From an optimization exercise on the open Yosys and OpenROAD flow, aimed at small area, a short achievable clock period and few clock cycles; shortcuts taken in it are not production practice.
At most, simulation tests tie the RTL to the original design; equivalence was not proved.
Some runs may be left out. An edit can pass the tests and still lose a function that they never use.
Function not checked in runs 3 to 6: the RTL went through the layout flow alone.

`design/flow/config.mk`:
```
export PLATFORM = sky130hd
export DESIGN_NAME = Milestone1
export DESIGN_NICKNAME = Milestone1
export VERILOG_FILES = /design/flow/design.v
export SDC_FILE = /design/flow/constraint.sdc
export NUM_CORES = 4
export LEC_CHECK = 0
export CAP_MARGIN = 20
export CORE_MARGIN = 2
export CORE_UTILIZATION = 40
export SLEW_MARGIN = 20
```
`design/flow/constraint.sdc`:
```
create_clock -name core_clock -period 11.0 [get_ports {Clock}]
set_input_delay 2.2000 -clock core_clock [delete_from_list [all_inputs] [get_ports {Clock}]]
set_output_delay 2.2000 -clock core_clock [all_outputs]
set_load 0.01 [all_outputs]
```
`design/flow/design.v`:
```
typedef enum logic [2:0] {
	S_IDLE,
	S_UART_RX,
	S_Milestone2,
	S_Milestone1
} top_state_type;
typedef enum logic [31:0] {
	M1_IDLE,
	LI_0,
	LI_1,
	LI_2,
	LI_3,
	LI_4,
	LI_5,
	LI_6,
	LI_7,
	LI_8,
	LI_9,
	CC_10,
	CC_11,
	CC_12,
	CC_13,
	CC_14,
	CC_15,
	CC_16,
	CC_17,
	CC_18,
	CC_19,
	CC_20,
	CC_21,
	CC_22,	
	CC_23,
	CC_24,
	CC_25,
	CC_26,
	CC_27,
	CC_28,
	CC_29,
	LO_30,
	LO_31,
	LO_32,
	LO_33,
	LO_34,
	LO_35,
	LO_36,
	LO_37,
	LO_38,
	LO_39,
	LO_40,
	LO_41,
	LO_42,
	LO_43,
	LO_44,
	LO_45,
	LO_46,
	LO_47,
	LO_48,
	LO_49,
	LO_50,
	LO_51,
	LO_52,
	LO_53,
	LO_54,
	LO_55,
	LO_56,
	LO_57,
	LO_58,
	LO_59,
	LO_60,
	LO_61,
	LO_62,
	LO_63,
	LO_64,
	LO_65,
	LO_66,
	LO_finish,
	M1_finish
} M1_state_type;
typedef enum logic [31:0] {
	M2_IDLE,
	LI_FS_0,
	LI_FS_1,
	CC_FS_2,
	CC_FS_3,
	CC_FS_4,
	CC_FS_5,
	CC_FS_6,
	CC_FS_7,
	CC_FS_8,
	CC_FS_9,
	LO_FS_10,
	LO_FS_11,
	LO_FS_12,
	LO_FS_13,
	LO_FS_14,
	LO_FS_15,
	LO_FS_16,
	LO_FS_17,
	LO_FS_17_5,
	LI_CT_18,
	LI_CT_19,
	CC_CT_20,
	CC_CT_21,
	CC_CT_22,
	CC_CT_23,
	CC_CT_24,
	CC_CT_25,
	CC_CT_26,
	CC_CT_27,
	LO_CT_28,
	LO_CT_29,
	LO_CT_30,
	LO_CT_31,
	LO_CT_32,
	LO_CT_33,
	LO_CT_34,
	LI_CS_FS_35,
	LI_CS_FS_35_5,
	LI_CS_FS_36,
	LI_CS_FS_37,
	CC_CS_FS_38,
	CC_CS_FS_39,
	CC_CS_FS_40,
	CC_CS_FS_41,
	CC_CS_FS_42,
	CC_CS_FS_43,
	CC_CS_FS_44,
	CC_CS_FS_45,
	LO_CS_FS_46,
	LO_CS_FS_47,
	LO_CS_FS_48,
	LO_CS_FS_49,
	LO_CS_FS_50,
	LO_CS_FS_51,
	LO_CS_FS_52,
	LI_WS_CT_53,
	LI_WS_CT_54,
	LI_WS_CT_55,
	CC_WS_CT_56,
	CC_WS_CT_57,
	CC_WS_CT_58,
	CC_WS_CT_59,
	CC_WS_CT_60,
	CC_WS_CT_61,
	CC_WS_CT_62,
	CC_WS_CT_63,
	LO_WS_CT_64,
	LO_WS_CT_65,
	LO_WS_CT_66,
	LO_WS_CT_67,
	LO_WS_CT_68,
	LO_WS_CT_69,
	LO_WS_CT_70,
	LO_IF_71,
	L2_finish,
	M2_finish
} M2_state_type;
typedef enum logic [1:0] {
	S_RXC_IDLE,
	S_RXC_SYNC,
	S_RXC_ASSEMBLE_DATA,
	S_RXC_STOP_BIT
} RX_Controller_state_type;
typedef enum logic [2:0] {
	S_US_IDLE,
	S_US_STRIP_FILE_HEADER_1,
	S_US_STRIP_FILE_HEADER_2,
	S_US_START_FIRST_BYTE_RECEIVE,
	S_US_WRITE_FIRST_BYTE,
	S_US_START_SECOND_BYTE_RECEIVE,
	S_US_WRITE_SECOND_BYTE
} UART_SRAM_state_type;
typedef enum logic [3:0] {
	S_VS_WAIT_NEW_PIXEL_ROW,
	S_VS_NEW_PIXEL_ROW_DELAY_1,
	S_VS_NEW_PIXEL_ROW_DELAY_2,
	S_VS_NEW_PIXEL_ROW_DELAY_3,
	S_VS_NEW_PIXEL_ROW_DELAY_4,
	S_VS_NEW_PIXEL_ROW_DELAY_5,
	S_VS_FETCH_PIXEL_DATA_0,
	S_VS_FETCH_PIXEL_DATA_1,
	S_VS_FETCH_PIXEL_DATA_2,
	S_VS_FETCH_PIXEL_DATA_3
} VGA_SRAM_state_type;
`timescale 1ns/100ps
`default_nettype none
module Milestone1(
	 input logic Clock,
	 input logic resetn,
	 input logic start,
	 input logic  [15:0] SRAM_read_data,
	 output logic [15:0] SRAM_write_data,
	 output logic done,
	 output logic SRAM_we_n,
	 output logic [17:0] SRAM_address 
);
M1_state_type M1_state;
logic [17:0] data_counter;  
logic [17:0] y_counter;  
logic [17:0] y_loop_counter;
logic [17:0] RGB_write_counter;
logic [7:0] Y,U,V;  
logic [31:0] Uj,Vj; 
logic [7:0] u_6;  
logic [7:0] u_5;
logic [7:0] u_4;
logic [7:0] u_3;
logic [7:0] u_2;
logic [7:0] u_1;  
logic [7:0] v_6;
logic [7:0] v_5;
logic [7:0] v_4;
logic [7:0] v_3;
logic [7:0] v_2;
logic [7:0] v_1;
parameter 
		U_START_ADDRESS   = 18'd38400,  
		V_START_ADDRESS   = 18'd57600,  
		RGB_START_ADDRESS = 18'd146944,  
		Y_START_ADDRESS = 18'd0;  
logic [17:0] RGB_address;
logic signed[31:0] coeff;  
logic [8:0]  Mult_op_U;  		 
logic signed[8:0] Mult_op_C;   
logic [8:0]  Mult_op_V;  		 
logic [31:0] Mult_op_UVY;  	 
logic [31:0] op_UVY_math;   
logic [31:0] MULTI_RGB; 
logic [15:0] RGB_data[2:0];  
logic [15:0] UVY_data[2:0]; 
logic [31:0] Mult_result_U, Mult_result_V;
logic [63:0] Mult_result_long_U, Mult_result_long_V;
logic [31:0] op_U_extended, op_V_extended, op_C_extended;
logic [31:0] Reven, Geven, Beven, Rodd, Godd, Bodd;
logic [31:0] RE, GE, BE, RO, GO, BO;
always @(posedge Clock or negedge resetn) begin
    if (~resetn)begin
		Mult_op_U <= 9'd0;
		Mult_op_C <= 9'sd0;
		Mult_op_V <= 9'd0;
		Mult_op_UVY <= 32'd0;
		Reven <= 32'd0;
		Geven <= 32'd0;
		Beven <= 32'd0;
		Rodd <= 32'd0;
		Godd <= 32'd0;
		Bodd <= 32'd0;
		UVY_data[0] <= 16'd0;
		UVY_data[1] <= 16'd0;
		UVY_data[2] <= 16'd0;
		coeff <= 32'sd0;
		SRAM_we_n <= 1'b1;	
		SRAM_address <= 18'd0;
		SRAM_write_data <= 16'd0;
		done <= 1'b0;		
		u_6 <= 8'd0;
		u_5 <= 8'd0;
		u_4 <= 8'd0;
		u_3 <= 8'd0;
		u_2 <= 8'd0;
		u_1 <= 8'd0;
		v_6 <= 8'd0;
		v_5 <= 8'd0;
		v_4 <= 8'd0;
		v_3 <= 8'd0;
		v_2 <= 8'd0;
		v_1 <= 8'd0;
		Uj <= 32'd0;
		Vj <= 32'd0;
		Y <= 8'd0;
		U <= 8'd0;
		V <= 8'd0;
		data_counter <= 18'd0;
		y_counter <= 18'd0;
		y_loop_counter <= 18'd0;
		RGB_write_counter <= 18'd0;
		RGB_address <= RGB_START_ADDRESS;
		M1_state <= M1_IDLE;		
	end else begin
		case (M1_state)
		M1_IDLE: begin
			done <= 1'b0;
			if (start) begin
				M1_state <= LI_0;
				SRAM_we_n <= 1'b1;  
				SRAM_address <= data_counter + U_START_ADDRESS;  
				Mult_op_U <= 9'd0;
				Mult_op_C <= 9'sd0;
				Mult_op_V <= 9'd0;
				Mult_op_UVY <= 32'd0;
				Reven <= 32'd0;
				Geven <= 32'd0;
				Beven <= 32'd0;
				Rodd <= 32'd0;
				Godd <= 32'd0;
				Bodd <= 32'd0;
				coeff <= 32'sd0;
				done <= 1'b0;		
				u_6 <= 8'd0;
				u_5 <= 8'd0;
				u_4 <= 8'd0;
				u_3 <= 8'd0;
				u_2 <= 8'd0;
				u_1 <= 8'd0;
				v_6 <= 8'd0;
				v_5 <= 8'd0;
				v_4 <= 8'd0;
				v_3 <= 8'd0;
				v_2 <= 8'd0;
				v_1 <= 8'd0;
				Uj <= 32'd0;
				Vj <= 32'd0;
				Y <= 8'd0;
				U <= 8'd0;
				V <= 8'd0;
			end
		end 
		LI_0: begin
			SRAM_address <= data_counter + V_START_ADDRESS; 
            M1_state <= LI_1;			
		end
		LI_1 : begin
			SRAM_address <= y_counter + Y_START_ADDRESS; 
			data_counter <= data_counter + 18'd1;
			M1_state <= LI_2;
		end
		LI_2 : begin
			UVY_data[2] <= SRAM_read_data; 
			u_4 <= SRAM_read_data[7:0]; 
			u_3 <= SRAM_read_data[15:8]; 
			u_2 <= SRAM_read_data[15:8]; 
			u_1 <= SRAM_read_data[15:8]; 
			Uj <= 32'd128;
			Vj <= 32'd128;
			y_counter <= y_counter + 18'd1;
			M1_state <= LI_3;
		end		
		LI_3 : begin
		   SRAM_address <= data_counter + U_START_ADDRESS; 
			UVY_data[1] <= SRAM_read_data; 
			v_4 <= SRAM_read_data[7:0]; 
			v_3 <= SRAM_read_data[15:8]; 
			v_2 <= SRAM_read_data[15:8]; 
			v_1 <= SRAM_read_data[15:8]; 
			Mult_op_U <= u_1;  
			Mult_op_C <= 9'sd21; 
			Mult_op_V <= SRAM_read_data[15:8]; 
			M1_state <= LI_4;
		end		
		LI_4 : begin
			SRAM_address <= data_counter + V_START_ADDRESS; 
			UVY_data[0] <= SRAM_read_data; 
			Mult_op_U <= u_2;    
			Mult_op_C <= -9'sd52; 
			Mult_op_V <= v_2;
			Uj <= Uj + Mult_result_U;
			Vj <= Vj + Mult_result_V;
			M1_state <= LI_5;	
		end	
		LI_5 : begin
		   Mult_op_U <= u_3;   
			Mult_op_C <= 9'sd159; 
			Mult_op_V <= v_3;
			Uj <= Uj + Mult_result_U;
			Vj <= Vj + Mult_result_V;
			Y <= UVY_data[0][15:8]; 
			U <= UVY_data[2][15:8]; 
			V <= UVY_data[1][15:8]; 
			coeff <= 32'sd76284;  
			Mult_op_UVY <= UVY_data[0][15:8]; 
			data_counter <= data_counter + 18'd1;
			M1_state <= LI_6;
		end	
		LI_6 : begin
		   UVY_data[2] <= SRAM_read_data; 
		   Mult_op_U <= u_4;   
			Mult_op_C <= 9'sd159; 
			Mult_op_V <= v_4;
			Uj <= Uj + Mult_result_U;
			Vj <= Vj + Mult_result_V;
			u_6 <= SRAM_read_data[7:0]; 
			u_5 <= SRAM_read_data[15:8]; 
			coeff <= 32'sd104595;  
			Mult_op_UVY <= V;  
			Reven <= 32'd0 + MULTI_RGB; 
			Geven <= 32'd0 + MULTI_RGB; 
			Beven <= 32'd0 + MULTI_RGB; 
			M1_state <= LI_7;
		end
		LI_7 : begin
		   UVY_data[1] <= SRAM_read_data; 
		   Mult_op_U <= u_5;  
			Mult_op_C <= -9'sd52; 
			Mult_op_V <= SRAM_read_data[15:8]; 
			Uj <= Uj + Mult_result_U;
			Vj <= Vj + Mult_result_V;
			v_6 <= SRAM_read_data[7:0]; 
			v_5 <= SRAM_read_data[15:8]; 
			coeff <= -32'sd25624;  
			Mult_op_UVY <= U;
			Reven <= Reven + MULTI_RGB; 
			M1_state <= LI_8;
		end
		LI_8 : begin
		   Mult_op_U <= u_6;   
			Mult_op_C <= 9'sd21; 
			Mult_op_V <= v_6;
			Uj <= Uj + Mult_result_U;
			Vj <= Vj + Mult_result_V;
			coeff <= -32'sd53281;  
			Mult_op_UVY <= V;
			Geven <= Geven + MULTI_RGB; 
			M1_state <= LI_9;
		end
		LI_9 : begin
			SRAM_address <= data_counter + U_START_ADDRESS; 
			Uj <= (Uj + Mult_result_U) >>> 8;
			Vj <= (Vj + Mult_result_V) >>> 8;
			coeff <= 32'sd132251;  
			Mult_op_UVY <= U;
			Geven <= Geven + MULTI_RGB; 
			M1_state <= CC_10;
		end
		CC_10: begin
			SRAM_address <= data_counter + V_START_ADDRESS; 
			Y <= UVY_data[0][7:0]; 
			U <= Uj[7:0]; 
			V <= Vj[7:0]; 
			u_1 <= u_2; 
			u_2 <= u_3; 
			u_3 <= u_4; 
			u_4 <= u_5; 
			u_5 <= u_6; 
			v_1 <= v_2; 
			v_2 <= v_3; 
			v_3 <= v_4; 
			v_4 <= v_5; 
			v_5 <= v_6; 
			coeff <= 32'sd76284;  
			Mult_op_UVY <= UVY_data[0][7:0];  
			Beven <= Beven + MULTI_RGB; 
			M1_state <= CC_11;
		end
		CC_11: begin
			SRAM_address <= y_counter + Y_START_ADDRESS; 
			Uj <= 32'd128;
			Vj <= 32'd128;
			coeff <= 32'sd104595;  
			Mult_op_UVY <= V;
			Rodd <= 32'd0 + MULTI_RGB; 
			Godd <= 32'd0 + MULTI_RGB; 
			Bodd <= 32'd0 + MULTI_RGB; 
			data_counter <= data_counter + 18'd1;
			M1_state <= CC_12;
		end
		CC_12: begin
			UVY_data[2] <= SRAM_read_data; 
			Mult_op_U <= u_1; 
			Mult_op_C <= 9'sd21; 
			Mult_op_V <= v_1; 
			coeff <= -32'sd25624;  
			Mult_op_UVY <= U;
			Rodd <= Rodd + MULTI_RGB; 
			y_counter <= y_counter + 18'd1;
			M1_state <= CC_13;
		end	
		CC_13: begin
			UVY_data[1] <= SRAM_read_data; 
			u_6 <= UVY_data[2][15:8]; 
			Mult_op_U <= u_2;   
			Mult_op_C <= -9'sd52; 
			Mult_op_V <= v_2;
			Uj <= Uj + Mult_result_U;
			Vj <= Vj + Mult_result_V;
			coeff <= -32'sd53281;  
			Mult_op_UVY <= V;
			Godd <= Godd + MULTI_RGB; 
			M1_state <= CC_14;
		end
		CC_14: begin
			SRAM_address <= RGB_address + RGB_write_counter;
			RGB_write_counter <= RGB_write_counter + 18'd1;
			SRAM_we_n <= 1'b0;  
			SRAM_write_data <= {RE[7:0], GE[7:0]};
			UVY_data[0] <= SRAM_read_data; 
			v_6 <= UVY_data[1][15:8]; 
		   Mult_op_U <= u_3;   
			Mult_op_C <= 9'sd159; 
			Mult_op_V <= v_3;
			Uj <= Uj + Mult_result_U;
			Vj <= Vj + Mult_result_V;
			coeff <= 32'sd132251;  
			Mult_op_UVY <= U;
			Godd <= Godd + MULTI_RGB; 
			M1_state <= CC_15;
		end
		CC_15 : begin
			SRAM_address <= RGB_address + RGB_write_counter;
			RGB_write_counter <= RGB_write_counter + 18'd1;
			SRAM_write_data <= {BE[7:0], RO[7:0]};
			Y <= UVY_data[0][15:8]; 
			U <= u_3; 
			V <= v_3; 
		   Mult_op_U <= u_4;   
			Mult_op_C <= 9'sd159; 
			Mult_op_V <= v_4;
			Uj <= Uj + Mult_result_U;
			Vj <= Vj + Mult_result_V;
			coeff <= 32'sd76284;  
			Mult_op_UVY <= UVY_data[0][15:8]; 
			Bodd <= Bodd + MULTI_RGB; 
			M1_state <= CC_16;
		end
		CC_16 : begin
			SRAM_address <= RGB_address + RGB_write_counter;
			RGB_write_counter <= RGB_write_counter + 18'd1;
			SRAM_write_data <= {GO[7:0], BO[7:0]};
		   Mult_op_U <= u_5;   
			Mult_op_C <= -9'sd52; 
			Mult_op_V <= v_5; 
			Uj <= Uj + Mult_result_U;
			Vj <= Vj + Mult_result_V;
			coeff <= 32'sd104595;  
			Mult_op_UVY <= V;
			Reven <= 32'd0 + MULTI_RGB; 
			Geven <= 32'd0 + MULTI_RGB; 
			Beven <= 32'd0 + MULTI_RGB; 
			M1_state <= CC_17;
		end
		CC_17 : begin
			SRAM_we_n <= 1'b1;  
		   Mult_op_U <= u_6;   
			Mult_op_C <= 9'sd21; 
			Mult_op_V <= v_6;
			Uj <= Uj + Mult_result_U;
			Vj <= Vj + Mult_result_V;
			coeff <= -32'sd25624;  
			Mult_op_UVY <= U;
			Reven <= Reven + MULTI_RGB; 
			M1_state <= CC_18;
		end
		CC_18: begin
			coeff <= -32'sd53281;  
			Mult_op_UVY <= V;
			Geven <= Geven + MULTI_RGB; 
			M1_state <= CC_19;
		end
		CC_19: begin
			Uj <= (Uj + Mult_result_U) >>> 8;
			Vj <= (Vj + Mult_result_V) >>> 8;
			coeff <= 32'sd132251;  
			Mult_op_UVY <= U;
			Geven <= Geven + MULTI_RGB; 
			M1_state <= CC_20;
		end
		CC_20: begin
			Y <= UVY_data[0][7:0]; 
			U <= Uj[7:0]; 
			V <= Vj[7:0]; 
			u_1 <= u_2; 
			u_2 <= u_3; 
			u_3 <= u_4; 
			u_4 <= u_5; 
			u_5 <= u_6; 
			v_1 <= v_2; 
			v_2 <= v_3; 
			v_3 <= v_4; 
			v_4 <= v_5; 
			v_5 <= v_6; 
			coeff <= 32'sd76284;  
			Mult_op_UVY <= UVY_data[0][7:0];  
			Beven <= Beven + MULTI_RGB; 
			M1_state <= CC_21;
		end
		CC_21: begin
			SRAM_address <= y_counter + Y_START_ADDRESS; 
			Uj <= 32'd128;
			Vj <= 32'd128;
			coeff <= 32'sd104595;  
			Mult_op_UVY <= V;
			Rodd <= 32'd0 + MULTI_RGB; 
			Godd <= 32'd0 + MULTI_RGB; 
			Bodd <= 32'd0 + MULTI_RGB; 
			M1_state <= CC_22;
		end
		CC_22: begin
			Mult_op_U <= u_1; 
			Mult_op_C <= 9'sd21; 
			Mult_op_V <= v_1; 
			coeff <= -32'sd25624;  
			Mult_op_UVY <= U;
			Rodd <= Rodd + MULTI_RGB; 
			y_counter <= y_counter + 18'd1;
			M1_state <= CC_23;
		end	
		CC_23: begin
			u_6 <= UVY_data[2][7:0]; 
			Mult_op_U <= u_2;   
			Mult_op_C <= -9'sd52; 
			Mult_op_V <= v_2;
			Uj <= Uj + Mult_result_U;
			Vj <= Vj + Mult_result_V;
			coeff <= -32'sd53281;  
			Mult_op_UVY <= V;
			Godd <= Godd + MULTI_RGB; 
			M1_state <= CC_24;
		end
		CC_24: begin
			SRAM_address <= RGB_address + RGB_write_counter;
			RGB_write_counter <= RGB_write_counter + 18'd1;
			SRAM_we_n <= 1'b0;  
			SRAM_write_data <= {RE[7:0], GE[7:0]};
			UVY_data[0] <= SRAM_read_data; 
			v_6 <= UVY_data[1][7:0]; 
		   Mult_op_U <= u_3;   
			Mult_op_C <= 9'sd159; 
			Mult_op_V <= v_3;
			Uj <= Uj + Mult_result_U;
			Vj <= Vj + Mult_result_V;
			coeff <= 32'sd132251;  
			Mult_op_UVY <= U;
			Godd <= Godd + MULTI_RGB; 
			M1_state <= CC_25;
		end
		CC_25 : begin
			SRAM_address <= RGB_address + RGB_write_counter;
			RGB_write_counter <= RGB_write_counter + 18'd1;
			SRAM_write_data <= {BE[7:0], RO[7:0]};
			Y <= UVY_data[0][15:8]; 
			U <= u_3; 
			V <= v_3; 
		   Mult_op_U <= u_4;   
			Mult_op_C <= 9'sd159; 
			Mult_op_V <= v_4;
			Uj <= Uj + Mult_result_U;
			Vj <= Vj + Mult_result_V;
			coeff <= 32'sd76284;  
			Mult_op_UVY <= UVY_data[0][15:8]; 
			Bodd <= Bodd + MULTI_RGB; 
			M1_state <= CC_26;
		end
		CC_26 : begin
			SRAM_address <= RGB_address + RGB_write_counter;
			RGB_write_counter <= RGB_write_counter + 18'd1;
			SRAM_write_data <= {GO[7:0], BO[7:0]};
		   Mult_op_U <= u_5;   
			Mult_op_C <= -9'sd52; 
			Mult_op_V <= v_5; 
			Uj <= Uj + Mult_result_U;
			Vj <= Vj + Mult_result_V;
			coeff <= 32'sd104595;  
			Mult_op_UVY <= V;
			Reven <= 32'd0 + MULTI_RGB; 
			Geven <= 32'd0 + MULTI_RGB; 
			Beven <= 32'd0 + MULTI_RGB; 
			M1_state <= CC_27;
		end
		CC_27 : begin
			SRAM_we_n <= 1'b1;  
		   Mult_op_U <= u_6;   
			Mult_op_C <= 9'sd21; 
			Mult_op_V <= v_6;
			Uj <= Uj + Mult_result_U;
			Vj <= Vj + Mult_result_V;
			coeff <= -32'sd25624;  
			Mult_op_UVY <= U;
			Reven <= Reven + MULTI_RGB; 
			M1_state <= CC_28;
		end
		CC_28 : begin
			coeff <= -32'sd53281;  
			Mult_op_UVY <= V;
			Geven <= Geven + MULTI_RGB; 
			M1_state <= CC_29;
		end
		CC_29 : begin
			Uj <= (Uj + Mult_result_U) >>> 8;
			Vj <= (Vj + Mult_result_V) >>> 8;
			coeff <= 32'sd132251;  
			Mult_op_UVY <= U;
			Geven <= Geven + MULTI_RGB; 
			if (y_counter - y_loop_counter == 18'd157) begin
				M1_state <= LO_30;  
			end else begin
				M1_state <= CC_10;  
				SRAM_address <= data_counter + U_START_ADDRESS; 
			end
		end
		LO_30: begin
			Y <= UVY_data[0][7:0]; 
			U <= Uj[7:0]; 
			V <= Vj[7:0]; 
			u_1 <= u_2; 
			u_2 <= u_3; 
			u_3 <= u_4; 
			u_4 <= u_5; 
			u_5 <= u_6; 
			u_6 <= u_6; 
			v_1 <= v_2; 
			v_2 <= v_3; 
			v_3 <= v_4; 
			v_4 <= v_5; 
			v_5 <= v_6; 
			v_6 <= v_6; 
			coeff <= 32'sd76284;  
			Mult_op_UVY <= UVY_data[0][7:0];  
			Beven <= Beven + MULTI_RGB; 
			M1_state <= LO_31;
		end
		LO_31: begin
			SRAM_address <= y_counter + Y_START_ADDRESS; 
			Uj <= 32'd128;
			Vj <= 32'd128;
			coeff <= 32'sd104595;  
			Mult_op_UVY <= V;
			Rodd <= 32'd0 + MULTI_RGB; 
			Godd <= 32'd0 + MULTI_RGB; 
			Bodd <= 32'd0 + MULTI_RGB; 
			data_counter <= data_counter + 18'd1;
			M1_state <= LO_32;
		end
		LO_32: begin
			Mult_op_U <= u_1; 
			Mult_op_C <= 9'sd21; 
			Mult_op_V <= v_1; 
			coeff <= -32'sd25624;  
			Mult_op_UVY <= U;
			Rodd <= Rodd + MULTI_RGB; 
			y_counter <= y_counter + 18'd1;
			M1_state <= LO_33;
		end	
		LO_33: begin
			Mult_op_U <= u_2;   
			Mult_op_C <= -9'sd52; 
			Mult_op_V <= v_2;
			Uj <= Uj + Mult_result_U;
			Vj <= Vj + Mult_result_V;
			coeff <= -32'sd53281;  
			Mult_op_UVY <= V;
			Godd <= Godd + MULTI_RGB; 
			M1_state <= LO_34;
		end
		LO_34: begin
			SRAM_address <= RGB_address + RGB_write_counter;
			RGB_write_counter <= RGB_write_counter + 18'd1;
			SRAM_we_n <= 1'b0;  
			SRAM_write_data <= {RE[7:0], GE[7:0]};
			UVY_data[0] <= SRAM_read_data; 
		   Mult_op_U <= u_3;   
			Mult_op_C <= 9'sd159; 
			Mult_op_V <= v_3;
			Uj <= Uj + Mult_result_U;
			Vj <= Vj + Mult_result_V;
			coeff <= 32'sd132251;  
			Mult_op_UVY <= U;
			Godd <= Godd + MULTI_RGB; 
			M1_state <= LO_35;
		end
		LO_35 : begin
			SRAM_address <= RGB_address + RGB_write_counter;
			RGB_write_counter <= RGB_write_counter + 18'd1;
			SRAM_write_data <= {BE[7:0], RO[7:0]};
			Y <= UVY_data[0][15:8]; 
			U <= u_3; 
			V <= v_3; 
		   Mult_op_U <= u_4;   
			Mult_op_C <= 9'sd159; 
			Mult_op_V <= v_4;
			Uj <= Uj + Mult_result_U;
			Vj <= Vj + Mult_result_V;
			coeff <= 32'sd76284;  
			Mult_op_UVY <= UVY_data[0][15:8]; 
			Bodd <= Bodd + MULTI_RGB; 
			M1_state <= LO_36;
		end
		LO_36 : begin
			SRAM_address <= RGB_address + RGB_write_counter;
			RGB_write_counter <= RGB_write_counter + 18'd1;
			SRAM_write_data <= {GO[7:0], BO[7:0]};
		   Mult_op_U <= u_5;   
			Mult_op_C <= -9'sd52; 
			Mult_op_V <= v_5; 
			Uj <= Uj + Mult_result_U;
			Vj <= Vj + Mult_result_V;
			coeff <= 32'sd104595;  
			Mult_op_UVY <= V;
			Reven <= 32'd0 + MULTI_RGB; 
			Geven <= 32'd0 + MULTI_RGB; 
			Beven <= 32'd0 + MULTI_RGB; 
			M1_state <= LO_37;
		end
		LO_37 : begin
			SRAM_we_n <= 1'b1;  
		   Mult_op_U <= u_6;   
			Mult_op_C <= 9'sd21; 
			Mult_op_V <= v_6;
			Uj <= Uj + Mult_result_U;
			Vj <= Vj + Mult_result_V;
			coeff <= -32'sd25624;  
			Mult_op_UVY <= U;
			Reven <= Reven + MULTI_RGB; 
			M1_state <= LO_38;
		end
		LO_38: begin
			coeff <= -32'sd53281;  
			Mult_op_UVY <= V;
			Geven <= Geven + MULTI_RGB; 
			M1_state <= LO_39;
		end
		LO_39: begin
			Uj <= (Uj + Mult_result_U) >>> 8;
			Vj <= (Vj + Mult_result_V) >>> 8;
			coeff <= 32'sd132251;  
			Mult_op_UVY <= U;
			Geven <= Geven + MULTI_RGB; 
			M1_state <= LO_40;
		end
		LO_40: begin
			Y <= UVY_data[0][7:0]; 
			U <= Uj[7:0]; 
			V <= Vj[7:0]; 
			u_1 <= u_2; 
			u_2 <= u_3; 
			u_3 <= u_4; 
			u_4 <= u_5; 
			u_5 <= u_6; 
			u_6 <= u_6; 
			v_1 <= v_2; 
			v_2 <= v_3; 
			v_3 <= v_4; 
			v_4 <= v_5; 
			v_5 <= v_6; 
			v_6 <= v_6; 
			coeff <= 32'sd76284;  
			Mult_op_UVY <= UVY_data[0][7:0];  
			Beven <= Beven + MULTI_RGB; 
			M1_state <= LO_41;
		end
		LO_41: begin
			SRAM_address <= y_counter + Y_START_ADDRESS; 
			Uj <= 32'd128;
			Vj <= 32'd128;
			coeff <= 32'sd104595;  
			Mult_op_UVY <= V;
			Rodd <= 32'd0 + MULTI_RGB; 
			Godd <= 32'd0 + MULTI_RGB; 
			Bodd <= 32'd0 + MULTI_RGB; 
			M1_state <= LO_42;
		end
		LO_42: begin
			Mult_op_U <= u_1; 
			Mult_op_C <= 9'sd21; 
			Mult_op_V <= v_1; 
			coeff <= -32'sd25624;  
			Mult_op_UVY <= U;
			Rodd <= Rodd + MULTI_RGB; 
			y_counter <= y_counter + 18'd1;
			M1_state <= LO_43;
		end	
		LO_43: begin
			Mult_op_U <= u_2;   
			Mult_op_C <= -9'sd52; 
			Mult_op_V <= v_2;
			Uj <= Uj + Mult_result_U;
			Vj <= Vj + Mult_result_V;
			coeff <= -32'sd53281;  
			Mult_op_UVY <= V;
			Godd <= Godd + MULTI_RGB; 
			M1_state <= LO_44;
		end
		LO_44: begin
			SRAM_address <= RGB_address + RGB_write_counter;
			RGB_write_counter <= RGB_write_counter + 18'd1;
			SRAM_we_n <= 1'b0;  
			SRAM_write_data <= {RE[7:0], GE[7:0]};
			UVY_data[0] <= SRAM_read_data; 
		   Mult_op_U <= u_3;   
			Mult_op_C <= 9'sd159; 
			Mult_op_V <= v_3;
			Uj <= Uj + Mult_result_U;
			Vj <= Vj + Mult_result_V;
			coeff <= 32'sd132251;  
			Mult_op_UVY <= U;
			Godd <= Godd + MULTI_RGB; 
			M1_state <= LO_45;
		end
		LO_45 : begin
			SRAM_address <= RGB_address + RGB_write_counter;
			RGB_write_counter <= RGB_write_counter + 18'd1;
			SRAM_write_data <= {BE[7:0], RO[7:0]};
			Y <= UVY_data[0][15:8]; 
			U <= u_3; 
			V <= v_3; 
		   Mult_op_U <= u_4;   
			Mult_op_C <= 9'sd159; 
			Mult_op_V <= v_4;
			Uj <= Uj + Mult_result_U;
			Vj <= Vj + Mult_result_V;
			coeff <= 32'sd76284;  
			Mult_op_UVY <= UVY_data[0][15:8]; 
			Bodd <= Bodd + MULTI_RGB; 
			M1_state <= LO_46;
		end
		LO_46 : begin
			SRAM_address <= RGB_address + RGB_write_counter;
			RGB_write_counter <= RGB_write_counter + 18'd1;
			SRAM_write_data <= {GO[7:0], BO[7:0]};
		   Mult_op_U <= u_5;   
			Mult_op_C <= -9'sd52; 
			Mult_op_V <= v_5; 
			Uj <= Uj + Mult_result_U;
			Vj <= Vj + Mult_result_V;
			coeff <= 32'sd104595;  
			Mult_op_UVY <= V;
			Reven <= 32'd0 + MULTI_RGB; 
			Geven <= 32'd0 + MULTI_RGB; 
			Beven <= 32'd0 + MULTI_RGB; 
			M1_state <= LO_47;
		end
		LO_47 : begin
			SRAM_we_n <= 1'b1;  
		   Mult_op_U <= u_6;   
			Mult_op_C <= 9'sd21; 
			Mult_op_V <= v_6;
			Uj <= Uj + Mult_result_U;
			Vj <= Vj + Mult_result_V;
			coeff <= -32'sd25624;  
			Mult_op_UVY <= U;
			Reven <= Reven + MULTI_RGB; 
			M1_state <= LO_48;
		end
		LO_48 : begin	
			coeff <= -32'sd53281;  
			Mult_op_UVY <= V;
			Geven <= Geven + MULTI_RGB; 
			M1_state <= LO_49;
		end
		LO_49 : begin
			Uj <= (Uj + Mult_result_U) >>> 8;
			Vj <= (Vj + Mult_result_V) >>> 8;
			coeff <= 32'sd132251;  
			Mult_op_UVY <= U;
			Geven <= Geven + MULTI_RGB; 
			M1_state <= LO_50;
		end
		LO_50: begin
			Y <= UVY_data[0][7:0]; 
			U <= Uj[7:0]; 
			V <= Vj[7:0]; 
			u_1 <= u_2; 
			u_2 <= u_3; 
			u_3 <= u_4; 
			u_4 <= u_5; 
			u_5 <= u_6; 
			u_6 <= u_6; 
			v_1 <= v_2; 
			v_2 <= v_3; 
			v_3 <= v_4; 
			v_4 <= v_5; 
			v_5 <= v_6; 
			v_6 <= v_6; 
			coeff <= 32'sd76284;  
			Mult_op_UVY <= UVY_data[0][7:0];  
			Beven <= Beven + MULTI_RGB; 
			M1_state <= LO_51;
		end
		LO_51: begin
			SRAM_address <= y_counter + Y_START_ADDRESS; 
			Uj <= 32'd128;
			Vj <= 32'd128;
			coeff <= 32'sd104595;  
			Mult_op_UVY <= V;
			Rodd <= 32'd0 + MULTI_RGB; 
			Godd <= 32'd0 + MULTI_RGB; 
			Bodd <= 32'd0 + MULTI_RGB; 
			data_counter <= data_counter + 18'd1;
			M1_state <= LO_52;
		end
		LO_52: begin
			Mult_op_U <= u_1; 
			Mult_op_C <= 9'sd21; 
			Mult_op_V <= v_1; 
			coeff <= -32'sd25624;  
			Mult_op_UVY <= U;
			Rodd <= Rodd + MULTI_RGB; 
			y_counter <= y_counter + 18'd1;
			M1_state <= LO_53;
		end	
		LO_53: begin
			Mult_op_U <= u_2;   
			Mult_op_C <= -9'sd52; 
			Mult_op_V <= v_2;
			Uj <= Uj + Mult_result_U;
			Vj <= Vj + Mult_result_V;
			coeff <= -32'sd53281;  
			Mult_op_UVY <= V;
			Godd <= Godd + MULTI_RGB; 
			M1_state <= LO_54;
		end
		LO_54: begin
			SRAM_address <= RGB_address + RGB_write_counter;
			RGB_write_counter <= RGB_write_counter + 18'd1;
			SRAM_we_n <= 1'b0;  
			SRAM_write_data <= {RE[7:0], GE[7:0]};
			UVY_data[0] <= SRAM_read_data; 
		   Mult_op_U <= u_3;   
			Mult_op_C <= 9'sd159; 
			Mult_op_V <= v_3;
			Uj <= Uj + Mult_result_U;
			Vj <= Vj + Mult_result_V;
			coeff <= 32'sd132251;  
			Mult_op_UVY <= U;
			Godd <= Godd + MULTI_RGB; 
			M1_state <= LO_55;
		end
		LO_55 : begin
			SRAM_address <= RGB_address + RGB_write_counter;
			RGB_write_counter <= RGB_write_counter + 18'd1;
			SRAM_write_data <= {BE[7:0], RO[7:0]};
			Y <= UVY_data[0][15:8]; 
			U <= u_3; 
			V <= v_3; 
		   Mult_op_U <= u_4;   
			Mult_op_C <= 9'sd159; 
			Mult_op_V <= v_4;
			Uj <= Uj + Mult_result_U;
			Vj <= Vj + Mult_result_V;
			coeff <= 32'sd76284;  
			Mult_op_UVY <= UVY_data[0][15:8]; 
			Bodd <= Bodd + MULTI_RGB; 
			M1_state <= LO_56;
		end
		LO_56 : begin
			SRAM_address <= RGB_address + RGB_write_counter;
			RGB_write_counter <= RGB_write_counter + 18'd1;
			SRAM_write_data <= {GO[7:0], BO[7:0]};
		   Mult_op_U <= u_5;   
			Mult_op_C <= -9'sd52; 
			Mult_op_V <= v_5; 
			Uj <= Uj + Mult_result_U;
			Vj <= Vj + Mult_result_V;
			coeff <= 32'sd104595;  
			Mult_op_UVY <= V;
			Reven <= 32'd0 + MULTI_RGB; 
			Geven <= 32'd0 + MULTI_RGB; 
			Beven <= 32'd0 + MULTI_RGB; 
			M1_state <= LO_57;
		end
		LO_57 : begin
			SRAM_we_n <= 1'b1;  
		   Mult_op_U <= u_6;   
			Mult_op_C <= 9'sd21; 
			Mult_op_V <= v_6;
			Uj <= Uj + Mult_result_U;
			Vj <= Vj + Mult_result_V;
			coeff <= -32'sd25624;  
			Mult_op_UVY <= U;
			Reven <= Reven + MULTI_RGB; 
			M1_state <= LO_58;
		end
		LO_58: begin
			coeff <= -32'sd53281;  
			Mult_op_UVY <= V;
			Geven <= Geven + MULTI_RGB; 
			M1_state <= LO_59;
		end
		LO_59: begin
			Uj <= (Uj + Mult_result_U) >>> 8;
			Vj <= (Vj + Mult_result_V) >>> 8;
			coeff <= 32'sd132251;  
			Mult_op_UVY <= U;
			Geven <= Geven + MULTI_RGB; 
			M1_state <= LO_60;
		end
		LO_60: begin
			Y <= UVY_data[0][7:0]; 
			U <= Uj[7:0]; 
			V <= Vj[7:0]; 
			coeff <= 32'sd76284;  
			Mult_op_UVY <= UVY_data[0][7:0];  
			Beven <= Beven + MULTI_RGB; 
			M1_state <= LO_61;
		end
		LO_61: begin
			coeff <= 32'sd104595;  
			Mult_op_UVY <= V;
			Rodd <= 32'd0 + MULTI_RGB; 
			Godd <= 32'd0 + MULTI_RGB; 
			Bodd <= 32'd0 + MULTI_RGB; 
			M1_state <= LO_62;
		end
		LO_62: begin
			coeff <= -32'sd25624;  
			Mult_op_UVY <= U;
			Rodd <= Rodd + MULTI_RGB; 
			M1_state <= LO_63;
		end	
		LO_63: begin
			coeff <= -32'sd53281;  
			Mult_op_UVY <= V;
			Godd <= Godd + MULTI_RGB; 
			M1_state <= LO_64;
		end
		LO_64: begin
			SRAM_address <= RGB_address + RGB_write_counter;
			RGB_write_counter <= RGB_write_counter + 18'd1;
			SRAM_we_n <= 1'b0;  
			SRAM_write_data <= {RE[7:0], GE[7:0]};
			coeff <= 32'sd132251;  
			Mult_op_UVY <= U;
			Godd <= Godd + MULTI_RGB; 
			M1_state <= LO_65;
		end
		LO_65 : begin
			SRAM_address <= RGB_address + RGB_write_counter;
			RGB_write_counter <= RGB_write_counter + 18'd1;
			SRAM_write_data <= {BE[7:0], RO[7:0]};
			coeff <= 32'sd76284;  
			Mult_op_UVY <= UVY_data[0][15:8]; 
			Bodd <= Bodd + MULTI_RGB; 
			M1_state <= LO_66;
		end
		LO_66 : begin
			SRAM_address <= RGB_address + RGB_write_counter;
			RGB_write_counter <= RGB_write_counter + 18'd1;
			SRAM_write_data <= {GO[7:0], BO[7:0]};
			M1_state <= LO_finish;
		end
      LO_finish : begin
			SRAM_we_n <= 1'b1;  
			if (y_counter == 18'd38400) begin  
				M1_state <= M1_finish;
			end
			else begin  
				data_counter <= data_counter - 18'd2;
				y_loop_counter <= y_counter;
				M1_state <= M1_IDLE;
			end
		end
		M1_finish : begin
			done <= 1'b1;
			M1_state <= M1_IDLE;
		end
		default : M1_state <= M1_IDLE;
		endcase
	end  
end
assign op_U_extended = {23'd0, Mult_op_U};  
assign op_C_extended = {{23{Mult_op_C[8]}},Mult_op_C};  
assign op_V_extended = {23'd0, Mult_op_V};  
assign Mult_result_long_U = op_U_extended * op_C_extended;
assign Mult_result_U = Mult_result_long_U[31:0];
assign Mult_result_long_V = op_V_extended * op_C_extended;
assign Mult_result_V = Mult_result_long_V[31:0];
assign op_UVY_math = (coeff == 32'sd76284) ? Mult_op_UVY - 32'd16 : Mult_op_UVY - 32'd128; 
assign MULTI_RGB = coeff * op_UVY_math;  
assign RE = (Reven[31]) ? 8'd0 : (|Reven[30:24]) ? 8'd255 : Reven[23:16];
assign GE = (Geven[31]) ? 8'd0 : (|Geven[30:24]) ? 8'd255 : Geven[23:16];
assign BE = (Beven[31]) ? 8'd0 : (|Beven[30:24]) ? 8'd255 : Beven[23:16];
assign RO = (Rodd[31]) ? 8'd0 : (|Rodd[30:24]) ? 8'd255 : Rodd[23:16];
assign GO = (Godd[31]) ? 8'd0 : (|Godd[30:24]) ? 8'd255 : Godd[23:16];
assign BO = (Bodd[31]) ? 8'd0 : (|Bodd[30:24]) ? 8'd255 : Bodd[23:16];
endmodule
```
`design/flow/run.sh`:
```
#!/bin/bash
# synth_recipe.tcl (not shown) runs the flow's synth.tcl, then flattens the netlist and writes it again
# the make line also repeats each setting of config.mk as NAME=value (left out here)
make -C /OpenROAD-flow-scripts/flow DESIGN_CONFIG=/design/flow/config.mk WORK_HOME=/design/flow/orfs CLKGATE_MAP_FILE= SYNTH_SCRIPT=/design/flow/synth_recipe.tcl finish
```
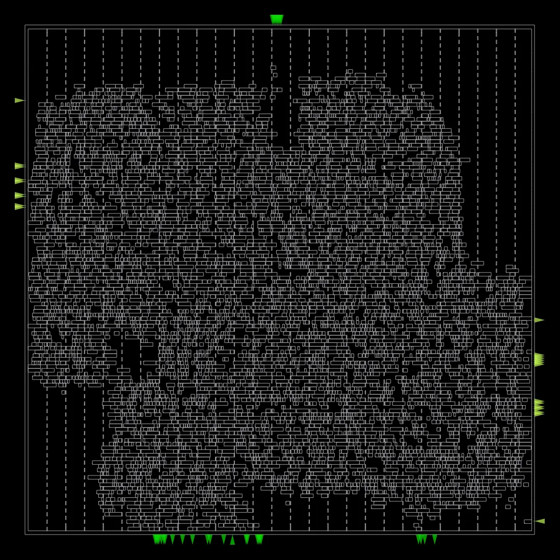
(run_1/placement.png)
Seq area share: 0.236
FILL cells: 13100
count of flip-flops and latches: 572
core area: 137000 um^2

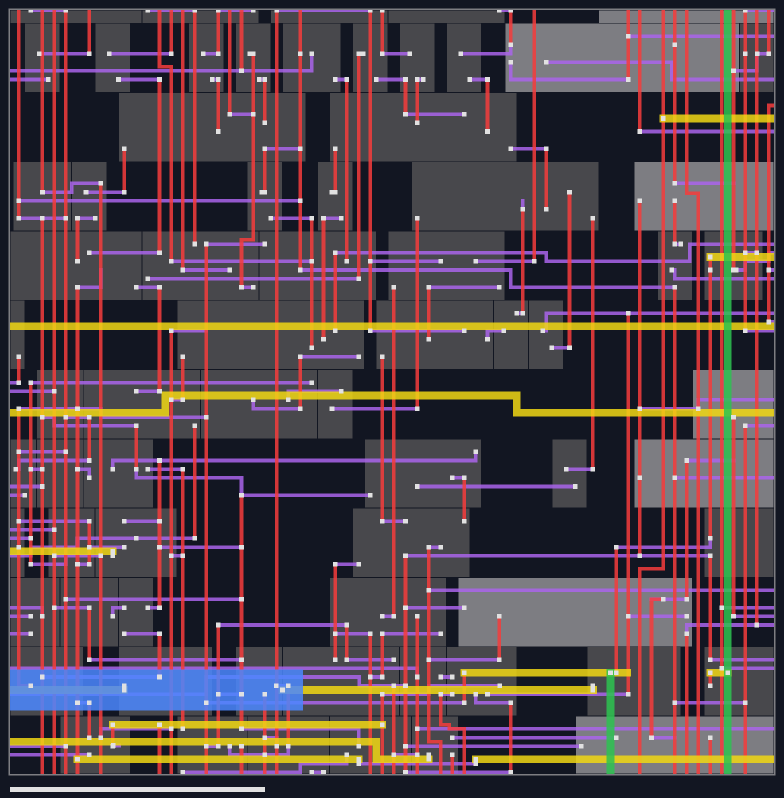
(run_1/detail.png)
The bar under the picture is 10 um long. Window x 79 to 109, y 267 to 297 um. Cells in gray, sequential cells in the stronger gray; small squares are vias.
Red is metal 2. Blue is metal 5. Green is metal 4. Yellow is metal 3. Purple is metal 1.
59 logic cells have their middle in the window. Netlist names of flops here include Uj (2), u_2 (2). Most frequent: inv_1 (16), ha_1 (10). Sequential cells in the window: 5.

==> flow_summary_export.csv, run 1 <==
group,metric,value,unit
run_status,run_status,"complete, no violations",
global_route,pin_count_of_the_biggest_net_entering_global_routing,162,
critical_path,data_arrival_at_the_endpoint_of_the_critical_path,10.88,ns
yosys,synth.area.top_cells,"dfrtp_1 26%, fa_1 18%, ha_1 11%",
yosys,synth.yosys.seq_area_share,0.259,
sta,layout_min_cycle_time,10.34,ns
sta,finalSetupViolCount,0,
route,routed_wire_length_per_instance,20.6,um
place,port-buffer-count,54,
route,dr.pass1.iters,7,
die,chipWidth,376,um
sta,final_min_period_over_clock_period,0.940,
critical_path,worstSetupStartpointType,"register",
sta,setup_slack,0.656,ns
yosys,ys_dominant_reg_cell,"dfrtp_1",
cts,clock-sinks,572,
die,die-area,141000,um^2
yosys,synth_warnings,2,
yosys,mean_post_synth_cell_area,9.50,um^2
critical_path,critPathMaxStageDelay,0.59,ns
die,i_o_pins,55,
global_route,initial_antenna_violation_count,11,
yosys,post_synth_num_cell_types,98,
cts,tritoncts,"yes",
critical_path,critPathRequiredTime,11.54,ns
critical_path,r2r_slack,0.66,ns
critical_path,critical_path.slowest_cell,"fa_1",
final_layout,synthToLayoutAreaGrowth,9.71,%
cts,htree_num_levels,3,
cts,insertion_delay,0.69,ns
run,max_cap_violations,0,
Testbench counts for the RTL of run 1, summed over its fixed seeds: cycles 2,316,966.
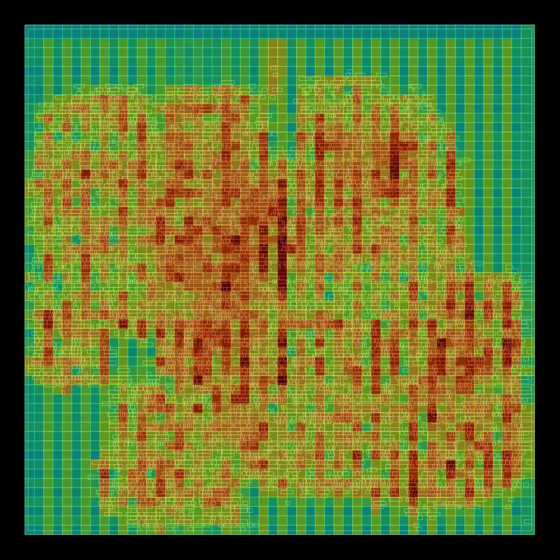
(run_1/congestion.png)
met2 track demand over resource: 0.371
end-of-flow core utilization: 0.441
GRT Total Usage: 0.225
met3 layer usage reported by global route: 0.0304

==> run 1: registers in the layout (all words and copies together), names as in the netlist, 32 cells and up <==
name	flops
UVY_data	48
Rodd	32
Bodd	32
Godd	32
Vj	32
Beven	32
Reven	32
Uj	32
Geven	32
==> run 1: critical path, delay by kind of cell (launching register included) <==
family,cells,cell delay [ns]
adders and majority gates,10,4.60
AOI/OAI and AO/OA,10,2.30
and+or+nand+nor,9,1.46
DFF,1,0.55
buffers and inverters,7,0.92
xor gates and xnor gates,1,0.35
==> run 1: metal layers <==
layer  track usage  share of wire  up-vias
li1              -              -    20300
met1         0.306           0.45    21600
met2         0.371           0.47     1154
met3        0.0304          0.050      279
met4        0.0705          0.030       14
met5             0        0.00054        -
==> run 1: area by class of cell <==
cell class	count	area, um^2	area share
Clock buffer	104	2070	0.0342
Clock inverter	27	413	0.00681
Inverter	774	2910	0.0480
Multi-Input combinational cell	4277	37400	0.618
Sequential cell	572	14300	0.236
Tap cell	1794	2240	0.0370
Timing Repair Buffer	140	1220	0.0201
==> run 1: path summary, 6_finish.rpt <==
path | from | end
worst min-delay path | U[5]$_DFFE_PN0P_ | U[5]$_DFFE_PN0P_
min in group asynchronous | resetn | Bodd[24]$_DFFE_PN0P_
worst max-delay path | coeff[17]$_DFFE_PN0P_ | Rodd[31]$_DFFE_PN0P_
worst min register to register | U[5]$_DFFE_PN0P_ | U[5]$_DFFE_PN0P_
max in group asynchronous | resetn | coeff[17]$_DFFE_PN0P_
worst max register to register | coeff[17]$_DFFE_PN0P_ | Rodd[31]$_DFFE_PN0P_
==> run 1: stage by stage <==
step                hold slack [ns]  std cells
floorplan                     0.446       5818
global placement              0.459       7555
CTS                           0.478       7686
global route                  0.495       7688
finish                        0.475       7688
detailed placement            0.462       7555
==> run 1: cells in the final DEF, fill, tap and decap left out, types with 78 or more instances in the layout <==
| cell | count |
|---|---|
| a21o_1 | 90 |
| a21oi_1 | 276 |
| a221o_1 | 163 |
| a222oi_1 | 103 |
| and2_1 | 183 |
| buf_4 | 84 |
| dfrtp_1 | 571 |
| fa_1 | 509 |
| ha_1 | 480 |
| inv_1 | 771 |
| nand2_1 | 501 |
| nand3_1 | 88 |
| nor2_1 | 272 |
| nor3_1 | 78 |
| o21ai_0 | 284 |
| xnor2_1 | 229 |
| xor2_1 | 122 |
==> run 1: timing repair <==
item                                    CTS  global route
endpoints found under the setup margin    0            14
buffers inserted                          0             2
hold endpoints to repair                  0             0
resized for setup                         0            10
==> run 1: cells by family (layout without fill, tap and decap cells) <==
logic type	count (synthesis)	after routing	synth area share
xor+xnor	355	355	0.0566
mux	88	88	0.0178
other cells	1	6	0.0000679
simple gates	1447	1447	0.127
compound gates	1392	1392	0.179
flops	572	572	0.259
buf+inv	969	1045	0.0671
fa+ha+maj	989	989	0.293
--- run 2 (changed files replaced; the others as in run 1) ---
==> design/flow/design.v <==
typedef enum logic [2:0] {
	S_IDLE,
	S_UART_RX,
	S_Milestone2,
	S_Milestone1
} top_state_type;
typedef enum logic [31:0] {
	M1_IDLE,
	LI_0,
	LI_1,
	LI_2,
	LI_3,
	LI_4,
	LI_5,
	LI_6,
	LI_7,
	LI_8,
	LI_9,
	CC_10,
	CC_11,
	CC_12,
	CC_13,
	CC_14,
	CC_15,
	CC_16,
	CC_17,
	CC_18,
	CC_19,
	CC_20,
	CC_21,
	CC_22,	
	CC_23,
	CC_24,
	CC_25,
	CC_26,
	CC_27,
	CC_28,
	CC_29,
	LO_30,
	LO_31,
	LO_32,
	LO_33,
	LO_34,
	LO_35,
	LO_36,
	LO_37,
	LO_38,
	LO_39,
	LO_40,
	LO_41,
	LO_42,
	LO_43,
	LO_44,
	LO_45,
	LO_46,
	LO_47,
	LO_48,
	LO_49,
	LO_50,
	LO_51,
	LO_52,
	LO_53,
	LO_54,
	LO_55,
	LO_56,
	LO_57,
	LO_58,
	LO_59,
	LO_60,
	LO_61,
	LO_62,
	LO_63,
	LO_64,
	LO_65,
	LO_66,
	LO_finish,
	M1_finish
} M1_state_type;
typedef enum logic [31:0] {
	M2_IDLE,
	LI_FS_0,
	LI_FS_1,
	CC_FS_2,
	CC_FS_3,
	CC_FS_4,
	CC_FS_5,
	CC_FS_6,
	CC_FS_7,
	CC_FS_8,
	CC_FS_9,
	LO_FS_10,
	LO_FS_11,
	LO_FS_12,
	LO_FS_13,
	LO_FS_14,
	LO_FS_15,
	LO_FS_16,
	LO_FS_17,
	LO_FS_17_5,
	LI_CT_18,
	LI_CT_19,
	CC_CT_20,
	CC_CT_21,
	CC_CT_22,
	CC_CT_23,
	CC_CT_24,
	CC_CT_25,
	CC_CT_26,
	CC_CT_27,
	LO_CT_28,
	LO_CT_29,
	LO_CT_30,
	LO_CT_31,
	LO_CT_32,
	LO_CT_33,
	LO_CT_34,
	LI_CS_FS_35,
	LI_CS_FS_35_5,
	LI_CS_FS_36,
	LI_CS_FS_37,
	CC_CS_FS_38,
	CC_CS_FS_39,
	CC_CS_FS_40,
	CC_CS_FS_41,
	CC_CS_FS_42,
	CC_CS_FS_43,
	CC_CS_FS_44,
	CC_CS_FS_45,
	LO_CS_FS_46,
	LO_CS_FS_47,
	LO_CS_FS_48,
	LO_CS_FS_49,
	LO_CS_FS_50,
	LO_CS_FS_51,
	LO_CS_FS_52,
	LI_WS_CT_53,
	LI_WS_CT_54,
	LI_WS_CT_55,
	CC_WS_CT_56,
	CC_WS_CT_57,
	CC_WS_CT_58,
	CC_WS_CT_59,
	CC_WS_CT_60,
	CC_WS_CT_61,
	CC_WS_CT_62,
	CC_WS_CT_63,
	LO_WS_CT_64,
	LO_WS_CT_65,
	LO_WS_CT_66,
	LO_WS_CT_67,
	LO_WS_CT_68,
	LO_WS_CT_69,
	LO_WS_CT_70,
	LO_IF_71,
	L2_finish,
	M2_finish
} M2_state_type;
typedef enum logic [1:0] {
	S_RXC_IDLE,
	S_RXC_SYNC,
	S_RXC_ASSEMBLE_DATA,
	S_RXC_STOP_BIT
} RX_Controller_state_type;
typedef enum logic [2:0] {
	S_US_IDLE,
	S_US_STRIP_FILE_HEADER_1,
	S_US_STRIP_FILE_HEADER_2,
	S_US_START_FIRST_BYTE_RECEIVE,
	S_US_WRITE_FIRST_BYTE,
	S_US_START_SECOND_BYTE_RECEIVE,
	S_US_WRITE_SECOND_BYTE
} UART_SRAM_state_type;
typedef enum logic [3:0] {
	S_VS_WAIT_NEW_PIXEL_ROW,
	S_VS_NEW_PIXEL_ROW_DELAY_1,
	S_VS_NEW_PIXEL_ROW_DELAY_2,
	S_VS_NEW_PIXEL_ROW_DELAY_3,
	S_VS_NEW_PIXEL_ROW_DELAY_4,
	S_VS_NEW_PIXEL_ROW_DELAY_5,
	S_VS_FETCH_PIXEL_DATA_0,
	S_VS_FETCH_PIXEL_DATA_1,
	S_VS_FETCH_PIXEL_DATA_2,
	S_VS_FETCH_PIXEL_DATA_3
} VGA_SRAM_state_type;
`timescale 1ns/100ps
`default_nettype none
module Milestone1(
	 input logic Clock,
	 input logic resetn,
	 input logic start,
	 input logic  [15:0] SRAM_read_data,
	 output logic [15:0] SRAM_write_data,
	 output logic done,
	 output logic SRAM_we_n,
	 output logic [17:0] SRAM_address
);
localparam logic [17:0] U_START   = 18'd38400;
localparam logic [17:0] V_START   = 18'd57600;
localparam logic [17:0] RGB_START = 18'd146944;
logic        run, fin;
logic [2:0]  ph;           
logic        odd;          
logic        wr_en;        
logic [15:0] yaddr;        
logic [14:0] cw;           
logic [17:0] waddr;        
logic [7:0]  qw;           
logic [7:0]  uw0, uw1, uw2, uw3, uw4, uw5;
logic [7:0]  vw0, vw1, vw2, vw3, vw4, vw5;
logic [7:0]  ustage;
logic [15:0] vstage;
logic [15:0] yreg;
logic [7:0]  uodd, vodd;
logic [7:0] iw0, iw1, iw2, iw3, iw4, iw5;
logic [7:0] e0, e1, e2, e3, e4, e5;
logic [15:0] isum;
logic [7:0]  iout;
assign iw0 = (ph == 3'd4) ? uw0 : vw0;
assign iw1 = (ph == 3'd4) ? uw1 : vw1;
assign iw2 = (ph == 3'd4) ? uw2 : vw2;
assign iw3 = (ph == 3'd4) ? uw3 : vw3;
assign iw4 = (ph == 3'd4) ? uw4 : vw4;
assign iw5 = (ph == 3'd4) ? uw5 : vw5;
wire q_first  = (qw == 8'd0);
wire q_second = (qw == 8'd1);
wire q_157    = (qw == 8'd157);
wire q_158    = (qw == 8'd158);
wire q_last   = (qw == 8'd159);
assign e0 = q_first ? iw2 : q_second ? iw1 : iw0;
assign e1 = q_first ? iw2 : iw1;
assign e2 = iw2;
assign e3 = q_last ? iw2 : iw3;
assign e4 = q_last ? iw2 : q_158 ? iw3 : iw4;
assign e5 = q_last ? iw2 : q_158 ? iw3 : q_157 ? iw4 : iw5;
assign isum = 16'd159 * ({8'd0, e2} + {8'd0, e3})
            - 16'd52  * ({8'd0, e1} + {8'd0, e4})
            + 16'd21  * ({8'd0, e0} + {8'd0, e5})
            + 16'd128;
assign iout = isum[15:8];
function automatic [7:0] clip(input logic [27:0] x);
	clip = x[27] ? 8'd0 : (|x[26:24]) ? 8'd255 : x[23:16];
endfunction
function automatic [7:0] f_r(input logic [7:0] y, input logic [7:0] v);
	logic [7:0] yn, vn;
	logic [27:0] s;
	yn = ~y; vn = ~v;
	s = ({20'd0, yn} << 2) + ({20'd0, y} << 9) + ({20'd0, y} << 11) + ({20'd0, y} << 13) + ({20'd0, y} << 16)
	  + {20'd0, vn} + ({20'd0, v} << 2) + ({20'd0, v} << 4) + ({20'd0, v} << 7) + ({20'd0, vn} << 11)
	  + ({20'd0, v} << 13) + ({20'd0, vn} << 15) + ({20'd0, v} << 17) + 28'd244947397;
	f_r = clip(s);
endfunction
function automatic [7:0] f_g(input logic [7:0] y, input logic [7:0] u, input logic [7:0] v);
	logic [7:0] yn, un, vn;
	logic [27:0] s;
	yn = ~y; un = ~u; vn = ~v;
	s = ({20'd0, yn} << 2) + ({20'd0, y} << 9) + ({20'd0, y} << 11) + ({20'd0, y} << 13) + ({20'd0, y} << 16)
	  + ({20'd0, u} << 3) + ({20'd0, un} << 5) + ({20'd0, un} << 10) + ({20'd0, u} << 13) + ({20'd0, un} << 15)
	  + {20'd0, vn} + ({20'd0, vn} << 5) + ({20'd0, vn} << 12) + ({20'd0, v} << 14) + ({20'd0, vn} << 16)
	  + 28'd250924037;
	f_g = clip(s);
endfunction
function automatic [7:0] f_b(input logic [7:0] y, input logic [7:0] u);
	logic [7:0] yn, un;
	logic [27:0] s;
	yn = ~y; un = ~u;
	s = ({20'd0, yn} << 2) + ({20'd0, y} << 9) + ({20'd0, y} << 11) + ({20'd0, y} << 13) + ({20'd0, y} << 16)
	  + {20'd0, un} + ({20'd0, un} << 2) + ({20'd0, u} << 5) + ({20'd0, u} << 7) + ({20'd0, u} << 10)
	  + ({20'd0, u} << 17) + 28'd250284489;
	f_b = clip(s);
endfunction
wire r_odd = (ph == 3'd2);
wire g_odd = (ph == 3'd3);
wire b_odd = (ph == 3'd3);
wire [7:0] r_out = f_r(r_odd ? yreg[7:0] : yreg[15:8], r_odd ? vodd : vw2);
wire [7:0] g_out = f_g(g_odd ? yreg[7:0] : yreg[15:8], g_odd ? uodd : uw2, g_odd ? vodd : vw2);
wire [7:0] b_out = f_b(b_odd ? yreg[7:0] : yreg[15:8], b_odd ? uodd : uw2);
wire        last_pair = (yaddr == 16'd38400);
wire [14:0] cw_next   = odd ? cw : cw + 15'd1;    
wire [17:0] u_addr    = U_START + {3'd0, cw_next};
wire [17:0] v_addr    = V_START + {3'd0, cw_next};
always_ff @(posedge Clock) begin
	if (ph == 3'd2) begin
		uw0 <= uw1; uw1 <= uw2; uw2 <= uw3; uw3 <= uw4; uw4 <= uw5;
		vw0 <= vw1; vw1 <= vw2; vw2 <= vw3; vw3 <= vw4; vw4 <= vw5;
		if (!odd) begin
			uw5 <= SRAM_read_data[15:8];
			ustage <= SRAM_read_data[7:0];
			vw5 <= vstage[15:8];
		end else begin
			uw5 <= ustage;
			vw5 <= vstage[7:0];
			vstage <= SRAM_read_data;
		end
	end
	if (ph == 3'd3) yreg <= SRAM_read_data;
	if (ph == 3'd4) uodd <= iout;
	if (ph == 3'd0) vodd <= iout;
	case (ph)
		3'd1:    SRAM_write_data <= {r_out, g_out};
		3'd2:    SRAM_write_data <= {b_out, r_out};
		default: SRAM_write_data <= {g_out, b_out};
	endcase
end
always_ff @(posedge Clock or negedge resetn) begin
	if (!resetn) begin
		run   <= 1'b0;
		fin   <= 1'b0;
		done  <= 1'b0;
		ph    <= 3'd4;
		odd   <= 1'b0;         
		wr_en <= 1'b0;
		yaddr <= 16'hFFFB;     
		cw    <= 15'h7FFF;     
		waddr <= RGB_START;
		qw    <= 8'd155;       
		SRAM_we_n <= 1'b1;
		SRAM_address <= 18'd0;
	end else begin
		done <= 1'b0;
		if ((run || (start && !fin)) && !(run && ph == 3'd4 && last_pair)) begin
			if (!run) run <= 1'b1;
			ph <= (ph == 3'd4) ? 3'd0 : ph + 3'd1;
			case (ph)
				3'd4: begin  
					odd   <= ~odd;
					cw    <= cw_next;
					yaddr <= yaddr + 16'd1;
					if (yaddr == 16'd0) wr_en <= 1'b1;
					SRAM_we_n <= 1'b1;
					SRAM_address <= odd ? u_addr : v_addr;
				end
				3'd0: begin  
					SRAM_we_n <= 1'b1;
					SRAM_address <= {2'd0, yaddr};
				end
				default: begin  
					SRAM_we_n <= ~wr_en;
					SRAM_address <= waddr;
					if (wr_en) waddr <= waddr + 18'd1;
					if (ph == 3'd2) qw <= (qw == 8'd159) ? 8'd0 : qw + 8'd1;
				end
			endcase
		end else if (run) begin
			run  <= 1'b0;
			fin  <= 1'b1;
			done <= 1'b1;
			SRAM_we_n <= 1'b1;
		end
	end
end
endmodule
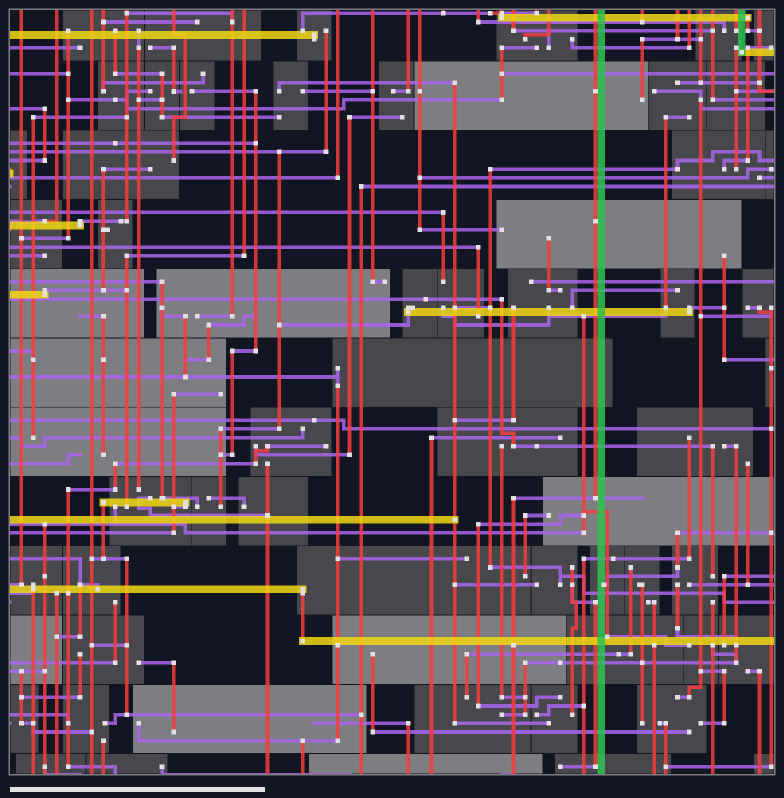
(run_2/detail.png)
The bar under the picture is 10 um long. Window x 49 to 79, y 176 to 206 um. Cells in gray, sequential cells in the stronger gray; small squares are vias.

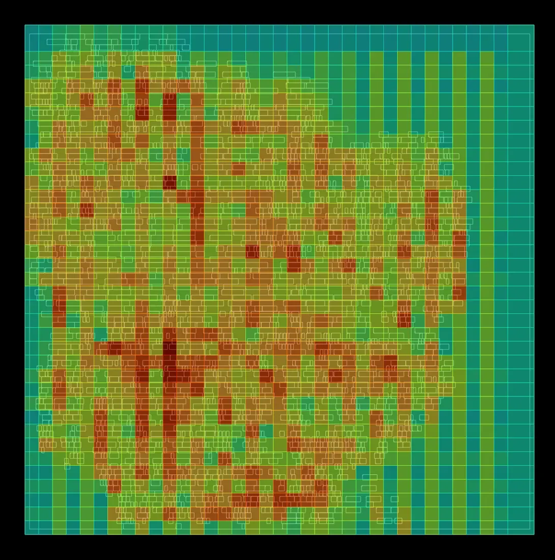
(run_2/congestion.png)
met2 track demand over resource: 0.303
most used routing layer in global routing: met2
average detailed-routed wire length per instance: 18.5 um
GRT Total Usage: 0.190
met3 layer usage reported by global route: 0.0370

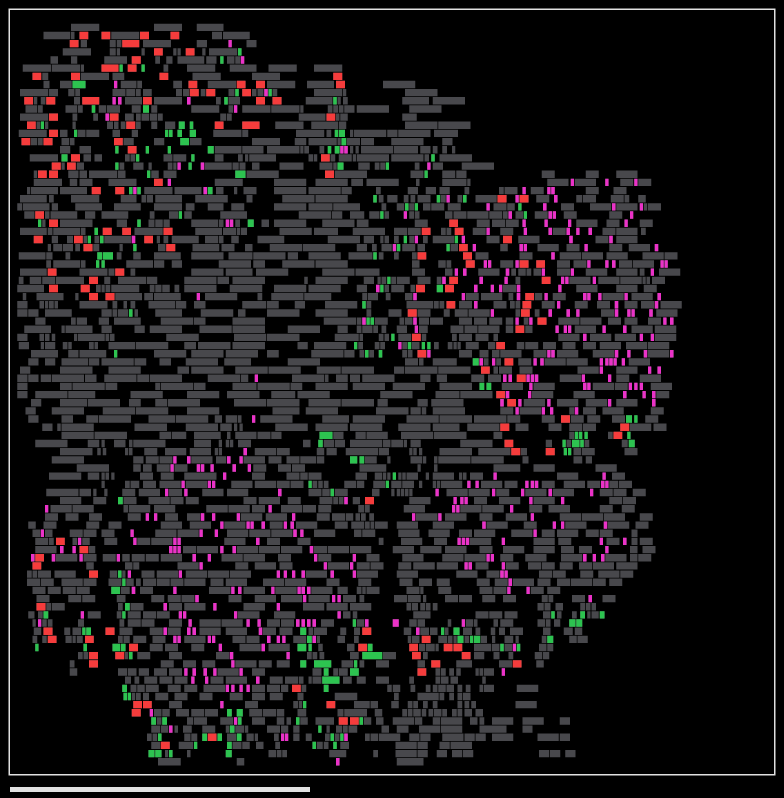
(run_2/logic_types.png)
The bar under the picture is 100 um long.
Green is nor cells, cells 174, most used nor2_1. Red is xor and xnor cells, cells 140, most used xnor2_1, where widely spread. Magenta is inv cells, cells 364, most used inv_1.
most frequent standard cell in the layout excluding fill and tap cells: ha_1
count of non-filler cells in the finished layout: 3260

==> run 2 against run 1 <==
Compared with the run above: non-clock buffer count is 69 lower; flip-flop and latch count is 320 lower; global-route usage is 3.4 points lower; register-to-register slack better by 0.51 ns; via count is 60% lower; die area is 54% lower; maximum frequency is 5.2% higher; synthesized cell count is 60% lower; cell area is 55% lower; count of clock-buffer cells in the layout is 73 lower; critical path type unchanged.
==> flow_summary_export.csv, run 2 <==
group,metric,value,unit
run_status,run_status,"complete, no violations",
yosys,syn_inst,2353,
final_layout,layout.filler_cells,5890,
sta,fmaxAchievable,102,MHz
global_route,initial_antenna_violation_count,2,
min_path,number_of_instances_on_the_worst_hold_path,0,
sta,finalSetupViolCount,0,
cts,htree_num_levels,1,
final_layout,synthToLayoutAreaGrowth,9.60,%
place,dp.cells,3210,
route,wl,60.2,mm
sta,layout_min_cycle_time,9.83,ns
cts,insertion_delay,0.56,ns
critical_path,critPathRequiredTime,11.30,ns
final_layout,mostFrequentLayoutCells,"366 x ha_1, 360 x inv_1, 216 x fa_1",
route,drc_errors,0,
cts,clock-sinks,252,
critical_path,critPathCaptureType,"register",
final_layout,biggestRegsByFlops,"SRAM_address (18), waddr (18)",
place,detailedPlacementHpwl,49.3,mm
critical_path,critPathMaxStageDelay,0.57,ns
place,port-buffer-count,54,
cts,cts_post_setup_buffers_inserted,0,
cts,cts_hold_repair.buffers,0,
yosys,synth.area.top_cells,"ha_1 18%, edfxtp_1 18%, fa_1 17%",
die,floorplan.die.height,255,um
sta,slew-limit-headroom,0.315,
route,dr.pass1.iters,6,
yosys,synth.cell_area,25100,um^2
die,i_o_pins,55,
yosys,post_synth_num_cell_types,100,
global_route,wire_length_of_the_first_global_routing_pass,97.0,mm
route,final_antenna_net_count,0,
die,core-area,61900,um^2
critical_path,critical_path.slowest_cell,"nor4_1",
yosys,synth_warnings,1,
sta,final_min_period_over_clock_period,0.894,
sta,setup_tns,0,ns
run,max_cap_violations,0,
sta,final_hold_viol_count,0,
die,chipWidth,255,um
yosys,mean_post_synth_cell_area,10.7,um^2
cts,tritoncts,"yes",
critical_path,data_arrival_at_the_endpoint_of_the_critical_path,10.13,ns
yosys,ys_dominant_reg_cell,"edfxtp_1",
die,die-area,64900,um^2
route,drt_iter0_markers,1213,
cts,clockBufferDepth,3,
cts,cts_resized,0,
global_route,pin_count_of_the_biggest_net_entering_global_routing,85,
critical_path,critical-path-top-cell-by-count,"fa_1",
critical_path,worst-path-max-fanout,24,
cts,cts_made_buffers,27,
critical_path,worstSetupStartpointType,"register",
critical_path,worst_r2r_path_depth,32,
yosys,synth.yosys.seq_area_share,0.280,
yosys,synth_area_leader_cell,"ha_1",
Testbench counts for the RTL of run 2, summed over its fixed seeds: cycles 1,152,156.
run 2: per-stage QoR:
step	utilization	hold slack (ns)	setup WS, ns	cell area [um^2]
4_1_cts	0.445	0.445	1.16	27500
3_3_place_gp	0.430	0.430	1.38	26600
6_report	0.445	0.444	1.17	27500
3_5_place_dp	0.430	0.431	1.21	26600
2_1_floorplan	-	0.421	1.84	25100
5_1_grt	0.445	0.455	0.294	27500
run 2: cell type report:
| type | count | area [um^2] | area share |
|---|---|---|---|
| multi-input combinational | 1686 | 16500 | 0.599 |
| timing repair buffer | 71 | 669 | 0.0243 |
| tap | 837 | 1050 | 0.0380 |
| clock inverter | 19 | 210 | 0.00763 |
| inverter | 364 | 1370 | 0.0497 |
| sequential | 252 | 7040 | 0.256 |
| clock buffer | 31 | 711 | 0.0258 |
run 2: path summary, 6_finish.rpt:
check | slack [ns] | from | to
max | 1.17 | qw[3]$_DFFE_PN1P_ | uodd[7]$_DFFE_PP_
max in group asynchronous | 8.78 | resetn | qw[2]$_DFFE_PN0P_
min | 0.44 | uw3[5]$_DFFE_PP_ | uw2[5]$_DFFE_PP_
min in group asynchronous | 1.69 | resetn | fin$_DFFE_PN0P_
min reg2reg | 0.44 | uw3[5]$_DFFE_PP_ | uw2[5]$_DFFE_PP_
max reg2reg | 1.17 | qw[3]$_DFFE_PN1P_ | uodd[7]$_DFFE_PP_
run 2: worst max-delay path: cells and delay by family (launching register included):
kind	cells	cell delay, ns
buf+inv	5	0.36
compound gates	7	1.45
simple gates	5	1.95
flops	1	0.55
mux	1	0.31
xor+xnor	3	0.48
fa+ha+maj	11	4.47
run 2: cells by family after synthesis:
logic type / count (synthesis) / share of synthesized area
compound gates: 409 / 0.109
simple gates: 440 / 0.0871
mux: 114 / 0.0557
flops: 252 / 0.280
xor+xnor: 140 / 0.0500
fa+ha+maj: 583 / 0.355
buf+inv: 415 / 0.0636
run 2: metal layers:
layer	share of wire	vias to the layer above	track usage
met5	0.00018	-	0
met4	0.021	2	0.0433
met3	0.060	64	0.0370
met2	0.46	404	0.303
met1	0.46	8583	0.269
li1	-	8223	-
## Run 3: files that changed since run 2, shown whole
==> design/flow/design.v <==
typedef enum logic [2:0] {
	S_IDLE,
	S_UART_RX,
	S_Milestone2,
	S_Milestone1
} top_state_type;
typedef enum logic [31:0] {
	M1_IDLE,
	LI_0,
	LI_1,
	LI_2,
	LI_3,
	LI_4,
	LI_5,
	LI_6,
	LI_7,
	LI_8,
	LI_9,
	CC_10,
	CC_11,
	CC_12,
	CC_13,
	CC_14,
	CC_15,
	CC_16,
	CC_17,
	CC_18,
	CC_19,
	CC_20,
	CC_21,
	CC_22,	
	CC_23,
	CC_24,
	CC_25,
	CC_26,
	CC_27,
	CC_28,
	CC_29,
	LO_30,
	LO_31,
	LO_32,
	LO_33,
	LO_34,
	LO_35,
	LO_36,
	LO_37,
	LO_38,
	LO_39,
	LO_40,
	LO_41,
	LO_42,
	LO_43,
	LO_44,
	LO_45,
	LO_46,
	LO_47,
	LO_48,
	LO_49,
	LO_50,
	LO_51,
	LO_52,
	LO_53,
	LO_54,
	LO_55,
	LO_56,
	LO_57,
	LO_58,
	LO_59,
	LO_60,
	LO_61,
	LO_62,
	LO_63,
	LO_64,
	LO_65,
	LO_66,
	LO_finish,
	M1_finish
} M1_state_type;
typedef enum logic [31:0] {
	M2_IDLE,
	LI_FS_0,
	LI_FS_1,
	CC_FS_2,
	CC_FS_3,
	CC_FS_4,
	CC_FS_5,
	CC_FS_6,
	CC_FS_7,
	CC_FS_8,
	CC_FS_9,
	LO_FS_10,
	LO_FS_11,
	LO_FS_12,
	LO_FS_13,
	LO_FS_14,
	LO_FS_15,
	LO_FS_16,
	LO_FS_17,
	LO_FS_17_5,
	LI_CT_18,
	LI_CT_19,
	CC_CT_20,
	CC_CT_21,
	CC_CT_22,
	CC_CT_23,
	CC_CT_24,
	CC_CT_25,
	CC_CT_26,
	CC_CT_27,
	LO_CT_28,
	LO_CT_29,
	LO_CT_30,
	LO_CT_31,
	LO_CT_32,
	LO_CT_33,
	LO_CT_34,
	LI_CS_FS_35,
	LI_CS_FS_35_5,
	LI_CS_FS_36,
	LI_CS_FS_37,
	CC_CS_FS_38,
	CC_CS_FS_39,
	CC_CS_FS_40,
	CC_CS_FS_41,
	CC_CS_FS_42,
	CC_CS_FS_43,
	CC_CS_FS_44,
	CC_CS_FS_45,
	LO_CS_FS_46,
	LO_CS_FS_47,
	LO_CS_FS_48,
	LO_CS_FS_49,
	LO_CS_FS_50,
	LO_CS_FS_51,
	LO_CS_FS_52,
	LI_WS_CT_53,
	LI_WS_CT_54,
	LI_WS_CT_55,
	CC_WS_CT_56,
	CC_WS_CT_57,
	CC_WS_CT_58,
	CC_WS_CT_59,
	CC_WS_CT_60,
	CC_WS_CT_61,
	CC_WS_CT_62,
	CC_WS_CT_63,
	LO_WS_CT_64,
	LO_WS_CT_65,
	LO_WS_CT_66,
	LO_WS_CT_67,
	LO_WS_CT_68,
	LO_WS_CT_69,
	LO_WS_CT_70,
	LO_IF_71,
	L2_finish,
	M2_finish
} M2_state_type;
typedef enum logic [1:0] {
	S_RXC_IDLE,
	S_RXC_SYNC,
	S_RXC_ASSEMBLE_DATA,
	S_RXC_STOP_BIT
} RX_Controller_state_type;
typedef enum logic [2:0] {
	S_US_IDLE,
	S_US_STRIP_FILE_HEADER_1,
	S_US_STRIP_FILE_HEADER_2,
	S_US_START_FIRST_BYTE_RECEIVE,
	S_US_WRITE_FIRST_BYTE,
	S_US_START_SECOND_BYTE_RECEIVE,
	S_US_WRITE_SECOND_BYTE
} UART_SRAM_state_type;
typedef enum logic [3:0] {
	S_VS_WAIT_NEW_PIXEL_ROW,
	S_VS_NEW_PIXEL_ROW_DELAY_1,
	S_VS_NEW_PIXEL_ROW_DELAY_2,
	S_VS_NEW_PIXEL_ROW_DELAY_3,
	S_VS_NEW_PIXEL_ROW_DELAY_4,
	S_VS_NEW_PIXEL_ROW_DELAY_5,
	S_VS_FETCH_PIXEL_DATA_0,
	S_VS_FETCH_PIXEL_DATA_1,
	S_VS_FETCH_PIXEL_DATA_2,
	S_VS_FETCH_PIXEL_DATA_3
} VGA_SRAM_state_type;
`timescale 1ns/100ps
`default_nettype none
module Milestone1(
	 input logic Clock,
	 input logic resetn,
	 input logic start,
	 input logic  [15:0] SRAM_read_data,
	 output logic [15:0] SRAM_write_data,
	 output logic done,
	 output logic SRAM_we_n,
	 output logic [17:0] SRAM_address
);
localparam logic [17:0] U_START   = 18'd38400;
localparam logic [17:0] V_START   = 18'd57600;
localparam logic [17:0] RGB_START = 18'd146944;
logic        run, fin;
logic [4:0]  ph;           
logic        odd;          
logic        wr_en;        
logic [15:0] yaddr;        
logic [17:0] waddr;        
logic [7:0]  qw;           
logic [7:0]  uw0, uw1, uw2, uw3, uw4, uw5;
logic [7:0]  vw0, vw1, vw2, vw3, vw4, vw5;
logic [7:0]  ustage;
logic [15:0] vstage;
logic [15:0] yreg;
logic [7:0]  uodd, vodd;
logic [7:0] iw0, iw1, iw2, iw3, iw4, iw5;
logic [7:0] e0, e1, e2, e3, e4, e5;
logic [8:0] ip1, ip2, ip3;       
logic [7:0] iout;
wire isel_u = ph[3];
assign iw0 = isel_u ? uw0 : vw0;
assign iw1 = isel_u ? uw1 : vw1;
assign iw2 = isel_u ? uw2 : vw2;
assign iw3 = isel_u ? uw3 : vw3;
assign iw4 = isel_u ? uw4 : vw4;
assign iw5 = isel_u ? uw5 : vw5;
wire q_first  = (qw == 8'd0);
wire q_second = (qw == 8'd1);
wire q_157    = (qw == 8'd157);
wire q_158    = (qw == 8'd158);
wire q_last   = (qw == 8'd159);
assign e0 = q_first ? iw2 : q_second ? iw1 : iw0;
assign e1 = q_first ? iw2 : iw1;
assign e2 = iw2;
assign e3 = q_last ? iw2 : iw3;
assign e4 = q_last ? iw2 : q_158 ? iw3 : iw4;
assign e5 = q_last ? iw2 : q_158 ? iw3 : q_157 ? iw4 : iw5;
always_ff @(posedge Clock) begin
	ip1 <= {1'b0, e2} + {1'b0, e3};
	ip2 <= {1'b0, e1} + {1'b0, e4};
	ip3 <= {1'b0, e0} + {1'b0, e5};
end
interp_tree u_interp (.p1(ip1), .p2(ip2), .p3(ip3), .o(iout));
wire r_odd = ph[2];
wire g_odd = ph[3];
wire b_odd = ph[3];
logic [7:0] r_out, g_out, b_out;
csc_r u_r (.y(r_odd ? yreg[7:0] : yreg[15:8]), .v(r_odd ? vodd : vw2), .o(r_out));
csc_g u_g (.y(g_odd ? yreg[7:0] : yreg[15:8]), .u(g_odd ? uodd : uw2), .v(g_odd ? vodd : vw2), .o(g_out));
csc_b u_b (.y(b_odd ? yreg[7:0] : yreg[15:8]), .u(b_odd ? uodd : uw2), .o(b_out));
wire        last_pair = (yaddr == 16'd38400);
wire        y_neg     = yaddr[15] & ~wr_en;    
wire [17:0] c_addr    = {{3{y_neg}}, yaddr[15:1]} + (odd ? U_START + 18'd2 : V_START + 18'd3);
always_ff @(posedge Clock) begin
	if (ph[2]) begin
		uw0 <= uw1; uw1 <= uw2; uw2 <= uw3; uw3 <= uw4; uw4 <= uw5;
		vw0 <= vw1; vw1 <= vw2; vw2 <= vw3; vw3 <= vw4; vw4 <= vw5;
		if (!odd) begin
			uw5 <= SRAM_read_data[15:8];
			ustage <= SRAM_read_data[7:0];
			vw5 <= vstage[15:8];
		end else begin
			uw5 <= ustage;
			vw5 <= vstage[7:0];
			vstage <= SRAM_read_data;
		end
	end
	if (ph[3]) yreg <= SRAM_read_data;
	if (ph[4]) uodd <= iout;
	if (ph[0]) vodd <= iout;
	SRAM_write_data <= ph[1] ? {r_out, g_out} : ph[2] ? {b_out, r_out} : {g_out, b_out};
end
always_ff @(posedge Clock) begin
	if (ph[4]) SRAM_address <= c_addr;
	else if (ph[0]) SRAM_address <= {2'd0, yaddr};
	else SRAM_address <= waddr;
end
always_ff @(posedge Clock or negedge resetn) begin
	if (!resetn) begin
		run   <= 1'b0;
		fin   <= 1'b0;
		done  <= 1'b0;
		ph    <= 5'b10000;
		odd   <= 1'b0;         
		wr_en <= 1'b0;
		yaddr <= 16'hFFFB;     
		waddr <= RGB_START;
		qw    <= 8'd155;       
		SRAM_we_n <= 1'b1;
	end else begin
		done <= 1'b0;
		if ((run || (start && !fin)) && !(run && ph[4] && last_pair)) begin
			if (!run) run <= 1'b1;
			ph <= {ph[3:0], ph[4]};
			if (ph[4]) begin  
				odd   <= ~odd;
				yaddr <= yaddr + 16'd1;
				if (yaddr == 16'd0) wr_en <= 1'b1;
			end
			if (ph[4] || ph[0]) SRAM_we_n <= 1'b1;
			else begin  
				SRAM_we_n <= ~wr_en;
				if (wr_en) waddr <= waddr + 18'd1;
			end
			if (ph[2]) qw <= (qw == 8'd159) ? 8'd0 : qw + 8'd1;
		end else if (run) begin
			run  <= 1'b0;
			fin  <= 1'b1;
			done <= 1'b1;
			SRAM_we_n <= 1'b1;
		end
	end
end
endmodule
module csc_r(input logic [7:0] y, input logic [7:0] v, output logic [7:0] o);
wire r_0 = y[6] ^ y[4];
wire r_1 = y[6] & y[4];
wire r_2 = y[7] ^ y[5] ^ y[3];
wire r_3 = (y[7] & y[5]) | (y[7] & y[3]) | (y[5] & y[3]);
wire r_4 = y[0] ^ ~v[5];
wire r_5 = y[0] & ~v[5];
wire r_6 = y[6] ^ y[4] ^ y[1];
wire r_7 = (y[6] & y[4]) | (y[6] & y[1]) | (y[4] & y[1]);
wire r_8 = ~v[6] ^ v[4];
wire r_9 = ~v[6] & v[4];
wire r_10 = y[7] ^ y[5] ^ y[2];
wire r_11 = (y[7] & y[5]) | (y[7] & y[2]) | (y[5] & y[2]);
wire r_12 = ~v[7] ^ v[5];
wire r_13 = ~v[7] & v[5];
wire r_14 = y[6] ^ y[3] ^ v[6];
wire r_15 = (y[6] & y[3]) | (y[6] & v[6]) | (y[3] & v[6]);
wire r_16 = y[7] ^ y[4];
wire r_17 = y[7] & y[4];
wire r_18 = ~y[4] ^ ~v[6];
wire r_19 = ~y[4] & ~v[6];
wire r_20 = ~y[5] ^ ~v[7] ^ v[5];
wire r_21 = (~y[5] & ~v[7]) | (~y[5] & v[5]) | (~v[7] & v[5]);
wire r_22 = v[3] ^ v[0];
wire r_23 = v[3] & v[0];
wire r_24 = ~y[6] ^ v[6] ^ v[4];
wire r_25 = (~y[6] & v[6]) | (~y[6] & v[4]) | (v[6] & v[4]);
wire r_26 = ~v[1];
wire r_27 = ~y[7] ^ y[0] ^ v[7];
wire r_28 = (~y[7] & y[0]) | (~y[7] & v[7]) | (y[0] & v[7]);
wire r_29 = v[5] ^ v[2];
wire r_30 = v[5] & v[2];
wire r_31 = y[1] ^ v[6];
wire r_32 = y[1] & v[6];
wire r_33 = y[2] ^ y[0] ^ v[7];
wire r_34 = (y[2] & y[0]) | (y[2] & v[7]) | (y[0] & v[7]);
wire r_35 = v[4] ^ ~v[0];
wire r_36 = v[4] & ~v[0];
wire r_37 = y[3] ^ y[1] ^ v[5];
wire r_38 = (y[3] & y[1]) | (y[3] & v[5]) | (y[1] & v[5]);
wire r_39 = ~~v[1];
wire r_40 = y[4] ^ y[2] ^ y[0];
wire r_41 = (y[4] & y[2]) | (y[4] & y[0]) | (y[2] & y[0]);
wire r_42 = v[6] ^ ~v[2] ^ v[0];
wire r_43 = (v[6] & ~v[2]) | (v[6] & v[0]) | (~v[2] & v[0]);
wire r_44 = y[5] ^ y[3] ^ y[1];
wire r_45 = (y[5] & y[3]) | (y[5] & y[1]) | (y[3] & y[1]);
wire r_46 = v[7] ^ ~v[3] ^ v[1];
wire r_47 = (v[7] & ~v[3]) | (v[7] & v[1]) | (~v[3] & v[1]);
wire r_48 = r_0 ^ y[2] ^ ~v[4];
wire r_49 = (r_0 & y[2]) | (r_0 & ~v[4]) | (y[2] & ~v[4]);
wire r_50 = ~(v[2] ^ ~v[0]);
wire r_51 = v[2] | ~v[0];
wire r_52 = r_1 ^ r_2 ^ r_4;
wire r_53 = (r_1 & r_2) | (r_1 & r_4) | (r_2 & r_4);
wire r_54 = ~(v[3] ^ ~v[1]);
wire r_55 = v[3] | ~v[1];
wire r_56 = r_3 ^ r_5 ^ r_6;
wire r_57 = (r_3 & r_5) | (r_3 & r_6) | (r_5 & r_6);
wire r_58 = r_8 ^ ~v[2] ^ v[0];
wire r_59 = (r_8 & ~v[2]) | (r_8 & v[0]) | (~v[2] & v[0]);
wire r_60 = r_7 ^ r_9 ^ r_10;
wire r_61 = (r_7 & r_9) | (r_7 & r_10) | (r_9 & r_10);
wire r_62 = r_12 ^ ~v[3] ^ v[1];
wire r_63 = (r_12 & ~v[3]) | (r_12 & v[1]) | (~v[3] & v[1]);
wire r_64 = r_11 ^ r_13 ^ r_14;
wire r_65 = (r_11 & r_13) | (r_11 & r_14) | (r_13 & r_14);
wire r_66 = ~(~v[4] ^ v[2]);
wire r_67 = ~v[4] | v[2];
wire r_68 = r_15 ^ r_16 ^ v[7];
wire r_69 = (r_15 & r_16) | (r_15 & v[7]) | (r_16 & v[7]);
wire r_70 = ~(~v[5] ^ v[3]);
wire r_71 = ~v[5] | v[3];
wire r_72 = r_17 ^ y[5] ^ ~v[6];
wire r_73 = (r_17 & y[5]) | (r_17 & ~v[6]) | (y[5] & ~v[6]);
wire r_74 = ~y[0] ^ ~v[2];
wire r_75 = ~y[0] & ~v[2];
wire r_76 = ~y[1] ^ ~v[3];
wire r_77 = ~y[1] & ~v[3];
wire r_78 = ~y[2] ^ ~v[4] ^ v[2];
wire r_79 = (~y[2] & ~v[4]) | (~y[2] & v[2]) | (~v[4] & v[2]);
wire r_80 = ~y[3] ^ ~v[5] ^ v[3];
wire r_81 = (~y[3] & ~v[5]) | (~y[3] & v[3]) | (~v[5] & v[3]);
wire r_82 = r_18 ^ v[4] ^ v[2];
wire r_83 = (r_18 & v[4]) | (r_18 & v[2]) | (v[4] & v[2]);
wire r_84 = r_19 ^ r_20 ^ r_22;
wire r_85 = (r_19 & r_20) | (r_19 & r_22) | (r_20 & r_22);
wire r_86 = r_21 ^ r_23 ^ r_24;
wire r_87 = (r_21 & r_23) | (r_21 & r_24) | (r_23 & r_24);
wire r_88 = r_25 ^ v[1] ^ r_27;
wire r_89 = (r_25 & v[1]) | (r_25 & r_27) | (v[1] & r_27);
wire r_90 = r_28 ^ r_30 ^ r_31;
wire r_91 = (r_28 & r_30) | (r_28 & r_31) | (r_30 & r_31);
wire r_92 = r_32 ^ r_33 ^ r_35;
wire r_93 = (r_32 & r_33) | (r_32 & r_35) | (r_33 & r_35);
wire r_94 = r_34 ^ r_36 ^ r_37;
wire r_95 = (r_34 & r_36) | (r_34 & r_37) | (r_36 & r_37);
wire r_96 = r_38 ^ ~v[1] ^ r_40;
wire r_97 = (r_38 & ~v[1]) | (r_38 & r_40) | (~v[1] & r_40);
wire r_98 = r_41 ^ r_43 ^ r_44;
wire r_99 = (r_41 & r_43) | (r_41 & r_44) | (r_43 & r_44);
wire r_100 = r_45 ^ r_47 ^ r_48;
wire r_101 = (r_45 & r_47) | (r_45 & r_48) | (r_47 & r_48);
wire r_102 = r_49 ^ r_51 ^ r_52;
wire r_103 = (r_49 & r_51) | (r_49 & r_52) | (r_51 & r_52);
wire r_104 = r_53 ^ r_55 ^ r_56;
wire r_105 = (r_53 & r_55) | (r_53 & r_56) | (r_55 & r_56);
wire r_106 = r_57 ^ r_59 ^ r_60;
wire r_107 = (r_57 & r_59) | (r_57 & r_60) | (r_59 & r_60);
wire r_108 = r_61 ^ r_63 ^ r_64;
wire r_109 = (r_61 & r_63) | (r_61 & r_64) | (r_63 & r_64);
wire r_110 = r_65 ^ r_67 ^ r_68;
wire r_111 = (r_65 & r_67) | (r_65 & r_68) | (r_67 & r_68);
wire r_112 = r_69 ^ r_71 ^ r_72;
wire r_113 = (r_69 & r_71) | (r_69 & r_72) | (r_71 & r_72);
wire r_114 = r_73 ^ y[6] ^ ~v[7];
wire r_115 = (r_73 & y[6]) | (r_73 & ~v[7]) | (y[6] & ~v[7]);
wire r_116 = y[7] ^ v[6];
wire r_117 = y[7] & v[6];
wire r_118 = r_74 ^ v[0];
wire r_119 = r_74 & v[0];
wire r_120 = r_75 ^ r_76 ^ v[1];
wire r_121 = (r_75 & r_76) | (r_75 & v[1]) | (r_76 & v[1]);
wire r_122 = r_77 ^ r_78 ^ v[0];
wire r_123 = (r_77 & r_78) | (r_77 & v[0]) | (r_78 & v[0]);
wire r_124 = r_79 ^ r_80 ^ v[1];
wire r_125 = (r_79 & r_80) | (r_79 & v[1]) | (r_80 & v[1]);
wire r_126 = ~(r_81 ^ r_82);
wire r_127 = r_81 | r_82;
wire r_128 = ~(r_83 ^ r_84);
wire r_129 = r_83 | r_84;
wire r_130 = r_85 ^ r_86 ^ r_26;
wire r_131 = (r_85 & r_86) | (r_85 & r_26) | (r_86 & r_26);
wire r_132 = r_87 ^ r_88 ^ r_29;
wire r_133 = (r_87 & r_88) | (r_87 & r_29) | (r_88 & r_29);
wire r_134 = r_89 ^ r_90 ^ v[3];
wire r_135 = (r_89 & r_90) | (r_89 & v[3]) | (r_90 & v[3]);
wire r_136 = ~(r_91 ^ r_92);
wire r_137 = r_91 | r_92;
wire r_138 = r_93 ^ r_94 ^ r_39;
wire r_139 = (r_93 & r_94) | (r_93 & r_39) | (r_94 & r_39);
wire r_140 = r_95 ^ r_96 ^ r_42;
wire r_141 = (r_95 & r_96) | (r_95 & r_42) | (r_96 & r_42);
wire r_142 = r_97 ^ r_98 ^ r_46;
wire r_143 = (r_97 & r_98) | (r_97 & r_46) | (r_98 & r_46);
wire r_144 = r_99 ^ r_100 ^ r_50;
wire r_145 = (r_99 & r_100) | (r_99 & r_50) | (r_100 & r_50);
wire r_146 = r_101 ^ r_102 ^ r_54;
wire r_147 = (r_101 & r_102) | (r_101 & r_54) | (r_102 & r_54);
wire r_148 = r_103 ^ r_104 ^ r_58;
wire r_149 = (r_103 & r_104) | (r_103 & r_58) | (r_104 & r_58);
wire r_150 = r_105 ^ r_106 ^ r_62;
wire r_151 = (r_105 & r_106) | (r_105 & r_62) | (r_106 & r_62);
wire r_152 = r_107 ^ r_108 ^ r_66;
wire r_153 = (r_107 & r_108) | (r_107 & r_66) | (r_108 & r_66);
wire r_154 = r_109 ^ r_110 ^ r_70;
wire r_155 = (r_109 & r_110) | (r_109 & r_70) | (r_110 & r_70);
wire r_156 = r_111 ^ r_112 ^ v[4];
wire r_157 = (r_111 & r_112) | (r_111 & v[4]) | (r_112 & v[4]);
wire r_158 = r_113 ^ r_114 ^ v[5];
wire r_159 = (r_113 & r_114) | (r_113 & v[5]) | (r_114 & v[5]);
wire r_160 = ~(r_115 ^ r_116);
wire r_161 = r_115 | r_116;
wire r_162 = r_117 ^ v[7];
wire r_163 = r_117 & v[7];
wire [27:0] r_a = {1'b1, 1'b1, r_163, r_161, r_159, r_157, r_155, r_153, r_151, r_149, r_147, r_145, r_143, r_141, r_139, r_137, r_135, r_133, r_131, r_129, r_127, r_125, r_123, r_121, r_119, r_118, ~v[1], ~v[0]};
wire [27:0] r_b = {1'b0, 1'b0, 1'b1, r_162, r_160, r_158, r_156, r_154, r_152, r_150, r_148, r_146, r_144, r_142, r_140, r_138, r_136, r_134, r_132, r_130, r_128, r_126, r_124, r_122, r_120, 1'b1, 1'b0, 1'b1};
wire [27:0] r_s = r_a + r_b;
assign o = r_s[27] ? 8'd0 : (|r_s[26:24]) ? 8'd255 : r_s[23:16];
endmodule
module csc_g(input logic [7:0] y, input logic [7:0] u, input logic [7:0] v, output logic [7:0] o);
wire g_0 = y[7] ^ y[5];
wire g_1 = y[7] & y[5];
wire g_2 = y[6] ^ y[4];
wire g_3 = y[6] & y[4];
wire g_4 = y[7] ^ y[5];
wire g_5 = y[7] & y[5];
wire g_6 = y[5] ^ y[3] ^ y[1];
wire g_7 = (y[5] & y[3]) | (y[5] & y[1]) | (y[3] & y[1]);
wire g_8 = y[6] ^ y[4] ^ y[2];
wire g_9 = (y[6] & y[4]) | (y[6] & y[2]) | (y[4] & y[2]);
wire g_10 = ~u[5] ^ u[2] ^ ~u[0];
wire g_11 = (~u[5] & u[2]) | (~u[5] & ~u[0]) | (u[2] & ~u[0]);
wire g_12 = g_0 ^ y[3] ^ y[0];
wire g_13 = (g_0 & y[3]) | (g_0 & y[0]) | (y[3] & y[0]);
wire g_14 = ~u[6] ^ u[3] ^ ~u[1];
wire g_15 = (~u[6] & u[3]) | (~u[6] & ~u[1]) | (u[3] & ~u[1]);
wire g_16 = ~v[4] ^ v[2];
wire g_17 = ~v[4] & v[2];
wire g_18 = g_1 ^ g_2 ^ y[1];
wire g_19 = (g_1 & g_2) | (g_1 & y[1]) | (g_2 & y[1]);
wire g_20 = ~u[7] ^ u[4] ^ ~u[2];
wire g_21 = (~u[7] & u[4]) | (~u[7] & ~u[2]) | (u[4] & ~u[2]);
wire g_22 = ~v[5] ^ v[3] ^ ~v[1];
wire g_23 = (~v[5] & v[3]) | (~v[5] & ~v[1]) | (v[3] & ~v[1]);
wire g_24 = g_3 ^ g_4 ^ y[2];
wire g_25 = (g_3 & g_4) | (g_3 & y[2]) | (g_4 & y[2]);
wire g_26 = u[5] ^ ~u[3] ^ ~v[6];
wire g_27 = (u[5] & ~u[3]) | (u[5] & ~v[6]) | (~u[3] & ~v[6]);
wire g_28 = ~(v[4] ^ ~v[2]);
wire g_29 = v[4] | ~v[2];
wire g_30 = g_5 ^ y[6] ^ y[3];
wire g_31 = (g_5 & y[6]) | (g_5 & y[3]) | (y[6] & y[3]);
wire g_32 = u[6] ^ ~u[4] ^ ~v[7];
wire g_33 = (u[6] & ~u[4]) | (u[6] & ~v[7]) | (~u[4] & ~v[7]);
wire g_34 = v[5] ^ ~v[3];
wire g_35 = v[5] & ~v[3];
wire g_36 = y[7] ^ y[4] ^ u[7];
wire g_37 = (y[7] & y[4]) | (y[7] & u[7]) | (y[4] & u[7]);
wire g_38 = ~u[5] ^ v[6] ^ ~v[4];
wire g_39 = (~u[5] & v[6]) | (~u[5] & ~v[4]) | (v[6] & ~v[4]);
wire g_40 = y[5] ^ ~u[6];
wire g_41 = y[5] & ~u[6];
wire g_42 = ~y[3] ^ u[2];
wire g_43 = ~y[3] & u[2];
wire g_44 = ~y[4] ^ u[3] ^ ~u[1];
wire g_45 = (~y[4] & u[3]) | (~y[4] & ~u[1]) | (u[3] & ~u[1]);
wire g_46 = ~y[5] ^ u[4] ^ ~u[2];
wire g_47 = (~y[5] & u[4]) | (~y[5] & ~u[2]) | (u[4] & ~u[2]);
wire g_48 = ~y[6] ^ u[5];
wire g_49 = ~y[6] & u[5];
wire g_50 = ~y[7] ^ y[0] ^ u[6];
wire g_51 = (~y[7] & y[0]) | (~y[7] & u[6]) | (y[0] & u[6]);
wire g_52 = y[1] ^ u[7] ^ ~u[5];
wire g_53 = (y[1] & u[7]) | (y[1] & ~u[5]) | (u[7] & ~u[5]);
wire g_54 = ~u[0] ^ ~v[5];
wire g_55 = ~u[0] & ~v[5];
wire g_56 = y[2] ^ y[0] ^ ~u[6];
wire g_57 = (y[2] & y[0]) | (y[2] & ~u[6]) | (y[0] & ~u[6]);
wire g_58 = ~(~u[1] ^ ~v[6]);
wire g_59 = ~u[1] | ~v[6];
wire g_60 = y[3] ^ y[1] ^ ~u[7];
wire g_61 = (y[3] & y[1]) | (y[3] & ~u[7]) | (y[1] & ~u[7]);
wire g_62 = ~u[2] ^ ~v[7] ^ ~v[0];
wire g_63 = (~u[2] & ~v[7]) | (~u[2] & ~v[0]) | (~v[7] & ~v[0]);
wire g_64 = y[4] ^ y[2] ^ y[0];
wire g_65 = (y[4] & y[2]) | (y[4] & y[0]) | (y[2] & y[0]);
wire g_66 = ~u[3] ^ u[0] ^ ~v[1];
wire g_67 = (~u[3] & u[0]) | (~u[3] & ~v[1]) | (u[0] & ~v[1]);
wire g_68 = g_6 ^ ~u[4] ^ u[1];
wire g_69 = (g_6 & ~u[4]) | (g_6 & u[1]) | (~u[4] & u[1]);
wire g_70 = ~(~v[2] ^ v[0]);
wire g_71 = ~v[2] | v[0];
wire g_72 = g_7 ^ g_8 ^ g_10;
wire g_73 = (g_7 & g_8) | (g_7 & g_10) | (g_8 & g_10);
wire g_74 = ~(~v[3] ^ v[1]);
wire g_75 = ~v[3] | v[1];
wire g_76 = g_9 ^ g_11 ^ g_12;
wire g_77 = (g_9 & g_11) | (g_9 & g_12) | (g_11 & g_12);
wire g_78 = g_14 ^ g_16 ^ ~v[0];
wire g_79 = (g_14 & g_16) | (g_14 & ~v[0]) | (g_16 & ~v[0]);
wire g_80 = g_13 ^ g_15 ^ g_17;
wire g_81 = (g_13 & g_15) | (g_13 & g_17) | (g_15 & g_17);
wire g_82 = g_18 ^ g_20 ^ g_22;
wire g_83 = (g_18 & g_20) | (g_18 & g_22) | (g_20 & g_22);
wire g_84 = g_19 ^ g_21 ^ g_23;
wire g_85 = (g_19 & g_21) | (g_19 & g_23) | (g_21 & g_23);
wire g_86 = g_24 ^ g_26 ^ g_28;
wire g_87 = (g_24 & g_26) | (g_24 & g_28) | (g_26 & g_28);
wire g_88 = g_25 ^ g_27 ^ g_29;
wire g_89 = (g_25 & g_27) | (g_25 & g_29) | (g_27 & g_29);
wire g_90 = g_30 ^ g_32 ^ g_34;
wire g_91 = (g_30 & g_32) | (g_30 & g_34) | (g_32 & g_34);
wire g_92 = g_31 ^ g_33 ^ g_35;
wire g_93 = (g_31 & g_33) | (g_31 & g_35) | (g_33 & g_35);
wire g_94 = ~(g_36 ^ g_38);
wire g_95 = g_36 | g_38;
wire g_96 = g_37 ^ g_39 ^ g_40;
wire g_97 = (g_37 & g_39) | (g_37 & g_40) | (g_39 & g_40);
wire g_98 = ~(v[7] ^ ~v[5]);
wire g_99 = v[7] | ~v[5];
wire g_100 = g_41 ^ y[6] ^ ~u[7];
wire g_101 = (g_41 & y[6]) | (g_41 & ~u[7]) | (y[6] & ~u[7]);
wire g_102 = ~~v[6];
wire g_103 = y[7] ^ ~v[7];
wire g_104 = y[7] & ~v[7];
wire g_105 = g_42 ^ ~u[0];
wire g_106 = g_42 & ~u[0];
wire g_107 = g_43 ^ g_44 ^ ~v[6];
wire g_108 = (g_43 & g_44) | (g_43 & ~v[6]) | (g_44 & ~v[6]);
wire g_109 = g_45 ^ g_46 ^ ~v[7];
wire g_110 = (g_45 & g_46) | (g_45 & ~v[7]) | (g_46 & ~v[7]);
wire g_111 = g_47 ^ g_48 ^ ~u[3];
wire g_112 = (g_47 & g_48) | (g_47 & ~u[3]) | (g_48 & ~u[3]);
wire g_113 = g_49 ^ g_50 ^ ~u[4];
wire g_114 = (g_49 & g_50) | (g_49 & ~u[4]) | (g_50 & ~u[4]);
wire g_115 = g_51 ^ g_52 ^ g_54;
wire g_116 = (g_51 & g_52) | (g_51 & g_54) | (g_52 & g_54);
wire g_117 = g_53 ^ g_55 ^ g_56;
wire g_118 = (g_53 & g_55) | (g_53 & g_56) | (g_55 & g_56);
wire g_119 = g_57 ^ g_59 ^ g_60;
wire g_120 = (g_57 & g_59) | (g_57 & g_60) | (g_59 & g_60);
wire g_121 = g_61 ^ g_63 ^ g_64;
wire g_122 = (g_61 & g_63) | (g_61 & g_64) | (g_63 & g_64);
wire g_123 = g_65 ^ g_67 ^ g_68;
wire g_124 = (g_65 & g_67) | (g_65 & g_68) | (g_67 & g_68);
wire g_125 = g_69 ^ g_71 ^ g_72;
wire g_126 = (g_69 & g_71) | (g_69 & g_72) | (g_71 & g_72);
wire g_127 = g_73 ^ g_75 ^ g_76;
wire g_128 = (g_73 & g_75) | (g_73 & g_76) | (g_75 & g_76);
wire g_129 = g_77 ^ g_79 ^ g_80;
wire g_130 = (g_77 & g_79) | (g_77 & g_80) | (g_79 & g_80);
wire g_131 = g_81 ^ g_83 ^ g_84;
wire g_132 = (g_81 & g_83) | (g_81 & g_84) | (g_83 & g_84);
wire g_133 = g_85 ^ g_87 ^ g_88;
wire g_134 = (g_85 & g_87) | (g_85 & g_88) | (g_87 & g_88);
wire g_135 = g_89 ^ g_91 ^ g_92;
wire g_136 = (g_89 & g_91) | (g_89 & g_92) | (g_91 & g_92);
wire g_137 = g_93 ^ g_95 ^ g_96;
wire g_138 = (g_93 & g_95) | (g_93 & g_96) | (g_95 & g_96);
wire g_139 = g_97 ^ g_99 ^ g_100;
wire g_140 = (g_97 & g_99) | (g_97 & g_100) | (g_99 & g_100);
wire g_141 = g_101 ^ ~v[6] ^ g_103;
wire g_142 = (g_101 & ~v[6]) | (g_101 & g_103) | (~v[6] & g_103);
wire g_143 = ~y[0] ^ ~v[2];
wire g_144 = ~y[0] & ~v[2];
wire g_145 = ~y[1] ^ u[0] ^ ~v[3];
wire g_146 = (~y[1] & u[0]) | (~y[1] & ~v[3]) | (u[0] & ~v[3]);
wire g_147 = ~y[2] ^ u[1] ^ ~v[4];
wire g_148 = (~y[2] & u[1]) | (~y[2] & ~v[4]) | (u[1] & ~v[4]);
wire g_149 = g_105 ^ ~v[5] ^ ~v[0];
wire g_150 = (g_105 & ~v[5]) | (g_105 & ~v[0]) | (~v[5] & ~v[0]);
wire g_151 = g_106 ^ g_107 ^ ~v[1];
wire g_152 = (g_106 & g_107) | (g_106 & ~v[1]) | (g_107 & ~v[1]);
wire g_153 = g_108 ^ g_109 ^ ~v[2];
wire g_154 = (g_108 & g_109) | (g_108 & ~v[2]) | (g_109 & ~v[2]);
wire g_155 = g_110 ^ g_111 ^ ~v[3];
wire g_156 = (g_110 & g_111) | (g_110 & ~v[3]) | (g_111 & ~v[3]);
wire g_157 = g_112 ^ g_113 ^ ~v[4];
wire g_158 = (g_112 & g_113) | (g_112 & ~v[4]) | (g_113 & ~v[4]);
wire g_159 = ~(g_114 ^ g_115);
wire g_160 = g_114 | g_115;
wire g_161 = g_116 ^ g_117 ^ g_58;
wire g_162 = (g_116 & g_117) | (g_116 & g_58) | (g_117 & g_58);
wire g_163 = g_118 ^ g_119 ^ g_62;
wire g_164 = (g_118 & g_119) | (g_118 & g_62) | (g_119 & g_62);
wire g_165 = g_120 ^ g_121 ^ g_66;
wire g_166 = (g_120 & g_121) | (g_120 & g_66) | (g_121 & g_66);
wire g_167 = g_122 ^ g_123 ^ g_70;
wire g_168 = (g_122 & g_123) | (g_122 & g_70) | (g_123 & g_70);
wire g_169 = g_124 ^ g_125 ^ g_74;
wire g_170 = (g_124 & g_125) | (g_124 & g_74) | (g_125 & g_74);
wire g_171 = g_126 ^ g_127 ^ g_78;
wire g_172 = (g_126 & g_127) | (g_126 & g_78) | (g_127 & g_78);
wire g_173 = g_128 ^ g_129 ^ g_82;
wire g_174 = (g_128 & g_129) | (g_128 & g_82) | (g_129 & g_82);
wire g_175 = g_130 ^ g_131 ^ g_86;
wire g_176 = (g_130 & g_131) | (g_130 & g_86) | (g_131 & g_86);
wire g_177 = g_132 ^ g_133 ^ g_90;
wire g_178 = (g_132 & g_133) | (g_132 & g_90) | (g_133 & g_90);
wire g_179 = g_134 ^ g_135 ^ g_94;
wire g_180 = (g_134 & g_135) | (g_134 & g_94) | (g_135 & g_94);
wire g_181 = g_136 ^ g_137 ^ g_98;
wire g_182 = (g_136 & g_137) | (g_136 & g_98) | (g_137 & g_98);
wire g_183 = g_138 ^ g_139 ^ g_102;
wire g_184 = (g_138 & g_139) | (g_138 & g_102) | (g_139 & g_102);
wire g_185 = ~(g_140 ^ g_141);
wire g_186 = g_140 | g_141;
wire g_187 = g_142 ^ g_104;
wire g_188 = g_142 & g_104;
wire [27:0] g_a = {1'b1, 1'b1, g_188, g_186, g_184, g_182, g_180, g_178, g_176, g_174, g_172, g_170, g_168, g_166, g_164, g_162, g_160, g_158, g_156, g_154, g_152, g_150, g_148, g_146, g_144, g_143, ~v[1], ~v[0]};
wire [27:0] g_b = {1'b0, 1'b0, 1'b1, g_187, g_185, g_183, g_181, g_179, g_177, g_175, g_173, g_171, g_169, g_167, g_165, g_163, g_161, g_159, g_157, g_155, g_153, g_151, g_149, g_147, g_145, 1'b1, 1'b0, 1'b1};
wire [27:0] g_s = g_a + g_b;
assign o = g_s[27] ? 8'd0 : (|g_s[26:24]) ? 8'd255 : g_s[23:16];
endmodule
module csc_b(input logic [7:0] y, input logic [7:0] u, output logic [7:0] o);
wire b_0 = ~y[4] ^ ~u[6];
wire b_1 = ~y[4] & ~u[6];
wire b_2 = ~y[5] ^ ~u[7] ^ ~u[5];
wire b_3 = (~y[5] & ~u[7]) | (~y[5] & ~u[5]) | (~u[7] & ~u[5]);
wire b_4 = u[2] ^ u[0];
wire b_5 = u[2] & u[0];
wire b_6 = ~y[6] ^ ~u[6] ^ u[3];
wire b_7 = (~y[6] & ~u[6]) | (~y[6] & u[3]) | (~u[6] & u[3]);
wire b_8 = ~u[1];
wire b_9 = ~y[7] ^ y[0] ^ ~u[7];
wire b_10 = (~y[7] & y[0]) | (~y[7] & ~u[7]) | (y[0] & ~u[7]);
wire b_11 = u[4] ^ u[2];
wire b_12 = u[4] & u[2];
wire b_13 = y[1] ^ u[5] ^ u[3];
wire b_14 = (y[1] & u[5]) | (y[1] & u[3]) | (u[5] & u[3]);
wire b_15 = y[2] ^ y[0] ^ u[6];
wire b_16 = (y[2] & y[0]) | (y[2] & u[6]) | (y[0] & u[6]);
wire b_17 = u[4] ^ u[1];
wire b_18 = u[4] & u[1];
wire b_19 = y[3] ^ y[1] ^ u[7];
wire b_20 = (y[3] & y[1]) | (y[3] & u[7]) | (y[1] & u[7]);
wire b_21 = u[5] ^ u[2];
wire b_22 = u[5] & u[2];
wire b_23 = y[4] ^ y[2] ^ y[0];
wire b_24 = (y[4] & y[2]) | (y[4] & y[0]) | (y[2] & y[0]);
wire b_25 = u[6] ^ u[3];
wire b_26 = u[6] & u[3];
wire b_27 = y[5] ^ y[3] ^ y[1];
wire b_28 = (y[5] & y[3]) | (y[5] & y[1]) | (y[3] & y[1]);
wire b_29 = u[7] ^ u[4];
wire b_30 = u[7] & u[4];
wire b_31 = y[6] ^ y[4] ^ y[2];
wire b_32 = (y[6] & y[4]) | (y[6] & y[2]) | (y[4] & y[2]);
wire b_33 = y[7] ^ y[5] ^ y[3];
wire b_34 = (y[7] & y[5]) | (y[7] & y[3]) | (y[5] & y[3]);
wire b_35 = y[0] ^ u[6];
wire b_36 = y[0] & u[6];
wire b_37 = y[6] ^ y[4] ^ y[1];
wire b_38 = (y[6] & y[4]) | (y[6] & y[1]) | (y[4] & y[1]);
wire b_39 = ~(u[7] ^ u[0]);
wire b_40 = u[7] | u[0];
wire b_41 = y[7] ^ y[5] ^ y[2];
wire b_42 = (y[7] & y[5]) | (y[7] & y[2]) | (y[5] & y[2]);
wire b_43 = y[6] ^ y[3];
wire b_44 = y[6] & y[3];
wire b_45 = ~y[1] ^ ~u[3];
wire b_46 = ~y[1] & ~u[3];
wire b_47 = ~y[2] ^ ~u[4];
wire b_48 = ~y[2] & ~u[4];
wire b_49 = ~y[3] ^ ~u[5] ^ ~u[3];
wire b_50 = (~y[3] & ~u[5]) | (~y[3] & ~u[3]) | (~u[5] & ~u[3]);
wire b_51 = b_0 ^ ~u[4] ^ u[1];
wire b_52 = (b_0 & ~u[4]) | (b_0 & u[1]) | (~u[4] & u[1]);
wire b_53 = b_1 ^ b_2 ^ b_4;
wire b_54 = (b_1 & b_2) | (b_1 & b_4) | (b_2 & b_4);
wire b_55 = b_3 ^ b_5 ^ b_6;
wire b_56 = (b_3 & b_5) | (b_3 & b_6) | (b_5 & b_6);
wire b_57 = b_7 ^ u[1] ^ b_9;
wire b_58 = (b_7 & u[1]) | (b_7 & b_9) | (u[1] & b_9);
wire b_59 = b_10 ^ b_12 ^ b_13;
wire b_60 = (b_10 & b_12) | (b_10 & b_13) | (b_12 & b_13);
wire b_61 = b_14 ^ b_15 ^ b_17;
wire b_62 = (b_14 & b_15) | (b_14 & b_17) | (b_15 & b_17);
wire b_63 = b_16 ^ b_18 ^ b_19;
wire b_64 = (b_16 & b_18) | (b_16 & b_19) | (b_18 & b_19);
wire b_65 = b_20 ^ b_22 ^ b_23;
wire b_66 = (b_20 & b_22) | (b_20 & b_23) | (b_22 & b_23);
wire b_67 = b_24 ^ b_26 ^ b_27;
wire b_68 = (b_24 & b_26) | (b_24 & b_27) | (b_26 & b_27);
wire b_69 = b_28 ^ b_30 ^ b_31;
wire b_70 = (b_28 & b_30) | (b_28 & b_31) | (b_30 & b_31);
wire b_71 = b_32 ^ b_33 ^ b_35;
wire b_72 = (b_32 & b_33) | (b_32 & b_35) | (b_33 & b_35);
wire b_73 = b_34 ^ b_36 ^ b_37;
wire b_74 = (b_34 & b_36) | (b_34 & b_37) | (b_36 & b_37);
wire b_75 = b_38 ^ b_40 ^ b_41;
wire b_76 = (b_38 & b_40) | (b_38 & b_41) | (b_40 & b_41);
wire b_77 = b_42 ^ b_43 ^ u[2];
wire b_78 = (b_42 & b_43) | (b_42 & u[2]) | (b_43 & u[2]);
wire b_79 = b_44 ^ y[7] ^ y[4];
wire b_80 = (b_44 & y[7]) | (b_44 & y[4]) | (y[7] & y[4]);
wire b_81 = y[5] ^ u[4];
wire b_82 = y[5] & u[4];
wire b_83 = y[6] ^ u[5];
wire b_84 = y[6] & u[5];
wire b_85 = y[7] ^ u[6];
wire b_86 = y[7] & u[6];
wire b_87 = ~y[0] ^ ~u[2];
wire b_88 = ~y[0] & ~u[2];
wire b_89 = ~(b_45 ^ ~u[1]);
wire b_90 = b_45 | ~u[1];
wire b_91 = b_46 ^ b_47 ^ ~u[2];
wire b_92 = (b_46 & b_47) | (b_46 & ~u[2]) | (b_47 & ~u[2]);
wire b_93 = b_48 ^ b_49 ^ u[0];
wire b_94 = (b_48 & b_49) | (b_48 & u[0]) | (b_49 & u[0]);
wire b_95 = ~(b_50 ^ b_51);
wire b_96 = b_50 | b_51;
wire b_97 = ~(b_52 ^ b_53);
wire b_98 = b_52 | b_53;
wire b_99 = b_54 ^ b_55 ^ b_8;
wire b_100 = (b_54 & b_55) | (b_54 & b_8) | (b_55 & b_8);
wire b_101 = b_56 ^ b_57 ^ b_11;
wire b_102 = (b_56 & b_57) | (b_56 & b_11) | (b_57 & b_11);
wire b_103 = b_58 ^ b_59 ^ u[0];
wire b_104 = (b_58 & b_59) | (b_58 & u[0]) | (b_59 & u[0]);
wire b_105 = ~(b_60 ^ b_61);
wire b_106 = b_60 | b_61;
wire b_107 = b_62 ^ b_63 ^ b_21;
wire b_108 = (b_62 & b_63) | (b_62 & b_21) | (b_63 & b_21);
wire b_109 = b_64 ^ b_65 ^ b_25;
wire b_110 = (b_64 & b_65) | (b_64 & b_25) | (b_65 & b_25);
wire b_111 = b_66 ^ b_67 ^ b_29;
wire b_112 = (b_66 & b_67) | (b_66 & b_29) | (b_67 & b_29);
wire b_113 = b_68 ^ b_69 ^ u[5];
wire b_114 = (b_68 & b_69) | (b_68 & u[5]) | (b_69 & u[5]);
wire b_115 = ~(b_70 ^ b_71);
wire b_116 = b_70 | b_71;
wire b_117 = b_72 ^ b_73 ^ b_39;
wire b_118 = (b_72 & b_73) | (b_72 & b_39) | (b_73 & b_39);
wire b_119 = b_74 ^ b_75 ^ u[1];
wire b_120 = (b_74 & b_75) | (b_74 & u[1]) | (b_75 & u[1]);
wire b_121 = ~(b_76 ^ b_77);
wire b_122 = b_76 | b_77;
wire b_123 = b_78 ^ b_79 ^ u[3];
wire b_124 = (b_78 & b_79) | (b_78 & u[3]) | (b_79 & u[3]);
wire b_125 = ~(b_80 ^ b_81);
wire b_126 = b_80 | b_81;
wire b_127 = ~(b_82 ^ b_83);
wire b_128 = b_82 | b_83;
wire b_129 = ~(b_84 ^ b_85);
wire b_130 = b_84 | b_85;
wire b_131 = b_86 ^ u[7];
wire b_132 = b_86 & u[7];
wire [27:0] b_a = {1'b1, 1'b1, b_132, b_130, b_128, b_126, b_124, b_122, b_120, b_118, b_116, b_114, b_112, b_110, b_108, b_106, b_104, b_102, b_100, b_98, b_96, b_94, b_92, b_90, b_88, b_87, ~u[1], ~u[0]};
wire [27:0] b_b = {1'b0, 1'b0, 1'b1, b_131, b_129, b_127, b_125, b_123, b_121, b_119, b_117, b_115, b_113, b_111, b_109, b_107, b_105, b_103, b_101, b_99, b_97, b_95, b_93, b_91, b_89, ~u[0], 1'b0, 1'b1};
wire [27:0] b_s = b_a + b_b;
assign o = b_s[27] ? 8'd0 : (|b_s[26:24]) ? 8'd255 : b_s[23:16];
endmodule
module interp_tree(input logic [8:0] p1, input logic [8:0] p2, input logic [8:0] p3, output logic [7:0] o);
wire it_0 = ~p1[7] ^ p1[2];
wire it_1 = ~p1[7] & p1[2];
wire it_2 = ~p1[8] ^ p1[3];
wire it_3 = ~p1[8] & p1[3];
wire it_4 = ~p1[5] ^ p1[0];
wire it_5 = ~p1[5] & p1[0];
wire it_6 = ~p1[6] ^ p1[1] ^ ~p2[4];
wire it_7 = (~p1[6] & p1[1]) | (~p1[6] & ~p2[4]) | (p1[1] & ~p2[4]);
wire it_8 = p2[2] ^ ~p2[0] ^ p3[6];
wire it_9 = (p2[2] & ~p2[0]) | (p2[2] & p3[6]) | (~p2[0] & p3[6]);
wire it_10 = it_0 ^ p1[0] ^ ~p2[5];
wire it_11 = (it_0 & p1[0]) | (it_0 & ~p2[5]) | (p1[0] & ~p2[5]);
wire it_12 = p2[3] ^ ~p2[1] ^ p3[7];
wire it_13 = (p2[3] & ~p2[1]) | (p2[3] & p3[7]) | (~p2[1] & p3[7]);
wire it_14 = p3[5] ^ p3[3];
wire it_15 = p3[5] & p3[3];
wire it_16 = it_1 ^ it_2 ^ p1[1];
wire it_17 = (it_1 & it_2) | (it_1 & p1[1]) | (it_2 & p1[1]);
wire it_18 = ~p2[6] ^ p2[4] ^ ~p2[2];
wire it_19 = (~p2[6] & p2[4]) | (~p2[6] & ~p2[2]) | (p2[4] & ~p2[2]);
wire it_20 = p3[8] ^ p3[6] ^ p3[4];
wire it_21 = (p3[8] & p3[6]) | (p3[8] & p3[4]) | (p3[6] & p3[4]);
wire it_22 = it_3 ^ p1[4] ^ p1[2];
wire it_23 = (it_3 & p1[4]) | (it_3 & p1[2]) | (p1[4] & p1[2]);
wire it_24 = ~p2[7] ^ p2[5] ^ ~p2[3];
wire it_25 = (~p2[7] & p2[5]) | (~p2[7] & ~p2[3]) | (p2[5] & ~p2[3]);
wire it_26 = ~(p3[7] ^ p3[5]);
wire it_27 = p3[7] | p3[5];
wire it_28 = p1[5] ^ p1[3] ^ ~p2[8];
wire it_29 = (p1[5] & p1[3]) | (p1[5] & ~p2[8]) | (p1[3] & ~p2[8]);
wire it_30 = p2[6] ^ ~p2[4] ^ p3[8];
wire it_31 = (p2[6] & ~p2[4]) | (p2[6] & p3[8]) | (~p2[4] & p3[8]);
wire it_32 = ~p3[6];
wire it_33 = p1[6] ^ p1[4] ^ p2[7];
wire it_34 = (p1[6] & p1[4]) | (p1[6] & p2[7]) | (p1[4] & p2[7]);
wire it_35 = p1[7] ^ p1[5];
wire it_36 = p1[7] & p1[5];
wire it_37 = ~p1[2] ^ ~p2[0];
wire it_38 = ~p1[2] & ~p2[0];
wire it_39 = ~p1[3] ^ ~p2[1];
wire it_40 = ~p1[3] & ~p2[1];
wire it_41 = ~p1[4] ^ ~p2[2] ^ p2[0];
wire it_42 = (~p1[4] & ~p2[2]) | (~p1[4] & p2[0]) | (~p2[2] & p2[0]);
wire it_43 = p3[4] ^ p3[2];
wire it_44 = p3[4] & p3[2];
wire it_45 = it_4 ^ ~p2[3] ^ p2[1];
wire it_46 = (it_4 & ~p2[3]) | (it_4 & p2[1]) | (~p2[3] & p2[1]);
wire it_47 = p3[5] ^ p3[3] ^ p3[1];
wire it_48 = (p3[5] & p3[3]) | (p3[5] & p3[1]) | (p3[3] & p3[1]);
wire it_49 = it_5 ^ it_6 ^ it_8;
wire it_50 = (it_5 & it_6) | (it_5 & it_8) | (it_6 & it_8);
wire it_51 = ~(p3[4] ^ p3[2]);
wire it_52 = p3[4] | p3[2];
wire it_53 = it_7 ^ it_9 ^ it_10;
wire it_54 = (it_7 & it_9) | (it_7 & it_10) | (it_9 & it_10);
wire it_55 = ~(it_12 ^ it_14);
wire it_56 = it_12 | it_14;
wire it_57 = it_11 ^ it_13 ^ it_15;
wire it_58 = (it_11 & it_13) | (it_11 & it_15) | (it_13 & it_15);
wire it_59 = it_16 ^ it_18 ^ it_20;
wire it_60 = (it_16 & it_18) | (it_16 & it_20) | (it_18 & it_20);
wire it_61 = it_17 ^ it_19 ^ it_21;
wire it_62 = (it_17 & it_19) | (it_17 & it_21) | (it_19 & it_21);
wire it_63 = it_22 ^ it_24 ^ it_26;
wire it_64 = (it_22 & it_24) | (it_22 & it_26) | (it_24 & it_26);
wire it_65 = it_23 ^ it_25 ^ it_27;
wire it_66 = (it_23 & it_25) | (it_23 & it_27) | (it_25 & it_27);
wire it_67 = it_28 ^ it_30 ^ it_32;
wire it_68 = (it_28 & it_30) | (it_28 & it_32) | (it_30 & it_32);
wire it_69 = it_29 ^ it_31 ^ p3[6];
wire it_70 = (it_29 & it_31) | (it_29 & p3[6]) | (it_31 & p3[6]);
wire it_71 = it_33 ^ ~p2[5] ^ p3[7];
wire it_72 = (it_33 & ~p2[5]) | (it_33 & p3[7]) | (~p2[5] & p3[7]);
wire it_73 = it_34 ^ it_35 ^ p2[8];
wire it_74 = (it_34 & it_35) | (it_34 & p2[8]) | (it_35 & p2[8]);
wire it_75 = ~(~p2[6] ^ p3[8]);
wire it_76 = ~p2[6] | p3[8];
wire it_77 = it_36 ^ p1[8] ^ p1[6];
wire it_78 = (it_36 & p1[8]) | (it_36 & p1[6]) | (p1[8] & p1[6]);
wire it_79 = ~~p2[7];
wire it_80 = p1[7] ^ ~p2[8];
wire it_81 = p1[7] & ~p2[8];
wire it_82 = it_37 ^ p3[2];
wire it_83 = it_37 & p3[2];
wire it_84 = it_38 ^ it_39 ^ p3[3];
wire it_85 = (it_38 & it_39) | (it_38 & p3[3]) | (it_39 & p3[3]);
wire it_86 = it_40 ^ it_41 ^ it_43;
wire it_87 = (it_40 & it_41) | (it_40 & it_43) | (it_41 & it_43);
wire it_88 = it_42 ^ it_44 ^ it_45;
wire it_89 = (it_42 & it_44) | (it_42 & it_45) | (it_44 & it_45);
wire it_90 = it_46 ^ it_48 ^ it_49;
wire it_91 = (it_46 & it_48) | (it_46 & it_49) | (it_48 & it_49);
wire it_92 = it_50 ^ it_52 ^ it_53;
wire it_93 = (it_50 & it_52) | (it_50 & it_53) | (it_52 & it_53);
wire it_94 = it_54 ^ it_56 ^ it_57;
wire it_95 = (it_54 & it_56) | (it_54 & it_57) | (it_56 & it_57);
wire it_96 = it_58 ^ it_60 ^ it_61;
wire it_97 = (it_58 & it_60) | (it_58 & it_61) | (it_60 & it_61);
wire it_98 = it_62 ^ it_64 ^ it_65;
wire it_99 = (it_62 & it_64) | (it_62 & it_65) | (it_64 & it_65);
wire it_100 = it_66 ^ it_68 ^ it_69;
wire it_101 = (it_66 & it_68) | (it_66 & it_69) | (it_68 & it_69);
wire it_102 = it_70 ^ it_72 ^ it_73;
wire it_103 = (it_70 & it_72) | (it_70 & it_73) | (it_72 & it_73);
wire it_104 = it_74 ^ it_76 ^ it_77;
wire it_105 = (it_74 & it_76) | (it_74 & it_77) | (it_76 & it_77);
wire it_106 = it_78 ^ ~p2[7] ^ it_80;
wire it_107 = (it_78 & ~p2[7]) | (it_78 & it_80) | (~p2[7] & it_80);
wire it_108 = ~p1[0] ^ p3[0];
wire it_109 = ~p1[0] & p3[0];
wire it_110 = ~p1[1] ^ p3[1];
wire it_111 = ~p1[1] & p3[1];
wire it_112 = ~(it_82 ^ p3[0]);
wire it_113 = it_82 | p3[0];
wire it_114 = it_83 ^ it_84 ^ p3[1];
wire it_115 = (it_83 & it_84) | (it_83 & p3[1]) | (it_84 & p3[1]);
wire it_116 = it_85 ^ it_86 ^ p3[0];
wire it_117 = (it_85 & it_86) | (it_85 & p3[0]) | (it_86 & p3[0]);
wire it_118 = it_87 ^ it_88 ^ it_47;
wire it_119 = (it_87 & it_88) | (it_87 & it_47) | (it_88 & it_47);
wire it_120 = it_89 ^ it_90 ^ it_51;
wire it_121 = (it_89 & it_90) | (it_89 & it_51) | (it_90 & it_51);
wire it_122 = it_91 ^ it_92 ^ it_55;
wire it_123 = (it_91 & it_92) | (it_91 & it_55) | (it_92 & it_55);
wire it_124 = it_93 ^ it_94 ^ it_59;
wire it_125 = (it_93 & it_94) | (it_93 & it_59) | (it_94 & it_59);
wire it_126 = it_95 ^ it_96 ^ it_63;
wire it_127 = (it_95 & it_96) | (it_95 & it_63) | (it_96 & it_63);
wire it_128 = it_97 ^ it_98 ^ it_67;
wire it_129 = (it_97 & it_98) | (it_97 & it_67) | (it_98 & it_67);
wire it_130 = it_99 ^ it_100 ^ it_71;
wire it_131 = (it_99 & it_100) | (it_99 & it_71) | (it_100 & it_71);
wire it_132 = it_101 ^ it_102 ^ it_75;
wire it_133 = (it_101 & it_102) | (it_101 & it_75) | (it_102 & it_75);
wire it_134 = it_103 ^ it_104 ^ it_79;
wire it_135 = (it_103 & it_104) | (it_103 & it_79) | (it_104 & it_79);
wire it_136 = ~(it_105 ^ it_106);
wire it_137 = it_105 | it_106;
wire it_138 = it_107 ^ it_81 ^ p1[8];
wire it_139 = (it_107 & it_81) | (it_107 & p1[8]) | (it_81 & p1[8]);
wire [15:0] it_a = {it_137, it_135, it_133, it_131, it_129, it_127, it_125, it_123, it_121, it_119, it_117, it_115, it_113, it_111, it_109, it_108};
wire [15:0] it_b = {it_138, it_136, it_134, it_132, it_130, it_128, it_126, it_124, it_122, it_120, it_118, it_116, it_114, it_112, it_110, 1'b1};
wire [15:0] it_s = it_a + it_b;
assign o = it_s[15:8];
endmodule
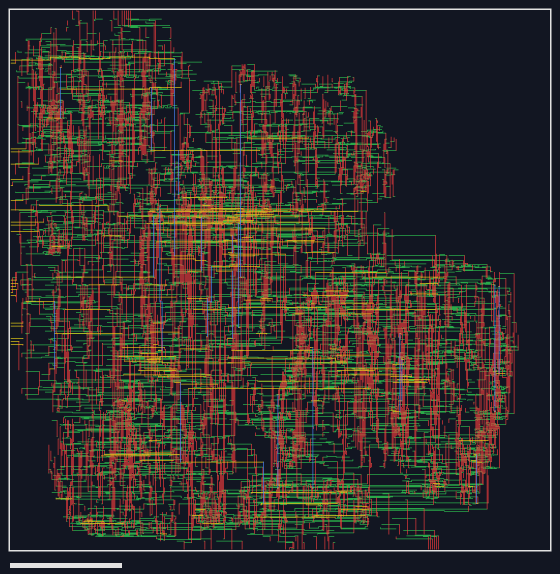
(run_3/wires.png)
The bar under the picture is 50 um long.
Red is metal 2, wire length 26.5 mm. Blue is metal 4, wire length 835 um. Green is metal 1, wire length 25.6 mm. Yellow is metal 3, wire length 2660 um.

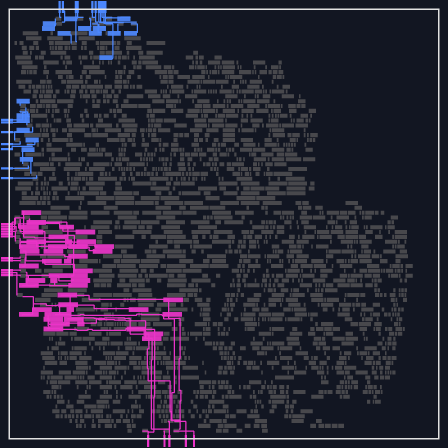
(run_3/io_fan.png)
Magenta is SRAM_read_data, bits 16, direction input, edge 11 left, 5 bottom, end cells 48, buffers 16, wire 1370 um. Blue is SRAM_address, bits 18, direction output, edge 11 top, 7 left, end cells 18, buffers 18, wire 365 um.

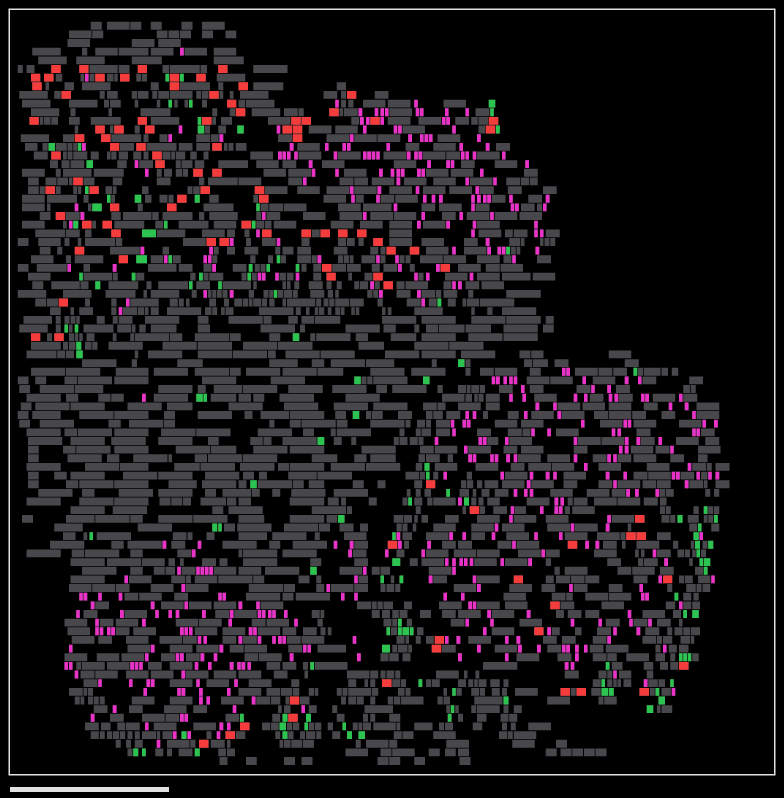
(run_3/logic_types.png)
The bar under the picture is 50 um long.
Green is nor cells, cells 117, most used nor2_1, where widely spread. Red is xor and xnor cells, cells 100, most used xnor2_1, where widely spread. Magenta is inv cells, cells 440, most used inv_1, where widely spread.

==> run 3 against run 2 <==
Compared with the run above: critical path depth is 10 lower; count of clock-buffer cells in the layout is 2 lower; routed wire length is 7.5% lower; sequential share of layout area is 3.4 points higher.
==> flow_summary_export.csv, run 3 <==
group,metric,value,unit
cts,clockBufferDepth,3,
sta,fmaxAchievable,135,MHz
cts,cts_post_setup_buffers_inserted,0,
global_route,track_usage,0.198,
critical_path,family_of_cells_with_the_greatest_summed_delay_on_the_critical_path,"adder cells",
sta,layout_min_cycle_time,7.42,ns
sta,holdWs,0.443,ns
min_path,number_of_instances_on_the_worst_hold_path,0,
die,i_o_pins,55,
critical_path,worst-path-max-fanout,55,
die,floorplan.die.height,240,um
cts,cts_resized,0,
die,die-area,57700,um^2
cts,htree_num_levels,1,
yosys,syn_inst,2120,
yosys,mean_post_synth_cell_area,10.5,um^2
cts,cts_hold_repair.buffers,0,
yosys,ys_dominant_reg_cell,"edfxtp_1",
critical_path,data_arrival_at_the_endpoint_of_the_critical_path,7.84,ns
yosys,post_synth_num_cell_types,75,
run_status,run_status,"complete, no violations",
route,drt_iter0_markers,983,
route,dr.pass1.iters,5,
cts,tritoncts,"yes",
critical_path,critPathMaxStageDelay,0.92,ns
yosys,synth.yosys.seq_area_share,0.320,
cts,clock-sinks,266,
final_layout,synthToLayoutAreaGrowth,10.6,%
cts,cts_made_buffers,27,
min_path,hold_end,"uw2[7]$_DFFE_PP_",
final_layout,mostFrequentLayoutCells,"439 x inv_1, 222 x ha_1, 216 x fa_1",
critical_path,critical_path.slowest_cell,"dfrtp_4",
route,final_antenna_net_count,0,
[run 3: how the worst max path moves through the flow]
stage                      startpoint                     endpoint  slack (ns)  cells after the start
detailed placement  ph[3]$_DFFE_PN0P_   SRAM_write_data[8]$_DFF_P_        3.31                     19
global route        ph[3]$_DFFE_PN0P_   SRAM_write_data[0]$_DFF_P_        3.13                     22
global placement    ph[3]$_DFFE_PN0P_   SRAM_write_data[0]$_DFF_P_        3.45                     19
CTS                 ph[3]$_DFFE_PN0P_   SRAM_write_data[8]$_DFF_P_        3.28                     19
floorplan           ph[2]$_DFFE_PN0P_  SRAM_write_data[11]$_DFF_P_        3.43                     22
finish              ph[3]$_DFFE_PN0P_   SRAM_write_data[8]$_DFF_P_        3.58                     22
[run 3: through the flow]
step	std cells	utilization
after floorplan	2120	-
after global placement	2900	0.432
after detailed placement	2900	0.432
after CTS	2947	0.448
after global routing	2948	0.448
final	2948	0.448
[run 3: cell type report]
cell class | count | area, um^2 | share of cell area
Clock buffer | 29 | 683 | 0.0277
Tap cell | 748 | 936 | 0.0379
Sequential cell | 266 | 7150 | 0.290
Multi-Input combinational cell | 1367 | 13300 | 0.541
Timing Repair Buffer | 80 | 728 | 0.0295
Inverter | 440 | 1650 | 0.0669
Clock inverter | 18 | 188 | 0.00760
[run 3: routing by layer]
metal	vias to the layer above	GRT usage	part of all wire
met4	0	0.0348	0.015
met2	323	0.330	0.48
met3	49	0.0233	0.048
li1	7229	-	-
met1	7687	0.280	0.46
met5	-	0	0
[run 3: worst reg2reg max path, stage by stage (launching register included)]
cell and delay [ns]:
dfrtp_4 0.92, buf_4 0.56, mux2i_1 0.28, buf_4 0.22, inv_1 0.15, fa_1 0.62, inv_1 0.08, fa_1 0.51
inv_1 0.05, fa_1 0.48, inv_1 0.05, fa_1 0.50, inv_1 0.04, ha_1 0.32, nand3_1 0.10, nor3_1 0.20
nand3_1 0.17, o21ai_0 0.34, o211ai_1 0.16, a221oi_1 0.86, nand2_1 0.21, o21ai_0 0.33, o211ai_1 0.13
[run 3: logic make-up after synthesis]
group                      count (synthesis)  share of synthesized area
xor gates and xnor gates                 100                     0.0392
buffers and inverters                    487                     0.0825
DFF                                      266                      0.320
AOI/OAI and AO/OA                        383                      0.107
muxes                                    104                     0.0575
adders and majority gates                438                      0.318
and+or+nand+nor                          342                     0.0753
--- run 4 (diff from run 3) ---
--- a/design/flow/config.mk
+++ b/design/flow/config.mk
@@ -7,5 +7,7 @@
 export LEC_CHECK = 0
+export ABC_CLOCK_PERIOD_IN_PS = 5000
 export CAP_MARGIN = 20
 export CORE_MARGIN = 2
-export CORE_UTILIZATION = 40
+export CORE_UTILIZATION = 60
+export SETUP_SLACK_MARGIN = 5
 export SLEW_MARGIN = 20
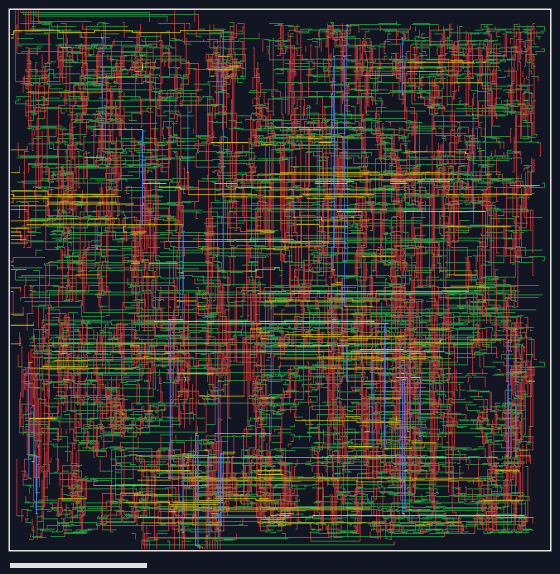
(run_4/wires.png)
The bar under the picture is 50 um long.
Green is metal 1, wire length 24.2 mm. Yellow is metal 3, wire length 4160 um. Red is metal 2, wire length 25.7 mm. Blue is metal 4, wire length 1560 um.
GRT Total Usage: 0.297
average detailed-routed wire length per instance: 20.5 um

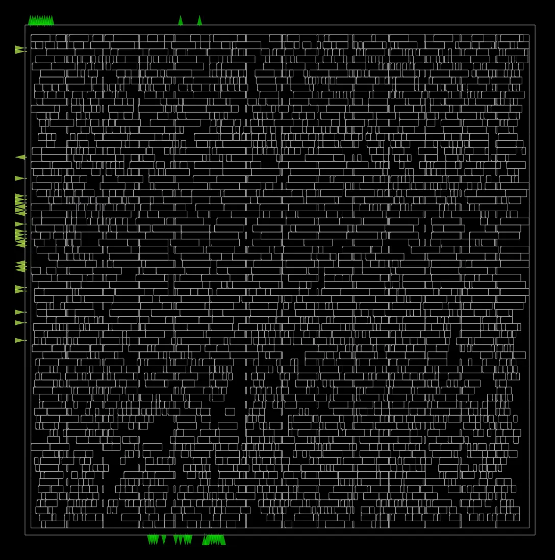
(run_4/placement.png)
count of flip-flops and latches: 266
number of standard-cell rows in the floorplan: 70
FILL cells: 2857

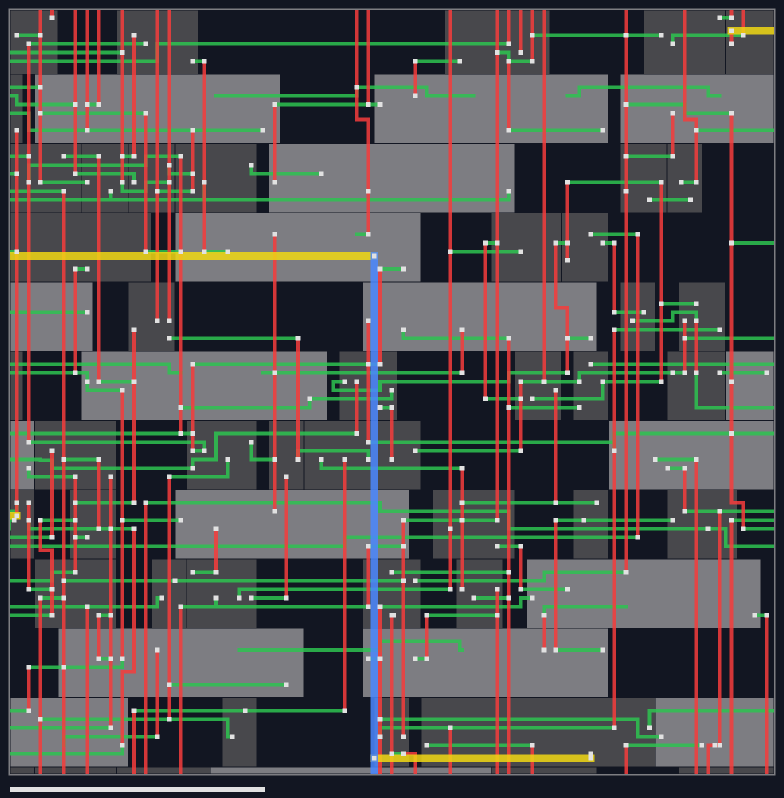
(run_4/detail.png)
The bar under the picture is 10 um long. Window x 34 to 64, y 133 to 163 um. Cells in gray, sequential cells in the stronger gray; small squares are vias.
Red is metal 2. Green is metal 1. Blue is metal 4. Yellow is metal 3.
Netlist names of flops here include yaddr (5). 49 logic cells have their middle in the window. Most frequent: dfstp_2 (7), xnor2_1 (6), inv_1 (5). Sequential cells in the window: 12.

==> run 4 against run 3 <==
Compared with the run above: still clean on timing, DRC and antenna; via count is 1.9% higher; register-to-register slack better by 1.6 ns; clock skew grew 0.038 ns; routed wire length is 0.19% lower; die area is 33% lower; cell area is 2.1% higher; flip-flop and latch count stayed put; maximum frequency grew 27%; non-clock buffer count rose by 32; first-iteration DRC count grew 17%; critical path type unchanged.
==> flow_summary_export.csv, run 4 <==
group,metric,value,unit
cts,clock-sinks,266,
min_path,hold_end,"uw2[0]$_DFFE_PP_",
sta,layout_min_cycle_time,5.85,ns
final_layout,synthToLayoutAreaGrowth,12.9,%
route,dr.pass1.iters,5,
sta,max_slew.worst_pin.slew,0.921,ns
die,chipWidth,197,um
yosys,post_synth_num_cell_types,75,
yosys,synth_enable_flop_cells,152,
cts,cts_hold_repair.buffers,0,
yosys,syn_inst,2120,
place,dpl-instance-area,23500,um^2
die,i_o_pins,55,
run_status,run_status,"complete, no violations",
yosys,synth.yosys.seq_area_share,0.320,
final_layout,utilization,0.688,
yosys,mean_post_synth_cell_area,10.5,um^2
cts,clockBufferDepth,3,
route,drt_iter0_markers,1146,
critical_path,worst-path-max-fanout,10,
die,die-area,38800,um^2
route,detail_route.vias_per_cell,5.76,
route,final_antenna_net_count,0,
critical_path,family_of_cells_with_the_greatest_summed_delay_on_the_critical_path,"adder cells",
final_layout,mostFrequentLayoutCells,"430 x inv_1, 222 x ha_1, 215 x fa_1",
min_path,number_of_instances_on_the_worst_hold_path,0,
final_layout,layout.cells.most_common,"inv_1",
cts,cts_made_buffers,28,
die,floorplan.die.height,197,um
sta,holdWs,0.452,ns
sta,fmaxAchievable,171,MHz
final_layout,count_of_non_filler_cells_in_the_finished_layout,2705,
critical_path,data_arrival_at_the_endpoint_of_the_critical_path,6.30,ns
critical_path,critPathMaxStageDelay,0.56,ns
cts,tritoncts,"yes",
-- run 4: cell counts after synthesis --
Identical to the previous run, type by type.
-- run 4: final cells by class --
| class | instances | area, um^2 | area share |
|---|---|---|---|
| multi-input cells | 1367 | 13700 | 0.543 |
| flip-flops and latches | 266 | 7150 | 0.284 |
| inverters | 440 | 1670 | 0.0664 |
| repair buffers | 112 | 1090 | 0.0434 |
| clock buffers | 35 | 811 | 0.0322 |
| well taps | 468 | 586 | 0.0232 |
| clock inverters | 17 | 194 | 0.00770 |
-- run 4: worst max-delay path by stage --
stage | cells past startpoint | startpoint | endpoint | slack [ns]
final | 17 | ph[3]$_DFFE_PN0P_ | SRAM_write_data[14]$_DFF_P_ | 5.15
after global routing | 22 | ph[3]$_DFFE_PN0P_ | SRAM_write_data[14]$_DFF_P_ | 4.92
after CTS | 21 | ph[3]$_DFFE_PN0P_ | SRAM_write_data[14]$_DFF_P_ | 5.00
after detailed placement | 17 | ph[3]$_DFFE_PN0P_ | SRAM_write_data[8]$_DFF_P_ | 3.89
after global placement | 17 | ph[3]$_DFFE_PN0P_ | SRAM_write_data[0]$_DFF_P_ | 4.00
after floorplan | 20 | ph[3]$_DFFE_PN0P_ | SRAM_write_data[0]$_DFF_P_ | 5.03
-- run 4: what timing repair did --
action                                  in CTS  in global routing
gates cloned                                 1                  0
buffers inserted                            19                 21
resized for setup                           26                 36
pin swaps                                    0                  5
endpoints found under the setup margin      16                 16
-- run 4: routing by layer --
metal  GRT usage  routed length, um  vias up
li1            -                  -     7306
met1       0.413              24200     7688
met2       0.471              25700      485
met3      0.0688               4160      102
met4      0.0816               1560        0
met5           0                  0        -
-- run 4: logic make-up (layout without fill, tap and decap cells) --
logic type	after synthesis	count (layout)	share of synthesized area
and+or+nand+nor	342	342	0.0753
xor gates and xnor gates	100	100	0.0392
adders and majority gates	438	438	0.318
muxes	104	104	0.0575
AOI/OAI and AO/OA	383	383	0.107
DFF	266	266	0.320
buffers and inverters	487	604	0.0825
--- run 5 (diff from run 4) ---
--- a/design/flow/design.v
+++ b/design/flow/design.v
@@ -214,16 +214,12 @@
 logic [7:0] e0, e1, e2, e3, e4, e5;
-logic [8:0] ip1, ip2, ip3;       
+logic [8:0] ip1, ip2, ip3;
 logic [7:0] iout;
-wire isel_u = ph[3];
-assign iw0 = isel_u ? uw0 : vw0;
-assign iw1 = isel_u ? uw1 : vw1;
-assign iw2 = isel_u ? uw2 : vw2;
-assign iw3 = isel_u ? uw3 : vw3;
-assign iw4 = isel_u ? uw4 : vw4;
-assign iw5 = isel_u ? uw5 : vw5;
-wire q_first  = (qw == 8'd0);
-wire q_second = (qw == 8'd1);
-wire q_157    = (qw == 8'd157);
-wire q_158    = (qw == 8'd158);
-wire q_last   = (qw == 8'd159);
+logic       q_first, q_second, q_157, q_158, q_last;    
+wire isel_v = ph[3];
+assign iw0 = isel_v ? vw0 : uw0;
+assign iw1 = isel_v ? vw1 : uw1;
+assign iw2 = isel_v ? vw2 : uw2;
+assign iw3 = isel_v ? vw3 : uw3;
+assign iw4 = isel_v ? vw4 : uw4;
+assign iw5 = isel_v ? vw5 : uw5;
 assign e0 = q_first ? iw2 : q_second ? iw1 : iw0;
@@ -240,9 +236,20 @@
 interp_tree u_interp (.p1(ip1), .p2(ip2), .p3(ip3), .o(iout));
-wire r_odd = ph[2];
-wire g_odd = ph[3];
-wire b_odd = ph[3];
+logic [7:0] ry, rv, gy, gu, gv, by, bu;
 logic [7:0] r_out, g_out, b_out;
-csc_r u_r (.y(r_odd ? yreg[7:0] : yreg[15:8]), .v(r_odd ? vodd : vw2), .o(r_out));
-csc_g u_g (.y(g_odd ? yreg[7:0] : yreg[15:8]), .u(g_odd ? uodd : uw2), .v(g_odd ? vodd : vw2), .o(g_out));
-csc_b u_b (.y(b_odd ? yreg[7:0] : yreg[15:8]), .u(b_odd ? uodd : uw2), .o(b_out));
+logic [7:0] ro, go, bo;
+always_ff @(posedge Clock) begin
+	ry <= ph[0] ? yreg[7:0] : yreg[15:8];
+	rv <= ph[0] ? vodd : vw2;
+	gy <= ph[1] ? yreg[7:0] : yreg[15:8];
+	gu <= ph[1] ? uodd : uw2;
+	gv <= ph[1] ? vodd : vw2;
+	by <= ph[1] ? yreg[7:0] : yreg[15:8];
+	bu <= ph[1] ? uodd : uw2;
+	ro <= r_out;
+	go <= g_out;
+	bo <= b_out;
+end
+csc_r u_r (.y(ry), .v(rv), .o(r_out));
+csc_g u_g (.y(gy), .u(gu), .v(gv), .o(g_out));
+csc_b u_b (.y(by), .u(bu), .o(b_out));
 wire        last_pair = (yaddr == 16'd38400);
@@ -265,5 +272,5 @@
 	if (ph[3]) yreg <= SRAM_read_data;
-	if (ph[4]) uodd <= iout;
-	if (ph[0]) vodd <= iout;
-	SRAM_write_data <= ph[1] ? {r_out, g_out} : ph[2] ? {b_out, r_out} : {g_out, b_out};
+	if (ph[0]) uodd <= iout;
+	if (ph[4]) vodd <= iout;
+	SRAM_write_data <= ph[1] ? {ro, go} : ph[2] ? {bo, ro} : {go, bo};
 end
@@ -285,2 +292,7 @@
 		qw    <= 8'd155;       
+		q_first  <= 1'b0;
+		q_second <= 1'b0;
+		q_157    <= 1'b0;
+		q_158    <= 1'b0;
+		q_last   <= 1'b0;
 		SRAM_we_n <= 1'b1;
@@ -301,3 +313,10 @@
 			end
-			if (ph[2]) qw <= (qw == 8'd159) ? 8'd0 : qw + 8'd1;
+			if (ph[2]) begin
+				qw       <= q_last ? 8'd0 : qw + 8'd1;
+				q_first  <= q_last;
+				q_second <= q_first;
+				q_157    <= (qw == 8'd156);
+				q_158    <= q_157;
+				q_last   <= q_158;
+			end
 		end else if (run) begin
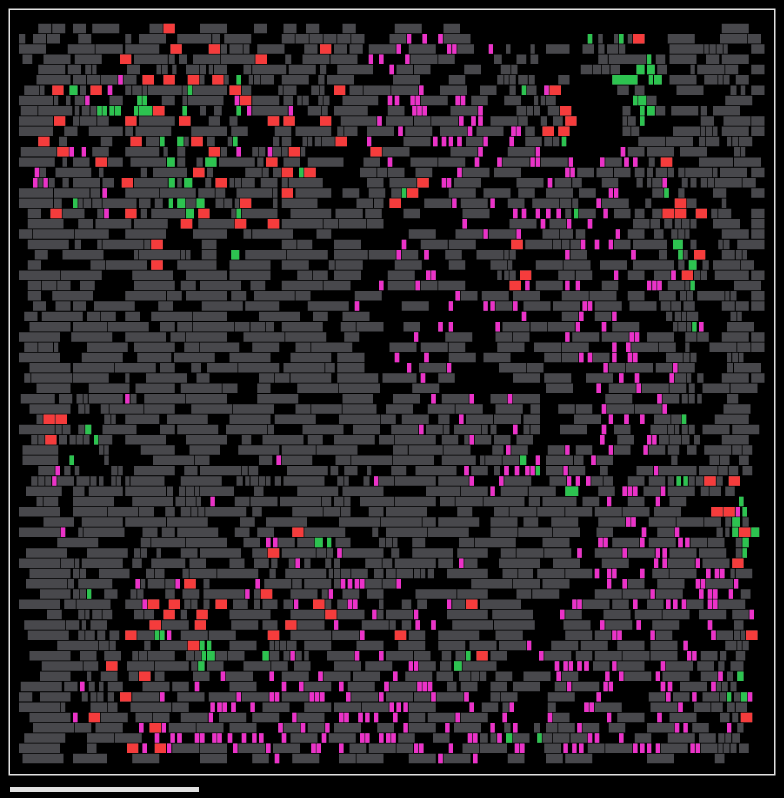
(run_5/logic_types.png)
The bar under the picture is 50 um long.
fraction of area in multi-input gates: 0.511
most frequent standard cell in the layout excluding fill and tap cells: inv_1
count of non-filler cells in the finished layout: 2698

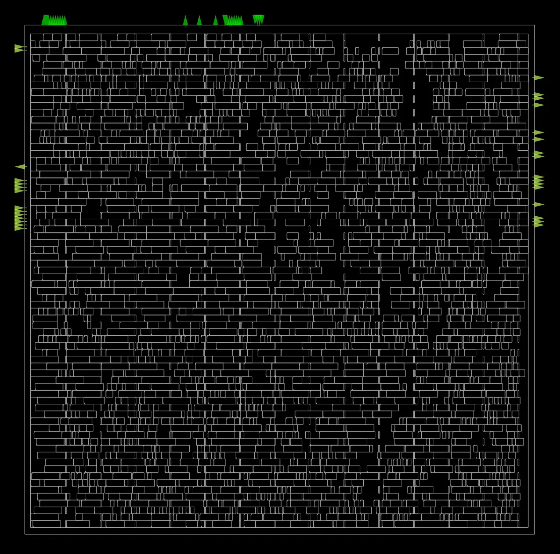
(run_5/placement.png)
count of flip-flops and latches: 335
FILL cells: 2938

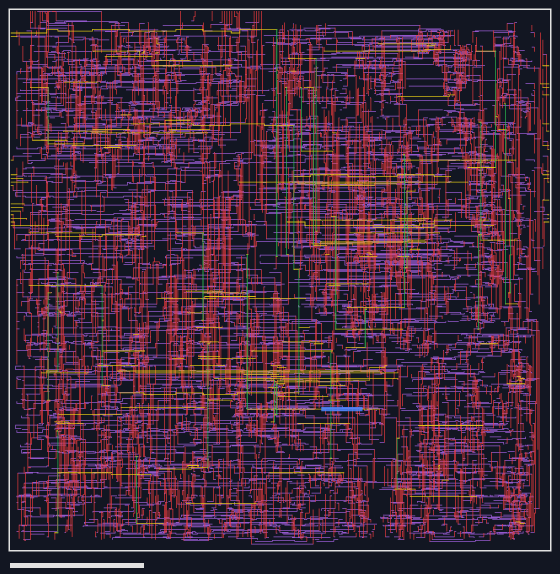
(run_5/wires.png)
The bar under the picture is 50 um long.
Green is metal 4, wire length 1190 um. Yellow is metal 3, wire length 2480 um. Red is metal 2, wire length 25.6 mm. Blue is metal 5, wire length 13.8 um. Purple is metal 1, wire length 23.5 mm.

==> run 5 against run 4 <==
Compared with the run above: still clean; flip-flop and latch count up 69; first-iteration DRC count down 20%; clock skew down 0.050 ns; die area up 5.3%; sequential share of layout area up 4.7 points; area after synthesis up 5.5%; core utilization down 1.9 points; non-clock buffer count down 54; global-route usage down 2.6 points; highest routed layer is now met5.
==> flow_summary_export.csv, run 5 <==
group,metric,value,unit
run_status,run_status,"complete, no violations",
yosys,syn_inst,2102,
cts,cts_post_setup_buffers_inserted,0,
cts,clockBufferDepth,3,
min_path,timing.hold.worst.start,"fin$_DFFE_PN0P_",
critical_path,worst-path-max-fanout,11,
global_route,vias_in_the_first_global_route,15500,
sta,layout_min_cycle_time,5.28,ns
yosys,ys_dominant_reg_cell,"edfxtp_1",
cts,cts_made_buffers,37,
yosys,post_synth_num_cell_types,72,
yosys,mean_post_synth_cell_area,11.2,um^2
sta,holdWs,0.445,ns
cts,tritoncts,"yes",
route,drt_iter0_markers,920,
die,i_o_pins,55,
final_layout,mostFrequentLayoutCells,"421 x inv_1, 219 x fa_1, 219 x ha_1",
sta,finalSetupViolCount,0,
cts,cts_hold_repair.buffers,0,
yosys,synth.yosys.seq_area_share,0.363,
route,routed_wire_length_per_instance,19.6,um
sta,timing_max_transition_violations_final,0,
die,die-area,40800,um^2
route,dr.pass1.iters,5,
route,wl,52.8,mm
sta,max_slew.worst_pin.slew,0.994,ns
place,port-buffer-count,54,
sta,fmaxAchievable,189,MHz
critical_path,worst_r2r_startpoint,"bu[4]$_DFF_P_",
route,final_antenna_net_count,0,
final_layout,synthToLayoutAreaGrowth,9.95,%
die,initial_core_util,0.609,
die,floorplan.die.height,202,um
die,chipWidth,202,um
cts,cts_resized,0,
yosys,synth_enable_flop_cells,152,
route,detail_route.vias_per_cell,5.53,
die,placementRows,72,
global_route,track_usage,0.271,
yosys,synth_area_leader_cell,"edfxtp_1",
route,drc_errors,0,
min_path,hold_end,"fin$_DFFE_PN0P_",
global_route,grt_overflow_total,0,
critical_path,data_arrival_at_the_endpoint_of_the_critical_path,5.70,ns
critical_path,worst_r2r_path_depth,15,
cts,clock-sinks,335,
min_path,number_of_instances_on_the_worst_hold_path,2,
final_layout,utilization,0.670,
## run 5: cell types whose count changed after synthesis, sizes merged, moves of 8 or more
cell,previous run,this run
a21boi,5,18
o21bai,24,12
nor2b,19,10
a21oi,112,82
buf,6,17
dfxtp,61,125
o211ai,27,4
inv,440,421
mux2,33,75
mux2i,55,47
clkbuf,41,31
nor2,67,50
nor3,21,13
nand3,46,30
## run 5: area by class of cell
cell class	instances	area (um^2)
Timing Repair Buffer	58	566
Multi-Input combinational cell	1298	13200
Tap cell	518	648
Fill cell	2938	12800
Clock inverter	23	310
Sequential cell	335	8570
Inverter	421	1580
Clock buffer	45	998
## run 5: worst max-delay path, cell delays in order (launching register included)
cell and delay (ns):
dfxtp_1 0.76, inv_1 0.35, fa_1 0.50, fa_1 0.52, inv_1 0.05, fa_1 0.47, inv_1 0.05, fa_1 0.49
inv_1 0.04, ha_1 0.37, a21oi_1 0.30, nand2_1 0.12, o31a_4 0.38, a41oi_4 0.26, nor3b_4 0.38, a31oi_1 0.09
## run 5: worst max path at each step
stage	from	end	slack (ns)	cells after the start
3_5_place_dp	bu[4]$_DFF_P_	go[0]$_SDFF_PN0_	5.73	15
5_1_grt	bu[4]$_DFF_P_	go[0]$_SDFF_PN0_	5.37	15
3_3_place_gp	bu[4]$_DFF_P_	go[4]$_SDFF_PN0_	5.79	15
6_report	bu[4]$_DFF_P_	go[7]$_SDFF_PN0_	5.72	15
2_1_floorplan	by[3]$_DFF_P_	go[0]$_SDFF_PN0_	6.12	16
4_1_cts	bu[4]$_DFF_P_	go[0]$_SDFF_PN0_	5.71	15
## run 5: stage by stage
stage | cell area (um^2) | setup slack [ns] | cells
3_3_place_gp | 24600 | 5.79 | 2630
3_5_place_dp | 24600 | 5.73 | 2630
5_1_grt | 25900 | 5.37 | 2698
2_1_floorplan | 23500 | 6.12 | 2102
6_report | 25900 | 5.72 | 2698
4_1_cts | 25900 | 5.71 | 2698
## run 5: per-layer routing
layer,vias up,part of all wire,track usage
met5,-,0.00025,0
met4,2,0.023,0.0727
met3,68,0.047,0.0489
met2,320,0.49,0.452
met1,7454,0.44,0.367
li1,7063,-,-
## run 5: cells by family after synthesis
family	Yosys count	synth area share
AO/OA/AOI/OAI	333	0.0905
XOR/XNOR	104	0.0387
adder cells (fa/ha/maj)	438	0.303
buffers and inverters	469	0.0753
flip-flops	335	0.363
multiplexers	138	0.0713
AND/OR/NAND/NOR	285	0.0582
--- run 6 (diff from run 5) ---
--- a/design/flow/config.mk
+++ b/design/flow/config.mk
@@ -7,3 +7,3 @@
 export LEC_CHECK = 0
-export ABC_CLOCK_PERIOD_IN_PS = 5000
+export ABC_CLOCK_PERIOD_IN_PS = 3500
 export CAP_MARGIN = 20
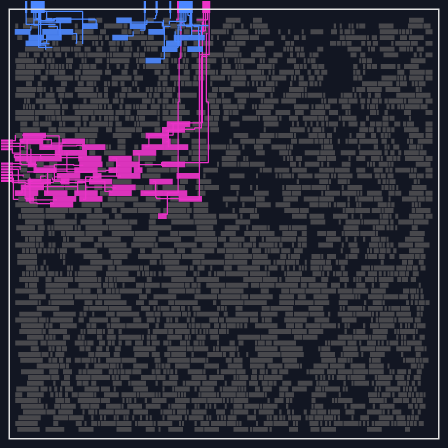
(run_6/io_fan.png)
Magenta is SRAM_read_data, bits 16, direction input, edge 11 left, 5 top, end cells 48, buffers 16, wire 1110 um. Blue is SRAM_address, bits 18, direction output, edge top, end cells 18, buffers 18, wire 419 um.
I/O Buffers: 54
I/O pins: 55

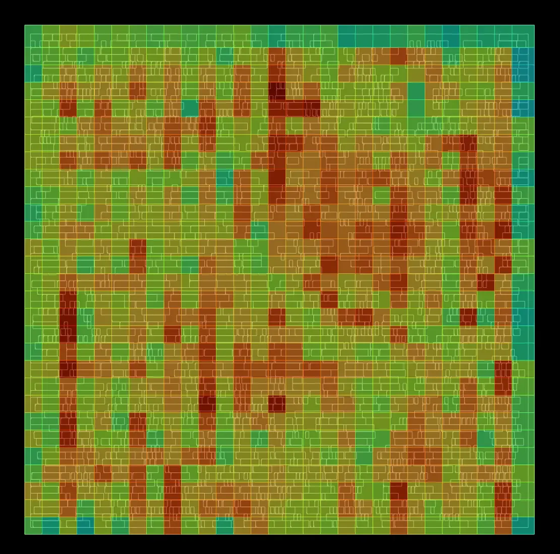
(run_6/congestion.png)
met1 Resource Use GR: 0.367
average detailed-routed wire length per instance: 19.6 um

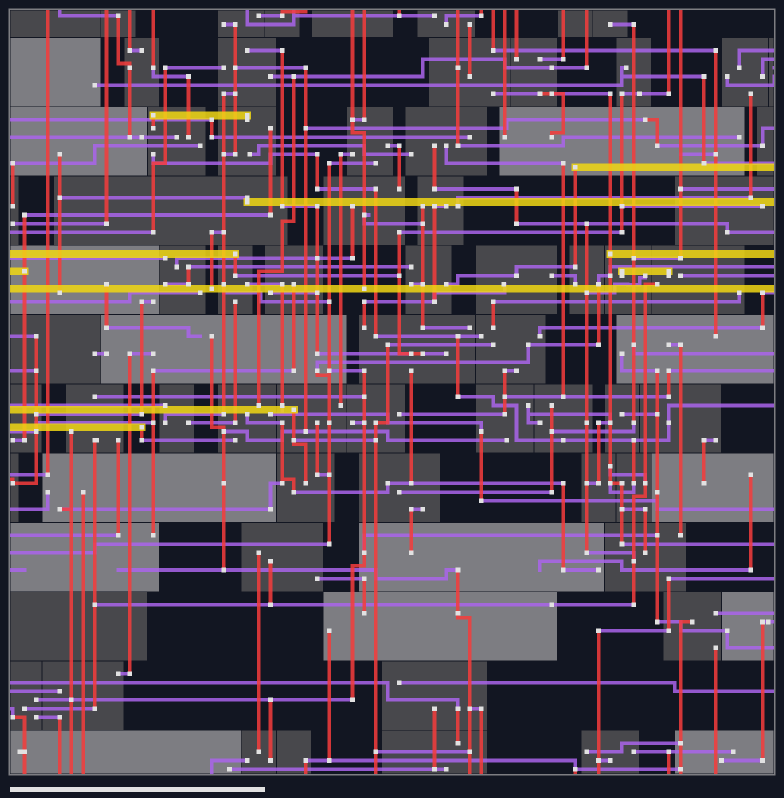
(run_6/detail.png)
The bar under the picture is 10 um long. Window x 36 to 66, y 137 to 167 um. Cells in gray, sequential cells in the stronger gray; small squares are vias.
Yellow is metal 3. Red is metal 2. Purple is metal 1.
57 logic cells have their middle in the window. Most frequent: nand2_1 (6), xnor2_1 (5), dfstp_2 (5). Sequential cells in the window: 10. Netlist names of flops here include waddr (4), yaddr (4).

==> run 6 against run 5 <==
Compared with the run above: still clean on timing, DRC and antenna; register-to-register slack is essentially flat; non-clock buffer count is the same; maximum frequency is the same; count of clock-buffer cells in the layout is the same; global-route usage is the same; synthesized cell count is the same; hold slack is the same; largest cell class unchanged; highest routed layer unchanged.
==> flow_summary_export.csv, run 6 <==
group,metric,value,unit
route,wl,52.8,mm
die,chipWidth,202,um
sta,setup_slack,5.72,ns
route,dr.pass1.iters,5,
cts,tritoncts,"yes",
critical_path,cp_num_buf_inv,4,
sta,fmaxAchievable,189,MHz
yosys,synth_area_leader_cell,"edfxtp_1",
route,detail_route.vias_per_cell,5.53,
cts,clock_transition_at_the_registers_of_the_reported_paths,0.06,ns
critical_path,data_arrival_at_the_endpoint_of_the_critical_path,5.70,ns
die,floorplan.die.height,202,um
critical_path,critical_path.slowest_cell,"dfxtp_1",
critical_path,family_of_cells_with_the_greatest_summed_delay_on_the_critical_path,"adder cells",
place,pre_cts_slack,5.73,ns
route,drt_iter0_markers,920,
min_path,number_of_instances_on_the_worst_hold_path,2,
die,initial_core_util,0.609,
global_route,vias_in_the_first_global_route,15500,
global_route,track_usage,0.271,
critical_path,crit_path_cell_trace,"inv_1 -> fa_1 -> fa_1 -> inv_1 -> fa_1 -> inv_1 -> fa_1 -> inv_1 -> ha_1 -> a21oi_1 -> nand2_1 -> o31a_4 -> a41oi_4 -> nor3b_4 -> a31oi_1",
cts,cts_resized,0,
final_layout,layout.cells.most_common,"inv_1",
cts,cts_hold_repair.buffers,0,
yosys,synth.area.top_cells,"edfxtp_1 19%, fa_1 19%, ha_1 12%",
global_route,grt_overflow_total,0,
route,drc_errors,0,
yosys,ys_dominant_reg_cell,"edfxtp_1",
final_layout,layout.filler_cells,2938,
critical_path,cp_num_cells,15,
die,die-area,40800,um^2
yosys,synth.yosys.seq_area_share,0.363,
final_layout,sequential_cell_area,8570,um^2
critical_path,critPathMaxStageDelay,0.76,ns
cts,cts_made_buffers,37,
sta,timing_max_transition_violations_final,0,
run_status,run_status,"complete, no violations",
final_layout,multi_input_area,13200,um^2
yosys,synth_enable_flop_cells,152,
final_layout,synthToLayoutAreaGrowth,9.95,%
critical_path,critPathCaptureType,"register",
die,placementRows,72,
sta,finalSetupViolCount,0,
critical_path,worst_r2r_path_depth,15,
cts,clockBufferDepth,3,
route,final_antenna_net_count,0,
cts,clock-sinks,335,
sta,layout_min_cycle_time,5.28,ns
yosys,mean_post_synth_cell_area,11.2,um^2
cts,cts_post_setup_buffers_inserted,0,
==> run 6: cell counts after synthesis <==
No cell type changed its count.
==> run 6: cells by family after synthesis <==
group	after synthesis	synth area share
fa+ha+maj	438	0.303
buf+inv	469	0.0753
mux	138	0.0713
compound gates	333	0.0905
xor+xnor	104	0.0387
simple gates	285	0.0582
flops	335	0.363
==> run 6: stage by stage <==
stage,instances,instance area [um^2]
6_report,2698,25900
5_1_grt,2698,25900
3_5_place_dp,2630,24600
3_3_place_gp,2630,24600
4_1_cts,2698,25900
2_1_floorplan,2102,23500
==> run 6: final cells by class <==
cell class | count | area share
Multi-Input combinational cell | 1298 | 0.511
Tap cell | 518 | 0.0250
Sequential cell | 335 | 0.331
Clock buffer | 45 | 0.0386
Clock inverter | 23 | 0.0120
Timing Repair Buffer | 58 | 0.0219
Inverter | 421 | 0.0611
==> run 6: path summary, 6_finish.rpt <==
check / start / to
max in group asynchronous: resetn / ph[3]$_DFFE_PN0P_
min in group asynchronous: resetn / waddr[2]$_DFFE_PN0P_
max: bu[4]$_DFF_P_ / go[7]$_SDFF_PN0_
max reg2reg: bu[4]$_DFF_P_ / go[7]$_SDFF_PN0_
min: fin$_DFFE_PN0P_ / fin$_DFFE_PN0P_
min reg2reg: fin$_DFFE_PN0P_ / fin$_DFFE_PN0P_
==> run 6: worst min-delay path, delay by kind of cell, from the launching register on <==
kind                   cells  cell delay [ns]
buffers and inverters      1             0.04
and+or+nand+nor            1             0.05
DFF                        1             0.32
==> run 6: routing by layer <==
metal	vias up	routed length, um	global-route usage
met3	68	2480	0.0489
met5	-	13	0
met4	2	1190	0.0727
met2	320	25600	0.452
met1	7454	23500	0.367
li1	7063	-	-
--- run 7 (diff from run 6) ---
--- a/design/flow/design.v
+++ b/design/flow/design.v
@@ -200,2 +200,3 @@
 logic        run, fin;
+logic        start_r;      
 logic [4:0]  ph;           
@@ -237,4 +238,7 @@
 logic [7:0] ry, rv, gy, gu, gv, by, bu;
-logic [7:0] r_out, g_out, b_out;
-logic [7:0] ro, go, bo;
+logic [11:0] r_out, g_out, b_out;    
+logic [11:0] ro, go, bo;
+function automatic [7:0] clip(input logic [11:0] x);
+	clip = x[11] ? 8'd0 : (|x[10:8]) ? 8'd255 : x[7:0];
+endfunction
 always_ff @(posedge Clock) begin
@@ -274,3 +278,3 @@
 	if (ph[4]) vodd <= iout;
-	SRAM_write_data <= ph[1] ? {ro, go} : ph[2] ? {bo, ro} : {go, bo};
+	SRAM_write_data <= ph[1] ? {clip(ro), clip(go)} : ph[2] ? {clip(bo), clip(ro)} : {clip(go), clip(bo)};
 end
@@ -286,2 +290,3 @@
 		done  <= 1'b0;
+		start_r <= 1'b0;
 		ph    <= 5'b10000;
@@ -300,3 +305,4 @@
 		done <= 1'b0;
-		if ((run || (start && !fin)) && !(run && ph[4] && last_pair)) begin
+		start_r <= start;
+		if ((run || (start_r && !fin)) && !(run && ph[4] && last_pair)) begin
 			if (!run) run <= 1'b1;
@@ -330,3 +336,3 @@
 endmodule
-module csc_r(input logic [7:0] y, input logic [7:0] v, output logic [7:0] o);
+module csc_r(input logic [7:0] y, input logic [7:0] v, output logic [11:0] o);
 wire r_0 = y[6] ^ y[4];
@@ -498,5 +504,5 @@
 wire [27:0] r_s = r_a + r_b;
-assign o = r_s[27] ? 8'd0 : (|r_s[26:24]) ? 8'd255 : r_s[23:16];
+assign o = r_s[27:16];
 endmodule
-module csc_g(input logic [7:0] y, input logic [7:0] u, input logic [7:0] v, output logic [7:0] o);
+module csc_g(input logic [7:0] y, input logic [7:0] u, input logic [7:0] v, output logic [11:0] o);
 wire g_0 = y[7] ^ y[5];
@@ -693,5 +699,5 @@
 wire [27:0] g_s = g_a + g_b;
-assign o = g_s[27] ? 8'd0 : (|g_s[26:24]) ? 8'd255 : g_s[23:16];
+assign o = g_s[27:16];
 endmodule
-module csc_b(input logic [7:0] y, input logic [7:0] u, output logic [7:0] o);
+module csc_b(input logic [7:0] y, input logic [7:0] u, output logic [11:0] o);
 wire b_0 = ~y[4] ^ ~u[6];
@@ -832,3 +838,3 @@
 wire [27:0] b_s = b_a + b_b;
-assign o = b_s[27] ? 8'd0 : (|b_s[26:24]) ? 8'd255 : b_s[23:16];
+assign o = b_s[27:16];
 endmodule
--- a/design/flow/config.mk
+++ b/design/flow/config.mk
@@ -7,3 +7,2 @@
 export LEC_CHECK = 0
-export ABC_CLOCK_PERIOD_IN_PS = 3500
 export CAP_MARGIN = 20
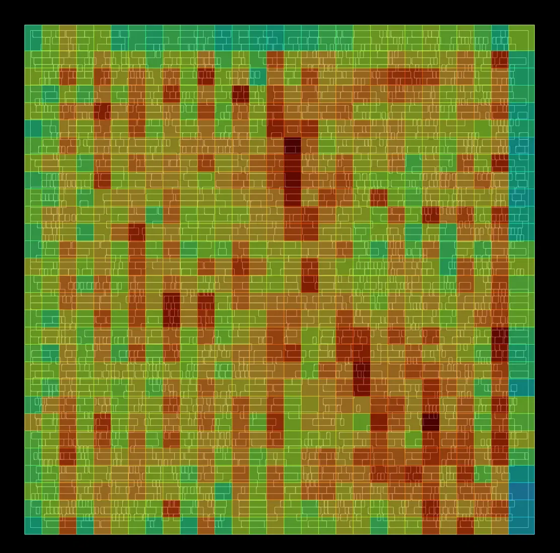
(run_7/congestion.png)
met3 layer usage reported by global route: 0.0435
average detailed-routed wire length per instance: 19.3 um
GRT Total Usage: 0.269
met2 track demand over resource: 0.447

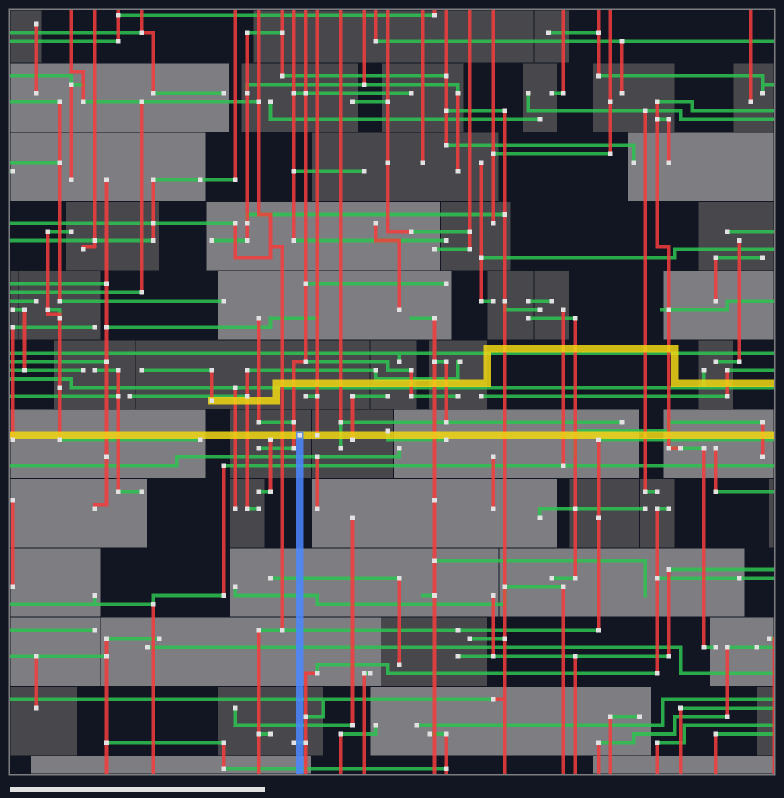
(run_7/detail.png)
The bar under the picture is 10 um long. Window x 36 to 66, y 138 to 168 um. Cells in gray, sequential cells in the stronger gray; small squares are vias.

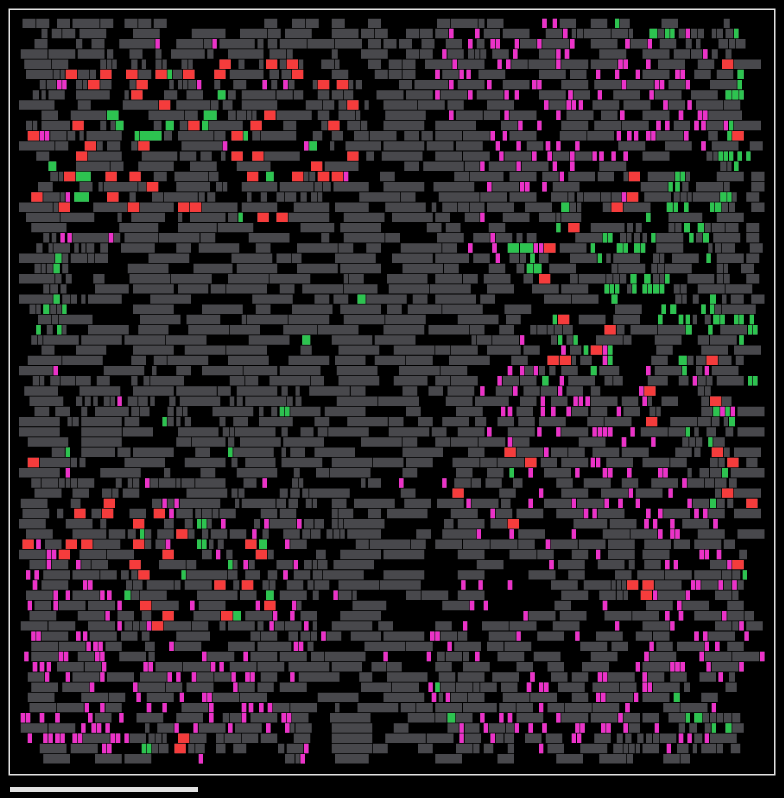
(run_7/logic_types.png)
The bar under the picture is 50 um long.
fraction of area in multi-input gates: 0.505
count of non-filler cells in the finished layout: 2762

==> run 7 against run 6 <==
Compared with the run above: flip-flop and latch count rose by 13; final cell count rose by 2.4%; via count rose by 1.2%; global-route usage fell by 0.18 points; hold slack barely moved; clock skew rose by 0.0062 ns; die area rose by 1.4%; area after synthesis rose by 1.4%; core utilization fell by 1.0 points; largest cell class unchanged.
==> flow_summary_export.csv, run 7 <==
group,metric,value,unit
die,chipWidth,203,um
route,drt_iter0_markers,789,
yosys,yosys-mux-area-fraction,0.0639,
die,die-area,41400,um^2
final_layout,synthToLayoutAreaGrowth,9.04,%
sta,layout_min_cycle_time,4.98,ns
yosys,synth_enable_flop_cells,152,
cts,cts_resized,0,
sta,finalSetupViolCount,0,
cts,cts_hold_repair.buffers,0,
yosys,synth.area.top_cells,"edfxtp_1 19%, fa_1 18%, dfxtp_1 11%",
sta,timing_max_transition_violations_final,0,
cts,clock-sinks,348,
place,dpl-instance-area,24800,um^2
yosys,synth-compound-area-share,0.0764,
die,floorplan.die.height,203,um
route,dr.pass1.iters,5,
yosys,synth_top_family_by_area,"adder cells",
route,detail_route.vias_per_cell,5.46,
route,wl,53.2,mm
yosys,synth.yosys.seq_area_share,0.369,
yosys,synth_fa_ha_area_frac,0.298,
global_route,grt_overflow_total,0,
yosys,synth_xor_xnor_area_share,0.0374,
cts,cts_post_setup_buffers_inserted,0,
place,port-buffer-count,54,
cts,clockBufferDepth,3,
cts,cts_made_buffers,39,
die,initial_core_util,0.605,
final_layout,layout.cells.most_common,"inv_1",
cts,tritoncts,"yes",
run_status,run_status,"complete, no violations",
critical_path,data_arrival_at_the_endpoint_of_the_critical_path,5.45,ns
Testbench counts for the RTL of run 7, summed over its fixed seeds: cycles 1,152,162.
-- run 7: cell count changes in the layout (fill, tap and decap cells not counted), moves of 6 or more --
cell / previous run / this run
clkinv_1: 1 / 7
xnor2_1: 73 / 79
inv_1: 421 / 433
a21o_1: 29 / 20
o21a_1: 16 / 6
a211oi_1: 17 / 10
nor3_1: 12 / 34
nor2_1: 50 / 94
mux2i_1: 46 / 31
xor2_1: 31 / 23
dfxtp_1: 125 / 137
-- run 7: worst paths after layout --
path | from | to | slack (ns) | depth (start not counted)
worst max-delay path | by[2]$_DFF_P_ | go[11]$_DFF_P_ | 6.02 | 14
worst min-delay path | uw3[5]$_DFFE_PP_ | uw2[5]$_DFFE_PP_ | 0.45 | 0
worst max register to register | by[2]$_DFF_P_ | go[11]$_DFF_P_ | 6.02 | 14
worst min register to register | uw3[5]$_DFFE_PP_ | uw2[5]$_DFFE_PP_ | 0.45 | 0
max in group asynchronous | resetn | ph[3]$_DFFE_PN0P_ | 8.61 | 2
min in group asynchronous | resetn | fin$_DFFE_PN0P_ | 1.79 | 2
-- run 7: cells by family (layout without fill, tap and decap cells) --
| group | count (synthesis) | after routing |
|---|---|---|
| buffers and inverters | 489 | 563 |
| DFF | 348 | 348 |
| xor gates and xnor gates | 102 | 102 |
| and+or+nand+nor | 367 | 367 |
| muxes | 124 | 124 |
| adders and majority gates | 438 | 438 |
| AOI/OAI and AO/OA | 295 | 295 |
-- run 7: routing by layer --
metal	wire (um)	up-vias
li1	-	7195
met1	23700	7502
met2	25600	303
met3	2280	81
met4	1700	0
met5	0	-
-- run 7: layout make-up --
class                   count  area, um^2  area share
well taps                 525         657      0.0252
clock buffers              43         991      0.0381
clock inverters            28         201     0.00774
flip-flops and latches    348        8830       0.339
multi-input cells        1326       13200       0.505
inverters                 433        1630      0.0624
repair buffers             59         573      0.0220
-- run 7: per-stage QoR --
step | cells | setup slack, ns | util
finish | 2762 | 6.02 | 0.660
global route | 2762 | 5.69 | 0.660
CTS | 2762 | 6.05 | 0.660
detailed placement | 2691 | 6.07 | 0.629
global placement | 2691 | 6.18 | 0.629
floorplan | 2163 | 6.67 | -
-- run 7: worst max-delay path, cell delays in order, from the launching register on --
cell and delay, ns:
dfxtp_1 0.55, inv_1 0.27, fa_1 0.64, xor2_1 0.25, xnor2_1 0.17, fa_1 0.46, fa_1 0.47, ha_1 0.32
and3_1 0.20, a221oi_1 0.35, nor2_1 0.07, a31oi_1 0.49, a21bo_2 0.25, nand3_1 0.13, a211oi_1 0.27
--- run 8 (diff from run 7) ---
==> design/flow/flow/run.sh (new file) <==
#!/bin/bash
# Standard layout (standard.sh) with a larger setup repair margin, so
# that timing repair aims for a shorter clock period than the constraint.
set -euo pipefail
MARGIN=${MARGIN:-7}
sed -e "s/SETUP_SLACK_MARGIN=[0-9.]*/SETUP_SLACK_MARGIN=$MARGIN/" standard.sh > standard_margin.sh
grep -q "SETUP_SLACK_MARGIN=$MARGIN" standard_margin.sh
bash standard_margin.sh > layout.log 2>&1
==> design/flow/standard.sh (new file) <==
#!/bin/bash
# synth_recipe.tcl (not shown) runs the flow's synth.tcl, then flattens the netlist and writes it again
# the make line also repeats each setting of config.mk as NAME=value (left out here)
make -C /OpenROAD-flow-scripts/flow DESIGN_CONFIG=/design/flow/config.mk WORK_HOME=/design/flow/orfs CLKGATE_MAP_FILE= SYNTH_SCRIPT=/design/flow/synth_recipe.tcl "${@:-finish}"
removed: design/flow/run.sh
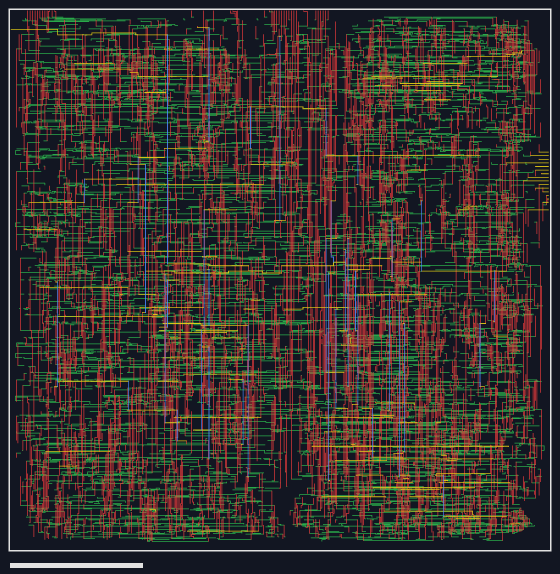
(run_8/wires.png)
The bar under the picture is 50 um long.
Green is metal 1, wire length 24.8 mm. Blue is metal 4, wire length 1310 um. Red is metal 2, wire length 27.6 mm. Yellow is metal 3, wire length 1940 um.

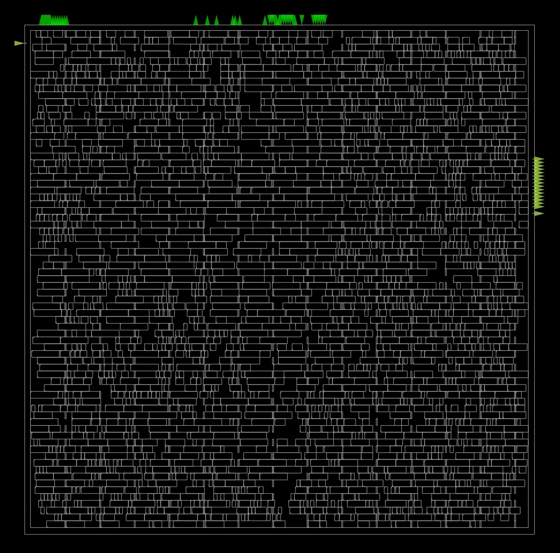
(run_8/placement.png)
number of standard-cell rows in the floorplan: 73
Tap Count: 525
core area: 39500 um^2
count of non-filler cells in the finished layout: 2845
FILL cells: 2899

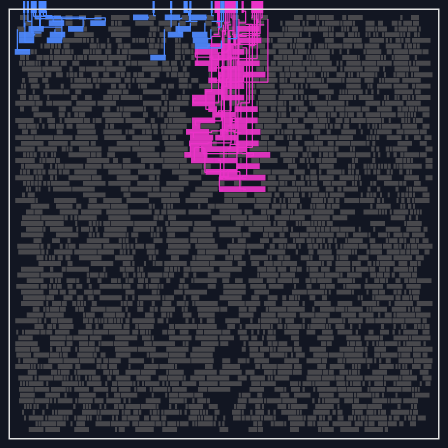
(run_8/io_fan.png)
Magenta is SRAM_read_data, bits 16, direction input, edge top, end cells 48, buffers 16, wire 1320 um. Blue is SRAM_address, bits 18, direction output, edge top, end cells 18, buffers 18, wire 334 um.

==> run 8 against run 7 <==
Compared with the run above: clock skew about the same; cell area increased by 7.7%; area after synthesis unchanged; maximum frequency increased by 20%; worst setup slack improved by 0.83 ns; first-iteration DRC count decreased by 2.5%; routed wire length increased by 4.6%.
==> flow_summary_export.csv, run 8 <==
group,metric,value,unit
run_status,run_status,"complete, no violations",
die,die-area,41400,um^2
route,dr.pass1.iters,5,
cts,tritoncts,"yes",
critical_path,critPathMaxStageDelay,0.54,ns
route,routed_wire_length_per_instance,19.6,um
critical_path,crit_path_cell_trace,"ha_4 -> fa_2 -> fa_1 -> fa_1 -> inv_1 -> fa_1 -> inv_2 -> ha_4 -> a21o_1 -> a21o_1 -> a21oi_2 -> o21ai_2 -> a32oi_2 -> nand3_4 -> a211oi_2",
critical_path,critical-path-top-cell-by-count,"fa_1",
yosys,synth.yosys.seq_area_share,0.369,
place,pre_cts_slack,6.35,ns
die,initial_core_util,0.605,
die,floorplan.die.height,203,um
route,route.met3.wl,1.94,mm
run,max_cap_violations,0,
global_route,track_usage,0.277,
sta,setup_slack,6.85,ns
route,wl,55.7,mm
final_layout,layout.cells.most_common,"inv_1",
sta,layout_min_cycle_time,4.15,ns
route,drt_iter0_markers,769,
yosys,synth.area.top_cells,"edfxtp_1 19%, fa_1 18%, dfxtp_1 11%",
route,m1WireLength,24.8,mm
die,chipWidth,203,um
cts,cts_hold_repair.buffers,0,
route,detail_route.vias_per_cell,5.46,
place,port-buffer-count,54,
yosys,synth.cell_area,23900,um^2
route,met2_wirelength,27.6,mm
route,maxUsedRoutingLayer,"met4",
critical_path,critical_path.slowest_cell,"fa_1",
yosys,synth_enable_flop_cells,152,
sta,timing_max_transition_violations_final,0,
yosys,synth_area_leader_cell,"edfxtp_1",
critical_path,data_arrival_at_the_endpoint_of_the_critical_path,4.60,ns
## run 8: final timing paths
path / startpoint / endpoint / cells after the start / slack (ns)
max reg2reg: by[5]$_DFF_P_ / go[11]$_DFF_P_ / 15 / 6.85
max in group asynchronous: resetn / ph[2]$_DFFE_PN0P_ / 2 / 8.63
min: vw3[7]$_DFFE_PP_ / vw2[7]$_DFFE_PP_ / 0 / 0.45
min reg2reg: vw3[7]$_DFFE_PP_ / vw2[7]$_DFFE_PP_ / 0 / 0.45
min in group asynchronous: resetn / waddr[7]$_DFFE_PN0P_ / 2 / 1.82
max: by[5]$_DFF_P_ / go[11]$_DFF_P_ / 15 / 6.85
## run 8: logic make-up after synthesis
family          share of synthesized area
fa+ha+maj                           0.298
flops                               0.369
compound gates                     0.0764
buf+inv                            0.0797
mux                                0.0639
xor+xnor                           0.0374
simple gates                       0.0748
## run 8: timing repair
| item | CTS | global route |
|---|---|---|
| gates resized for setup | 151 | 122 |
| pin swaps | 68 | 96 |
| setup endpoints to repair | 45 | 43 |
| buffers inserted | 44 | 42 |
## run 8: worst max-delay path: cells and delay by family (launching register included)
family          cells  cell delay [ns]
fa+ha+maj           6             2.34
buf+inv             2             0.10
flops               1             0.42
compound gates      6             1.08
simple gates        1             0.13
## run 8: layer usage
layer,global-route usage,up-vias
met3,0.0315,84
met1,0.383,7787
met5,0,-
li1,-,7366
met2,0.469,284
met4,0.0688,0
## run 8: final cells by class
class / instances / area (um^2) / share of cell area
clock buffers: 49 / 1050 / 0.0376
clock inverters: 19 / 190 / 0.00679
inverters: 433 / 1670 / 0.0596
multi-input cells: 1326 / 14200 / 0.506
flip-flops and latches: 348 / 8950 / 0.319
well taps: 525 / 657 / 0.0234
repair buffers: 145 / 1310 / 0.0468
## run 8: stage by stage
step / util / cell area [um^2] / hold slack, ns
detailed placement: 0.632 / 24900 / 0.436
floorplan: - / 24000 / 0.418
CTS: 0.688 / 27100 / 0.452
global placement: 0.632 / 24900 / 0.431
global route: 0.710 / 28000 / 0.465
finish: 0.710 / 28000 / 0.452
==> run 9: too many edits to list; what changed since run 8 <==
design/flow/design.v: 986 -> 966 lines; modules unchanged: 1
  Milestone1: edited, 150 -> 168 lines
  csc_r: edited, 170 -> 156 lines
  csc_g: edited, 195 -> 168 lines
  interp_tree: edited, 146 -> 149 lines
==> module Milestone1 as of run 9 <==
module Milestone1(
	 input logic Clock,
	 input logic resetn,
	 input logic start,
	 input logic  [15:0] SRAM_read_data,
	 output logic [15:0] SRAM_write_data,
	 output logic done,
	 output logic SRAM_we_n,
	 output logic [17:0] SRAM_address
);
localparam logic [17:0] U_START   = 18'd38400;
localparam logic [17:0] V_START   = 18'd57600;
localparam logic [17:0] RGB_START = 18'd146944;
logic        run, fin;
logic        start_r;      
logic [4:0]  ph;           
logic        odd;          
logic        wr_en;        
logic [15:0] yaddr;        
logic [17:0] waddr;        
logic [7:0]  qw;           
logic [7:0]  uw0, uw1, uw2, uw3, uw4, uw5;
logic [7:0]  vw0, vw1, vw2, vw3, vw4, vw5;
logic [7:0]  ustage;
logic [15:0] vstage;
logic [15:0] yreg;
logic [7:0]  uodd, vodd;
logic [7:0] iw0, iw1, iw2, iw3, iw4, iw5;
logic [7:0] e0, e1, e2, e3, e4, e5;
logic [8:0] ip1, ip2, ip3;
logic [7:0] ia, ib;              
logic       ic;                  
logic [7:0] it_a, it_b;
logic       it_c;
logic [7:0] iout;
logic       q_first, q_second, q_156, q_157, q_158, q_last;    
wire [7:0] vnew = odd ? vstage[7:0] : vstage[15:8];
wire isel_v = ph[2];
assign iw0 = isel_v ? vw1  : uw0;
assign iw1 = isel_v ? vw2  : uw1;
assign iw2 = isel_v ? vw3  : uw2;
assign iw3 = isel_v ? vw4  : uw3;
assign iw4 = isel_v ? vw5  : uw4;
assign iw5 = isel_v ? vnew : uw5;
wire c_first  = isel_v ? q_last   : q_first;
wire c_second = isel_v ? q_first  : q_second;
wire c_157    = isel_v ? q_156    : q_157;
wire c_158    = isel_v ? q_157    : q_158;
wire c_last   = isel_v ? q_158    : q_last;
assign e0 = c_first ? iw2 : c_second ? iw1 : iw0;
assign e1 = c_first ? iw2 : iw1;
assign e2 = iw2;
assign e3 = c_last ? iw2 : iw3;
assign e4 = c_last ? iw2 : c_158 ? iw3 : iw4;
assign e5 = c_last ? iw2 : c_158 ? iw3 : c_157 ? iw4 : iw5;
always_ff @(posedge Clock) begin
	ip1 <= {1'b0, e2} + {1'b0, e3};
	ip2 <= {1'b0, e1} + {1'b0, e4};
	ip3 <= {1'b0, e0} + {1'b0, e5};
	ia  <= it_a;
	ib  <= it_b;
	ic  <= it_c;
end
interp_tree u_interp (.p1(ip1), .p2(ip2), .p3(ip3), .a(it_a), .b(it_b), .c(it_c));
assign iout = ia + ib + {7'd0, ic};
logic [7:0] ry, rv, gy, gu, gv, by, bu;
logic [8:0] gs;       
logic [11:0] r_out, g_out, b_out;    
logic [11:0] ro, go, bo;
function automatic [7:0] clip(input logic [11:0] x);
	clip = x[11] ? 8'd0 : (|x[10:8]) ? 8'd255 : x[7:0];
endfunction
always_ff @(posedge Clock) begin
	ry <= ph[0] ? yreg[7:0] : yreg[15:8];
	rv <= ph[0] ? vodd : vw2;
	gy <= ph[1] ? yreg[7:0] : yreg[15:8];
	gu <= ph[1] ? uodd : uw2;
	gv <= ph[1] ? vodd : vw2;
	gs <= ph[1] ? {1'b0, uodd} + {1'b0, vodd} : {1'b0, uw2} + {1'b0, vw2};
	by <= ph[1] ? yreg[7:0] : yreg[15:8];
	bu <= ph[1] ? uodd : uw2;
	ro <= r_out;
	go <= g_out;
	bo <= b_out;
end
csc_r u_r (.y(ry), .v(rv), .o(r_out));
csc_g u_g (.y(gy), .u(gu), .v(gv), .s(gs), .o(g_out));
csc_b u_b (.y(by), .u(bu), .o(b_out));
wire        last_pair = (yaddr == 16'd38400);
wire        y_neg     = yaddr[15] & ~wr_en;    
wire [17:0] c_addr    = {{3{y_neg}}, yaddr[15:1]} + (odd ? U_START + 18'd2 : V_START + 18'd3);
always_ff @(posedge Clock) begin
	if (ph[2]) begin
		uw0 <= uw1; uw1 <= uw2; uw2 <= uw3; uw3 <= uw4; uw4 <= uw5;
		vw0 <= vw1; vw1 <= vw2; vw2 <= vw3; vw3 <= vw4; vw4 <= vw5;
		if (!odd) begin
			uw5 <= SRAM_read_data[15:8];
			ustage <= SRAM_read_data[7:0];
			vw5 <= vstage[15:8];
		end else begin
			uw5 <= ustage;
			vw5 <= vstage[7:0];
			vstage <= SRAM_read_data;
		end
	end
	if (ph[3]) yreg <= SRAM_read_data;
	if (ph[0]) uodd <= iout;
	if (ph[4]) vodd <= iout;
	SRAM_write_data <= ph[1] ? {clip(ro), clip(go)} : ph[2] ? {clip(bo), clip(ro)} : {clip(go), clip(bo)};
end
always_ff @(posedge Clock) begin
	if (ph[4]) SRAM_address <= c_addr;
	else if (ph[0]) SRAM_address <= {2'd0, yaddr};
	else SRAM_address <= waddr;
end
always_ff @(posedge Clock or negedge resetn) begin
	if (!resetn) begin
		run   <= 1'b0;
		fin   <= 1'b0;
		done  <= 1'b0;
		start_r <= 1'b0;
		ph    <= 5'b10000;
		odd   <= 1'b0;         
		wr_en <= 1'b0;
		yaddr <= 16'hFFFB;     
		waddr <= RGB_START;
		qw    <= 8'd155;       
		q_first  <= 1'b0;
		q_second <= 1'b0;
		q_156    <= 1'b0;
		q_157    <= 1'b0;
		q_158    <= 1'b0;
		q_last   <= 1'b0;
		SRAM_we_n <= 1'b1;
	end else begin
		done <= 1'b0;
		start_r <= start;
		if ((run || (start_r && !fin)) && !(run && ph[4] && last_pair)) begin
			if (!run) run <= 1'b1;
			ph <= {ph[3:0], ph[4]};
			if (ph[4]) begin  
				odd   <= ~odd;
				yaddr <= yaddr + 16'd1;
				if (yaddr == 16'd0) wr_en <= 1'b1;
			end
			if (ph[4] || ph[0]) SRAM_we_n <= 1'b1;
			else begin  
				SRAM_we_n <= ~wr_en;
				if (wr_en) waddr <= waddr + 18'd1;
			end
			if (ph[2]) begin
				qw       <= q_last ? 8'd0 : qw + 8'd1;
				q_first  <= q_last;
				q_second <= q_first;
				q_156    <= (qw == 8'd155);
				q_157    <= q_156;
				q_158    <= q_157;
				q_last   <= q_158;
			end
		end else if (run) begin
			run  <= 1'b0;
			fin  <= 1'b1;
			done <= 1'b1;
			SRAM_we_n <= 1'b1;
		end
	end
end
endmodule
==> module csc_r as of run 9 <==
module csc_r(input logic [7:0] y, input logic [7:0] v, output logic [11:0] o);
wire r_0 = y[7] ^ y[5] ^ y[3];
wire r_1 = (y[7] & y[5]) | (y[7] & y[3]) | (y[5] & y[3]);
wire r_2 = y[0] ^ v[5];
wire r_3 = y[0] & v[5];
wire r_4 = y[6] ^ y[4] ^ y[1];
wire r_5 = (y[6] & y[4]) | (y[6] & y[1]) | (y[4] & y[1]);
wire r_6 = v[6] ^ v[5];
wire r_7 = v[6] & v[5];
wire r_8 = y[7] ^ y[5] ^ y[2];
wire r_9 = (y[7] & y[5]) | (y[7] & y[2]) | (y[5] & y[2]);
wire r_10 = v[7] ^ v[6];
wire r_11 = v[7] & v[6];
wire r_12 = y[6] ^ y[3];
wire r_13 = y[6] & y[3];
wire r_14 = ~y[4] ^ v[6];
wire r_15 = ~y[4] & v[6];
wire r_16 = ~y[5] ^ v[7] ^ v[6];
wire r_17 = (~y[5] & v[7]) | (~y[5] & v[6]) | (v[7] & v[6]);
wire r_18 = v[3] ^ v[0];
wire r_19 = v[3] & v[0];
wire r_20 = ~y[6] ^ v[7] ^ v[4];
wire r_21 = (~y[6] & v[7]) | (~y[6] & v[4]) | (v[7] & v[4]);
wire r_22 = ~y[7] ^ y[0] ^ v[5];
wire r_23 = (~y[7] & y[0]) | (~y[7] & v[5]) | (y[0] & v[5]);
wire r_24 = y[2] ^ y[0];
wire r_25 = y[2] & y[0];
wire r_26 = y[3] ^ y[1] ^ v[5];
wire r_27 = (y[3] & y[1]) | (y[3] & v[5]) | (y[1] & v[5]);
wire r_28 = v[1] ^ v[0];
wire r_29 = v[1] & v[0];
wire r_30 = y[4] ^ y[2] ^ y[0];
wire r_31 = (y[4] & y[2]) | (y[4] & y[0]) | (y[2] & y[0]);
wire r_32 = v[6] ^ v[2] ^ v[1];
wire r_33 = (v[6] & v[2]) | (v[6] & v[1]) | (v[2] & v[1]);
wire r_34 = y[5] ^ y[3] ^ y[1];
wire r_35 = (y[5] & y[3]) | (y[5] & y[1]) | (y[3] & y[1]);
wire r_36 = v[7] ^ v[3] ^ v[2];
wire r_37 = (v[7] & v[3]) | (v[7] & v[2]) | (v[3] & v[2]);
wire r_38 = y[6] ^ y[4] ^ y[2];
wire r_39 = (y[6] & y[4]) | (y[6] & y[2]) | (y[4] & y[2]);
wire r_40 = v[4] ^ v[3] ^ v[0];
wire r_41 = (v[4] & v[3]) | (v[4] & v[0]) | (v[3] & v[0]);
wire r_42 = r_0 ^ r_2 ^ v[4];
wire r_43 = (r_0 & r_2) | (r_0 & v[4]) | (r_2 & v[4]);
wire r_44 = ~(v[1] ^ v[0]);
wire r_45 = v[1] | v[0];
wire r_46 = r_1 ^ r_3 ^ r_4;
wire r_47 = (r_1 & r_3) | (r_1 & r_4) | (r_3 & r_4);
wire r_48 = r_6 ^ v[2] ^ v[1];
wire r_49 = (r_6 & v[2]) | (r_6 & v[1]) | (v[2] & v[1]);
wire r_50 = r_5 ^ r_7 ^ r_8;
wire r_51 = (r_5 & r_7) | (r_5 & r_8) | (r_7 & r_8);
wire r_52 = r_10 ^ v[3] ^ v[2];
wire r_53 = (r_10 & v[3]) | (r_10 & v[2]) | (v[3] & v[2]);
wire r_54 = r_9 ^ r_11 ^ r_12;
wire r_55 = (r_9 & r_11) | (r_9 & r_12) | (r_11 & r_12);
wire r_56 = v[7] ^ v[4] ^ v[3];
wire r_57 = (v[7] & v[4]) | (v[7] & v[3]) | (v[4] & v[3]);
wire r_58 = r_13 ^ y[7] ^ y[4];
wire r_59 = (r_13 & y[7]) | (r_13 & y[4]) | (y[7] & y[4]);
wire r_60 = v[5] ^ v[4];
wire r_61 = v[5] & v[4];
wire r_62 = y[5] ^ v[6] ^ v[5];
wire r_63 = (y[5] & v[6]) | (y[5] & v[5]) | (v[6] & v[5]);
wire r_64 = ~y[0] ^ v[2];
wire r_65 = ~y[0] & v[2];
wire r_66 = ~y[1] ^ v[3];
wire r_67 = ~y[1] & v[3];
wire r_68 = ~y[2] ^ v[4] ^ v[3];
wire r_69 = (~y[2] & v[4]) | (~y[2] & v[3]) | (v[4] & v[3]);
wire r_70 = ~y[3] ^ v[5] ^ v[4];
wire r_71 = (~y[3] & v[5]) | (~y[3] & v[4]) | (v[5] & v[4]);
wire r_72 = r_14 ^ v[5] ^ v[2];
wire r_73 = (r_14 & v[5]) | (r_14 & v[2]) | (v[5] & v[2]);
wire r_74 = r_15 ^ r_16 ^ r_18;
wire r_75 = (r_15 & r_16) | (r_15 & r_18) | (r_16 & r_18);
wire r_76 = r_17 ^ r_19 ^ r_20;
wire r_77 = (r_17 & r_19) | (r_17 & r_20) | (r_19 & r_20);
wire r_78 = r_21 ^ r_22 ^ v[2];
wire r_79 = (r_21 & r_22) | (r_21 & v[2]) | (r_22 & v[2]);
wire r_80 = r_23 ^ y[1] ^ v[6];
wire r_81 = (r_23 & y[1]) | (r_23 & v[6]) | (y[1] & v[6]);
wire r_82 = r_24 ^ v[7] ^ v[4];
wire r_83 = (r_24 & v[7]) | (r_24 & v[4]) | (v[7] & v[4]);
wire r_84 = r_25 ^ r_26 ^ r_28;
wire r_85 = (r_25 & r_26) | (r_25 & r_28) | (r_26 & r_28);
wire r_86 = r_27 ^ r_29 ^ r_30;
wire r_87 = (r_27 & r_29) | (r_27 & r_30) | (r_29 & r_30);
wire r_88 = r_31 ^ r_33 ^ r_34;
wire r_89 = (r_31 & r_33) | (r_31 & r_34) | (r_33 & r_34);
wire r_90 = r_35 ^ r_37 ^ r_38;
wire r_91 = (r_35 & r_37) | (r_35 & r_38) | (r_37 & r_38);
wire r_92 = r_39 ^ r_41 ^ r_42;
wire r_93 = (r_39 & r_41) | (r_39 & r_42) | (r_41 & r_42);
wire r_94 = r_43 ^ r_45 ^ r_46;
wire r_95 = (r_43 & r_45) | (r_43 & r_46) | (r_45 & r_46);
wire r_96 = r_47 ^ r_49 ^ r_50;
wire r_97 = (r_47 & r_49) | (r_47 & r_50) | (r_49 & r_50);
wire r_98 = r_51 ^ r_53 ^ r_54;
wire r_99 = (r_51 & r_53) | (r_51 & r_54) | (r_53 & r_54);
wire r_100 = r_55 ^ r_57 ^ r_58;
wire r_101 = (r_55 & r_57) | (r_55 & r_58) | (r_57 & r_58);
wire r_102 = r_59 ^ r_61 ^ r_62;
wire r_103 = (r_59 & r_61) | (r_59 & r_62) | (r_61 & r_62);
wire r_104 = r_63 ^ y[6] ^ v[7];
wire r_105 = (r_63 & y[6]) | (r_63 & v[7]) | (y[6] & v[7]);
wire r_106 = r_64 ^ v[1];
wire r_107 = r_64 & v[1];
wire r_108 = r_65 ^ r_66 ^ v[2];
wire r_109 = (r_65 & r_66) | (r_65 & v[2]) | (r_66 & v[2]);
wire r_110 = r_67 ^ r_68 ^ v[0];
wire r_111 = (r_67 & r_68) | (r_67 & v[0]) | (r_68 & v[0]);
wire r_112 = r_69 ^ r_70 ^ v[1];
wire r_113 = (r_69 & r_70) | (r_69 & v[1]) | (r_70 & v[1]);
wire r_114 = ~(r_71 ^ r_72);
wire r_115 = r_71 | r_72;
wire r_116 = ~(r_73 ^ r_74);
wire r_117 = r_73 | r_74;
wire r_118 = r_75 ^ r_76 ^ v[1];
wire r_119 = (r_75 & r_76) | (r_75 & v[1]) | (r_76 & v[1]);
wire r_120 = ~(r_77 ^ r_78);
wire r_121 = r_77 | r_78;
wire r_122 = r_79 ^ r_80 ^ v[3];
wire r_123 = (r_79 & r_80) | (r_79 & v[3]) | (r_80 & v[3]);
wire r_124 = r_81 ^ r_82 ^ v[0];
wire r_125 = (r_81 & r_82) | (r_81 & v[0]) | (r_82 & v[0]);
wire r_126 = ~(r_83 ^ r_84);
wire r_127 = r_83 | r_84;
wire r_128 = r_85 ^ r_86 ^ r_32;
wire r_129 = (r_85 & r_86) | (r_85 & r_32) | (r_86 & r_32);
wire r_130 = r_87 ^ r_88 ^ r_36;
wire r_131 = (r_87 & r_88) | (r_87 & r_36) | (r_88 & r_36);
wire r_132 = r_89 ^ r_90 ^ r_40;
wire r_133 = (r_89 & r_90) | (r_89 & r_40) | (r_90 & r_40);
wire r_134 = r_91 ^ r_92 ^ r_44;
wire r_135 = (r_91 & r_92) | (r_91 & r_44) | (r_92 & r_44);
wire r_136 = r_93 ^ r_94 ^ r_48;
wire r_137 = (r_93 & r_94) | (r_93 & r_48) | (r_94 & r_48);
wire r_138 = r_95 ^ r_96 ^ r_52;
wire r_139 = (r_95 & r_96) | (r_95 & r_52) | (r_96 & r_52);
wire r_140 = r_97 ^ r_98 ^ r_56;
wire r_141 = (r_97 & r_98) | (r_97 & r_56) | (r_98 & r_56);
wire r_142 = r_99 ^ r_100 ^ r_60;
wire r_143 = (r_99 & r_100) | (r_99 & r_60) | (r_100 & r_60);
wire r_144 = ~(r_101 ^ r_102);
wire r_145 = r_101 | r_102;
wire r_146 = r_103 ^ r_104 ^ v[6];
wire r_147 = (r_103 & r_104) | (r_103 & v[6]) | (r_104 & v[6]);
wire r_148 = r_105 ^ y[7] ^ v[7];
wire r_149 = (r_105 & y[7]) | (r_105 & v[7]) | (y[7] & v[7]);
wire [27:0] r_a = {1'b1, 1'b1, 1'b1, r_149, r_147, r_145, r_143, r_141, r_139, r_137, r_135, r_133, r_131, r_129, r_127, r_125, r_123, r_121, r_119, r_117, r_115, r_113, r_111, r_109, r_107, r_106, v[1], v[0]};
wire [27:0] r_b = {1'b0, 1'b0, 1'b0, 1'b1, r_148, r_146, r_144, r_142, r_140, r_138, r_136, r_134, r_132, r_130, r_128, r_126, r_124, r_122, r_120, r_118, r_116, r_114, r_112, r_110, r_108, 1'b1, v[0], 1'b0};
wire [27:0] r_s = r_a + r_b;
assign o = r_s[27:16];
endmodule
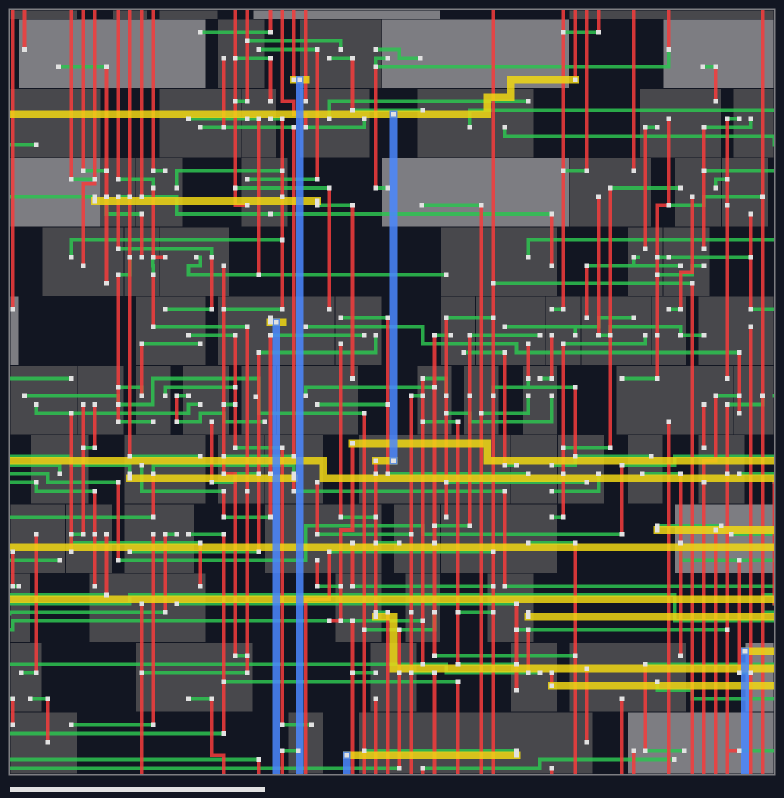
(run_9/detail.png)
The bar under the picture is 10 um long. Window x 36 to 66, y 139 to 169 um. Cells in gray, sequential cells in the stronger gray; small squares are vias.

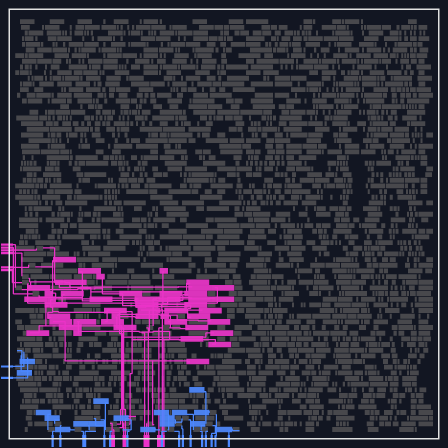
(run_9/io_fan.png)

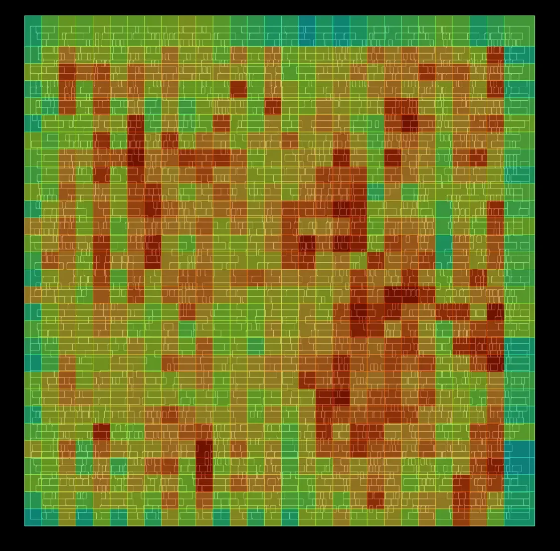
(run_9/congestion.png)
end-of-flow core utilization: 0.694
met1 Resource Use GR: 0.364
average detailed-routed wire length per instance: 19.2 um
met2 track demand over resource: 0.470

==> run 9 against run 8 <==
Compared with the run above: sequential share of layout area increased by 1.1 points; via count increased by 3.7%; worst setup slack improved by 0.15 ns; core utilization decreased by 1.6 points; critical path type unchanged.
==> flow_summary_export.csv, run 9 <==
group,metric,value,unit
final_layout,layout.cells.most_common,"inv_1",
critical_path,family_of_cells_with_the_greatest_summed_delay_on_the_critical_path,"adder cells",
yosys,synth.yosys.seq_area_share,0.373,
run,max_cap_violations,0,
yosys,synth-compound-area-share,0.0895,
place,port-buffer-count,54,
run_status,run_status,"complete, no violations",
cts,clock-sinks,365,
route,drt_iter0_markers,874,
yosys,post_synth_num_cell_types,85,
die,chipWidth,206,um
yosys,synth_fa_ha_area_frac,0.284,
die,die-area,42200,um^2
yosys,synthSimpleGateAreaFrac,0.0778,
yosys,synth_enable_flop_cells,144,
die,floorplan.die.height,206,um
critical_path,cp_num_buf_inv,4,
critical_path,data_arrival_at_the_endpoint_of_the_critical_path,4.45,ns
die,initial_core_util,0.610,
cts,tritoncts,"yes",
critical_path,cp_num_cells,15,
die,core-area,39900,um^2
global_route,track_usage,0.279,
cts,insertion_delay,0.60,ns
die,placementRows,73,
critical_path,crit_path_cell_trace,"clkinvlp_4 -> fa_2 -> fa_1 -> inv_2 -> fa_1 -> inv_2 -> fa_1 -> inv_2 -> ha_4 -> a21o_1 -> a21oi_2 -> nor2b_1 -> a311oi_2 -> a21oi_1 -> xor2_1",
cts,htree_num_levels,2,
critical_path,worst_r2r_path_depth,15,
cts,clockBufferDepth,3,
route,wl,56.6,mm
sta,layout_min_cycle_time,4.01,ns
final_layout,count_of_non_filler_cells_in_the_finished_layout,2951,
route,detail_route.vias_per_cell,5.46,
yosys,synth_xor_xnor_area_share,0.0403,
place,dpl-instance-area,25400,um^2
final_layout,layout.cell_area.non_filler,27700,um^2
critical_path,critical_path.slowest_cell,"fa_1",
min_path,number_of_instances_on_the_worst_hold_path,0,
critical_path,critPathMaxStageDelay,0.51,ns
route,dr.pass1.iters,5,
sta,timing_max_transition_violations_final,0,
yosys,yosys-mux-area-fraction,0.0563,
yosys,synth_area_leader_cell,"edfxtp_1",
yosys,synth.cell_area,24400,um^2
Testbench counts for the RTL of run 9, summed over its fixed seeds: cycles 1,152,162.
-- run 9: repair_timing --
action | CTS | global route
setup buffers | 28 | 15
endpoints found under the hold margin | 0 | 0
hold buffers | 0 | 0
setup endpoints to repair | 45 | 30
pin swaps | 14 | 22
resized for setup | 74 | 61
-- run 9: per-stage QoR --
| step | setup WS [ns] | hold slack, ns |
|---|---|---|
| 2_1_floorplan | 7.00 | 0.414 |
| 3_3_place_gp | 6.56 | 0.424 |
| 6_report | 6.99 | 0.435 |
| 4_1_cts | 6.99 | 0.438 |
| 5_1_grt | 6.85 | 0.455 |
| 3_5_place_dp | 6.42 | 0.425 |
-- run 9: path summary, 6_finish.rpt --
kind / from / endpoint / slack [ns]
setup / recovery: by[5]$_DFF_P_ / go[5]$_DFF_P_ / 6.99
hold / removal: uw4[1]$_DFFE_PP_ / uw3[1]$_DFFE_PP_ / 0.44
setup reg to reg: by[5]$_DFF_P_ / go[5]$_DFF_P_ / 6.99
hold reg to reg: uw4[1]$_DFFE_PP_ / uw3[1]$_DFFE_PP_ / 0.44
max in group asynchronous: resetn / ph[2]$_DFFE_PN0P_ / 8.64
min in group asynchronous: resetn / waddr[6]$_DFFE_PN0P_ / 1.77
-- run 9: final cells by class --
class | instances | area, um^2 | area share
Antenna cell | 1 | 2.50 | 0.0000903
Clock buffer | 60 | 1160 | 0.0418
Clock inverter | 17 | 275 | 0.00993
Inverter | 448 | 1730 | 0.0623
Multi-Input combinational cell | 1428 | 13700 | 0.496
Sequential cell | 365 | 9160 | 0.331
Tap cell | 525 | 657 | 0.0237
Timing Repair Buffer | 107 | 982 | 0.0354
-- run 9: worst reg2reg max path, stage by stage (launching register included) --
cell,delay (ns)
dfxtp_4,0.37
clkinvlp_4,0.14
fa_2,0.45
fa_1,0.51
inv_2,0.04
fa_1,0.50
inv_2,0.04
fa_1,0.51
inv_2,0.05
ha_4,0.24
a21o_1,0.20
a21oi_2,0.14
nor2b_1,0.07
a311oi_2,0.34
a21oi_1,0.14
xor2_1,0.15
-- run 9: cells by family after synthesis --
kind of cell,Yosys count
simple gates,407
compound gates,353
fa+ha+maj,429
buf+inv,505
mux,127
xor+xnor,112
flops,365
-- run 9: per-layer routing --
layer	global-route usage	wire length, um	up-vias
met5	0	0	-
met4	0.106	2070	0
met3	0.0432	2690	119
met2	0.470	27300	344
met1	0.364	24600	7900
li1	-	-	7737
--- run 10 (diff from run 9) ---
==> design/flow/flow/run.sh (replaced) <==
#!/bin/bash
# The standard layout (standard.sh) with two changes:
#  - timing repair aims MARGIN ns below the clock period (SETUP_SLACK_MARGIN);
#  - after the standard synthesis, flow/polarity.py removes inverters around
#    full adders (a full adder with all inputs and outputs inverted is the
#    same full adder); registers are untouched.
set -euo pipefail
MARGIN=${MARGIN:-7.3}
sed -e "s/SETUP_SLACK_MARGIN=[0-9.]*/SETUP_SLACK_MARGIN=$MARGIN/" standard.sh > standard_margin.sh
grep -q "SETUP_SLACK_MARGIN=$MARGIN" standard_margin.sh
bash standard_margin.sh synth > synth.log 2>&1
RES=orfs/results/${FLOW_PLATFORM}/Milestone1/base
cp $RES/1_2_yosys.v 1_2_yosys.orig.v
python3 flow/polarity.py 1_2_yosys.orig.v $RES/1_2_yosys.v > polarity.log 2>&1
rm -f $RES/1_synth.odb $RES/1_synth.sdc
bash standard_margin.sh > layout.log 2>&1
==> design/flow/flow/polarity.py (new file) <==
#!/usr/bin/env python3
"""Removes inverters around full adders in a mapped sky130 netlist.

A full adder is self-dual: FA(~a, ~b, ~c) = (~sum, ~cout). Yosys' adder
extraction often leaves inverters on full-adder inputs and outputs; this
pass chooses, per full adder, whether to use it "flipped" (inverted inputs
and outputs) so that as few inverters as possible remain, then rewrites the
netlist. Registers and all other cells are untouched; the logic function of
every register input and output port is unchanged.

usage: polarity.py in.v out.v
"""
import re, sys, random

OUT_PINS = {"X", "Y", "Q", "Q_N", "SUM", "COUT", "HI", "LO"}
FA_IN = ("A", "B", "CIN")
INV = "sky130_fd_sc_hd__inv_1"

src = open(sys.argv[1]).read()
cell_re = re.compile(r"^  (sky130_fd_sc_hd__\w+) (\\\S+ |\S+) \((.*?)\n  \);\n", re.S | re.M)
pin_re = re.compile(r"\.(\w+)\(([^()]*)\)")

cells = []   # [type, name, [(pin, net)], span]
for m in cell_re.finditer(src):
    pins = [(p, n.strip()) for p, n in pin_re.findall(m.group(3))]
    cells.append([m.group(1), m.group(2), pins, m.span()])

# module ports: never rename or remove the nets they are on
hdr = src[:cells[0][3][0]]
ports = set()
for m in re.finditer(r"^\s*(input|output)\s*(\[\d+:\d+\])?\s*(\S+);", hdr, re.M):
    ports.add(m.group(3))
def is_port(net):
    return net.split("[")[0].lstrip("\\").strip() in ports or net.startswith("\\") and net[1:].split("[")[0] in ports

driver = {}
loads = {}
for i, (t, name, pins, _) in enumerate(cells):
    for p, n in pins:
        if p in OUT_PINS:
            driver[n] = (i, p)
        else:
            loads.setdefault(n, []).append((i, p))

# removable inverters: output net internal
removable = set()
for i, (t, name, pins, _) in enumerate(cells):
    if t == INV:
        d = dict(pins)
        if not is_port(d["Y"]) and d["Y"] not in ("1'h0", "1'h1"):
            removable.add(i)

def lit(net, depth=0):
    """(base net, polarity) of a net through removable inverters."""
    if net in driver and driver[net][0] in removable and depth < 50:
        a = dict(cells[driver[net][0]][2])["A"]
        b, p = lit(a, depth + 1)
        return b, p ^ 1
    return net, 0

# consumers of every base net
cons = {}          # base -> list of (cell, pin, r)
for i, (t, name, pins, _) in enumerate(cells):
    if i in removable:
        continue
    for p, n in pins:
        if p in OUT_PINS:
            continue
        b, r = lit(n)
        cons.setdefault(b, []).append((i, p, r))
# ports that are driven through an inverter chain: keep these inverters (skip)
fa = [i for i, c in enumerate(cells) if c[0] == "sky130_fd_sc_hd__fa_1" or c[0].startswith("sky130_fd_sc_hd__fa_")]
faset = set(fa)
flip = {i: 0 for i in fa}

def drv_flip(b):
    if b in driver and driver[b][0] in faset:
        return flip[driver[b][0]]
    return 0

def need_inv(b):
    d = drv_flip(b)
    for (i, p, r) in cons.get(b, []):
        rr = r ^ (flip[i] if (i in faset and p in FA_IN) else 0)
        if rr != d:
            return 1
    return 0

# nets touched by each FA
touch = {}
for i in fa:
    d = dict(cells[i][2])
    s = set()
    for p in FA_IN:
        s.add(lit(d[p])[0])
    s.add(d["SUM"]); s.add(d["COUT"])
    touch[i] = s

base_nets = set(cons.keys())
before = sum(need_inv(b) for b in base_nets)
improved = True
rounds = 0
while improved and rounds < 50:
    improved = False
    rounds += 1
    for i in fa:
        nets = touch[i]
        c0 = sum(need_inv(b) for b in nets)
        flip[i] ^= 1
        c1 = sum(need_inv(b) for b in nets)
        if c1 < c0:
            improved = True
        else:
            flip[i] ^= 1
after = sum(need_inv(b) for b in base_nets)

# rewrite
new_inv = {}    # base -> inverted net name
decls = []
k = [0]
def inv_net(b):
    if b not in new_inv:
        n = f"_polinv_{k[0]}_"
        k[0] += 1
        new_inv[b] = n
        decls.append(f"  wire {n};\n")
    return new_inv[b]

def esc(n):
    return n + " " if n.startswith("\\") else n


out_cells = {}
for i, (t, name, pins, span) in enumerate(cells):
    if i in removable:
        out_cells[i] = ""
        continue
    newpins = []
    for p, n in pins:
        if p in OUT_PINS:
            newpins.append((p, n))
            continue
        b, r = lit(n)
        rr = r ^ (flip[i] if (i in faset and p in FA_IN) else 0)
        d = drv_flip(b)
        newpins.append((p, b if rr == d else inv_net(b)))
    body = ",\n".join(f"    .{p}({esc(n)})" for p, n in newpins)
    out_cells[i] = f"  {t} {name} (\n{body}\n  );\n"

inv_cells = []
for j, (b, n) in enumerate(sorted(new_inv.items(), key=lambda x: x[1])):
    inv_cells.append(f"  {INV} _polinv_cell_{j}_ (\n    .A({esc(b)}),\n    .Y({n})\n  );\n")

res = []
pos = 0
for i, (t, name, pins, span) in enumerate(cells):
    if i == 0:
        res.append(src[pos:span[0]])
        res.extend(decls)
    else:
        res.append(src[pos:span[0]])
    res.append(out_cells[i])
    pos = span[1]
    if i == len(cells) - 1:
        res.extend(inv_cells)
res.append(src[pos:])
open(sys.argv[2], "w").write("".join(res))
print(f"full adders {len(fa)}, flipped {sum(flip.values())}; inverters: {len(removable)} removable,"
      f" needed before {before}, after {after}, written {len(new_inv)}")
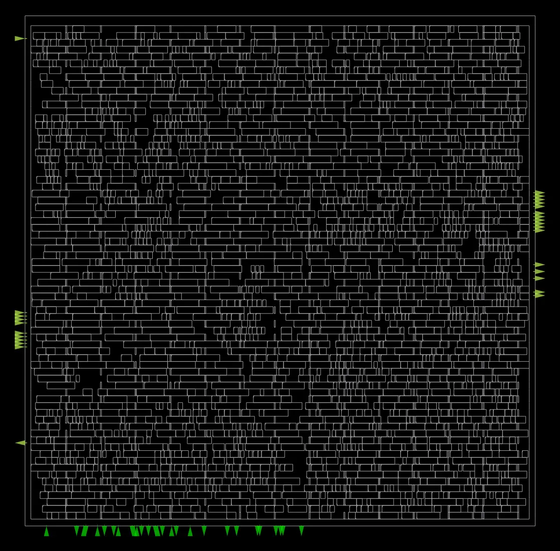
(run_10/placement.png)
FILL cells: 2800
number of standard-cell rows in the floorplan: 72
Tap Count: 518
end-of-flow core utilization: 0.712

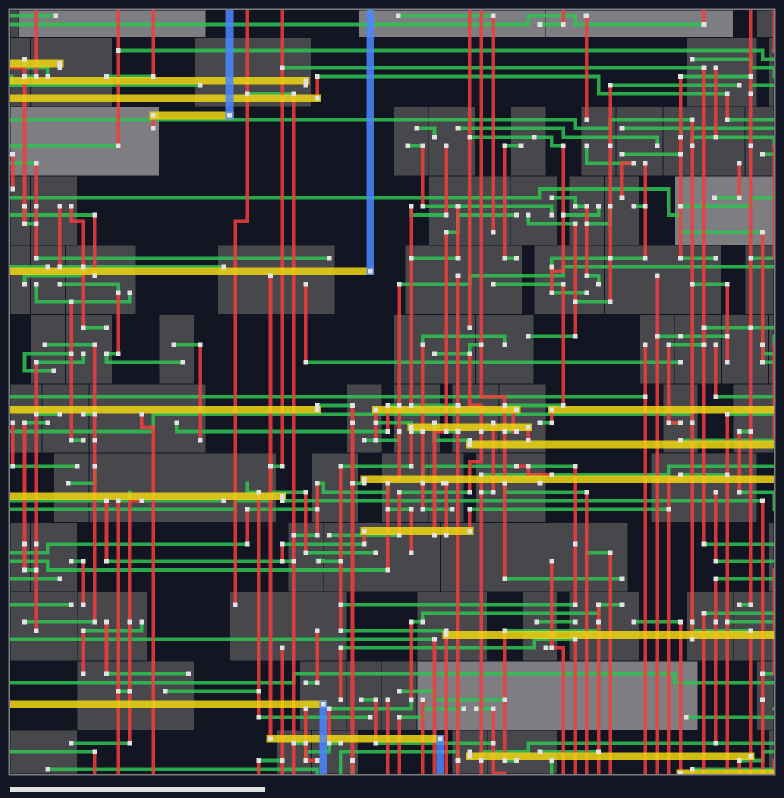
(run_10/detail.png)
The bar under the picture is 10 um long. Window x 36 to 66, y 137 to 167 um. Cells in gray, sequential cells in the stronger gray; small squares are vias.
Red is metal 2. Green is metal 1. Yellow is metal 3. Blue is metal 4.
Most frequent: a21oi_1 (13), nor2_1 (11), ha_1 (9). Sequential cells in the window: 3. 69 logic cells have their middle in the window.

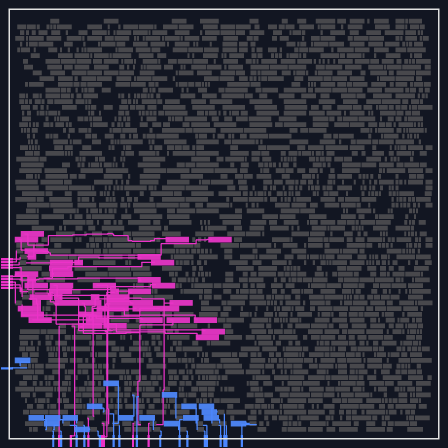
(run_10/io_fan.png)
Blue is SRAM_address, bits 18, direction output, edge 17 bottom, 1 left, end cells 18, buffers 18, wire 240 um. Magenta is SRAM_read_data, bits 16, direction input, edge 9 left, 7 bottom, end cells 48, buffers 16, wire 1600 um.

==> run 10 against run 9 <==
Compared with the run above: critical path depth fell by 3; critical path type unchanged; flip-flop and latch count stayed put; area after synthesis is 3.0% lower; count of clock-buffer cells in the layout fell by 5; via count shrank 3.1%.
==> flow_summary_export.csv, run 10 <==
group,metric,value,unit
die,initial_core_util,0.610,
yosys,synth.cell_area,23600,um^2
global_route,track_usage,0.279,
critical_path,family_of_cells_with_the_greatest_summed_delay_on_the_critical_path,"adder cells",
final_layout,synthToLayoutAreaGrowth,16.7,%
critical_path,critPathMaxStageDelay,0.60,ns
route,detail_route.vias_per_cell,5.62,
sta,timing_max_transition_violations_final,0,
run,max_cap_violations,0,
min_path,timing.hold.worst.start,"vw4[7]$_DFFE_PP_",
route,dr.pass1.iters,5,
route,routed_wire_length_per_instance,20.1,um
route,drt_iter0_markers,984,
cts,clockBufferDepth,3,
die,die-area,41000,um^2
final_layout,insertedDiodeCount,0,
cts,tritoncts,"yes",
cts,insertion_delay,0.55,ns
yosys,mean_post_synth_cell_area,11.2,um^2
route,wl,55.7,mm
run_status,run_status,"complete, no violations",
cts,cts_hold_repair.buffers,0,
final_layout,layout.cells.most_common,"inv_1",
critical_path,worst_r2r_startpoint,"by[5]$_DFF_P_",
cts,clock-sinks,365,
sta,slew-limit-headroom,0.440,
die,floorplan.die.height,202,um
critical_path,crit_path_cell_trace,"buf_6 -> fa_2 -> fa_1 -> fa_2 -> fa_1 -> ha_4 -> a21o_1 -> a21oi_2 -> nor2b_1 -> a311oi_2 -> a21oi_1 -> xor2_1",
die,chipWidth,202,um
critical_path,critical_path.slowest_cell,"fa_1",
cts,htree_num_levels,2,
die,core-area,38700,um^2
place,port-buffer-count,54,
critical_path,crit_start,"by[5]$_DFF_P_",
sta,layout_min_cycle_time,3.96,ns
==> run 10: worst register-to-register path, delay by kind of cell, from the launching register on <==
family,cells,cell delay [ns]
compound gates,4,0.74
xor+xnor,1,0.19
fa+ha+maj,5,2.36
buf+inv,1,0.13
flops,1,0.37
simple gates,1,0.06
==> run 10: stage by stage <==
stage                util  std cells  cell area, um^2  setup slack, ns
global route        0.712       2775            27600             6.91
floorplan               -       2103            23700             7.30
detailed placement  0.639       2627            24700             5.81
CTS                 0.695       2737            26900             7.09
finish              0.712       2775            27600             7.04
global placement    0.639       2627            24700             5.89
==> run 10: what timing repair did <==
item,4_1_cts,5_1_grt
setup endpoints to repair,58,39
cloned,1,2
gates resized for setup,119,64
buffers inserted,40,36
pin swaps,56,61
==> run 10: cell type report <==
type,instances,area [um^2],share of cell area
clock inverter,14,146,0.00531
clock buffer,55,1160,0.0421
tap,518,648,0.0235
multi-input combinational,1429,14100,0.512
sequential,365,9180,0.333
timing repair buffer,141,1350,0.0489
inverter,253,978,0.0355
==> run 10: path summary, 6_finish.rpt <==
check	end	slack (ns)	cells past startpoint
max	go[5]$_DFF_P_	7.04	12
min	vw3[7]$_DFFE_PP_	0.45	0
max reg2reg	go[5]$_DFF_P_	7.04	12
min reg2reg	vw3[7]$_DFFE_PP_	0.45	0
max in group asynchronous	ph[2]$_DFFE_PN0P_	8.56	2
min in group asynchronous	waddr[2]$_DFFE_PN0P_	1.81	2
==> run 10: metal layers <==
| metal | up-vias | share of wire | routed length [um] | global-route usage |
|---|---|---|---|---|
| met5 | - | 0 | 0 | 0 |
| met4 | 0 | 0.025 | 1410 | 0.0714 |
| met3 | 88 | 0.045 | 2480 | 0.0337 |
| met2 | 357 | 0.48 | 27000 | 0.475 |
| met1 | 7747 | 0.45 | 24900 | 0.384 |
| li1 | 7411 | - | - | - |
--- run 11 (diff from run 10) ---
--- a/design/flow/flow/run.sh
+++ b/design/flow/flow/run.sh
@@ -7,3 +7,3 @@
 set -euo pipefail
-MARGIN=${MARGIN:-7.3}
+MARGIN=${MARGIN:-7}
 sed -e "s/SETUP_SLACK_MARGIN=[0-9.]*/SETUP_SLACK_MARGIN=$MARGIN/" standard.sh > standard_margin.sh
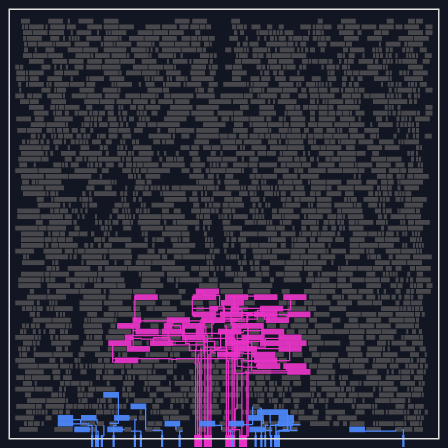
(run_11/io_fan.png)

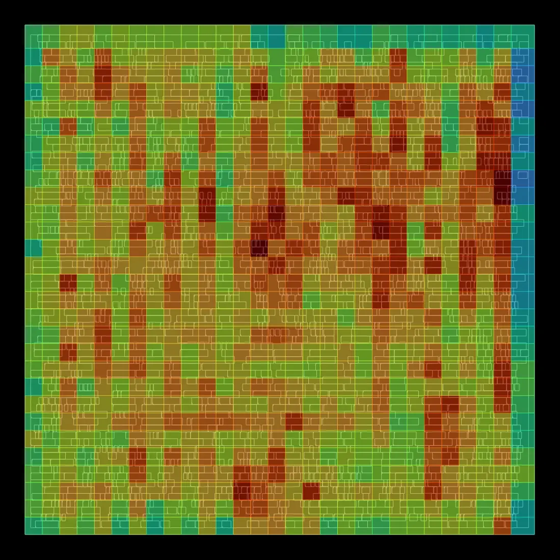
(run_11/congestion.png)
met1 Resource Use GR: 0.364
GRT Total Usage: 0.273
end-of-flow core utilization: 0.690

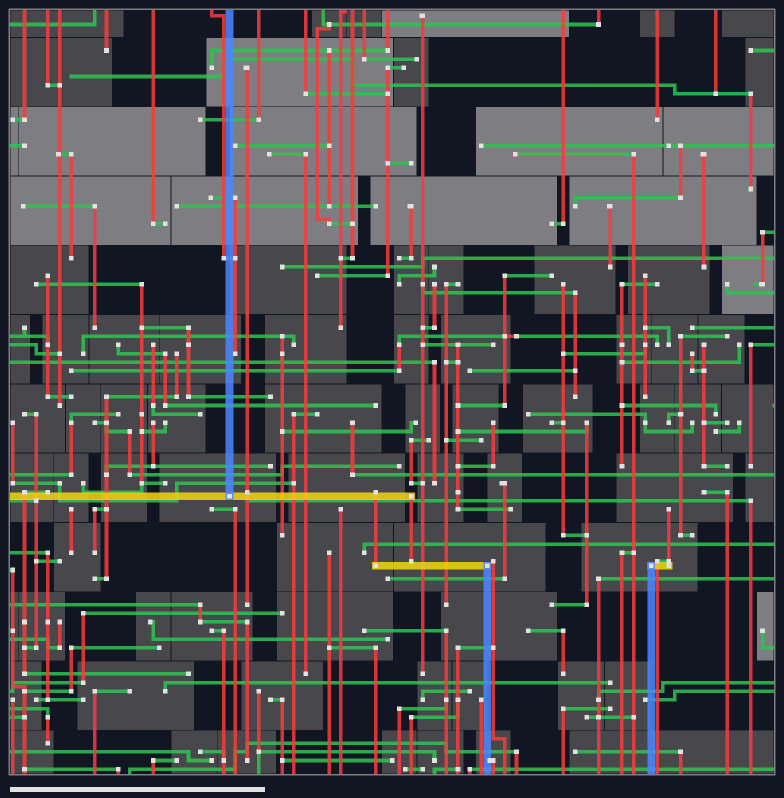
(run_11/detail.png)
The bar under the picture is 10 um long. Window x 36 to 66, y 137 to 167 um. Cells in gray, sequential cells in the stronger gray; small squares are vias.

==> run 11 against run 10 <==
Compared with the run above: still clean on timing, DRC and antenna; global-route usage decreased by 0.67 points; area after synthesis unchanged; sequential share of layout area increased by 1.0 points; critical path depth increased by 3; die area unchanged; maximum frequency decreased by 0.61%; critical path type unchanged; highest routed layer unchanged.
==> flow_summary_export.csv, run 11 <==
group,metric,value,unit
critical_path,worst_r2r_path_depth,15,
final_layout,layout.cells.most_common,"inv_1",
die,initial_core_util,0.610,
cts,clock-sinks,365,
critical_path,critPathCaptureType,"register",
min_path,timing.hold.worst.start,"uw3[4]$_DFFE_PP_",
die,die-area,41000,um^2
route,routed_wire_length_per_instance,19.9,um
cts,htree_num_levels,2,
yosys,mean_post_synth_cell_area,11.2,um^2
place,port-buffer-count,54,
final_layout,count_of_non_filler_cells_in_the_finished_layout,2745,
place,dp.cells,2629,
cts,cts_hold_repair.buffers,0,
sta,skew,0.0232,ns
final_layout,synthToLayoutAreaGrowth,13.1,%
die,placementRows,72,
critical_path,r2r_slack,7.01,ns
route,wl,54.5,mm
final_layout,layout.filler_cells,2908,
min_path,number_of_instances_on_the_worst_hold_path,0,
cts,clockBufferDepth,3,
route,dr.pass1.iters,5,
yosys,synth_warnings,1,
sta,timing_max_transition_violations_final,0,
min_path,hold_end,"uw2[4]$_DFFE_PP_",
route,detail_route.vias_per_cell,5.61,
run,max_cap_violations,0,
sta,slew-limit-headroom,0.435,
die,floorplan.die.height,202,um
final_layout,layout.cell_area.non_filler,26700,um^2
die,core-area,38700,um^2
run_status,run_status,"complete, no violations",
global_route,grt_overflow_total,0,
sta,layout_min_cycle_time,3.99,ns
route,drt_iter0_markers,906,
cts,tritoncts,"yes",
die,chipWidth,202,um
cts,insertion_delay,0.58,ns
critical_path,worst_r2r_startpoint,"by[5]$_DFF_P_",
place,dpl-instance-area,24700,um^2
critical_path,r2r_end,"go[8]$_DFF_P_",
-- run 11: cell count changes in the layout (fill, tap and decap cells not counted), moves of 4 or more --
cell	change
a21oi_2	-8
ha_4	-12
fa_1	+11
a21oi_1	+9
fa_2	-11
inv_4	-5
buf_6	-10
o21ai_0	+7
inv_1	+4
clkinvlp_4	+4
buf_4	-24
ha_1	+9
dfxtp_1	+4
clkinv_1	+7
-- run 11: layout make-up --
type                            instances  area [um^2]  area share
Multi-Input combinational cell       1428        13600       0.509
Sequential cell                       365         9170       0.343
Clock buffer                           53         1130      0.0423
Timing Repair Buffer                  104          976      0.0365
Inverter                              253          970      0.0363
Tap cell                              518          648      0.0242
Clock inverter                         23          220     0.00824
Antenna cell                            1         2.50   0.0000936
-- run 11: worst max-delay path, cell delays in order (launching register included) --
cell and delay (ns):
dfxtp_4 0.41, clkinvlp_4 0.12, fa_2 0.53, inv_2 0.06, ha_4 0.26, xor2_1 0.14, inv_1 0.08, fa_1 0.48
fa_1 0.56, ha_4 0.23, o21a_1 0.20, a21oi_2 0.15, o21ai_2 0.09, a211oi_2 0.30, o21bai_2 0.11, xnor2_1 0.13
-- run 11: how the worst max path moves through the flow --
| stage | slack, ns | end | depth (start not counted) |
|---|---|---|---|
| 2_1_floorplan | 7.00 | go[5]$_DFF_P_ | 13 |
| 3_3_place_gp | 6.66 | bo[11]$_DFF_P_ | 11 |
| 3_5_place_dp | 6.60 | go[5]$_DFF_P_ | 13 |
| 4_1_cts | 7.00 | ip1[8]$_DFF_P_ | 16 |
| 5_1_grt | 6.85 | go[8]$_DFF_P_ | 15 |
| 6_report | 7.01 | go[8]$_DFF_P_ | 15 |
-- run 11: what timing repair did --
item | CTS | global route
setup endpoints to repair | 39 | 36
setup buffers | 10 | 28
pin swaps | 4 | 25
gates resized for setup | 43 | 64
gates cloned | 0 | 1
-- run 11: per-layer routing --
layer  vias up  routed length [um]  share of wire  global-route usage
li1       7338                   -              -                   -
met1      7611               24100           0.44               0.364
met2       332               26100           0.48               0.455
met3       108                2170          0.040              0.0390
met4         0                2130          0.039               0.102
met5         -                   0              0                   0
-- run 11: stage by stage --
| step | setup slack [ns] |
|---|---|
| 4_1_cts | 7.00 |
| 3_3_place_gp | 6.66 |
| 5_1_grt | 6.85 |
| 6_report | 7.01 |
| 3_5_place_dp | 6.60 |
| 2_1_floorplan | 7.00 |
--- run 12 (diff from run 11) ---
--- a/design/flow/design.v
+++ b/design/flow/design.v
@@ -230,7 +230,7 @@
 assign iw5 = isel_v ? vnew : uw5;
-wire c_first  = isel_v ? q_last   : q_first;
-wire c_second = isel_v ? q_first  : q_second;
-wire c_157    = isel_v ? q_156    : q_157;
-wire c_158    = isel_v ? q_157    : q_158;
-wire c_last   = isel_v ? q_158    : q_last;
+wire c_first  = q_first;
+wire c_second = q_second;
+wire c_157    = q_157;
+wire c_158    = q_158;
+wire c_last   = q_last;
 assign e0 = c_first ? iw2 : c_second ? iw1 : iw0;
@@ -253,5 +253,7 @@
 logic [8:0] gs;       
-logic [11:0] r_out, g_out, b_out;    
-logic [11:0] ro, go, bo;
-function automatic [7:0] clip(input logic [11:0] x);
+logic [24:0] r_out, g_out, b_out;
+logic [24:0] ro, go, bo;
+function automatic [7:0] clip(input logic [24:0] t);
+	logic [11:0] x;
+	x = t[24:13] + t[12:1] + {11'd0, t[0]};
 	clip = x[11] ? 8'd0 : (|x[10:8]) ? 8'd255 : x[7:0];
@@ -336,3 +338,3 @@
 			end
-			if (ph[2]) begin
+			if (ph[1]) begin
 				qw       <= q_last ? 8'd0 : qw + 8'd1;
@@ -354,3 +356,3 @@
 endmodule
-module csc_r(input logic [7:0] y, input logic [7:0] v, output logic [11:0] o);
+module csc_r(input logic [7:0] y, input logic [7:0] v, output logic [24:0] o);
 wire r_0 = y[7] ^ y[5] ^ y[3];
@@ -507,6 +509,6 @@
 wire [27:0] r_b = {1'b0, 1'b0, 1'b0, 1'b1, r_148, r_146, r_144, r_142, r_140, r_138, r_136, r_134, r_132, r_130, r_128, r_126, r_124, r_122, r_120, r_118, r_116, r_114, r_112, r_110, r_108, 1'b1, v[0], 1'b0};
-wire [27:0] r_s = r_a + r_b;
-assign o = r_s[27:16];
+wire [16:0] r_lo = {1'b0, r_a[15:0]} + {1'b0, r_b[15:0]};
+assign o = {r_a[27:16], r_b[27:16], r_lo[16]};
 endmodule
-module csc_g(input logic [7:0] y, input logic [7:0] u, input logic [7:0] v, input logic [8:0] s, output logic [11:0] o);
+module csc_g(input logic [7:0] y, input logic [7:0] u, input logic [7:0] v, input logic [8:0] s, output logic [24:0] o);
 wire g_0 = y[4] ^ y[2];
@@ -675,6 +677,6 @@
 wire [27:0] g_b = {1'b0, 1'b0, 1'b0, 1'b1, g_160, g_158, g_156, g_154, g_152, g_150, g_148, g_146, g_144, g_142, g_140, g_138, g_136, g_134, g_132, g_130, g_128, g_126, g_124, g_122, g_120, 1'b1, 1'b0, 1'b1};
-wire [27:0] g_s = g_a + g_b;
-assign o = g_s[27:16];
+wire [16:0] g_lo = {1'b0, g_a[15:0]} + {1'b0, g_b[15:0]};
+assign o = {g_a[27:16], g_b[27:16], g_lo[16]};
 endmodule
-module csc_b(input logic [7:0] y, input logic [7:0] u, output logic [11:0] o);
+module csc_b(input logic [7:0] y, input logic [7:0] u, output logic [24:0] o);
 wire b_0 = ~y[4] ^ ~u[6];
@@ -814,4 +816,4 @@
 wire [27:0] b_b = {1'b0, 1'b0, 1'b1, b_131, b_129, b_127, b_125, b_123, b_121, b_119, b_117, b_115, b_113, b_111, b_109, b_107, b_105, b_103, b_101, b_99, b_97, b_95, b_93, b_91, b_89, ~u[0], 1'b0, 1'b1};
-wire [27:0] b_s = b_a + b_b;
-assign o = b_s[27:16];
+wire [16:0] b_lo = {1'b0, b_a[15:0]} + {1'b0, b_b[15:0]};
+assign o = {b_a[27:16], b_b[27:16], b_lo[16]};
 endmodule
--- a/design/flow/flow/run.sh
+++ b/design/flow/flow/run.sh
@@ -7,3 +7,3 @@
 set -euo pipefail
-MARGIN=${MARGIN:-7}
+MARGIN=${MARGIN:-7.3}
 sed -e "s/SETUP_SLACK_MARGIN=[0-9.]*/SETUP_SLACK_MARGIN=$MARGIN/" standard.sh > standard_margin.sh
--- a/design/flow/flow/polarity.py
+++ b/design/flow/flow/polarity.py
@@ -100,16 +100,32 @@
 before = sum(need_inv(b) for b in base_nets)
-improved = True
-rounds = 0
-while improved and rounds < 50:
-    improved = False
-    rounds += 1
-    for i in fa:
-        nets = touch[i]
-        c0 = sum(need_inv(b) for b in nets)
+def greedy():
+    improved = True
+    rounds = 0
+    while improved and rounds < 50:
+        improved = False
+        rounds += 1
+        for i in fa:
+            nets = touch[i]
+            c0 = sum(need_inv(b) for b in nets)
+            flip[i] ^= 1
+            c1 = sum(need_inv(b) for b in nets)
+            if c1 < c0:
+                improved = True
+            else:
+                flip[i] ^= 1
+
+# greedy descent, then random perturbations (kept when not worse)
+greedy()
+cur = sum(need_inv(b) for b in base_nets)
+rng = random.Random(1)
+for it in range(300):
+    saved = dict(flip)
+    for i in rng.sample(fa, min(len(fa), 4)):
         flip[i] ^= 1
-        c1 = sum(need_inv(b) for b in nets)
-        if c1 < c0:
-            improved = True
-        else:
-            flip[i] ^= 1
+    greedy()
+    c = sum(need_inv(b) for b in base_nets)
+    if c <= cur:
+        cur = c
+    else:
+        flip.clear(); flip.update(saved)
 after = sum(need_inv(b) for b in base_nets)
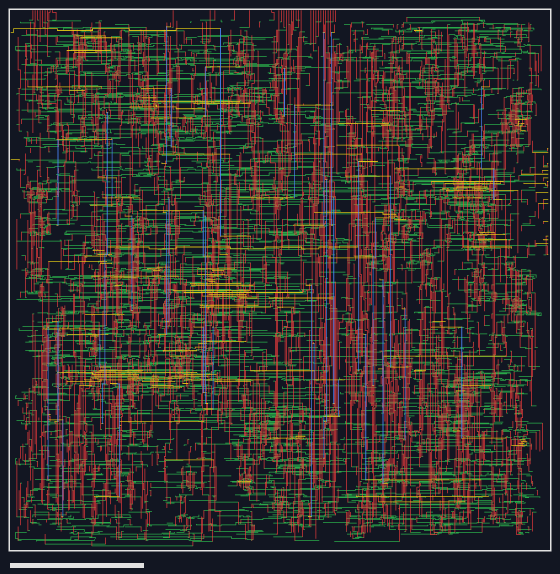
(run_12/wires.png)
The bar under the picture is 50 um long.
wire length reported by the detailed router: 51.8 mm
average detailed-routed wire length per instance: 20.1 um

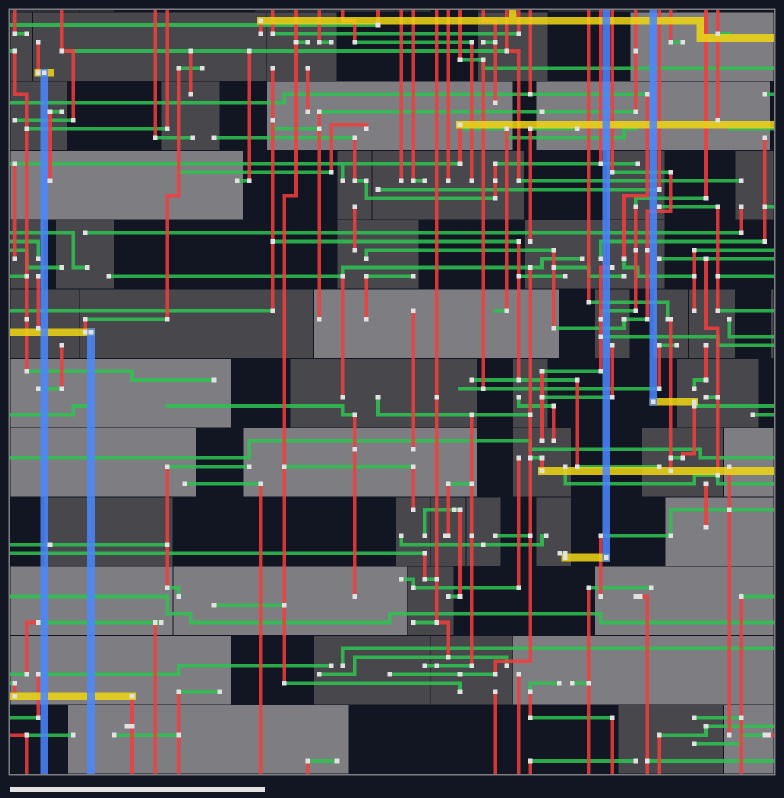
(run_12/detail.png)
The bar under the picture is 10 um long. Window x 35 to 65, y 136 to 166 um. Cells in gray, sequential cells in the stronger gray; small squares are vias.

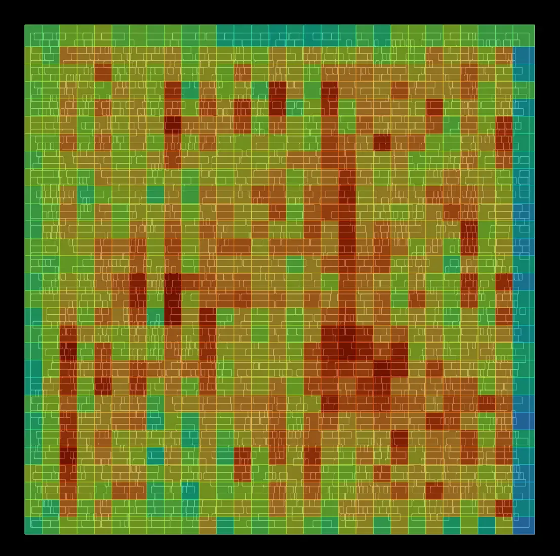
(run_12/congestion.png)
met1 Resource Use GR: 0.364
met2 track demand over resource: 0.441
met3 layer usage reported by global route: 0.0324
GRT Total Usage: 0.266

==> run 12 against run 11 <==
Compared with the run above: still clean on timing, DRC and antenna; register-to-register slack gained 0.40 ns; sequential share of layout area increased by 2.5 points; routed wire length decreased by 5.0%; area after synthesis fell by 0.67%; cell area decreased by 2.9%; maximum frequency increased by 8.6%; hold slack gained 0.0073 ns; core utilization decreased by 1.9 points; first-iteration DRC count is 0.99% lower; non-clock buffer count decreased by 36; synthesized cell count decreased by 6.8%; worst setup slack improved by 0.32 ns; largest cell class unchanged.
==> flow_summary_export.csv, run 12 <==
group,metric,value,unit
sta,skew,0.0155,ns
cts,clockBufferDepth,3,
cts,cts_hold_repair.buffers,0,
critical_path,cp_num_buf_inv,1,
global_route,grt_overflow_total,0,
critical_path,worst_r2r_path_depth,15,
final_layout,count_of_non_filler_cells_in_the_finished_layout,2579,
cts,tritoncts,"yes",
critical_path,crit_path_cell_trace,"clkdlybuf4s50_1",
critical_path,worstSetupStartpointType,"register",
die,die-area,40700,um^2
final_layout,synthToLayoutAreaGrowth,10.6,%
die,placementRows,72,
critical_path,critPathCaptureType,"output port",
yosys,synth_warnings,1,
cts,htree_num_levels,2,
cts,clock-sinks,387,
critical_path,cp_num_cells,1,
sta,finalSetupViolCount,0,
global_route,pin_count_of_the_biggest_net_entering_global_routing,67,
critical_path,critPathMaxStageDelay,0.55,ns
die,initial_core_util,0.607,
run,max_cap_violations,0,
final_layout,layout.cells.most_common,"inv_1",
critical_path,critical_path.slowest_cell,"clkdlybuf4s50_1",
place,port-buffer-count,54,
route,detail_route.vias_per_cell,5.65,
final_layout,insertedDiodeCount,0,
sta,layout_min_cycle_time,3.67,ns
die,i_o_pins,55,
final_layout,layout.filler_cells,2955,
final_layout,sequential_cell_area,9540,um^2
final_layout,multi_input_area,12900,um^2
yosys,mean_post_synth_cell_area,12.0,um^2
die,core-area,38600,um^2
die,chipWidth,202,um
route,drc_errors,0,
route,dr.pass1.iters,7,
critical_path,family_of_cells_with_the_greatest_summed_delay_on_the_critical_path,"buffers and inverters",
sta,setup_tns,0,ns
die,floorplan.die.height,202,um
run_status,run_status,"complete, no violations",
global_route,global_route.peak_usage_layer,"met2",
cts,insertion_delay,0.57,ns
final_layout,regMostFlops,"bo",
min_path,number_of_instances_on_the_worst_hold_path,0,
sta,timing_max_transition_violations_final,0,
place,dp.cells,2495,
sta,slew-limit-headroom,0.464,
route,drt_iter0_markers,897,
sta,max_slew.worst_pin.slew,0.805,ns
Testbench counts for the RTL of run 12, summed over its fixed seeds: cycles 1,152,162.
run 12: final cells by class:
cell class              count  area share
inverters                 232      0.0336
clock buffers              59      0.0459
clock inverters            19     0.00593
flip-flops and latches    387       0.367
well taps                 518      0.0250
repair buffers             68      0.0265
multi-input cells        1296       0.496
run 12: worst paths after layout:
path	start	endpoint	slack [ns]
worst max register to register	ph[2]$_DFFE_PN0P_	ip3[8]$_DFF_P_	7.41
worst max-delay path	SRAM_write_data[6]$_DFF_P_	SRAM_write_data[6]	7.33
worst min-delay path	uw4[5]$_DFFE_PP_	uw3[5]$_DFFE_PP_	0.44
max in group asynchronous	resetn	ph[2]$_DFFE_PN0P_	8.58
worst min register to register	uw4[5]$_DFFE_PP_	uw3[5]$_DFFE_PP_	0.44
min in group asynchronous	resetn	ph[3]$_DFFE_PN0P_	1.79
run 12: through the flow:
stage               cell area [um^2]  setup slack [ns]  hold slack (ns)  utilization
global route                   26000              7.19            0.455        0.672
CTS                            25900              7.23            0.443        0.670
global placement               24500              6.99            0.424        0.634
finish                         26000              7.33            0.444        0.672
detailed placement             24500              6.77            0.431        0.634
floorplan                      23500              7.31            0.414            -
run 12: metal layers:
layer  vias up  part of all wire
li1       6855                 -
met1      7268              0.44
met2       350              0.48
met3        91             0.041
met4         0             0.034
met5         -                 0
run 12: what timing repair did:
item	4_1_cts	5_1_grt
cloned	0	0
endpoints found under the setup margin	14	9
endpoints found under the hold margin	0	0
setup buffers	1	5
gates resized for setup	6	11
--- run 13 (diff from run 12) ---
--- a/design/flow/flow/run.sh
+++ b/design/flow/flow/run.sh
@@ -7,3 +7,3 @@
 set -euo pipefail
-MARGIN=${MARGIN:-7.3}
+MARGIN=${MARGIN:-7.6}
 sed -e "s/SETUP_SLACK_MARGIN=[0-9.]*/SETUP_SLACK_MARGIN=$MARGIN/" standard.sh > standard_margin.sh
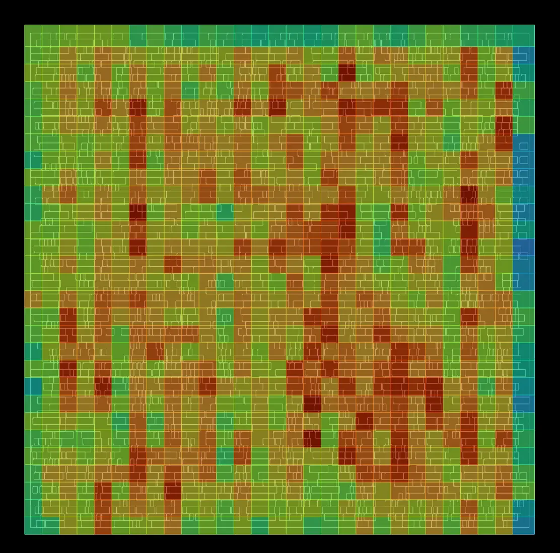
(run_13/congestion.png)
GRT Total Usage: 0.262
met3 layer usage reported by global route: 0.0377
average detailed-routed wire length per instance: 19.8 um
met1 Resource Use GR: 0.347
end-of-flow core utilization: 0.680

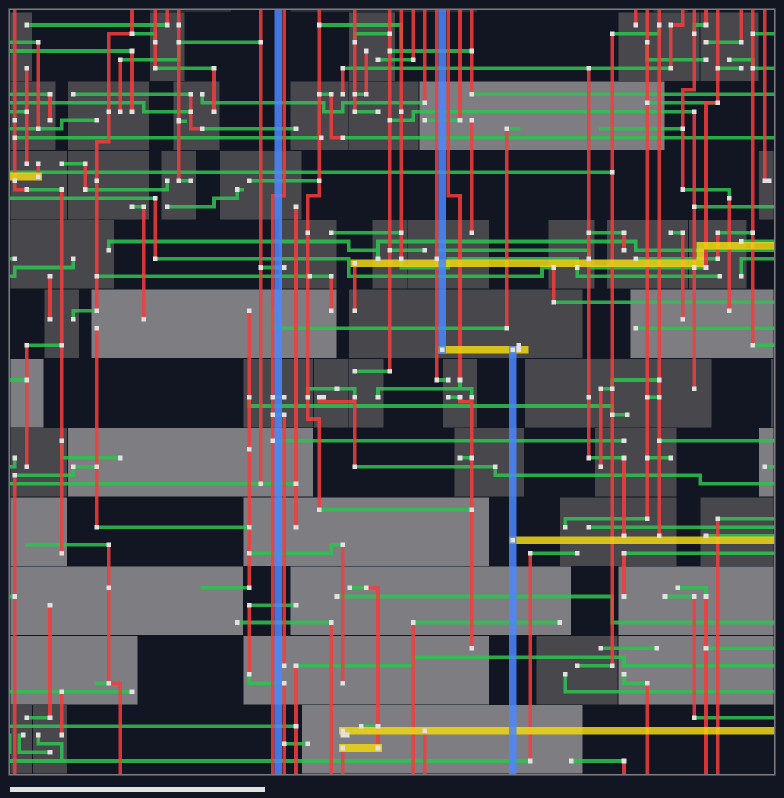
(run_13/detail.png)
The bar under the picture is 10 um long. Window x 35 to 65, y 136 to 166 um. Cells in gray, sequential cells in the stronger gray; small squares are vias.
Red is metal 2. Yellow is metal 3. Blue is metal 4. Green is metal 1.
47 logic cells have their middle in the window. Netlist names of flops here include yaddr (5). Most frequent: nand2_1 (5), xnor2_1 (5), dfstp_2 (5). Sequential cells in the window: 12.

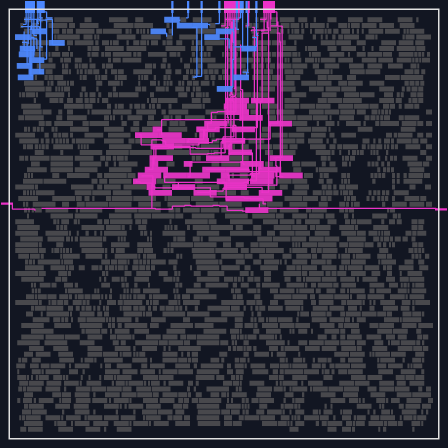
(run_13/io_fan.png)
Blue is SRAM_address, bits 18, direction output, edge top, end cells 18, buffers 18, wire 477 um. Magenta is SRAM_read_data, bits 16, direction input, edge 14 top, 1 left, 1 right, end cells 48, buffers 16, wire 1850 um.

==> run 13 against run 12 <==
Compared with the run above: critical endpoint is now SRAM_we_n; count of clock-buffer cells in the layout is 10 lower; global-route usage is 0.40 points lower; die area stayed put; non-clock buffer count is 27 higher; area after synthesis stayed put; via count is 0.41% higher.
==> flow_summary_export.csv, run 13 <==
group,metric,value,unit
run,max_cap_violations,0,
cts,tritoncts,"yes",
die,die-area,40700,um^2
final_layout,layout.filler_cells,2865,
critical_path,worst_r2r_startpoint,"bu[7]$_DFF_P_",
sta,finalSetupViolCount,0,
sta,max_slew.worst_pin.slew,0.803,ns
critical_path,family_of_cells_with_the_greatest_summed_delay_on_the_critical_path,"flip-flops",
run_status,run_status,"complete, no violations",
yosys,synth_warnings,1,
cts,cts_hold_repair.buffers,0,
global_route,grt_overflow_total,0,
die,initial_core_util,0.607,
critical_path,critPathCaptureType,"output port",
critical_path,cp_num_buf_inv,1,
cts,htree_num_levels,2,
critical_path,r2r_slack,7.73,ns
die,placementRows,72,
route,wl,51.7,mm
critical_path,r2r_end,"bo[0]$_DFF_P_",
route,drc_errors,0,
sta,holdWs,0.443,ns
place,port-buffer-count,54,
final_layout,insertedDiodeCount,0,
place,pre_cts_slack,6.92,ns
die,floorplan.die.height,202,um
sta,setup_tns,0,ns
final_layout,synthToLayoutAreaGrowth,12.0,%
sta,slew-limit-headroom,0.465,
[run 13: metrics by stage]
stage	instances	area, um^2
2_1_floorplan	1960	23500
3_3_place_gp	2493	24500
3_5_place_dp	2493	24500
4_1_cts	2572	25900
5_1_grt	2607	26300
6_report	2607	26300
[run 13: layout make-up]
class | instances | area, um^2 | share of cell area
Clock buffer | 49 | 1120 | 0.0425
Clock inverter | 29 | 272 | 0.0103
Inverter | 232 | 890 | 0.0338
Multi-Input combinational cell | 1296 | 12900 | 0.491
Sequential cell | 387 | 9590 | 0.365
Tap cell | 518 | 648 | 0.0246
Timing Repair Buffer | 95 | 853 | 0.0324
Timing Repair inverter | 1 | 5.00 | 0.000190
[run 13: worst min-delay path by stage]
stage	startpoint	end	slack, ns	depth (start not counted)
2_1_floorplan	fin$_DFFE_PN0P_	fin$_DFFE_PN0P_	0.41	2
3_3_place_gp	uw4[3]$_DFFE_PP_	uw3[3]$_DFFE_PP_	0.43	0
3_5_place_dp	vw3[7]$_DFFE_PP_	vw2[7]$_DFFE_PP_	0.43	0
4_1_cts	vw3[7]$_DFFE_PP_	vw2[7]$_DFFE_PP_	0.44	0
5_1_grt	uw3[2]$_DFFE_PP_	uw2[2]$_DFFE_PP_	0.46	0
6_report	fin$_DFFE_PN0P_	fin$_DFFE_PN0P_	0.44	2
[run 13: repair_timing]
item	4_1_cts	5_1_grt
pin swaps	0	5
resized for setup	74	38
setup endpoints to repair	56	24
setup buffers	1	33
cloned	0	2
[run 13: per-layer routing]
layer,share of wire,track usage,up-vias,routed length (um)
li1,-,-,6917,-
met1,0.43,0.347,7308,22400
met2,0.49,0.446,312,25600
met3,0.041,0.0377,87,2120
met4,0.032,0.0864,0,1630
met5,0,0,-,0
--- run 14 (diff from run 13) ---
--- a/design/flow/config.mk
+++ b/design/flow/config.mk
@@ -10,2 +10,4 @@
 export CORE_UTILIZATION = 60
+export CTS_CLUSTER_DIAMETER = 80
+export CTS_CLUSTER_SIZE = 24
 export SETUP_SLACK_MARGIN = 5
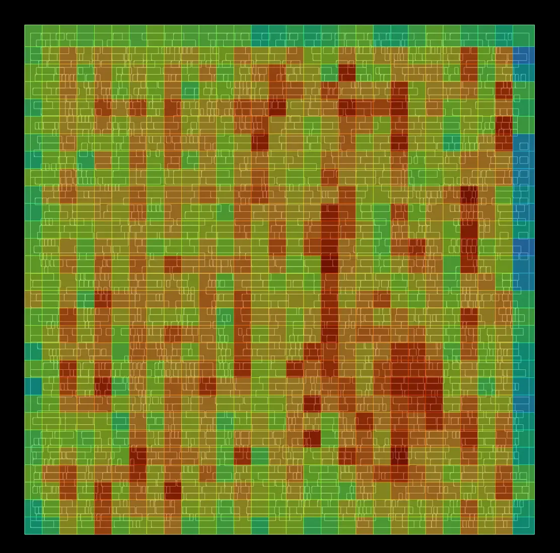
(run_14/congestion.png)
met3 layer usage reported by global route: 0.0255
met2 track demand over resource: 0.448
GRT Total Usage: 0.258
end-of-flow core utilization: 0.664
met1 Resource Use GR: 0.344

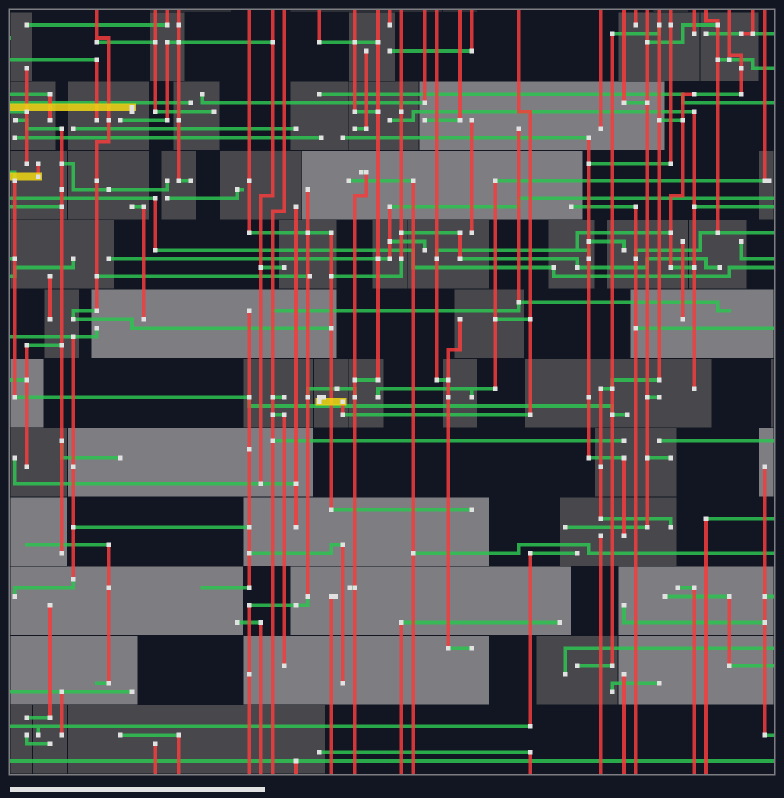
(run_14/detail.png)
The bar under the picture is 10 um long. Window x 35 to 65, y 136 to 166 um. Cells in gray, sequential cells in the stronger gray; small squares are vias.
Green is metal 1. Yellow is metal 3. Red is metal 2.
Sequential cells in the window: 12. Most frequent: nand2_1 (5), xnor2_1 (5), dfstp_2 (5). 46 logic cells have their middle in the window. Netlist names of flops here include yaddr (5).

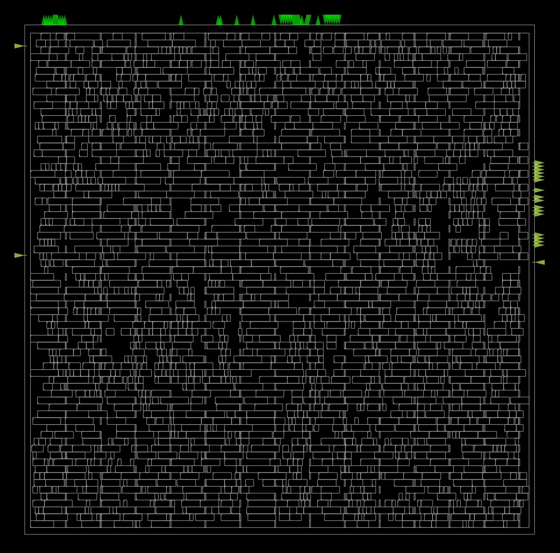
(run_14/placement.png)
core area: 38600 um^2
count of non-filler cells in the finished layout: 2569

==> run 14 against run 13 <==
Compared with the run above: still clean; global-route usage is 0.43 points lower; maximum frequency down 0.15%; critical endpoint unchanged; largest cell class unchanged.
==> flow_summary_export.csv, run 14 <==
group,metric,value,unit
die,initial_core_util,0.607,
critical_path,worst_r2r_path_depth,11,
min_path,timing.hold.worst.start,"vw3[7]$_DFFE_PP_",
sta,finalSetupViolCount,0,
final_layout,synthToLayoutAreaGrowth,9.40,%
min_path,hold_end,"vw2[7]$_DFFE_PP_",
cts,cts_hold_repair.buffers,0,
place,gpl.final_weighted_congestion,0.860,
global_route,grt_overflow_total,0,
route,routed_wire_length_per_instance,19.8,um
cts,htree_num_levels,1,
critical_path,worst-path-max-fanout,2,
die,chipWidth,202,um
global_route,wire_length_of_the_first_global_routing_pass,81.7,mm
final_layout,layout.cell_area.non_filler,25700,um^2
critical_path,worst_r2r_startpoint,"bu[6]$_DFF_P_",
global_route,global_route.peak_usage_layer,"met2",
route,final_antenna_net_count,0,
sta,unrepaired_setup_endpoints_after_global_routing,"yes",
die,floorplan.die.height,202,um
critical_path,cp_num_buf_inv,1,
critical_path,r2r_end,"bo[0]$_DFF_P_",
run,max_cap_violations,0,
run_status,run_status,"complete, no violations",
global_route,vias_in_the_first_global_route,15200,
sta,slew-limit-headroom,0.435,
place,port-buffer-count,54,
min_path,holdCritPathClass,"register to register",
critical_path,critical_path.slowest_cell,"dfstp_2",
place,dpl-instance-area,24500,um^2
yosys,mean_post_synth_cell_area,12.0,um^2
cts,cts-root-buf,"clkbuf_16",
sta,max_slew.worst_pin.slew,0.848,ns
critical_path,r2r_slack,7.66,ns
sta,layout_min_cycle_time,3.40,ns
sta,setup_tns,0,ns
final_layout,regMostFlops,"bo",
route,detail_route.vias_per_cell,5.63,
route,dr.pass1.iters,5,
critical_path,critPathCaptureType,"output port",
final_layout,fin_nets,2482,
final_layout,share_of_cells_above_drive_strength_1,0.128,
critical_path,critPathMaxStageDelay,0.55,ns
yosys,synth.cell_area,23500,um^2
final_layout,insertedDiodeCount,0,
yosys,synth_warnings,1,
route,drc_errors,0,
die,die-area,40700,um^2
cts,cts_made_buffers,24,
route,wl,50.8,mm
min_path,number_of_instances_on_the_worst_hold_path,0,
die,placementRows,72,
cts,tritoncts,"yes",
critical_path,family_of_cells_with_the_greatest_summed_delay_on_the_critical_path,"flip-flops",
==> run 14: cell count changes in the layout (fill, tap and decap cells not counted), moves of 3 or more <==
| cell | delta |
|---|---|
| clkbuf_16 | -18 |
| clkinv_2 | -12 |
| clkinv_1 | -5 |
| bufinv_16 | -4 |
| fa_1 | -4 |
| fa_2 | +4 |
| buf_4 | -3 |
| clkbuf_1 | +3 |
| clkbuf_8 | -3 |
| inv_8 | +3 |
==> run 14: worst reg2reg max path: stages (launching register included) <==
cell,delay (ns)
dfxtp_4,0.44
clkinvlp_4,0.20
fa_2,0.57
fa_2,0.44
fa_1,0.44
ha_4,0.27
a21o_1,0.17
a21o_1,0.18
a21oi_1,0.16
nor2_1,0.06
a211oi_1,0.20
o31ai_1,0.10
==> run 14: repair_timing <==
| item | CTS | global route |
|---|---|---|
| setup buffers | 3 | 27 |
| gates resized for setup | 74 | 37 |
| cloned | 0 | 2 |
| endpoints found under the setup margin | 57 | 22 |
| endpoints found under the hold margin | 0 | 0 |
| pin swaps | 1 | 5 |
==> run 14: final cells by class <==
cell class / count / area (um^2)
Inverter: 232 / 890
Timing Repair inverter: 1 / 5.00
Timing Repair Buffer: 91 / 820
Clock inverter: 12 / 150
Sequential cell: 387 / 9590
Fill cell: 2934 / 13000
Clock buffer: 32 / 652
Multi-Input combinational cell: 1296 / 12900
Tap cell: 518 / 648
==> run 14: worst max-delay path by stage <==
stage,slack (ns),endpoint,start,cells past startpoint
6_report,7.60,SRAM_we_n,SRAM_we_n$_DFFE_PN1P_,1
4_1_cts,7.57,SRAM_we_n,SRAM_we_n$_DFFE_PN1P_,1
5_1_grt,7.55,ip3[7]$_DFF_P_,odd$_DFFE_PN0P_,11
3_3_place_gp,6.99,ip3[8]$_DFF_P_,ph[2]$_DFFE_PN0P_,12
3_5_place_dp,6.92,ip3[8]$_DFF_P_,ph[2]$_DFFE_PN0P_,12
2_1_floorplan,7.57,ip2[8]$_DFF_P_,ph[2]$_DFFE_PN0P_,17
==> run 14: metal layers <==
metal	routed length, um	share of wire	vias to the layer above
li1	-	-	6867
met1	22100	0.44	7255
met2	25400	0.50	274
met3	1790	0.035	71
met4	1530	0.030	0
met5	0	0	-
==> run 14: through the flow <==
stage	std cells	worst slack [ns]	hold WS, ns	util
detailed placement	2493	6.92	0.429	0.634
finish	2569	7.60	0.450	0.664
CTS	2540	7.57	0.452	0.656
global route	2569	7.55	0.466	0.664
global placement	2493	6.99	0.427	0.634
floorplan	1960	7.57	0.414	-

## Gallery

Nets reached from selected ports.
panel A
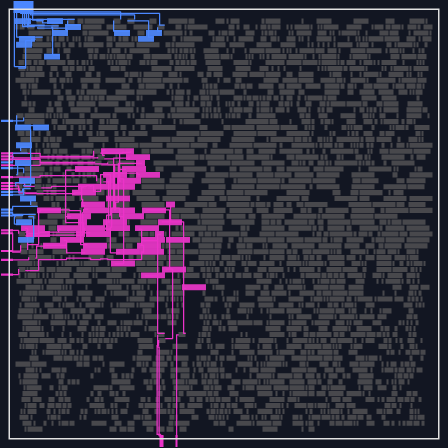
panel B
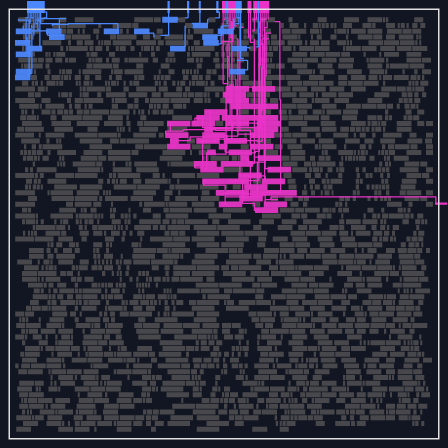
panel C
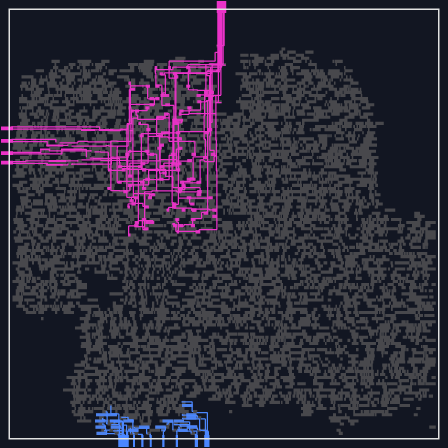
panel D
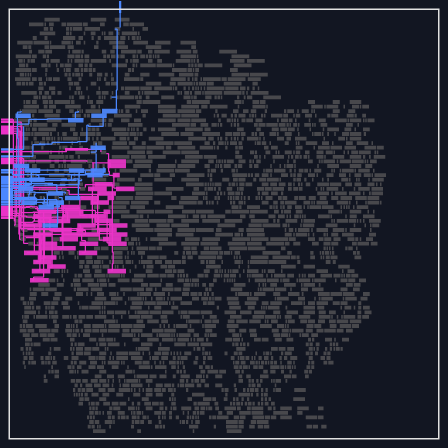
| picture | from |
|---|---|
| panel C | run 1 |
| panel A | run 4 |
| panel B | run 12 |
| panel D | run 2 |
- most cells: panel C


==> layout pictures side by side <==
Signal wires by layer.
picture 1
The bar under the picture is 50 um long.
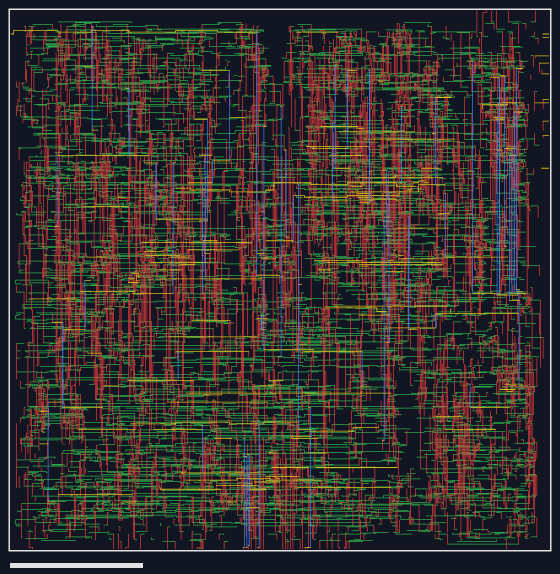
picture 2
The bar under the picture is 50 um long.
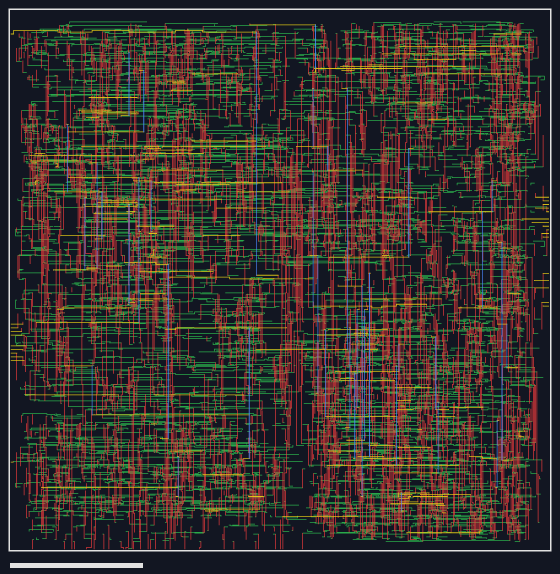
picture 3
The bar under the picture is 100 um long.
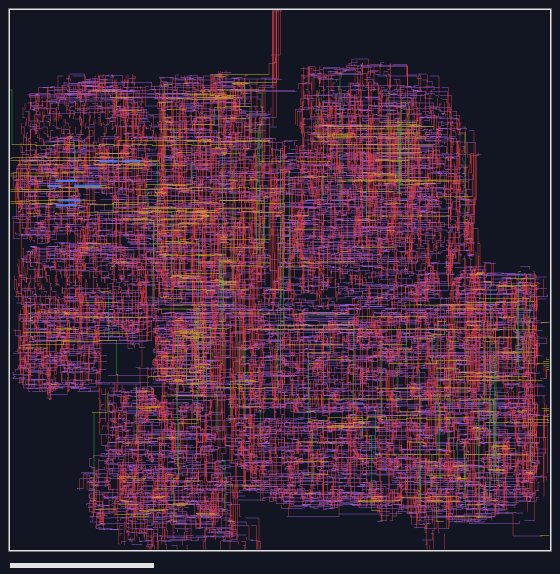
picture 4
The bar under the picture is 50 um long.
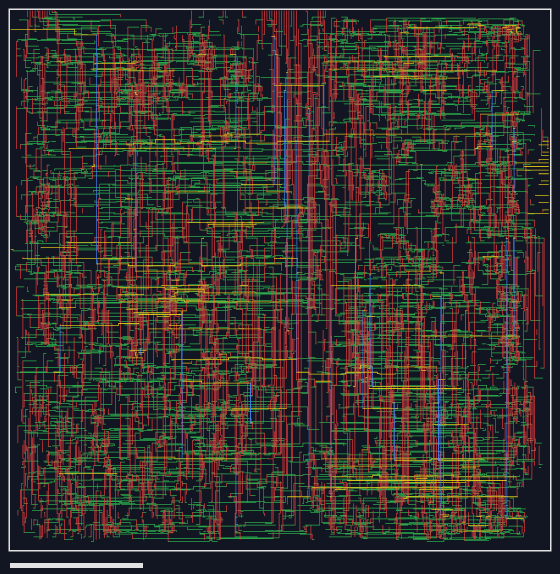
picture 5
The bar under the picture is 100 um long.
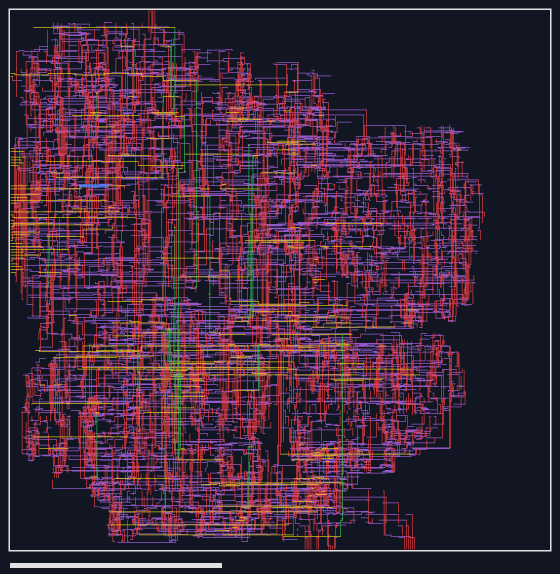
picture 6
The bar under the picture is 50 um long.
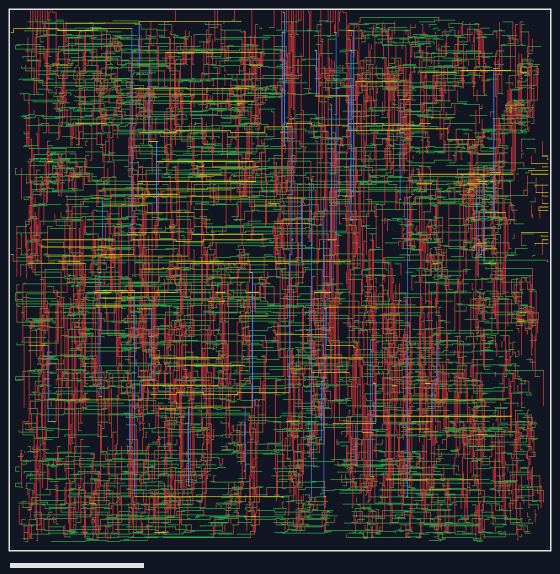
run 10: picture 2
run 13: picture 6
run 7: picture 4
run 2: picture 5
run 11: picture 1
run 1: picture 3

Key to picture 6:
Blue is metal 4, wire length 1630 um. Yellow is metal 3, wire length 2120 um. Red is metal 2, wire length 25.6 mm. Green is metal 1, wire length 22.4 mm.

==> re-timing with driven ports <==
How much do the figures lean on ideal ports? The routed layouts below were timed once more, with nothing changed but the port constraints. Step 1 (the two cells are an assumption about what drives the block):
set clk [get_ports {Clock}]
set_driving_cell -lib_cell sky130_fd_sc_hd__clkbuf_16 $clk
set_driving_cell -lib_cell sky130_fd_sc_hd__buf_2 [delete_from_list [all_inputs] $clk]
Step 2 times the ports against the registers' clock, not the clock port: input delays grow and output delays shrink by t, the midpoint of the rising clock arrivals with the driver on. Slacks: ideal / step 1 / step 2; pairs: ideal / step 1.
| run | shift t [ns] | setup slack, ns | pins driven straight from the clock port |
|---|---|---|---|
| run 1 | 0.746 | 0.656 / 0.656 / 0.656 | 1 |
| run 2 | 0.614 | 1.168 / 1.168 / 1.168 | 1 |
| run 3 | 0.597 | 3.577 / 3.577 / 3.577 | 1 |
| run 4 | 0.618 | 5.151 / 5.151 / 5.151 | 1 |
| run 5 | 0.607 | 5.716 / 5.716 / 5.716 | 1 |
| run 6 | 0.607 | 5.716 / 5.716 / 5.716 | 1 |
| run 7 | 0.607 | 6.020 / 6.020 / 6.020 | 1 |
| run 8 | 0.587 | 6.847 / 6.847 / 6.847 | 1 |
| run 9 | 0.638 | 6.994 / 6.994 / 6.994 | 1 |
| run 10 | 0.600 | 7.036 / 7.036 / 7.036 | 1 |
| run 11 | 0.624 | 7.011 / 7.011 / 7.011 | 1 |
| run 12 | 0.613 | 7.327 / 7.276 / 7.409 | 1 |
| run 13 | 0.620 | 7.602 / 7.548 / 7.637 | 1 |
| run 14 | 0.605 | 7.597 / 7.544 / 7.650 | 1 |
After both steps setup and hold are still met in every run listed.
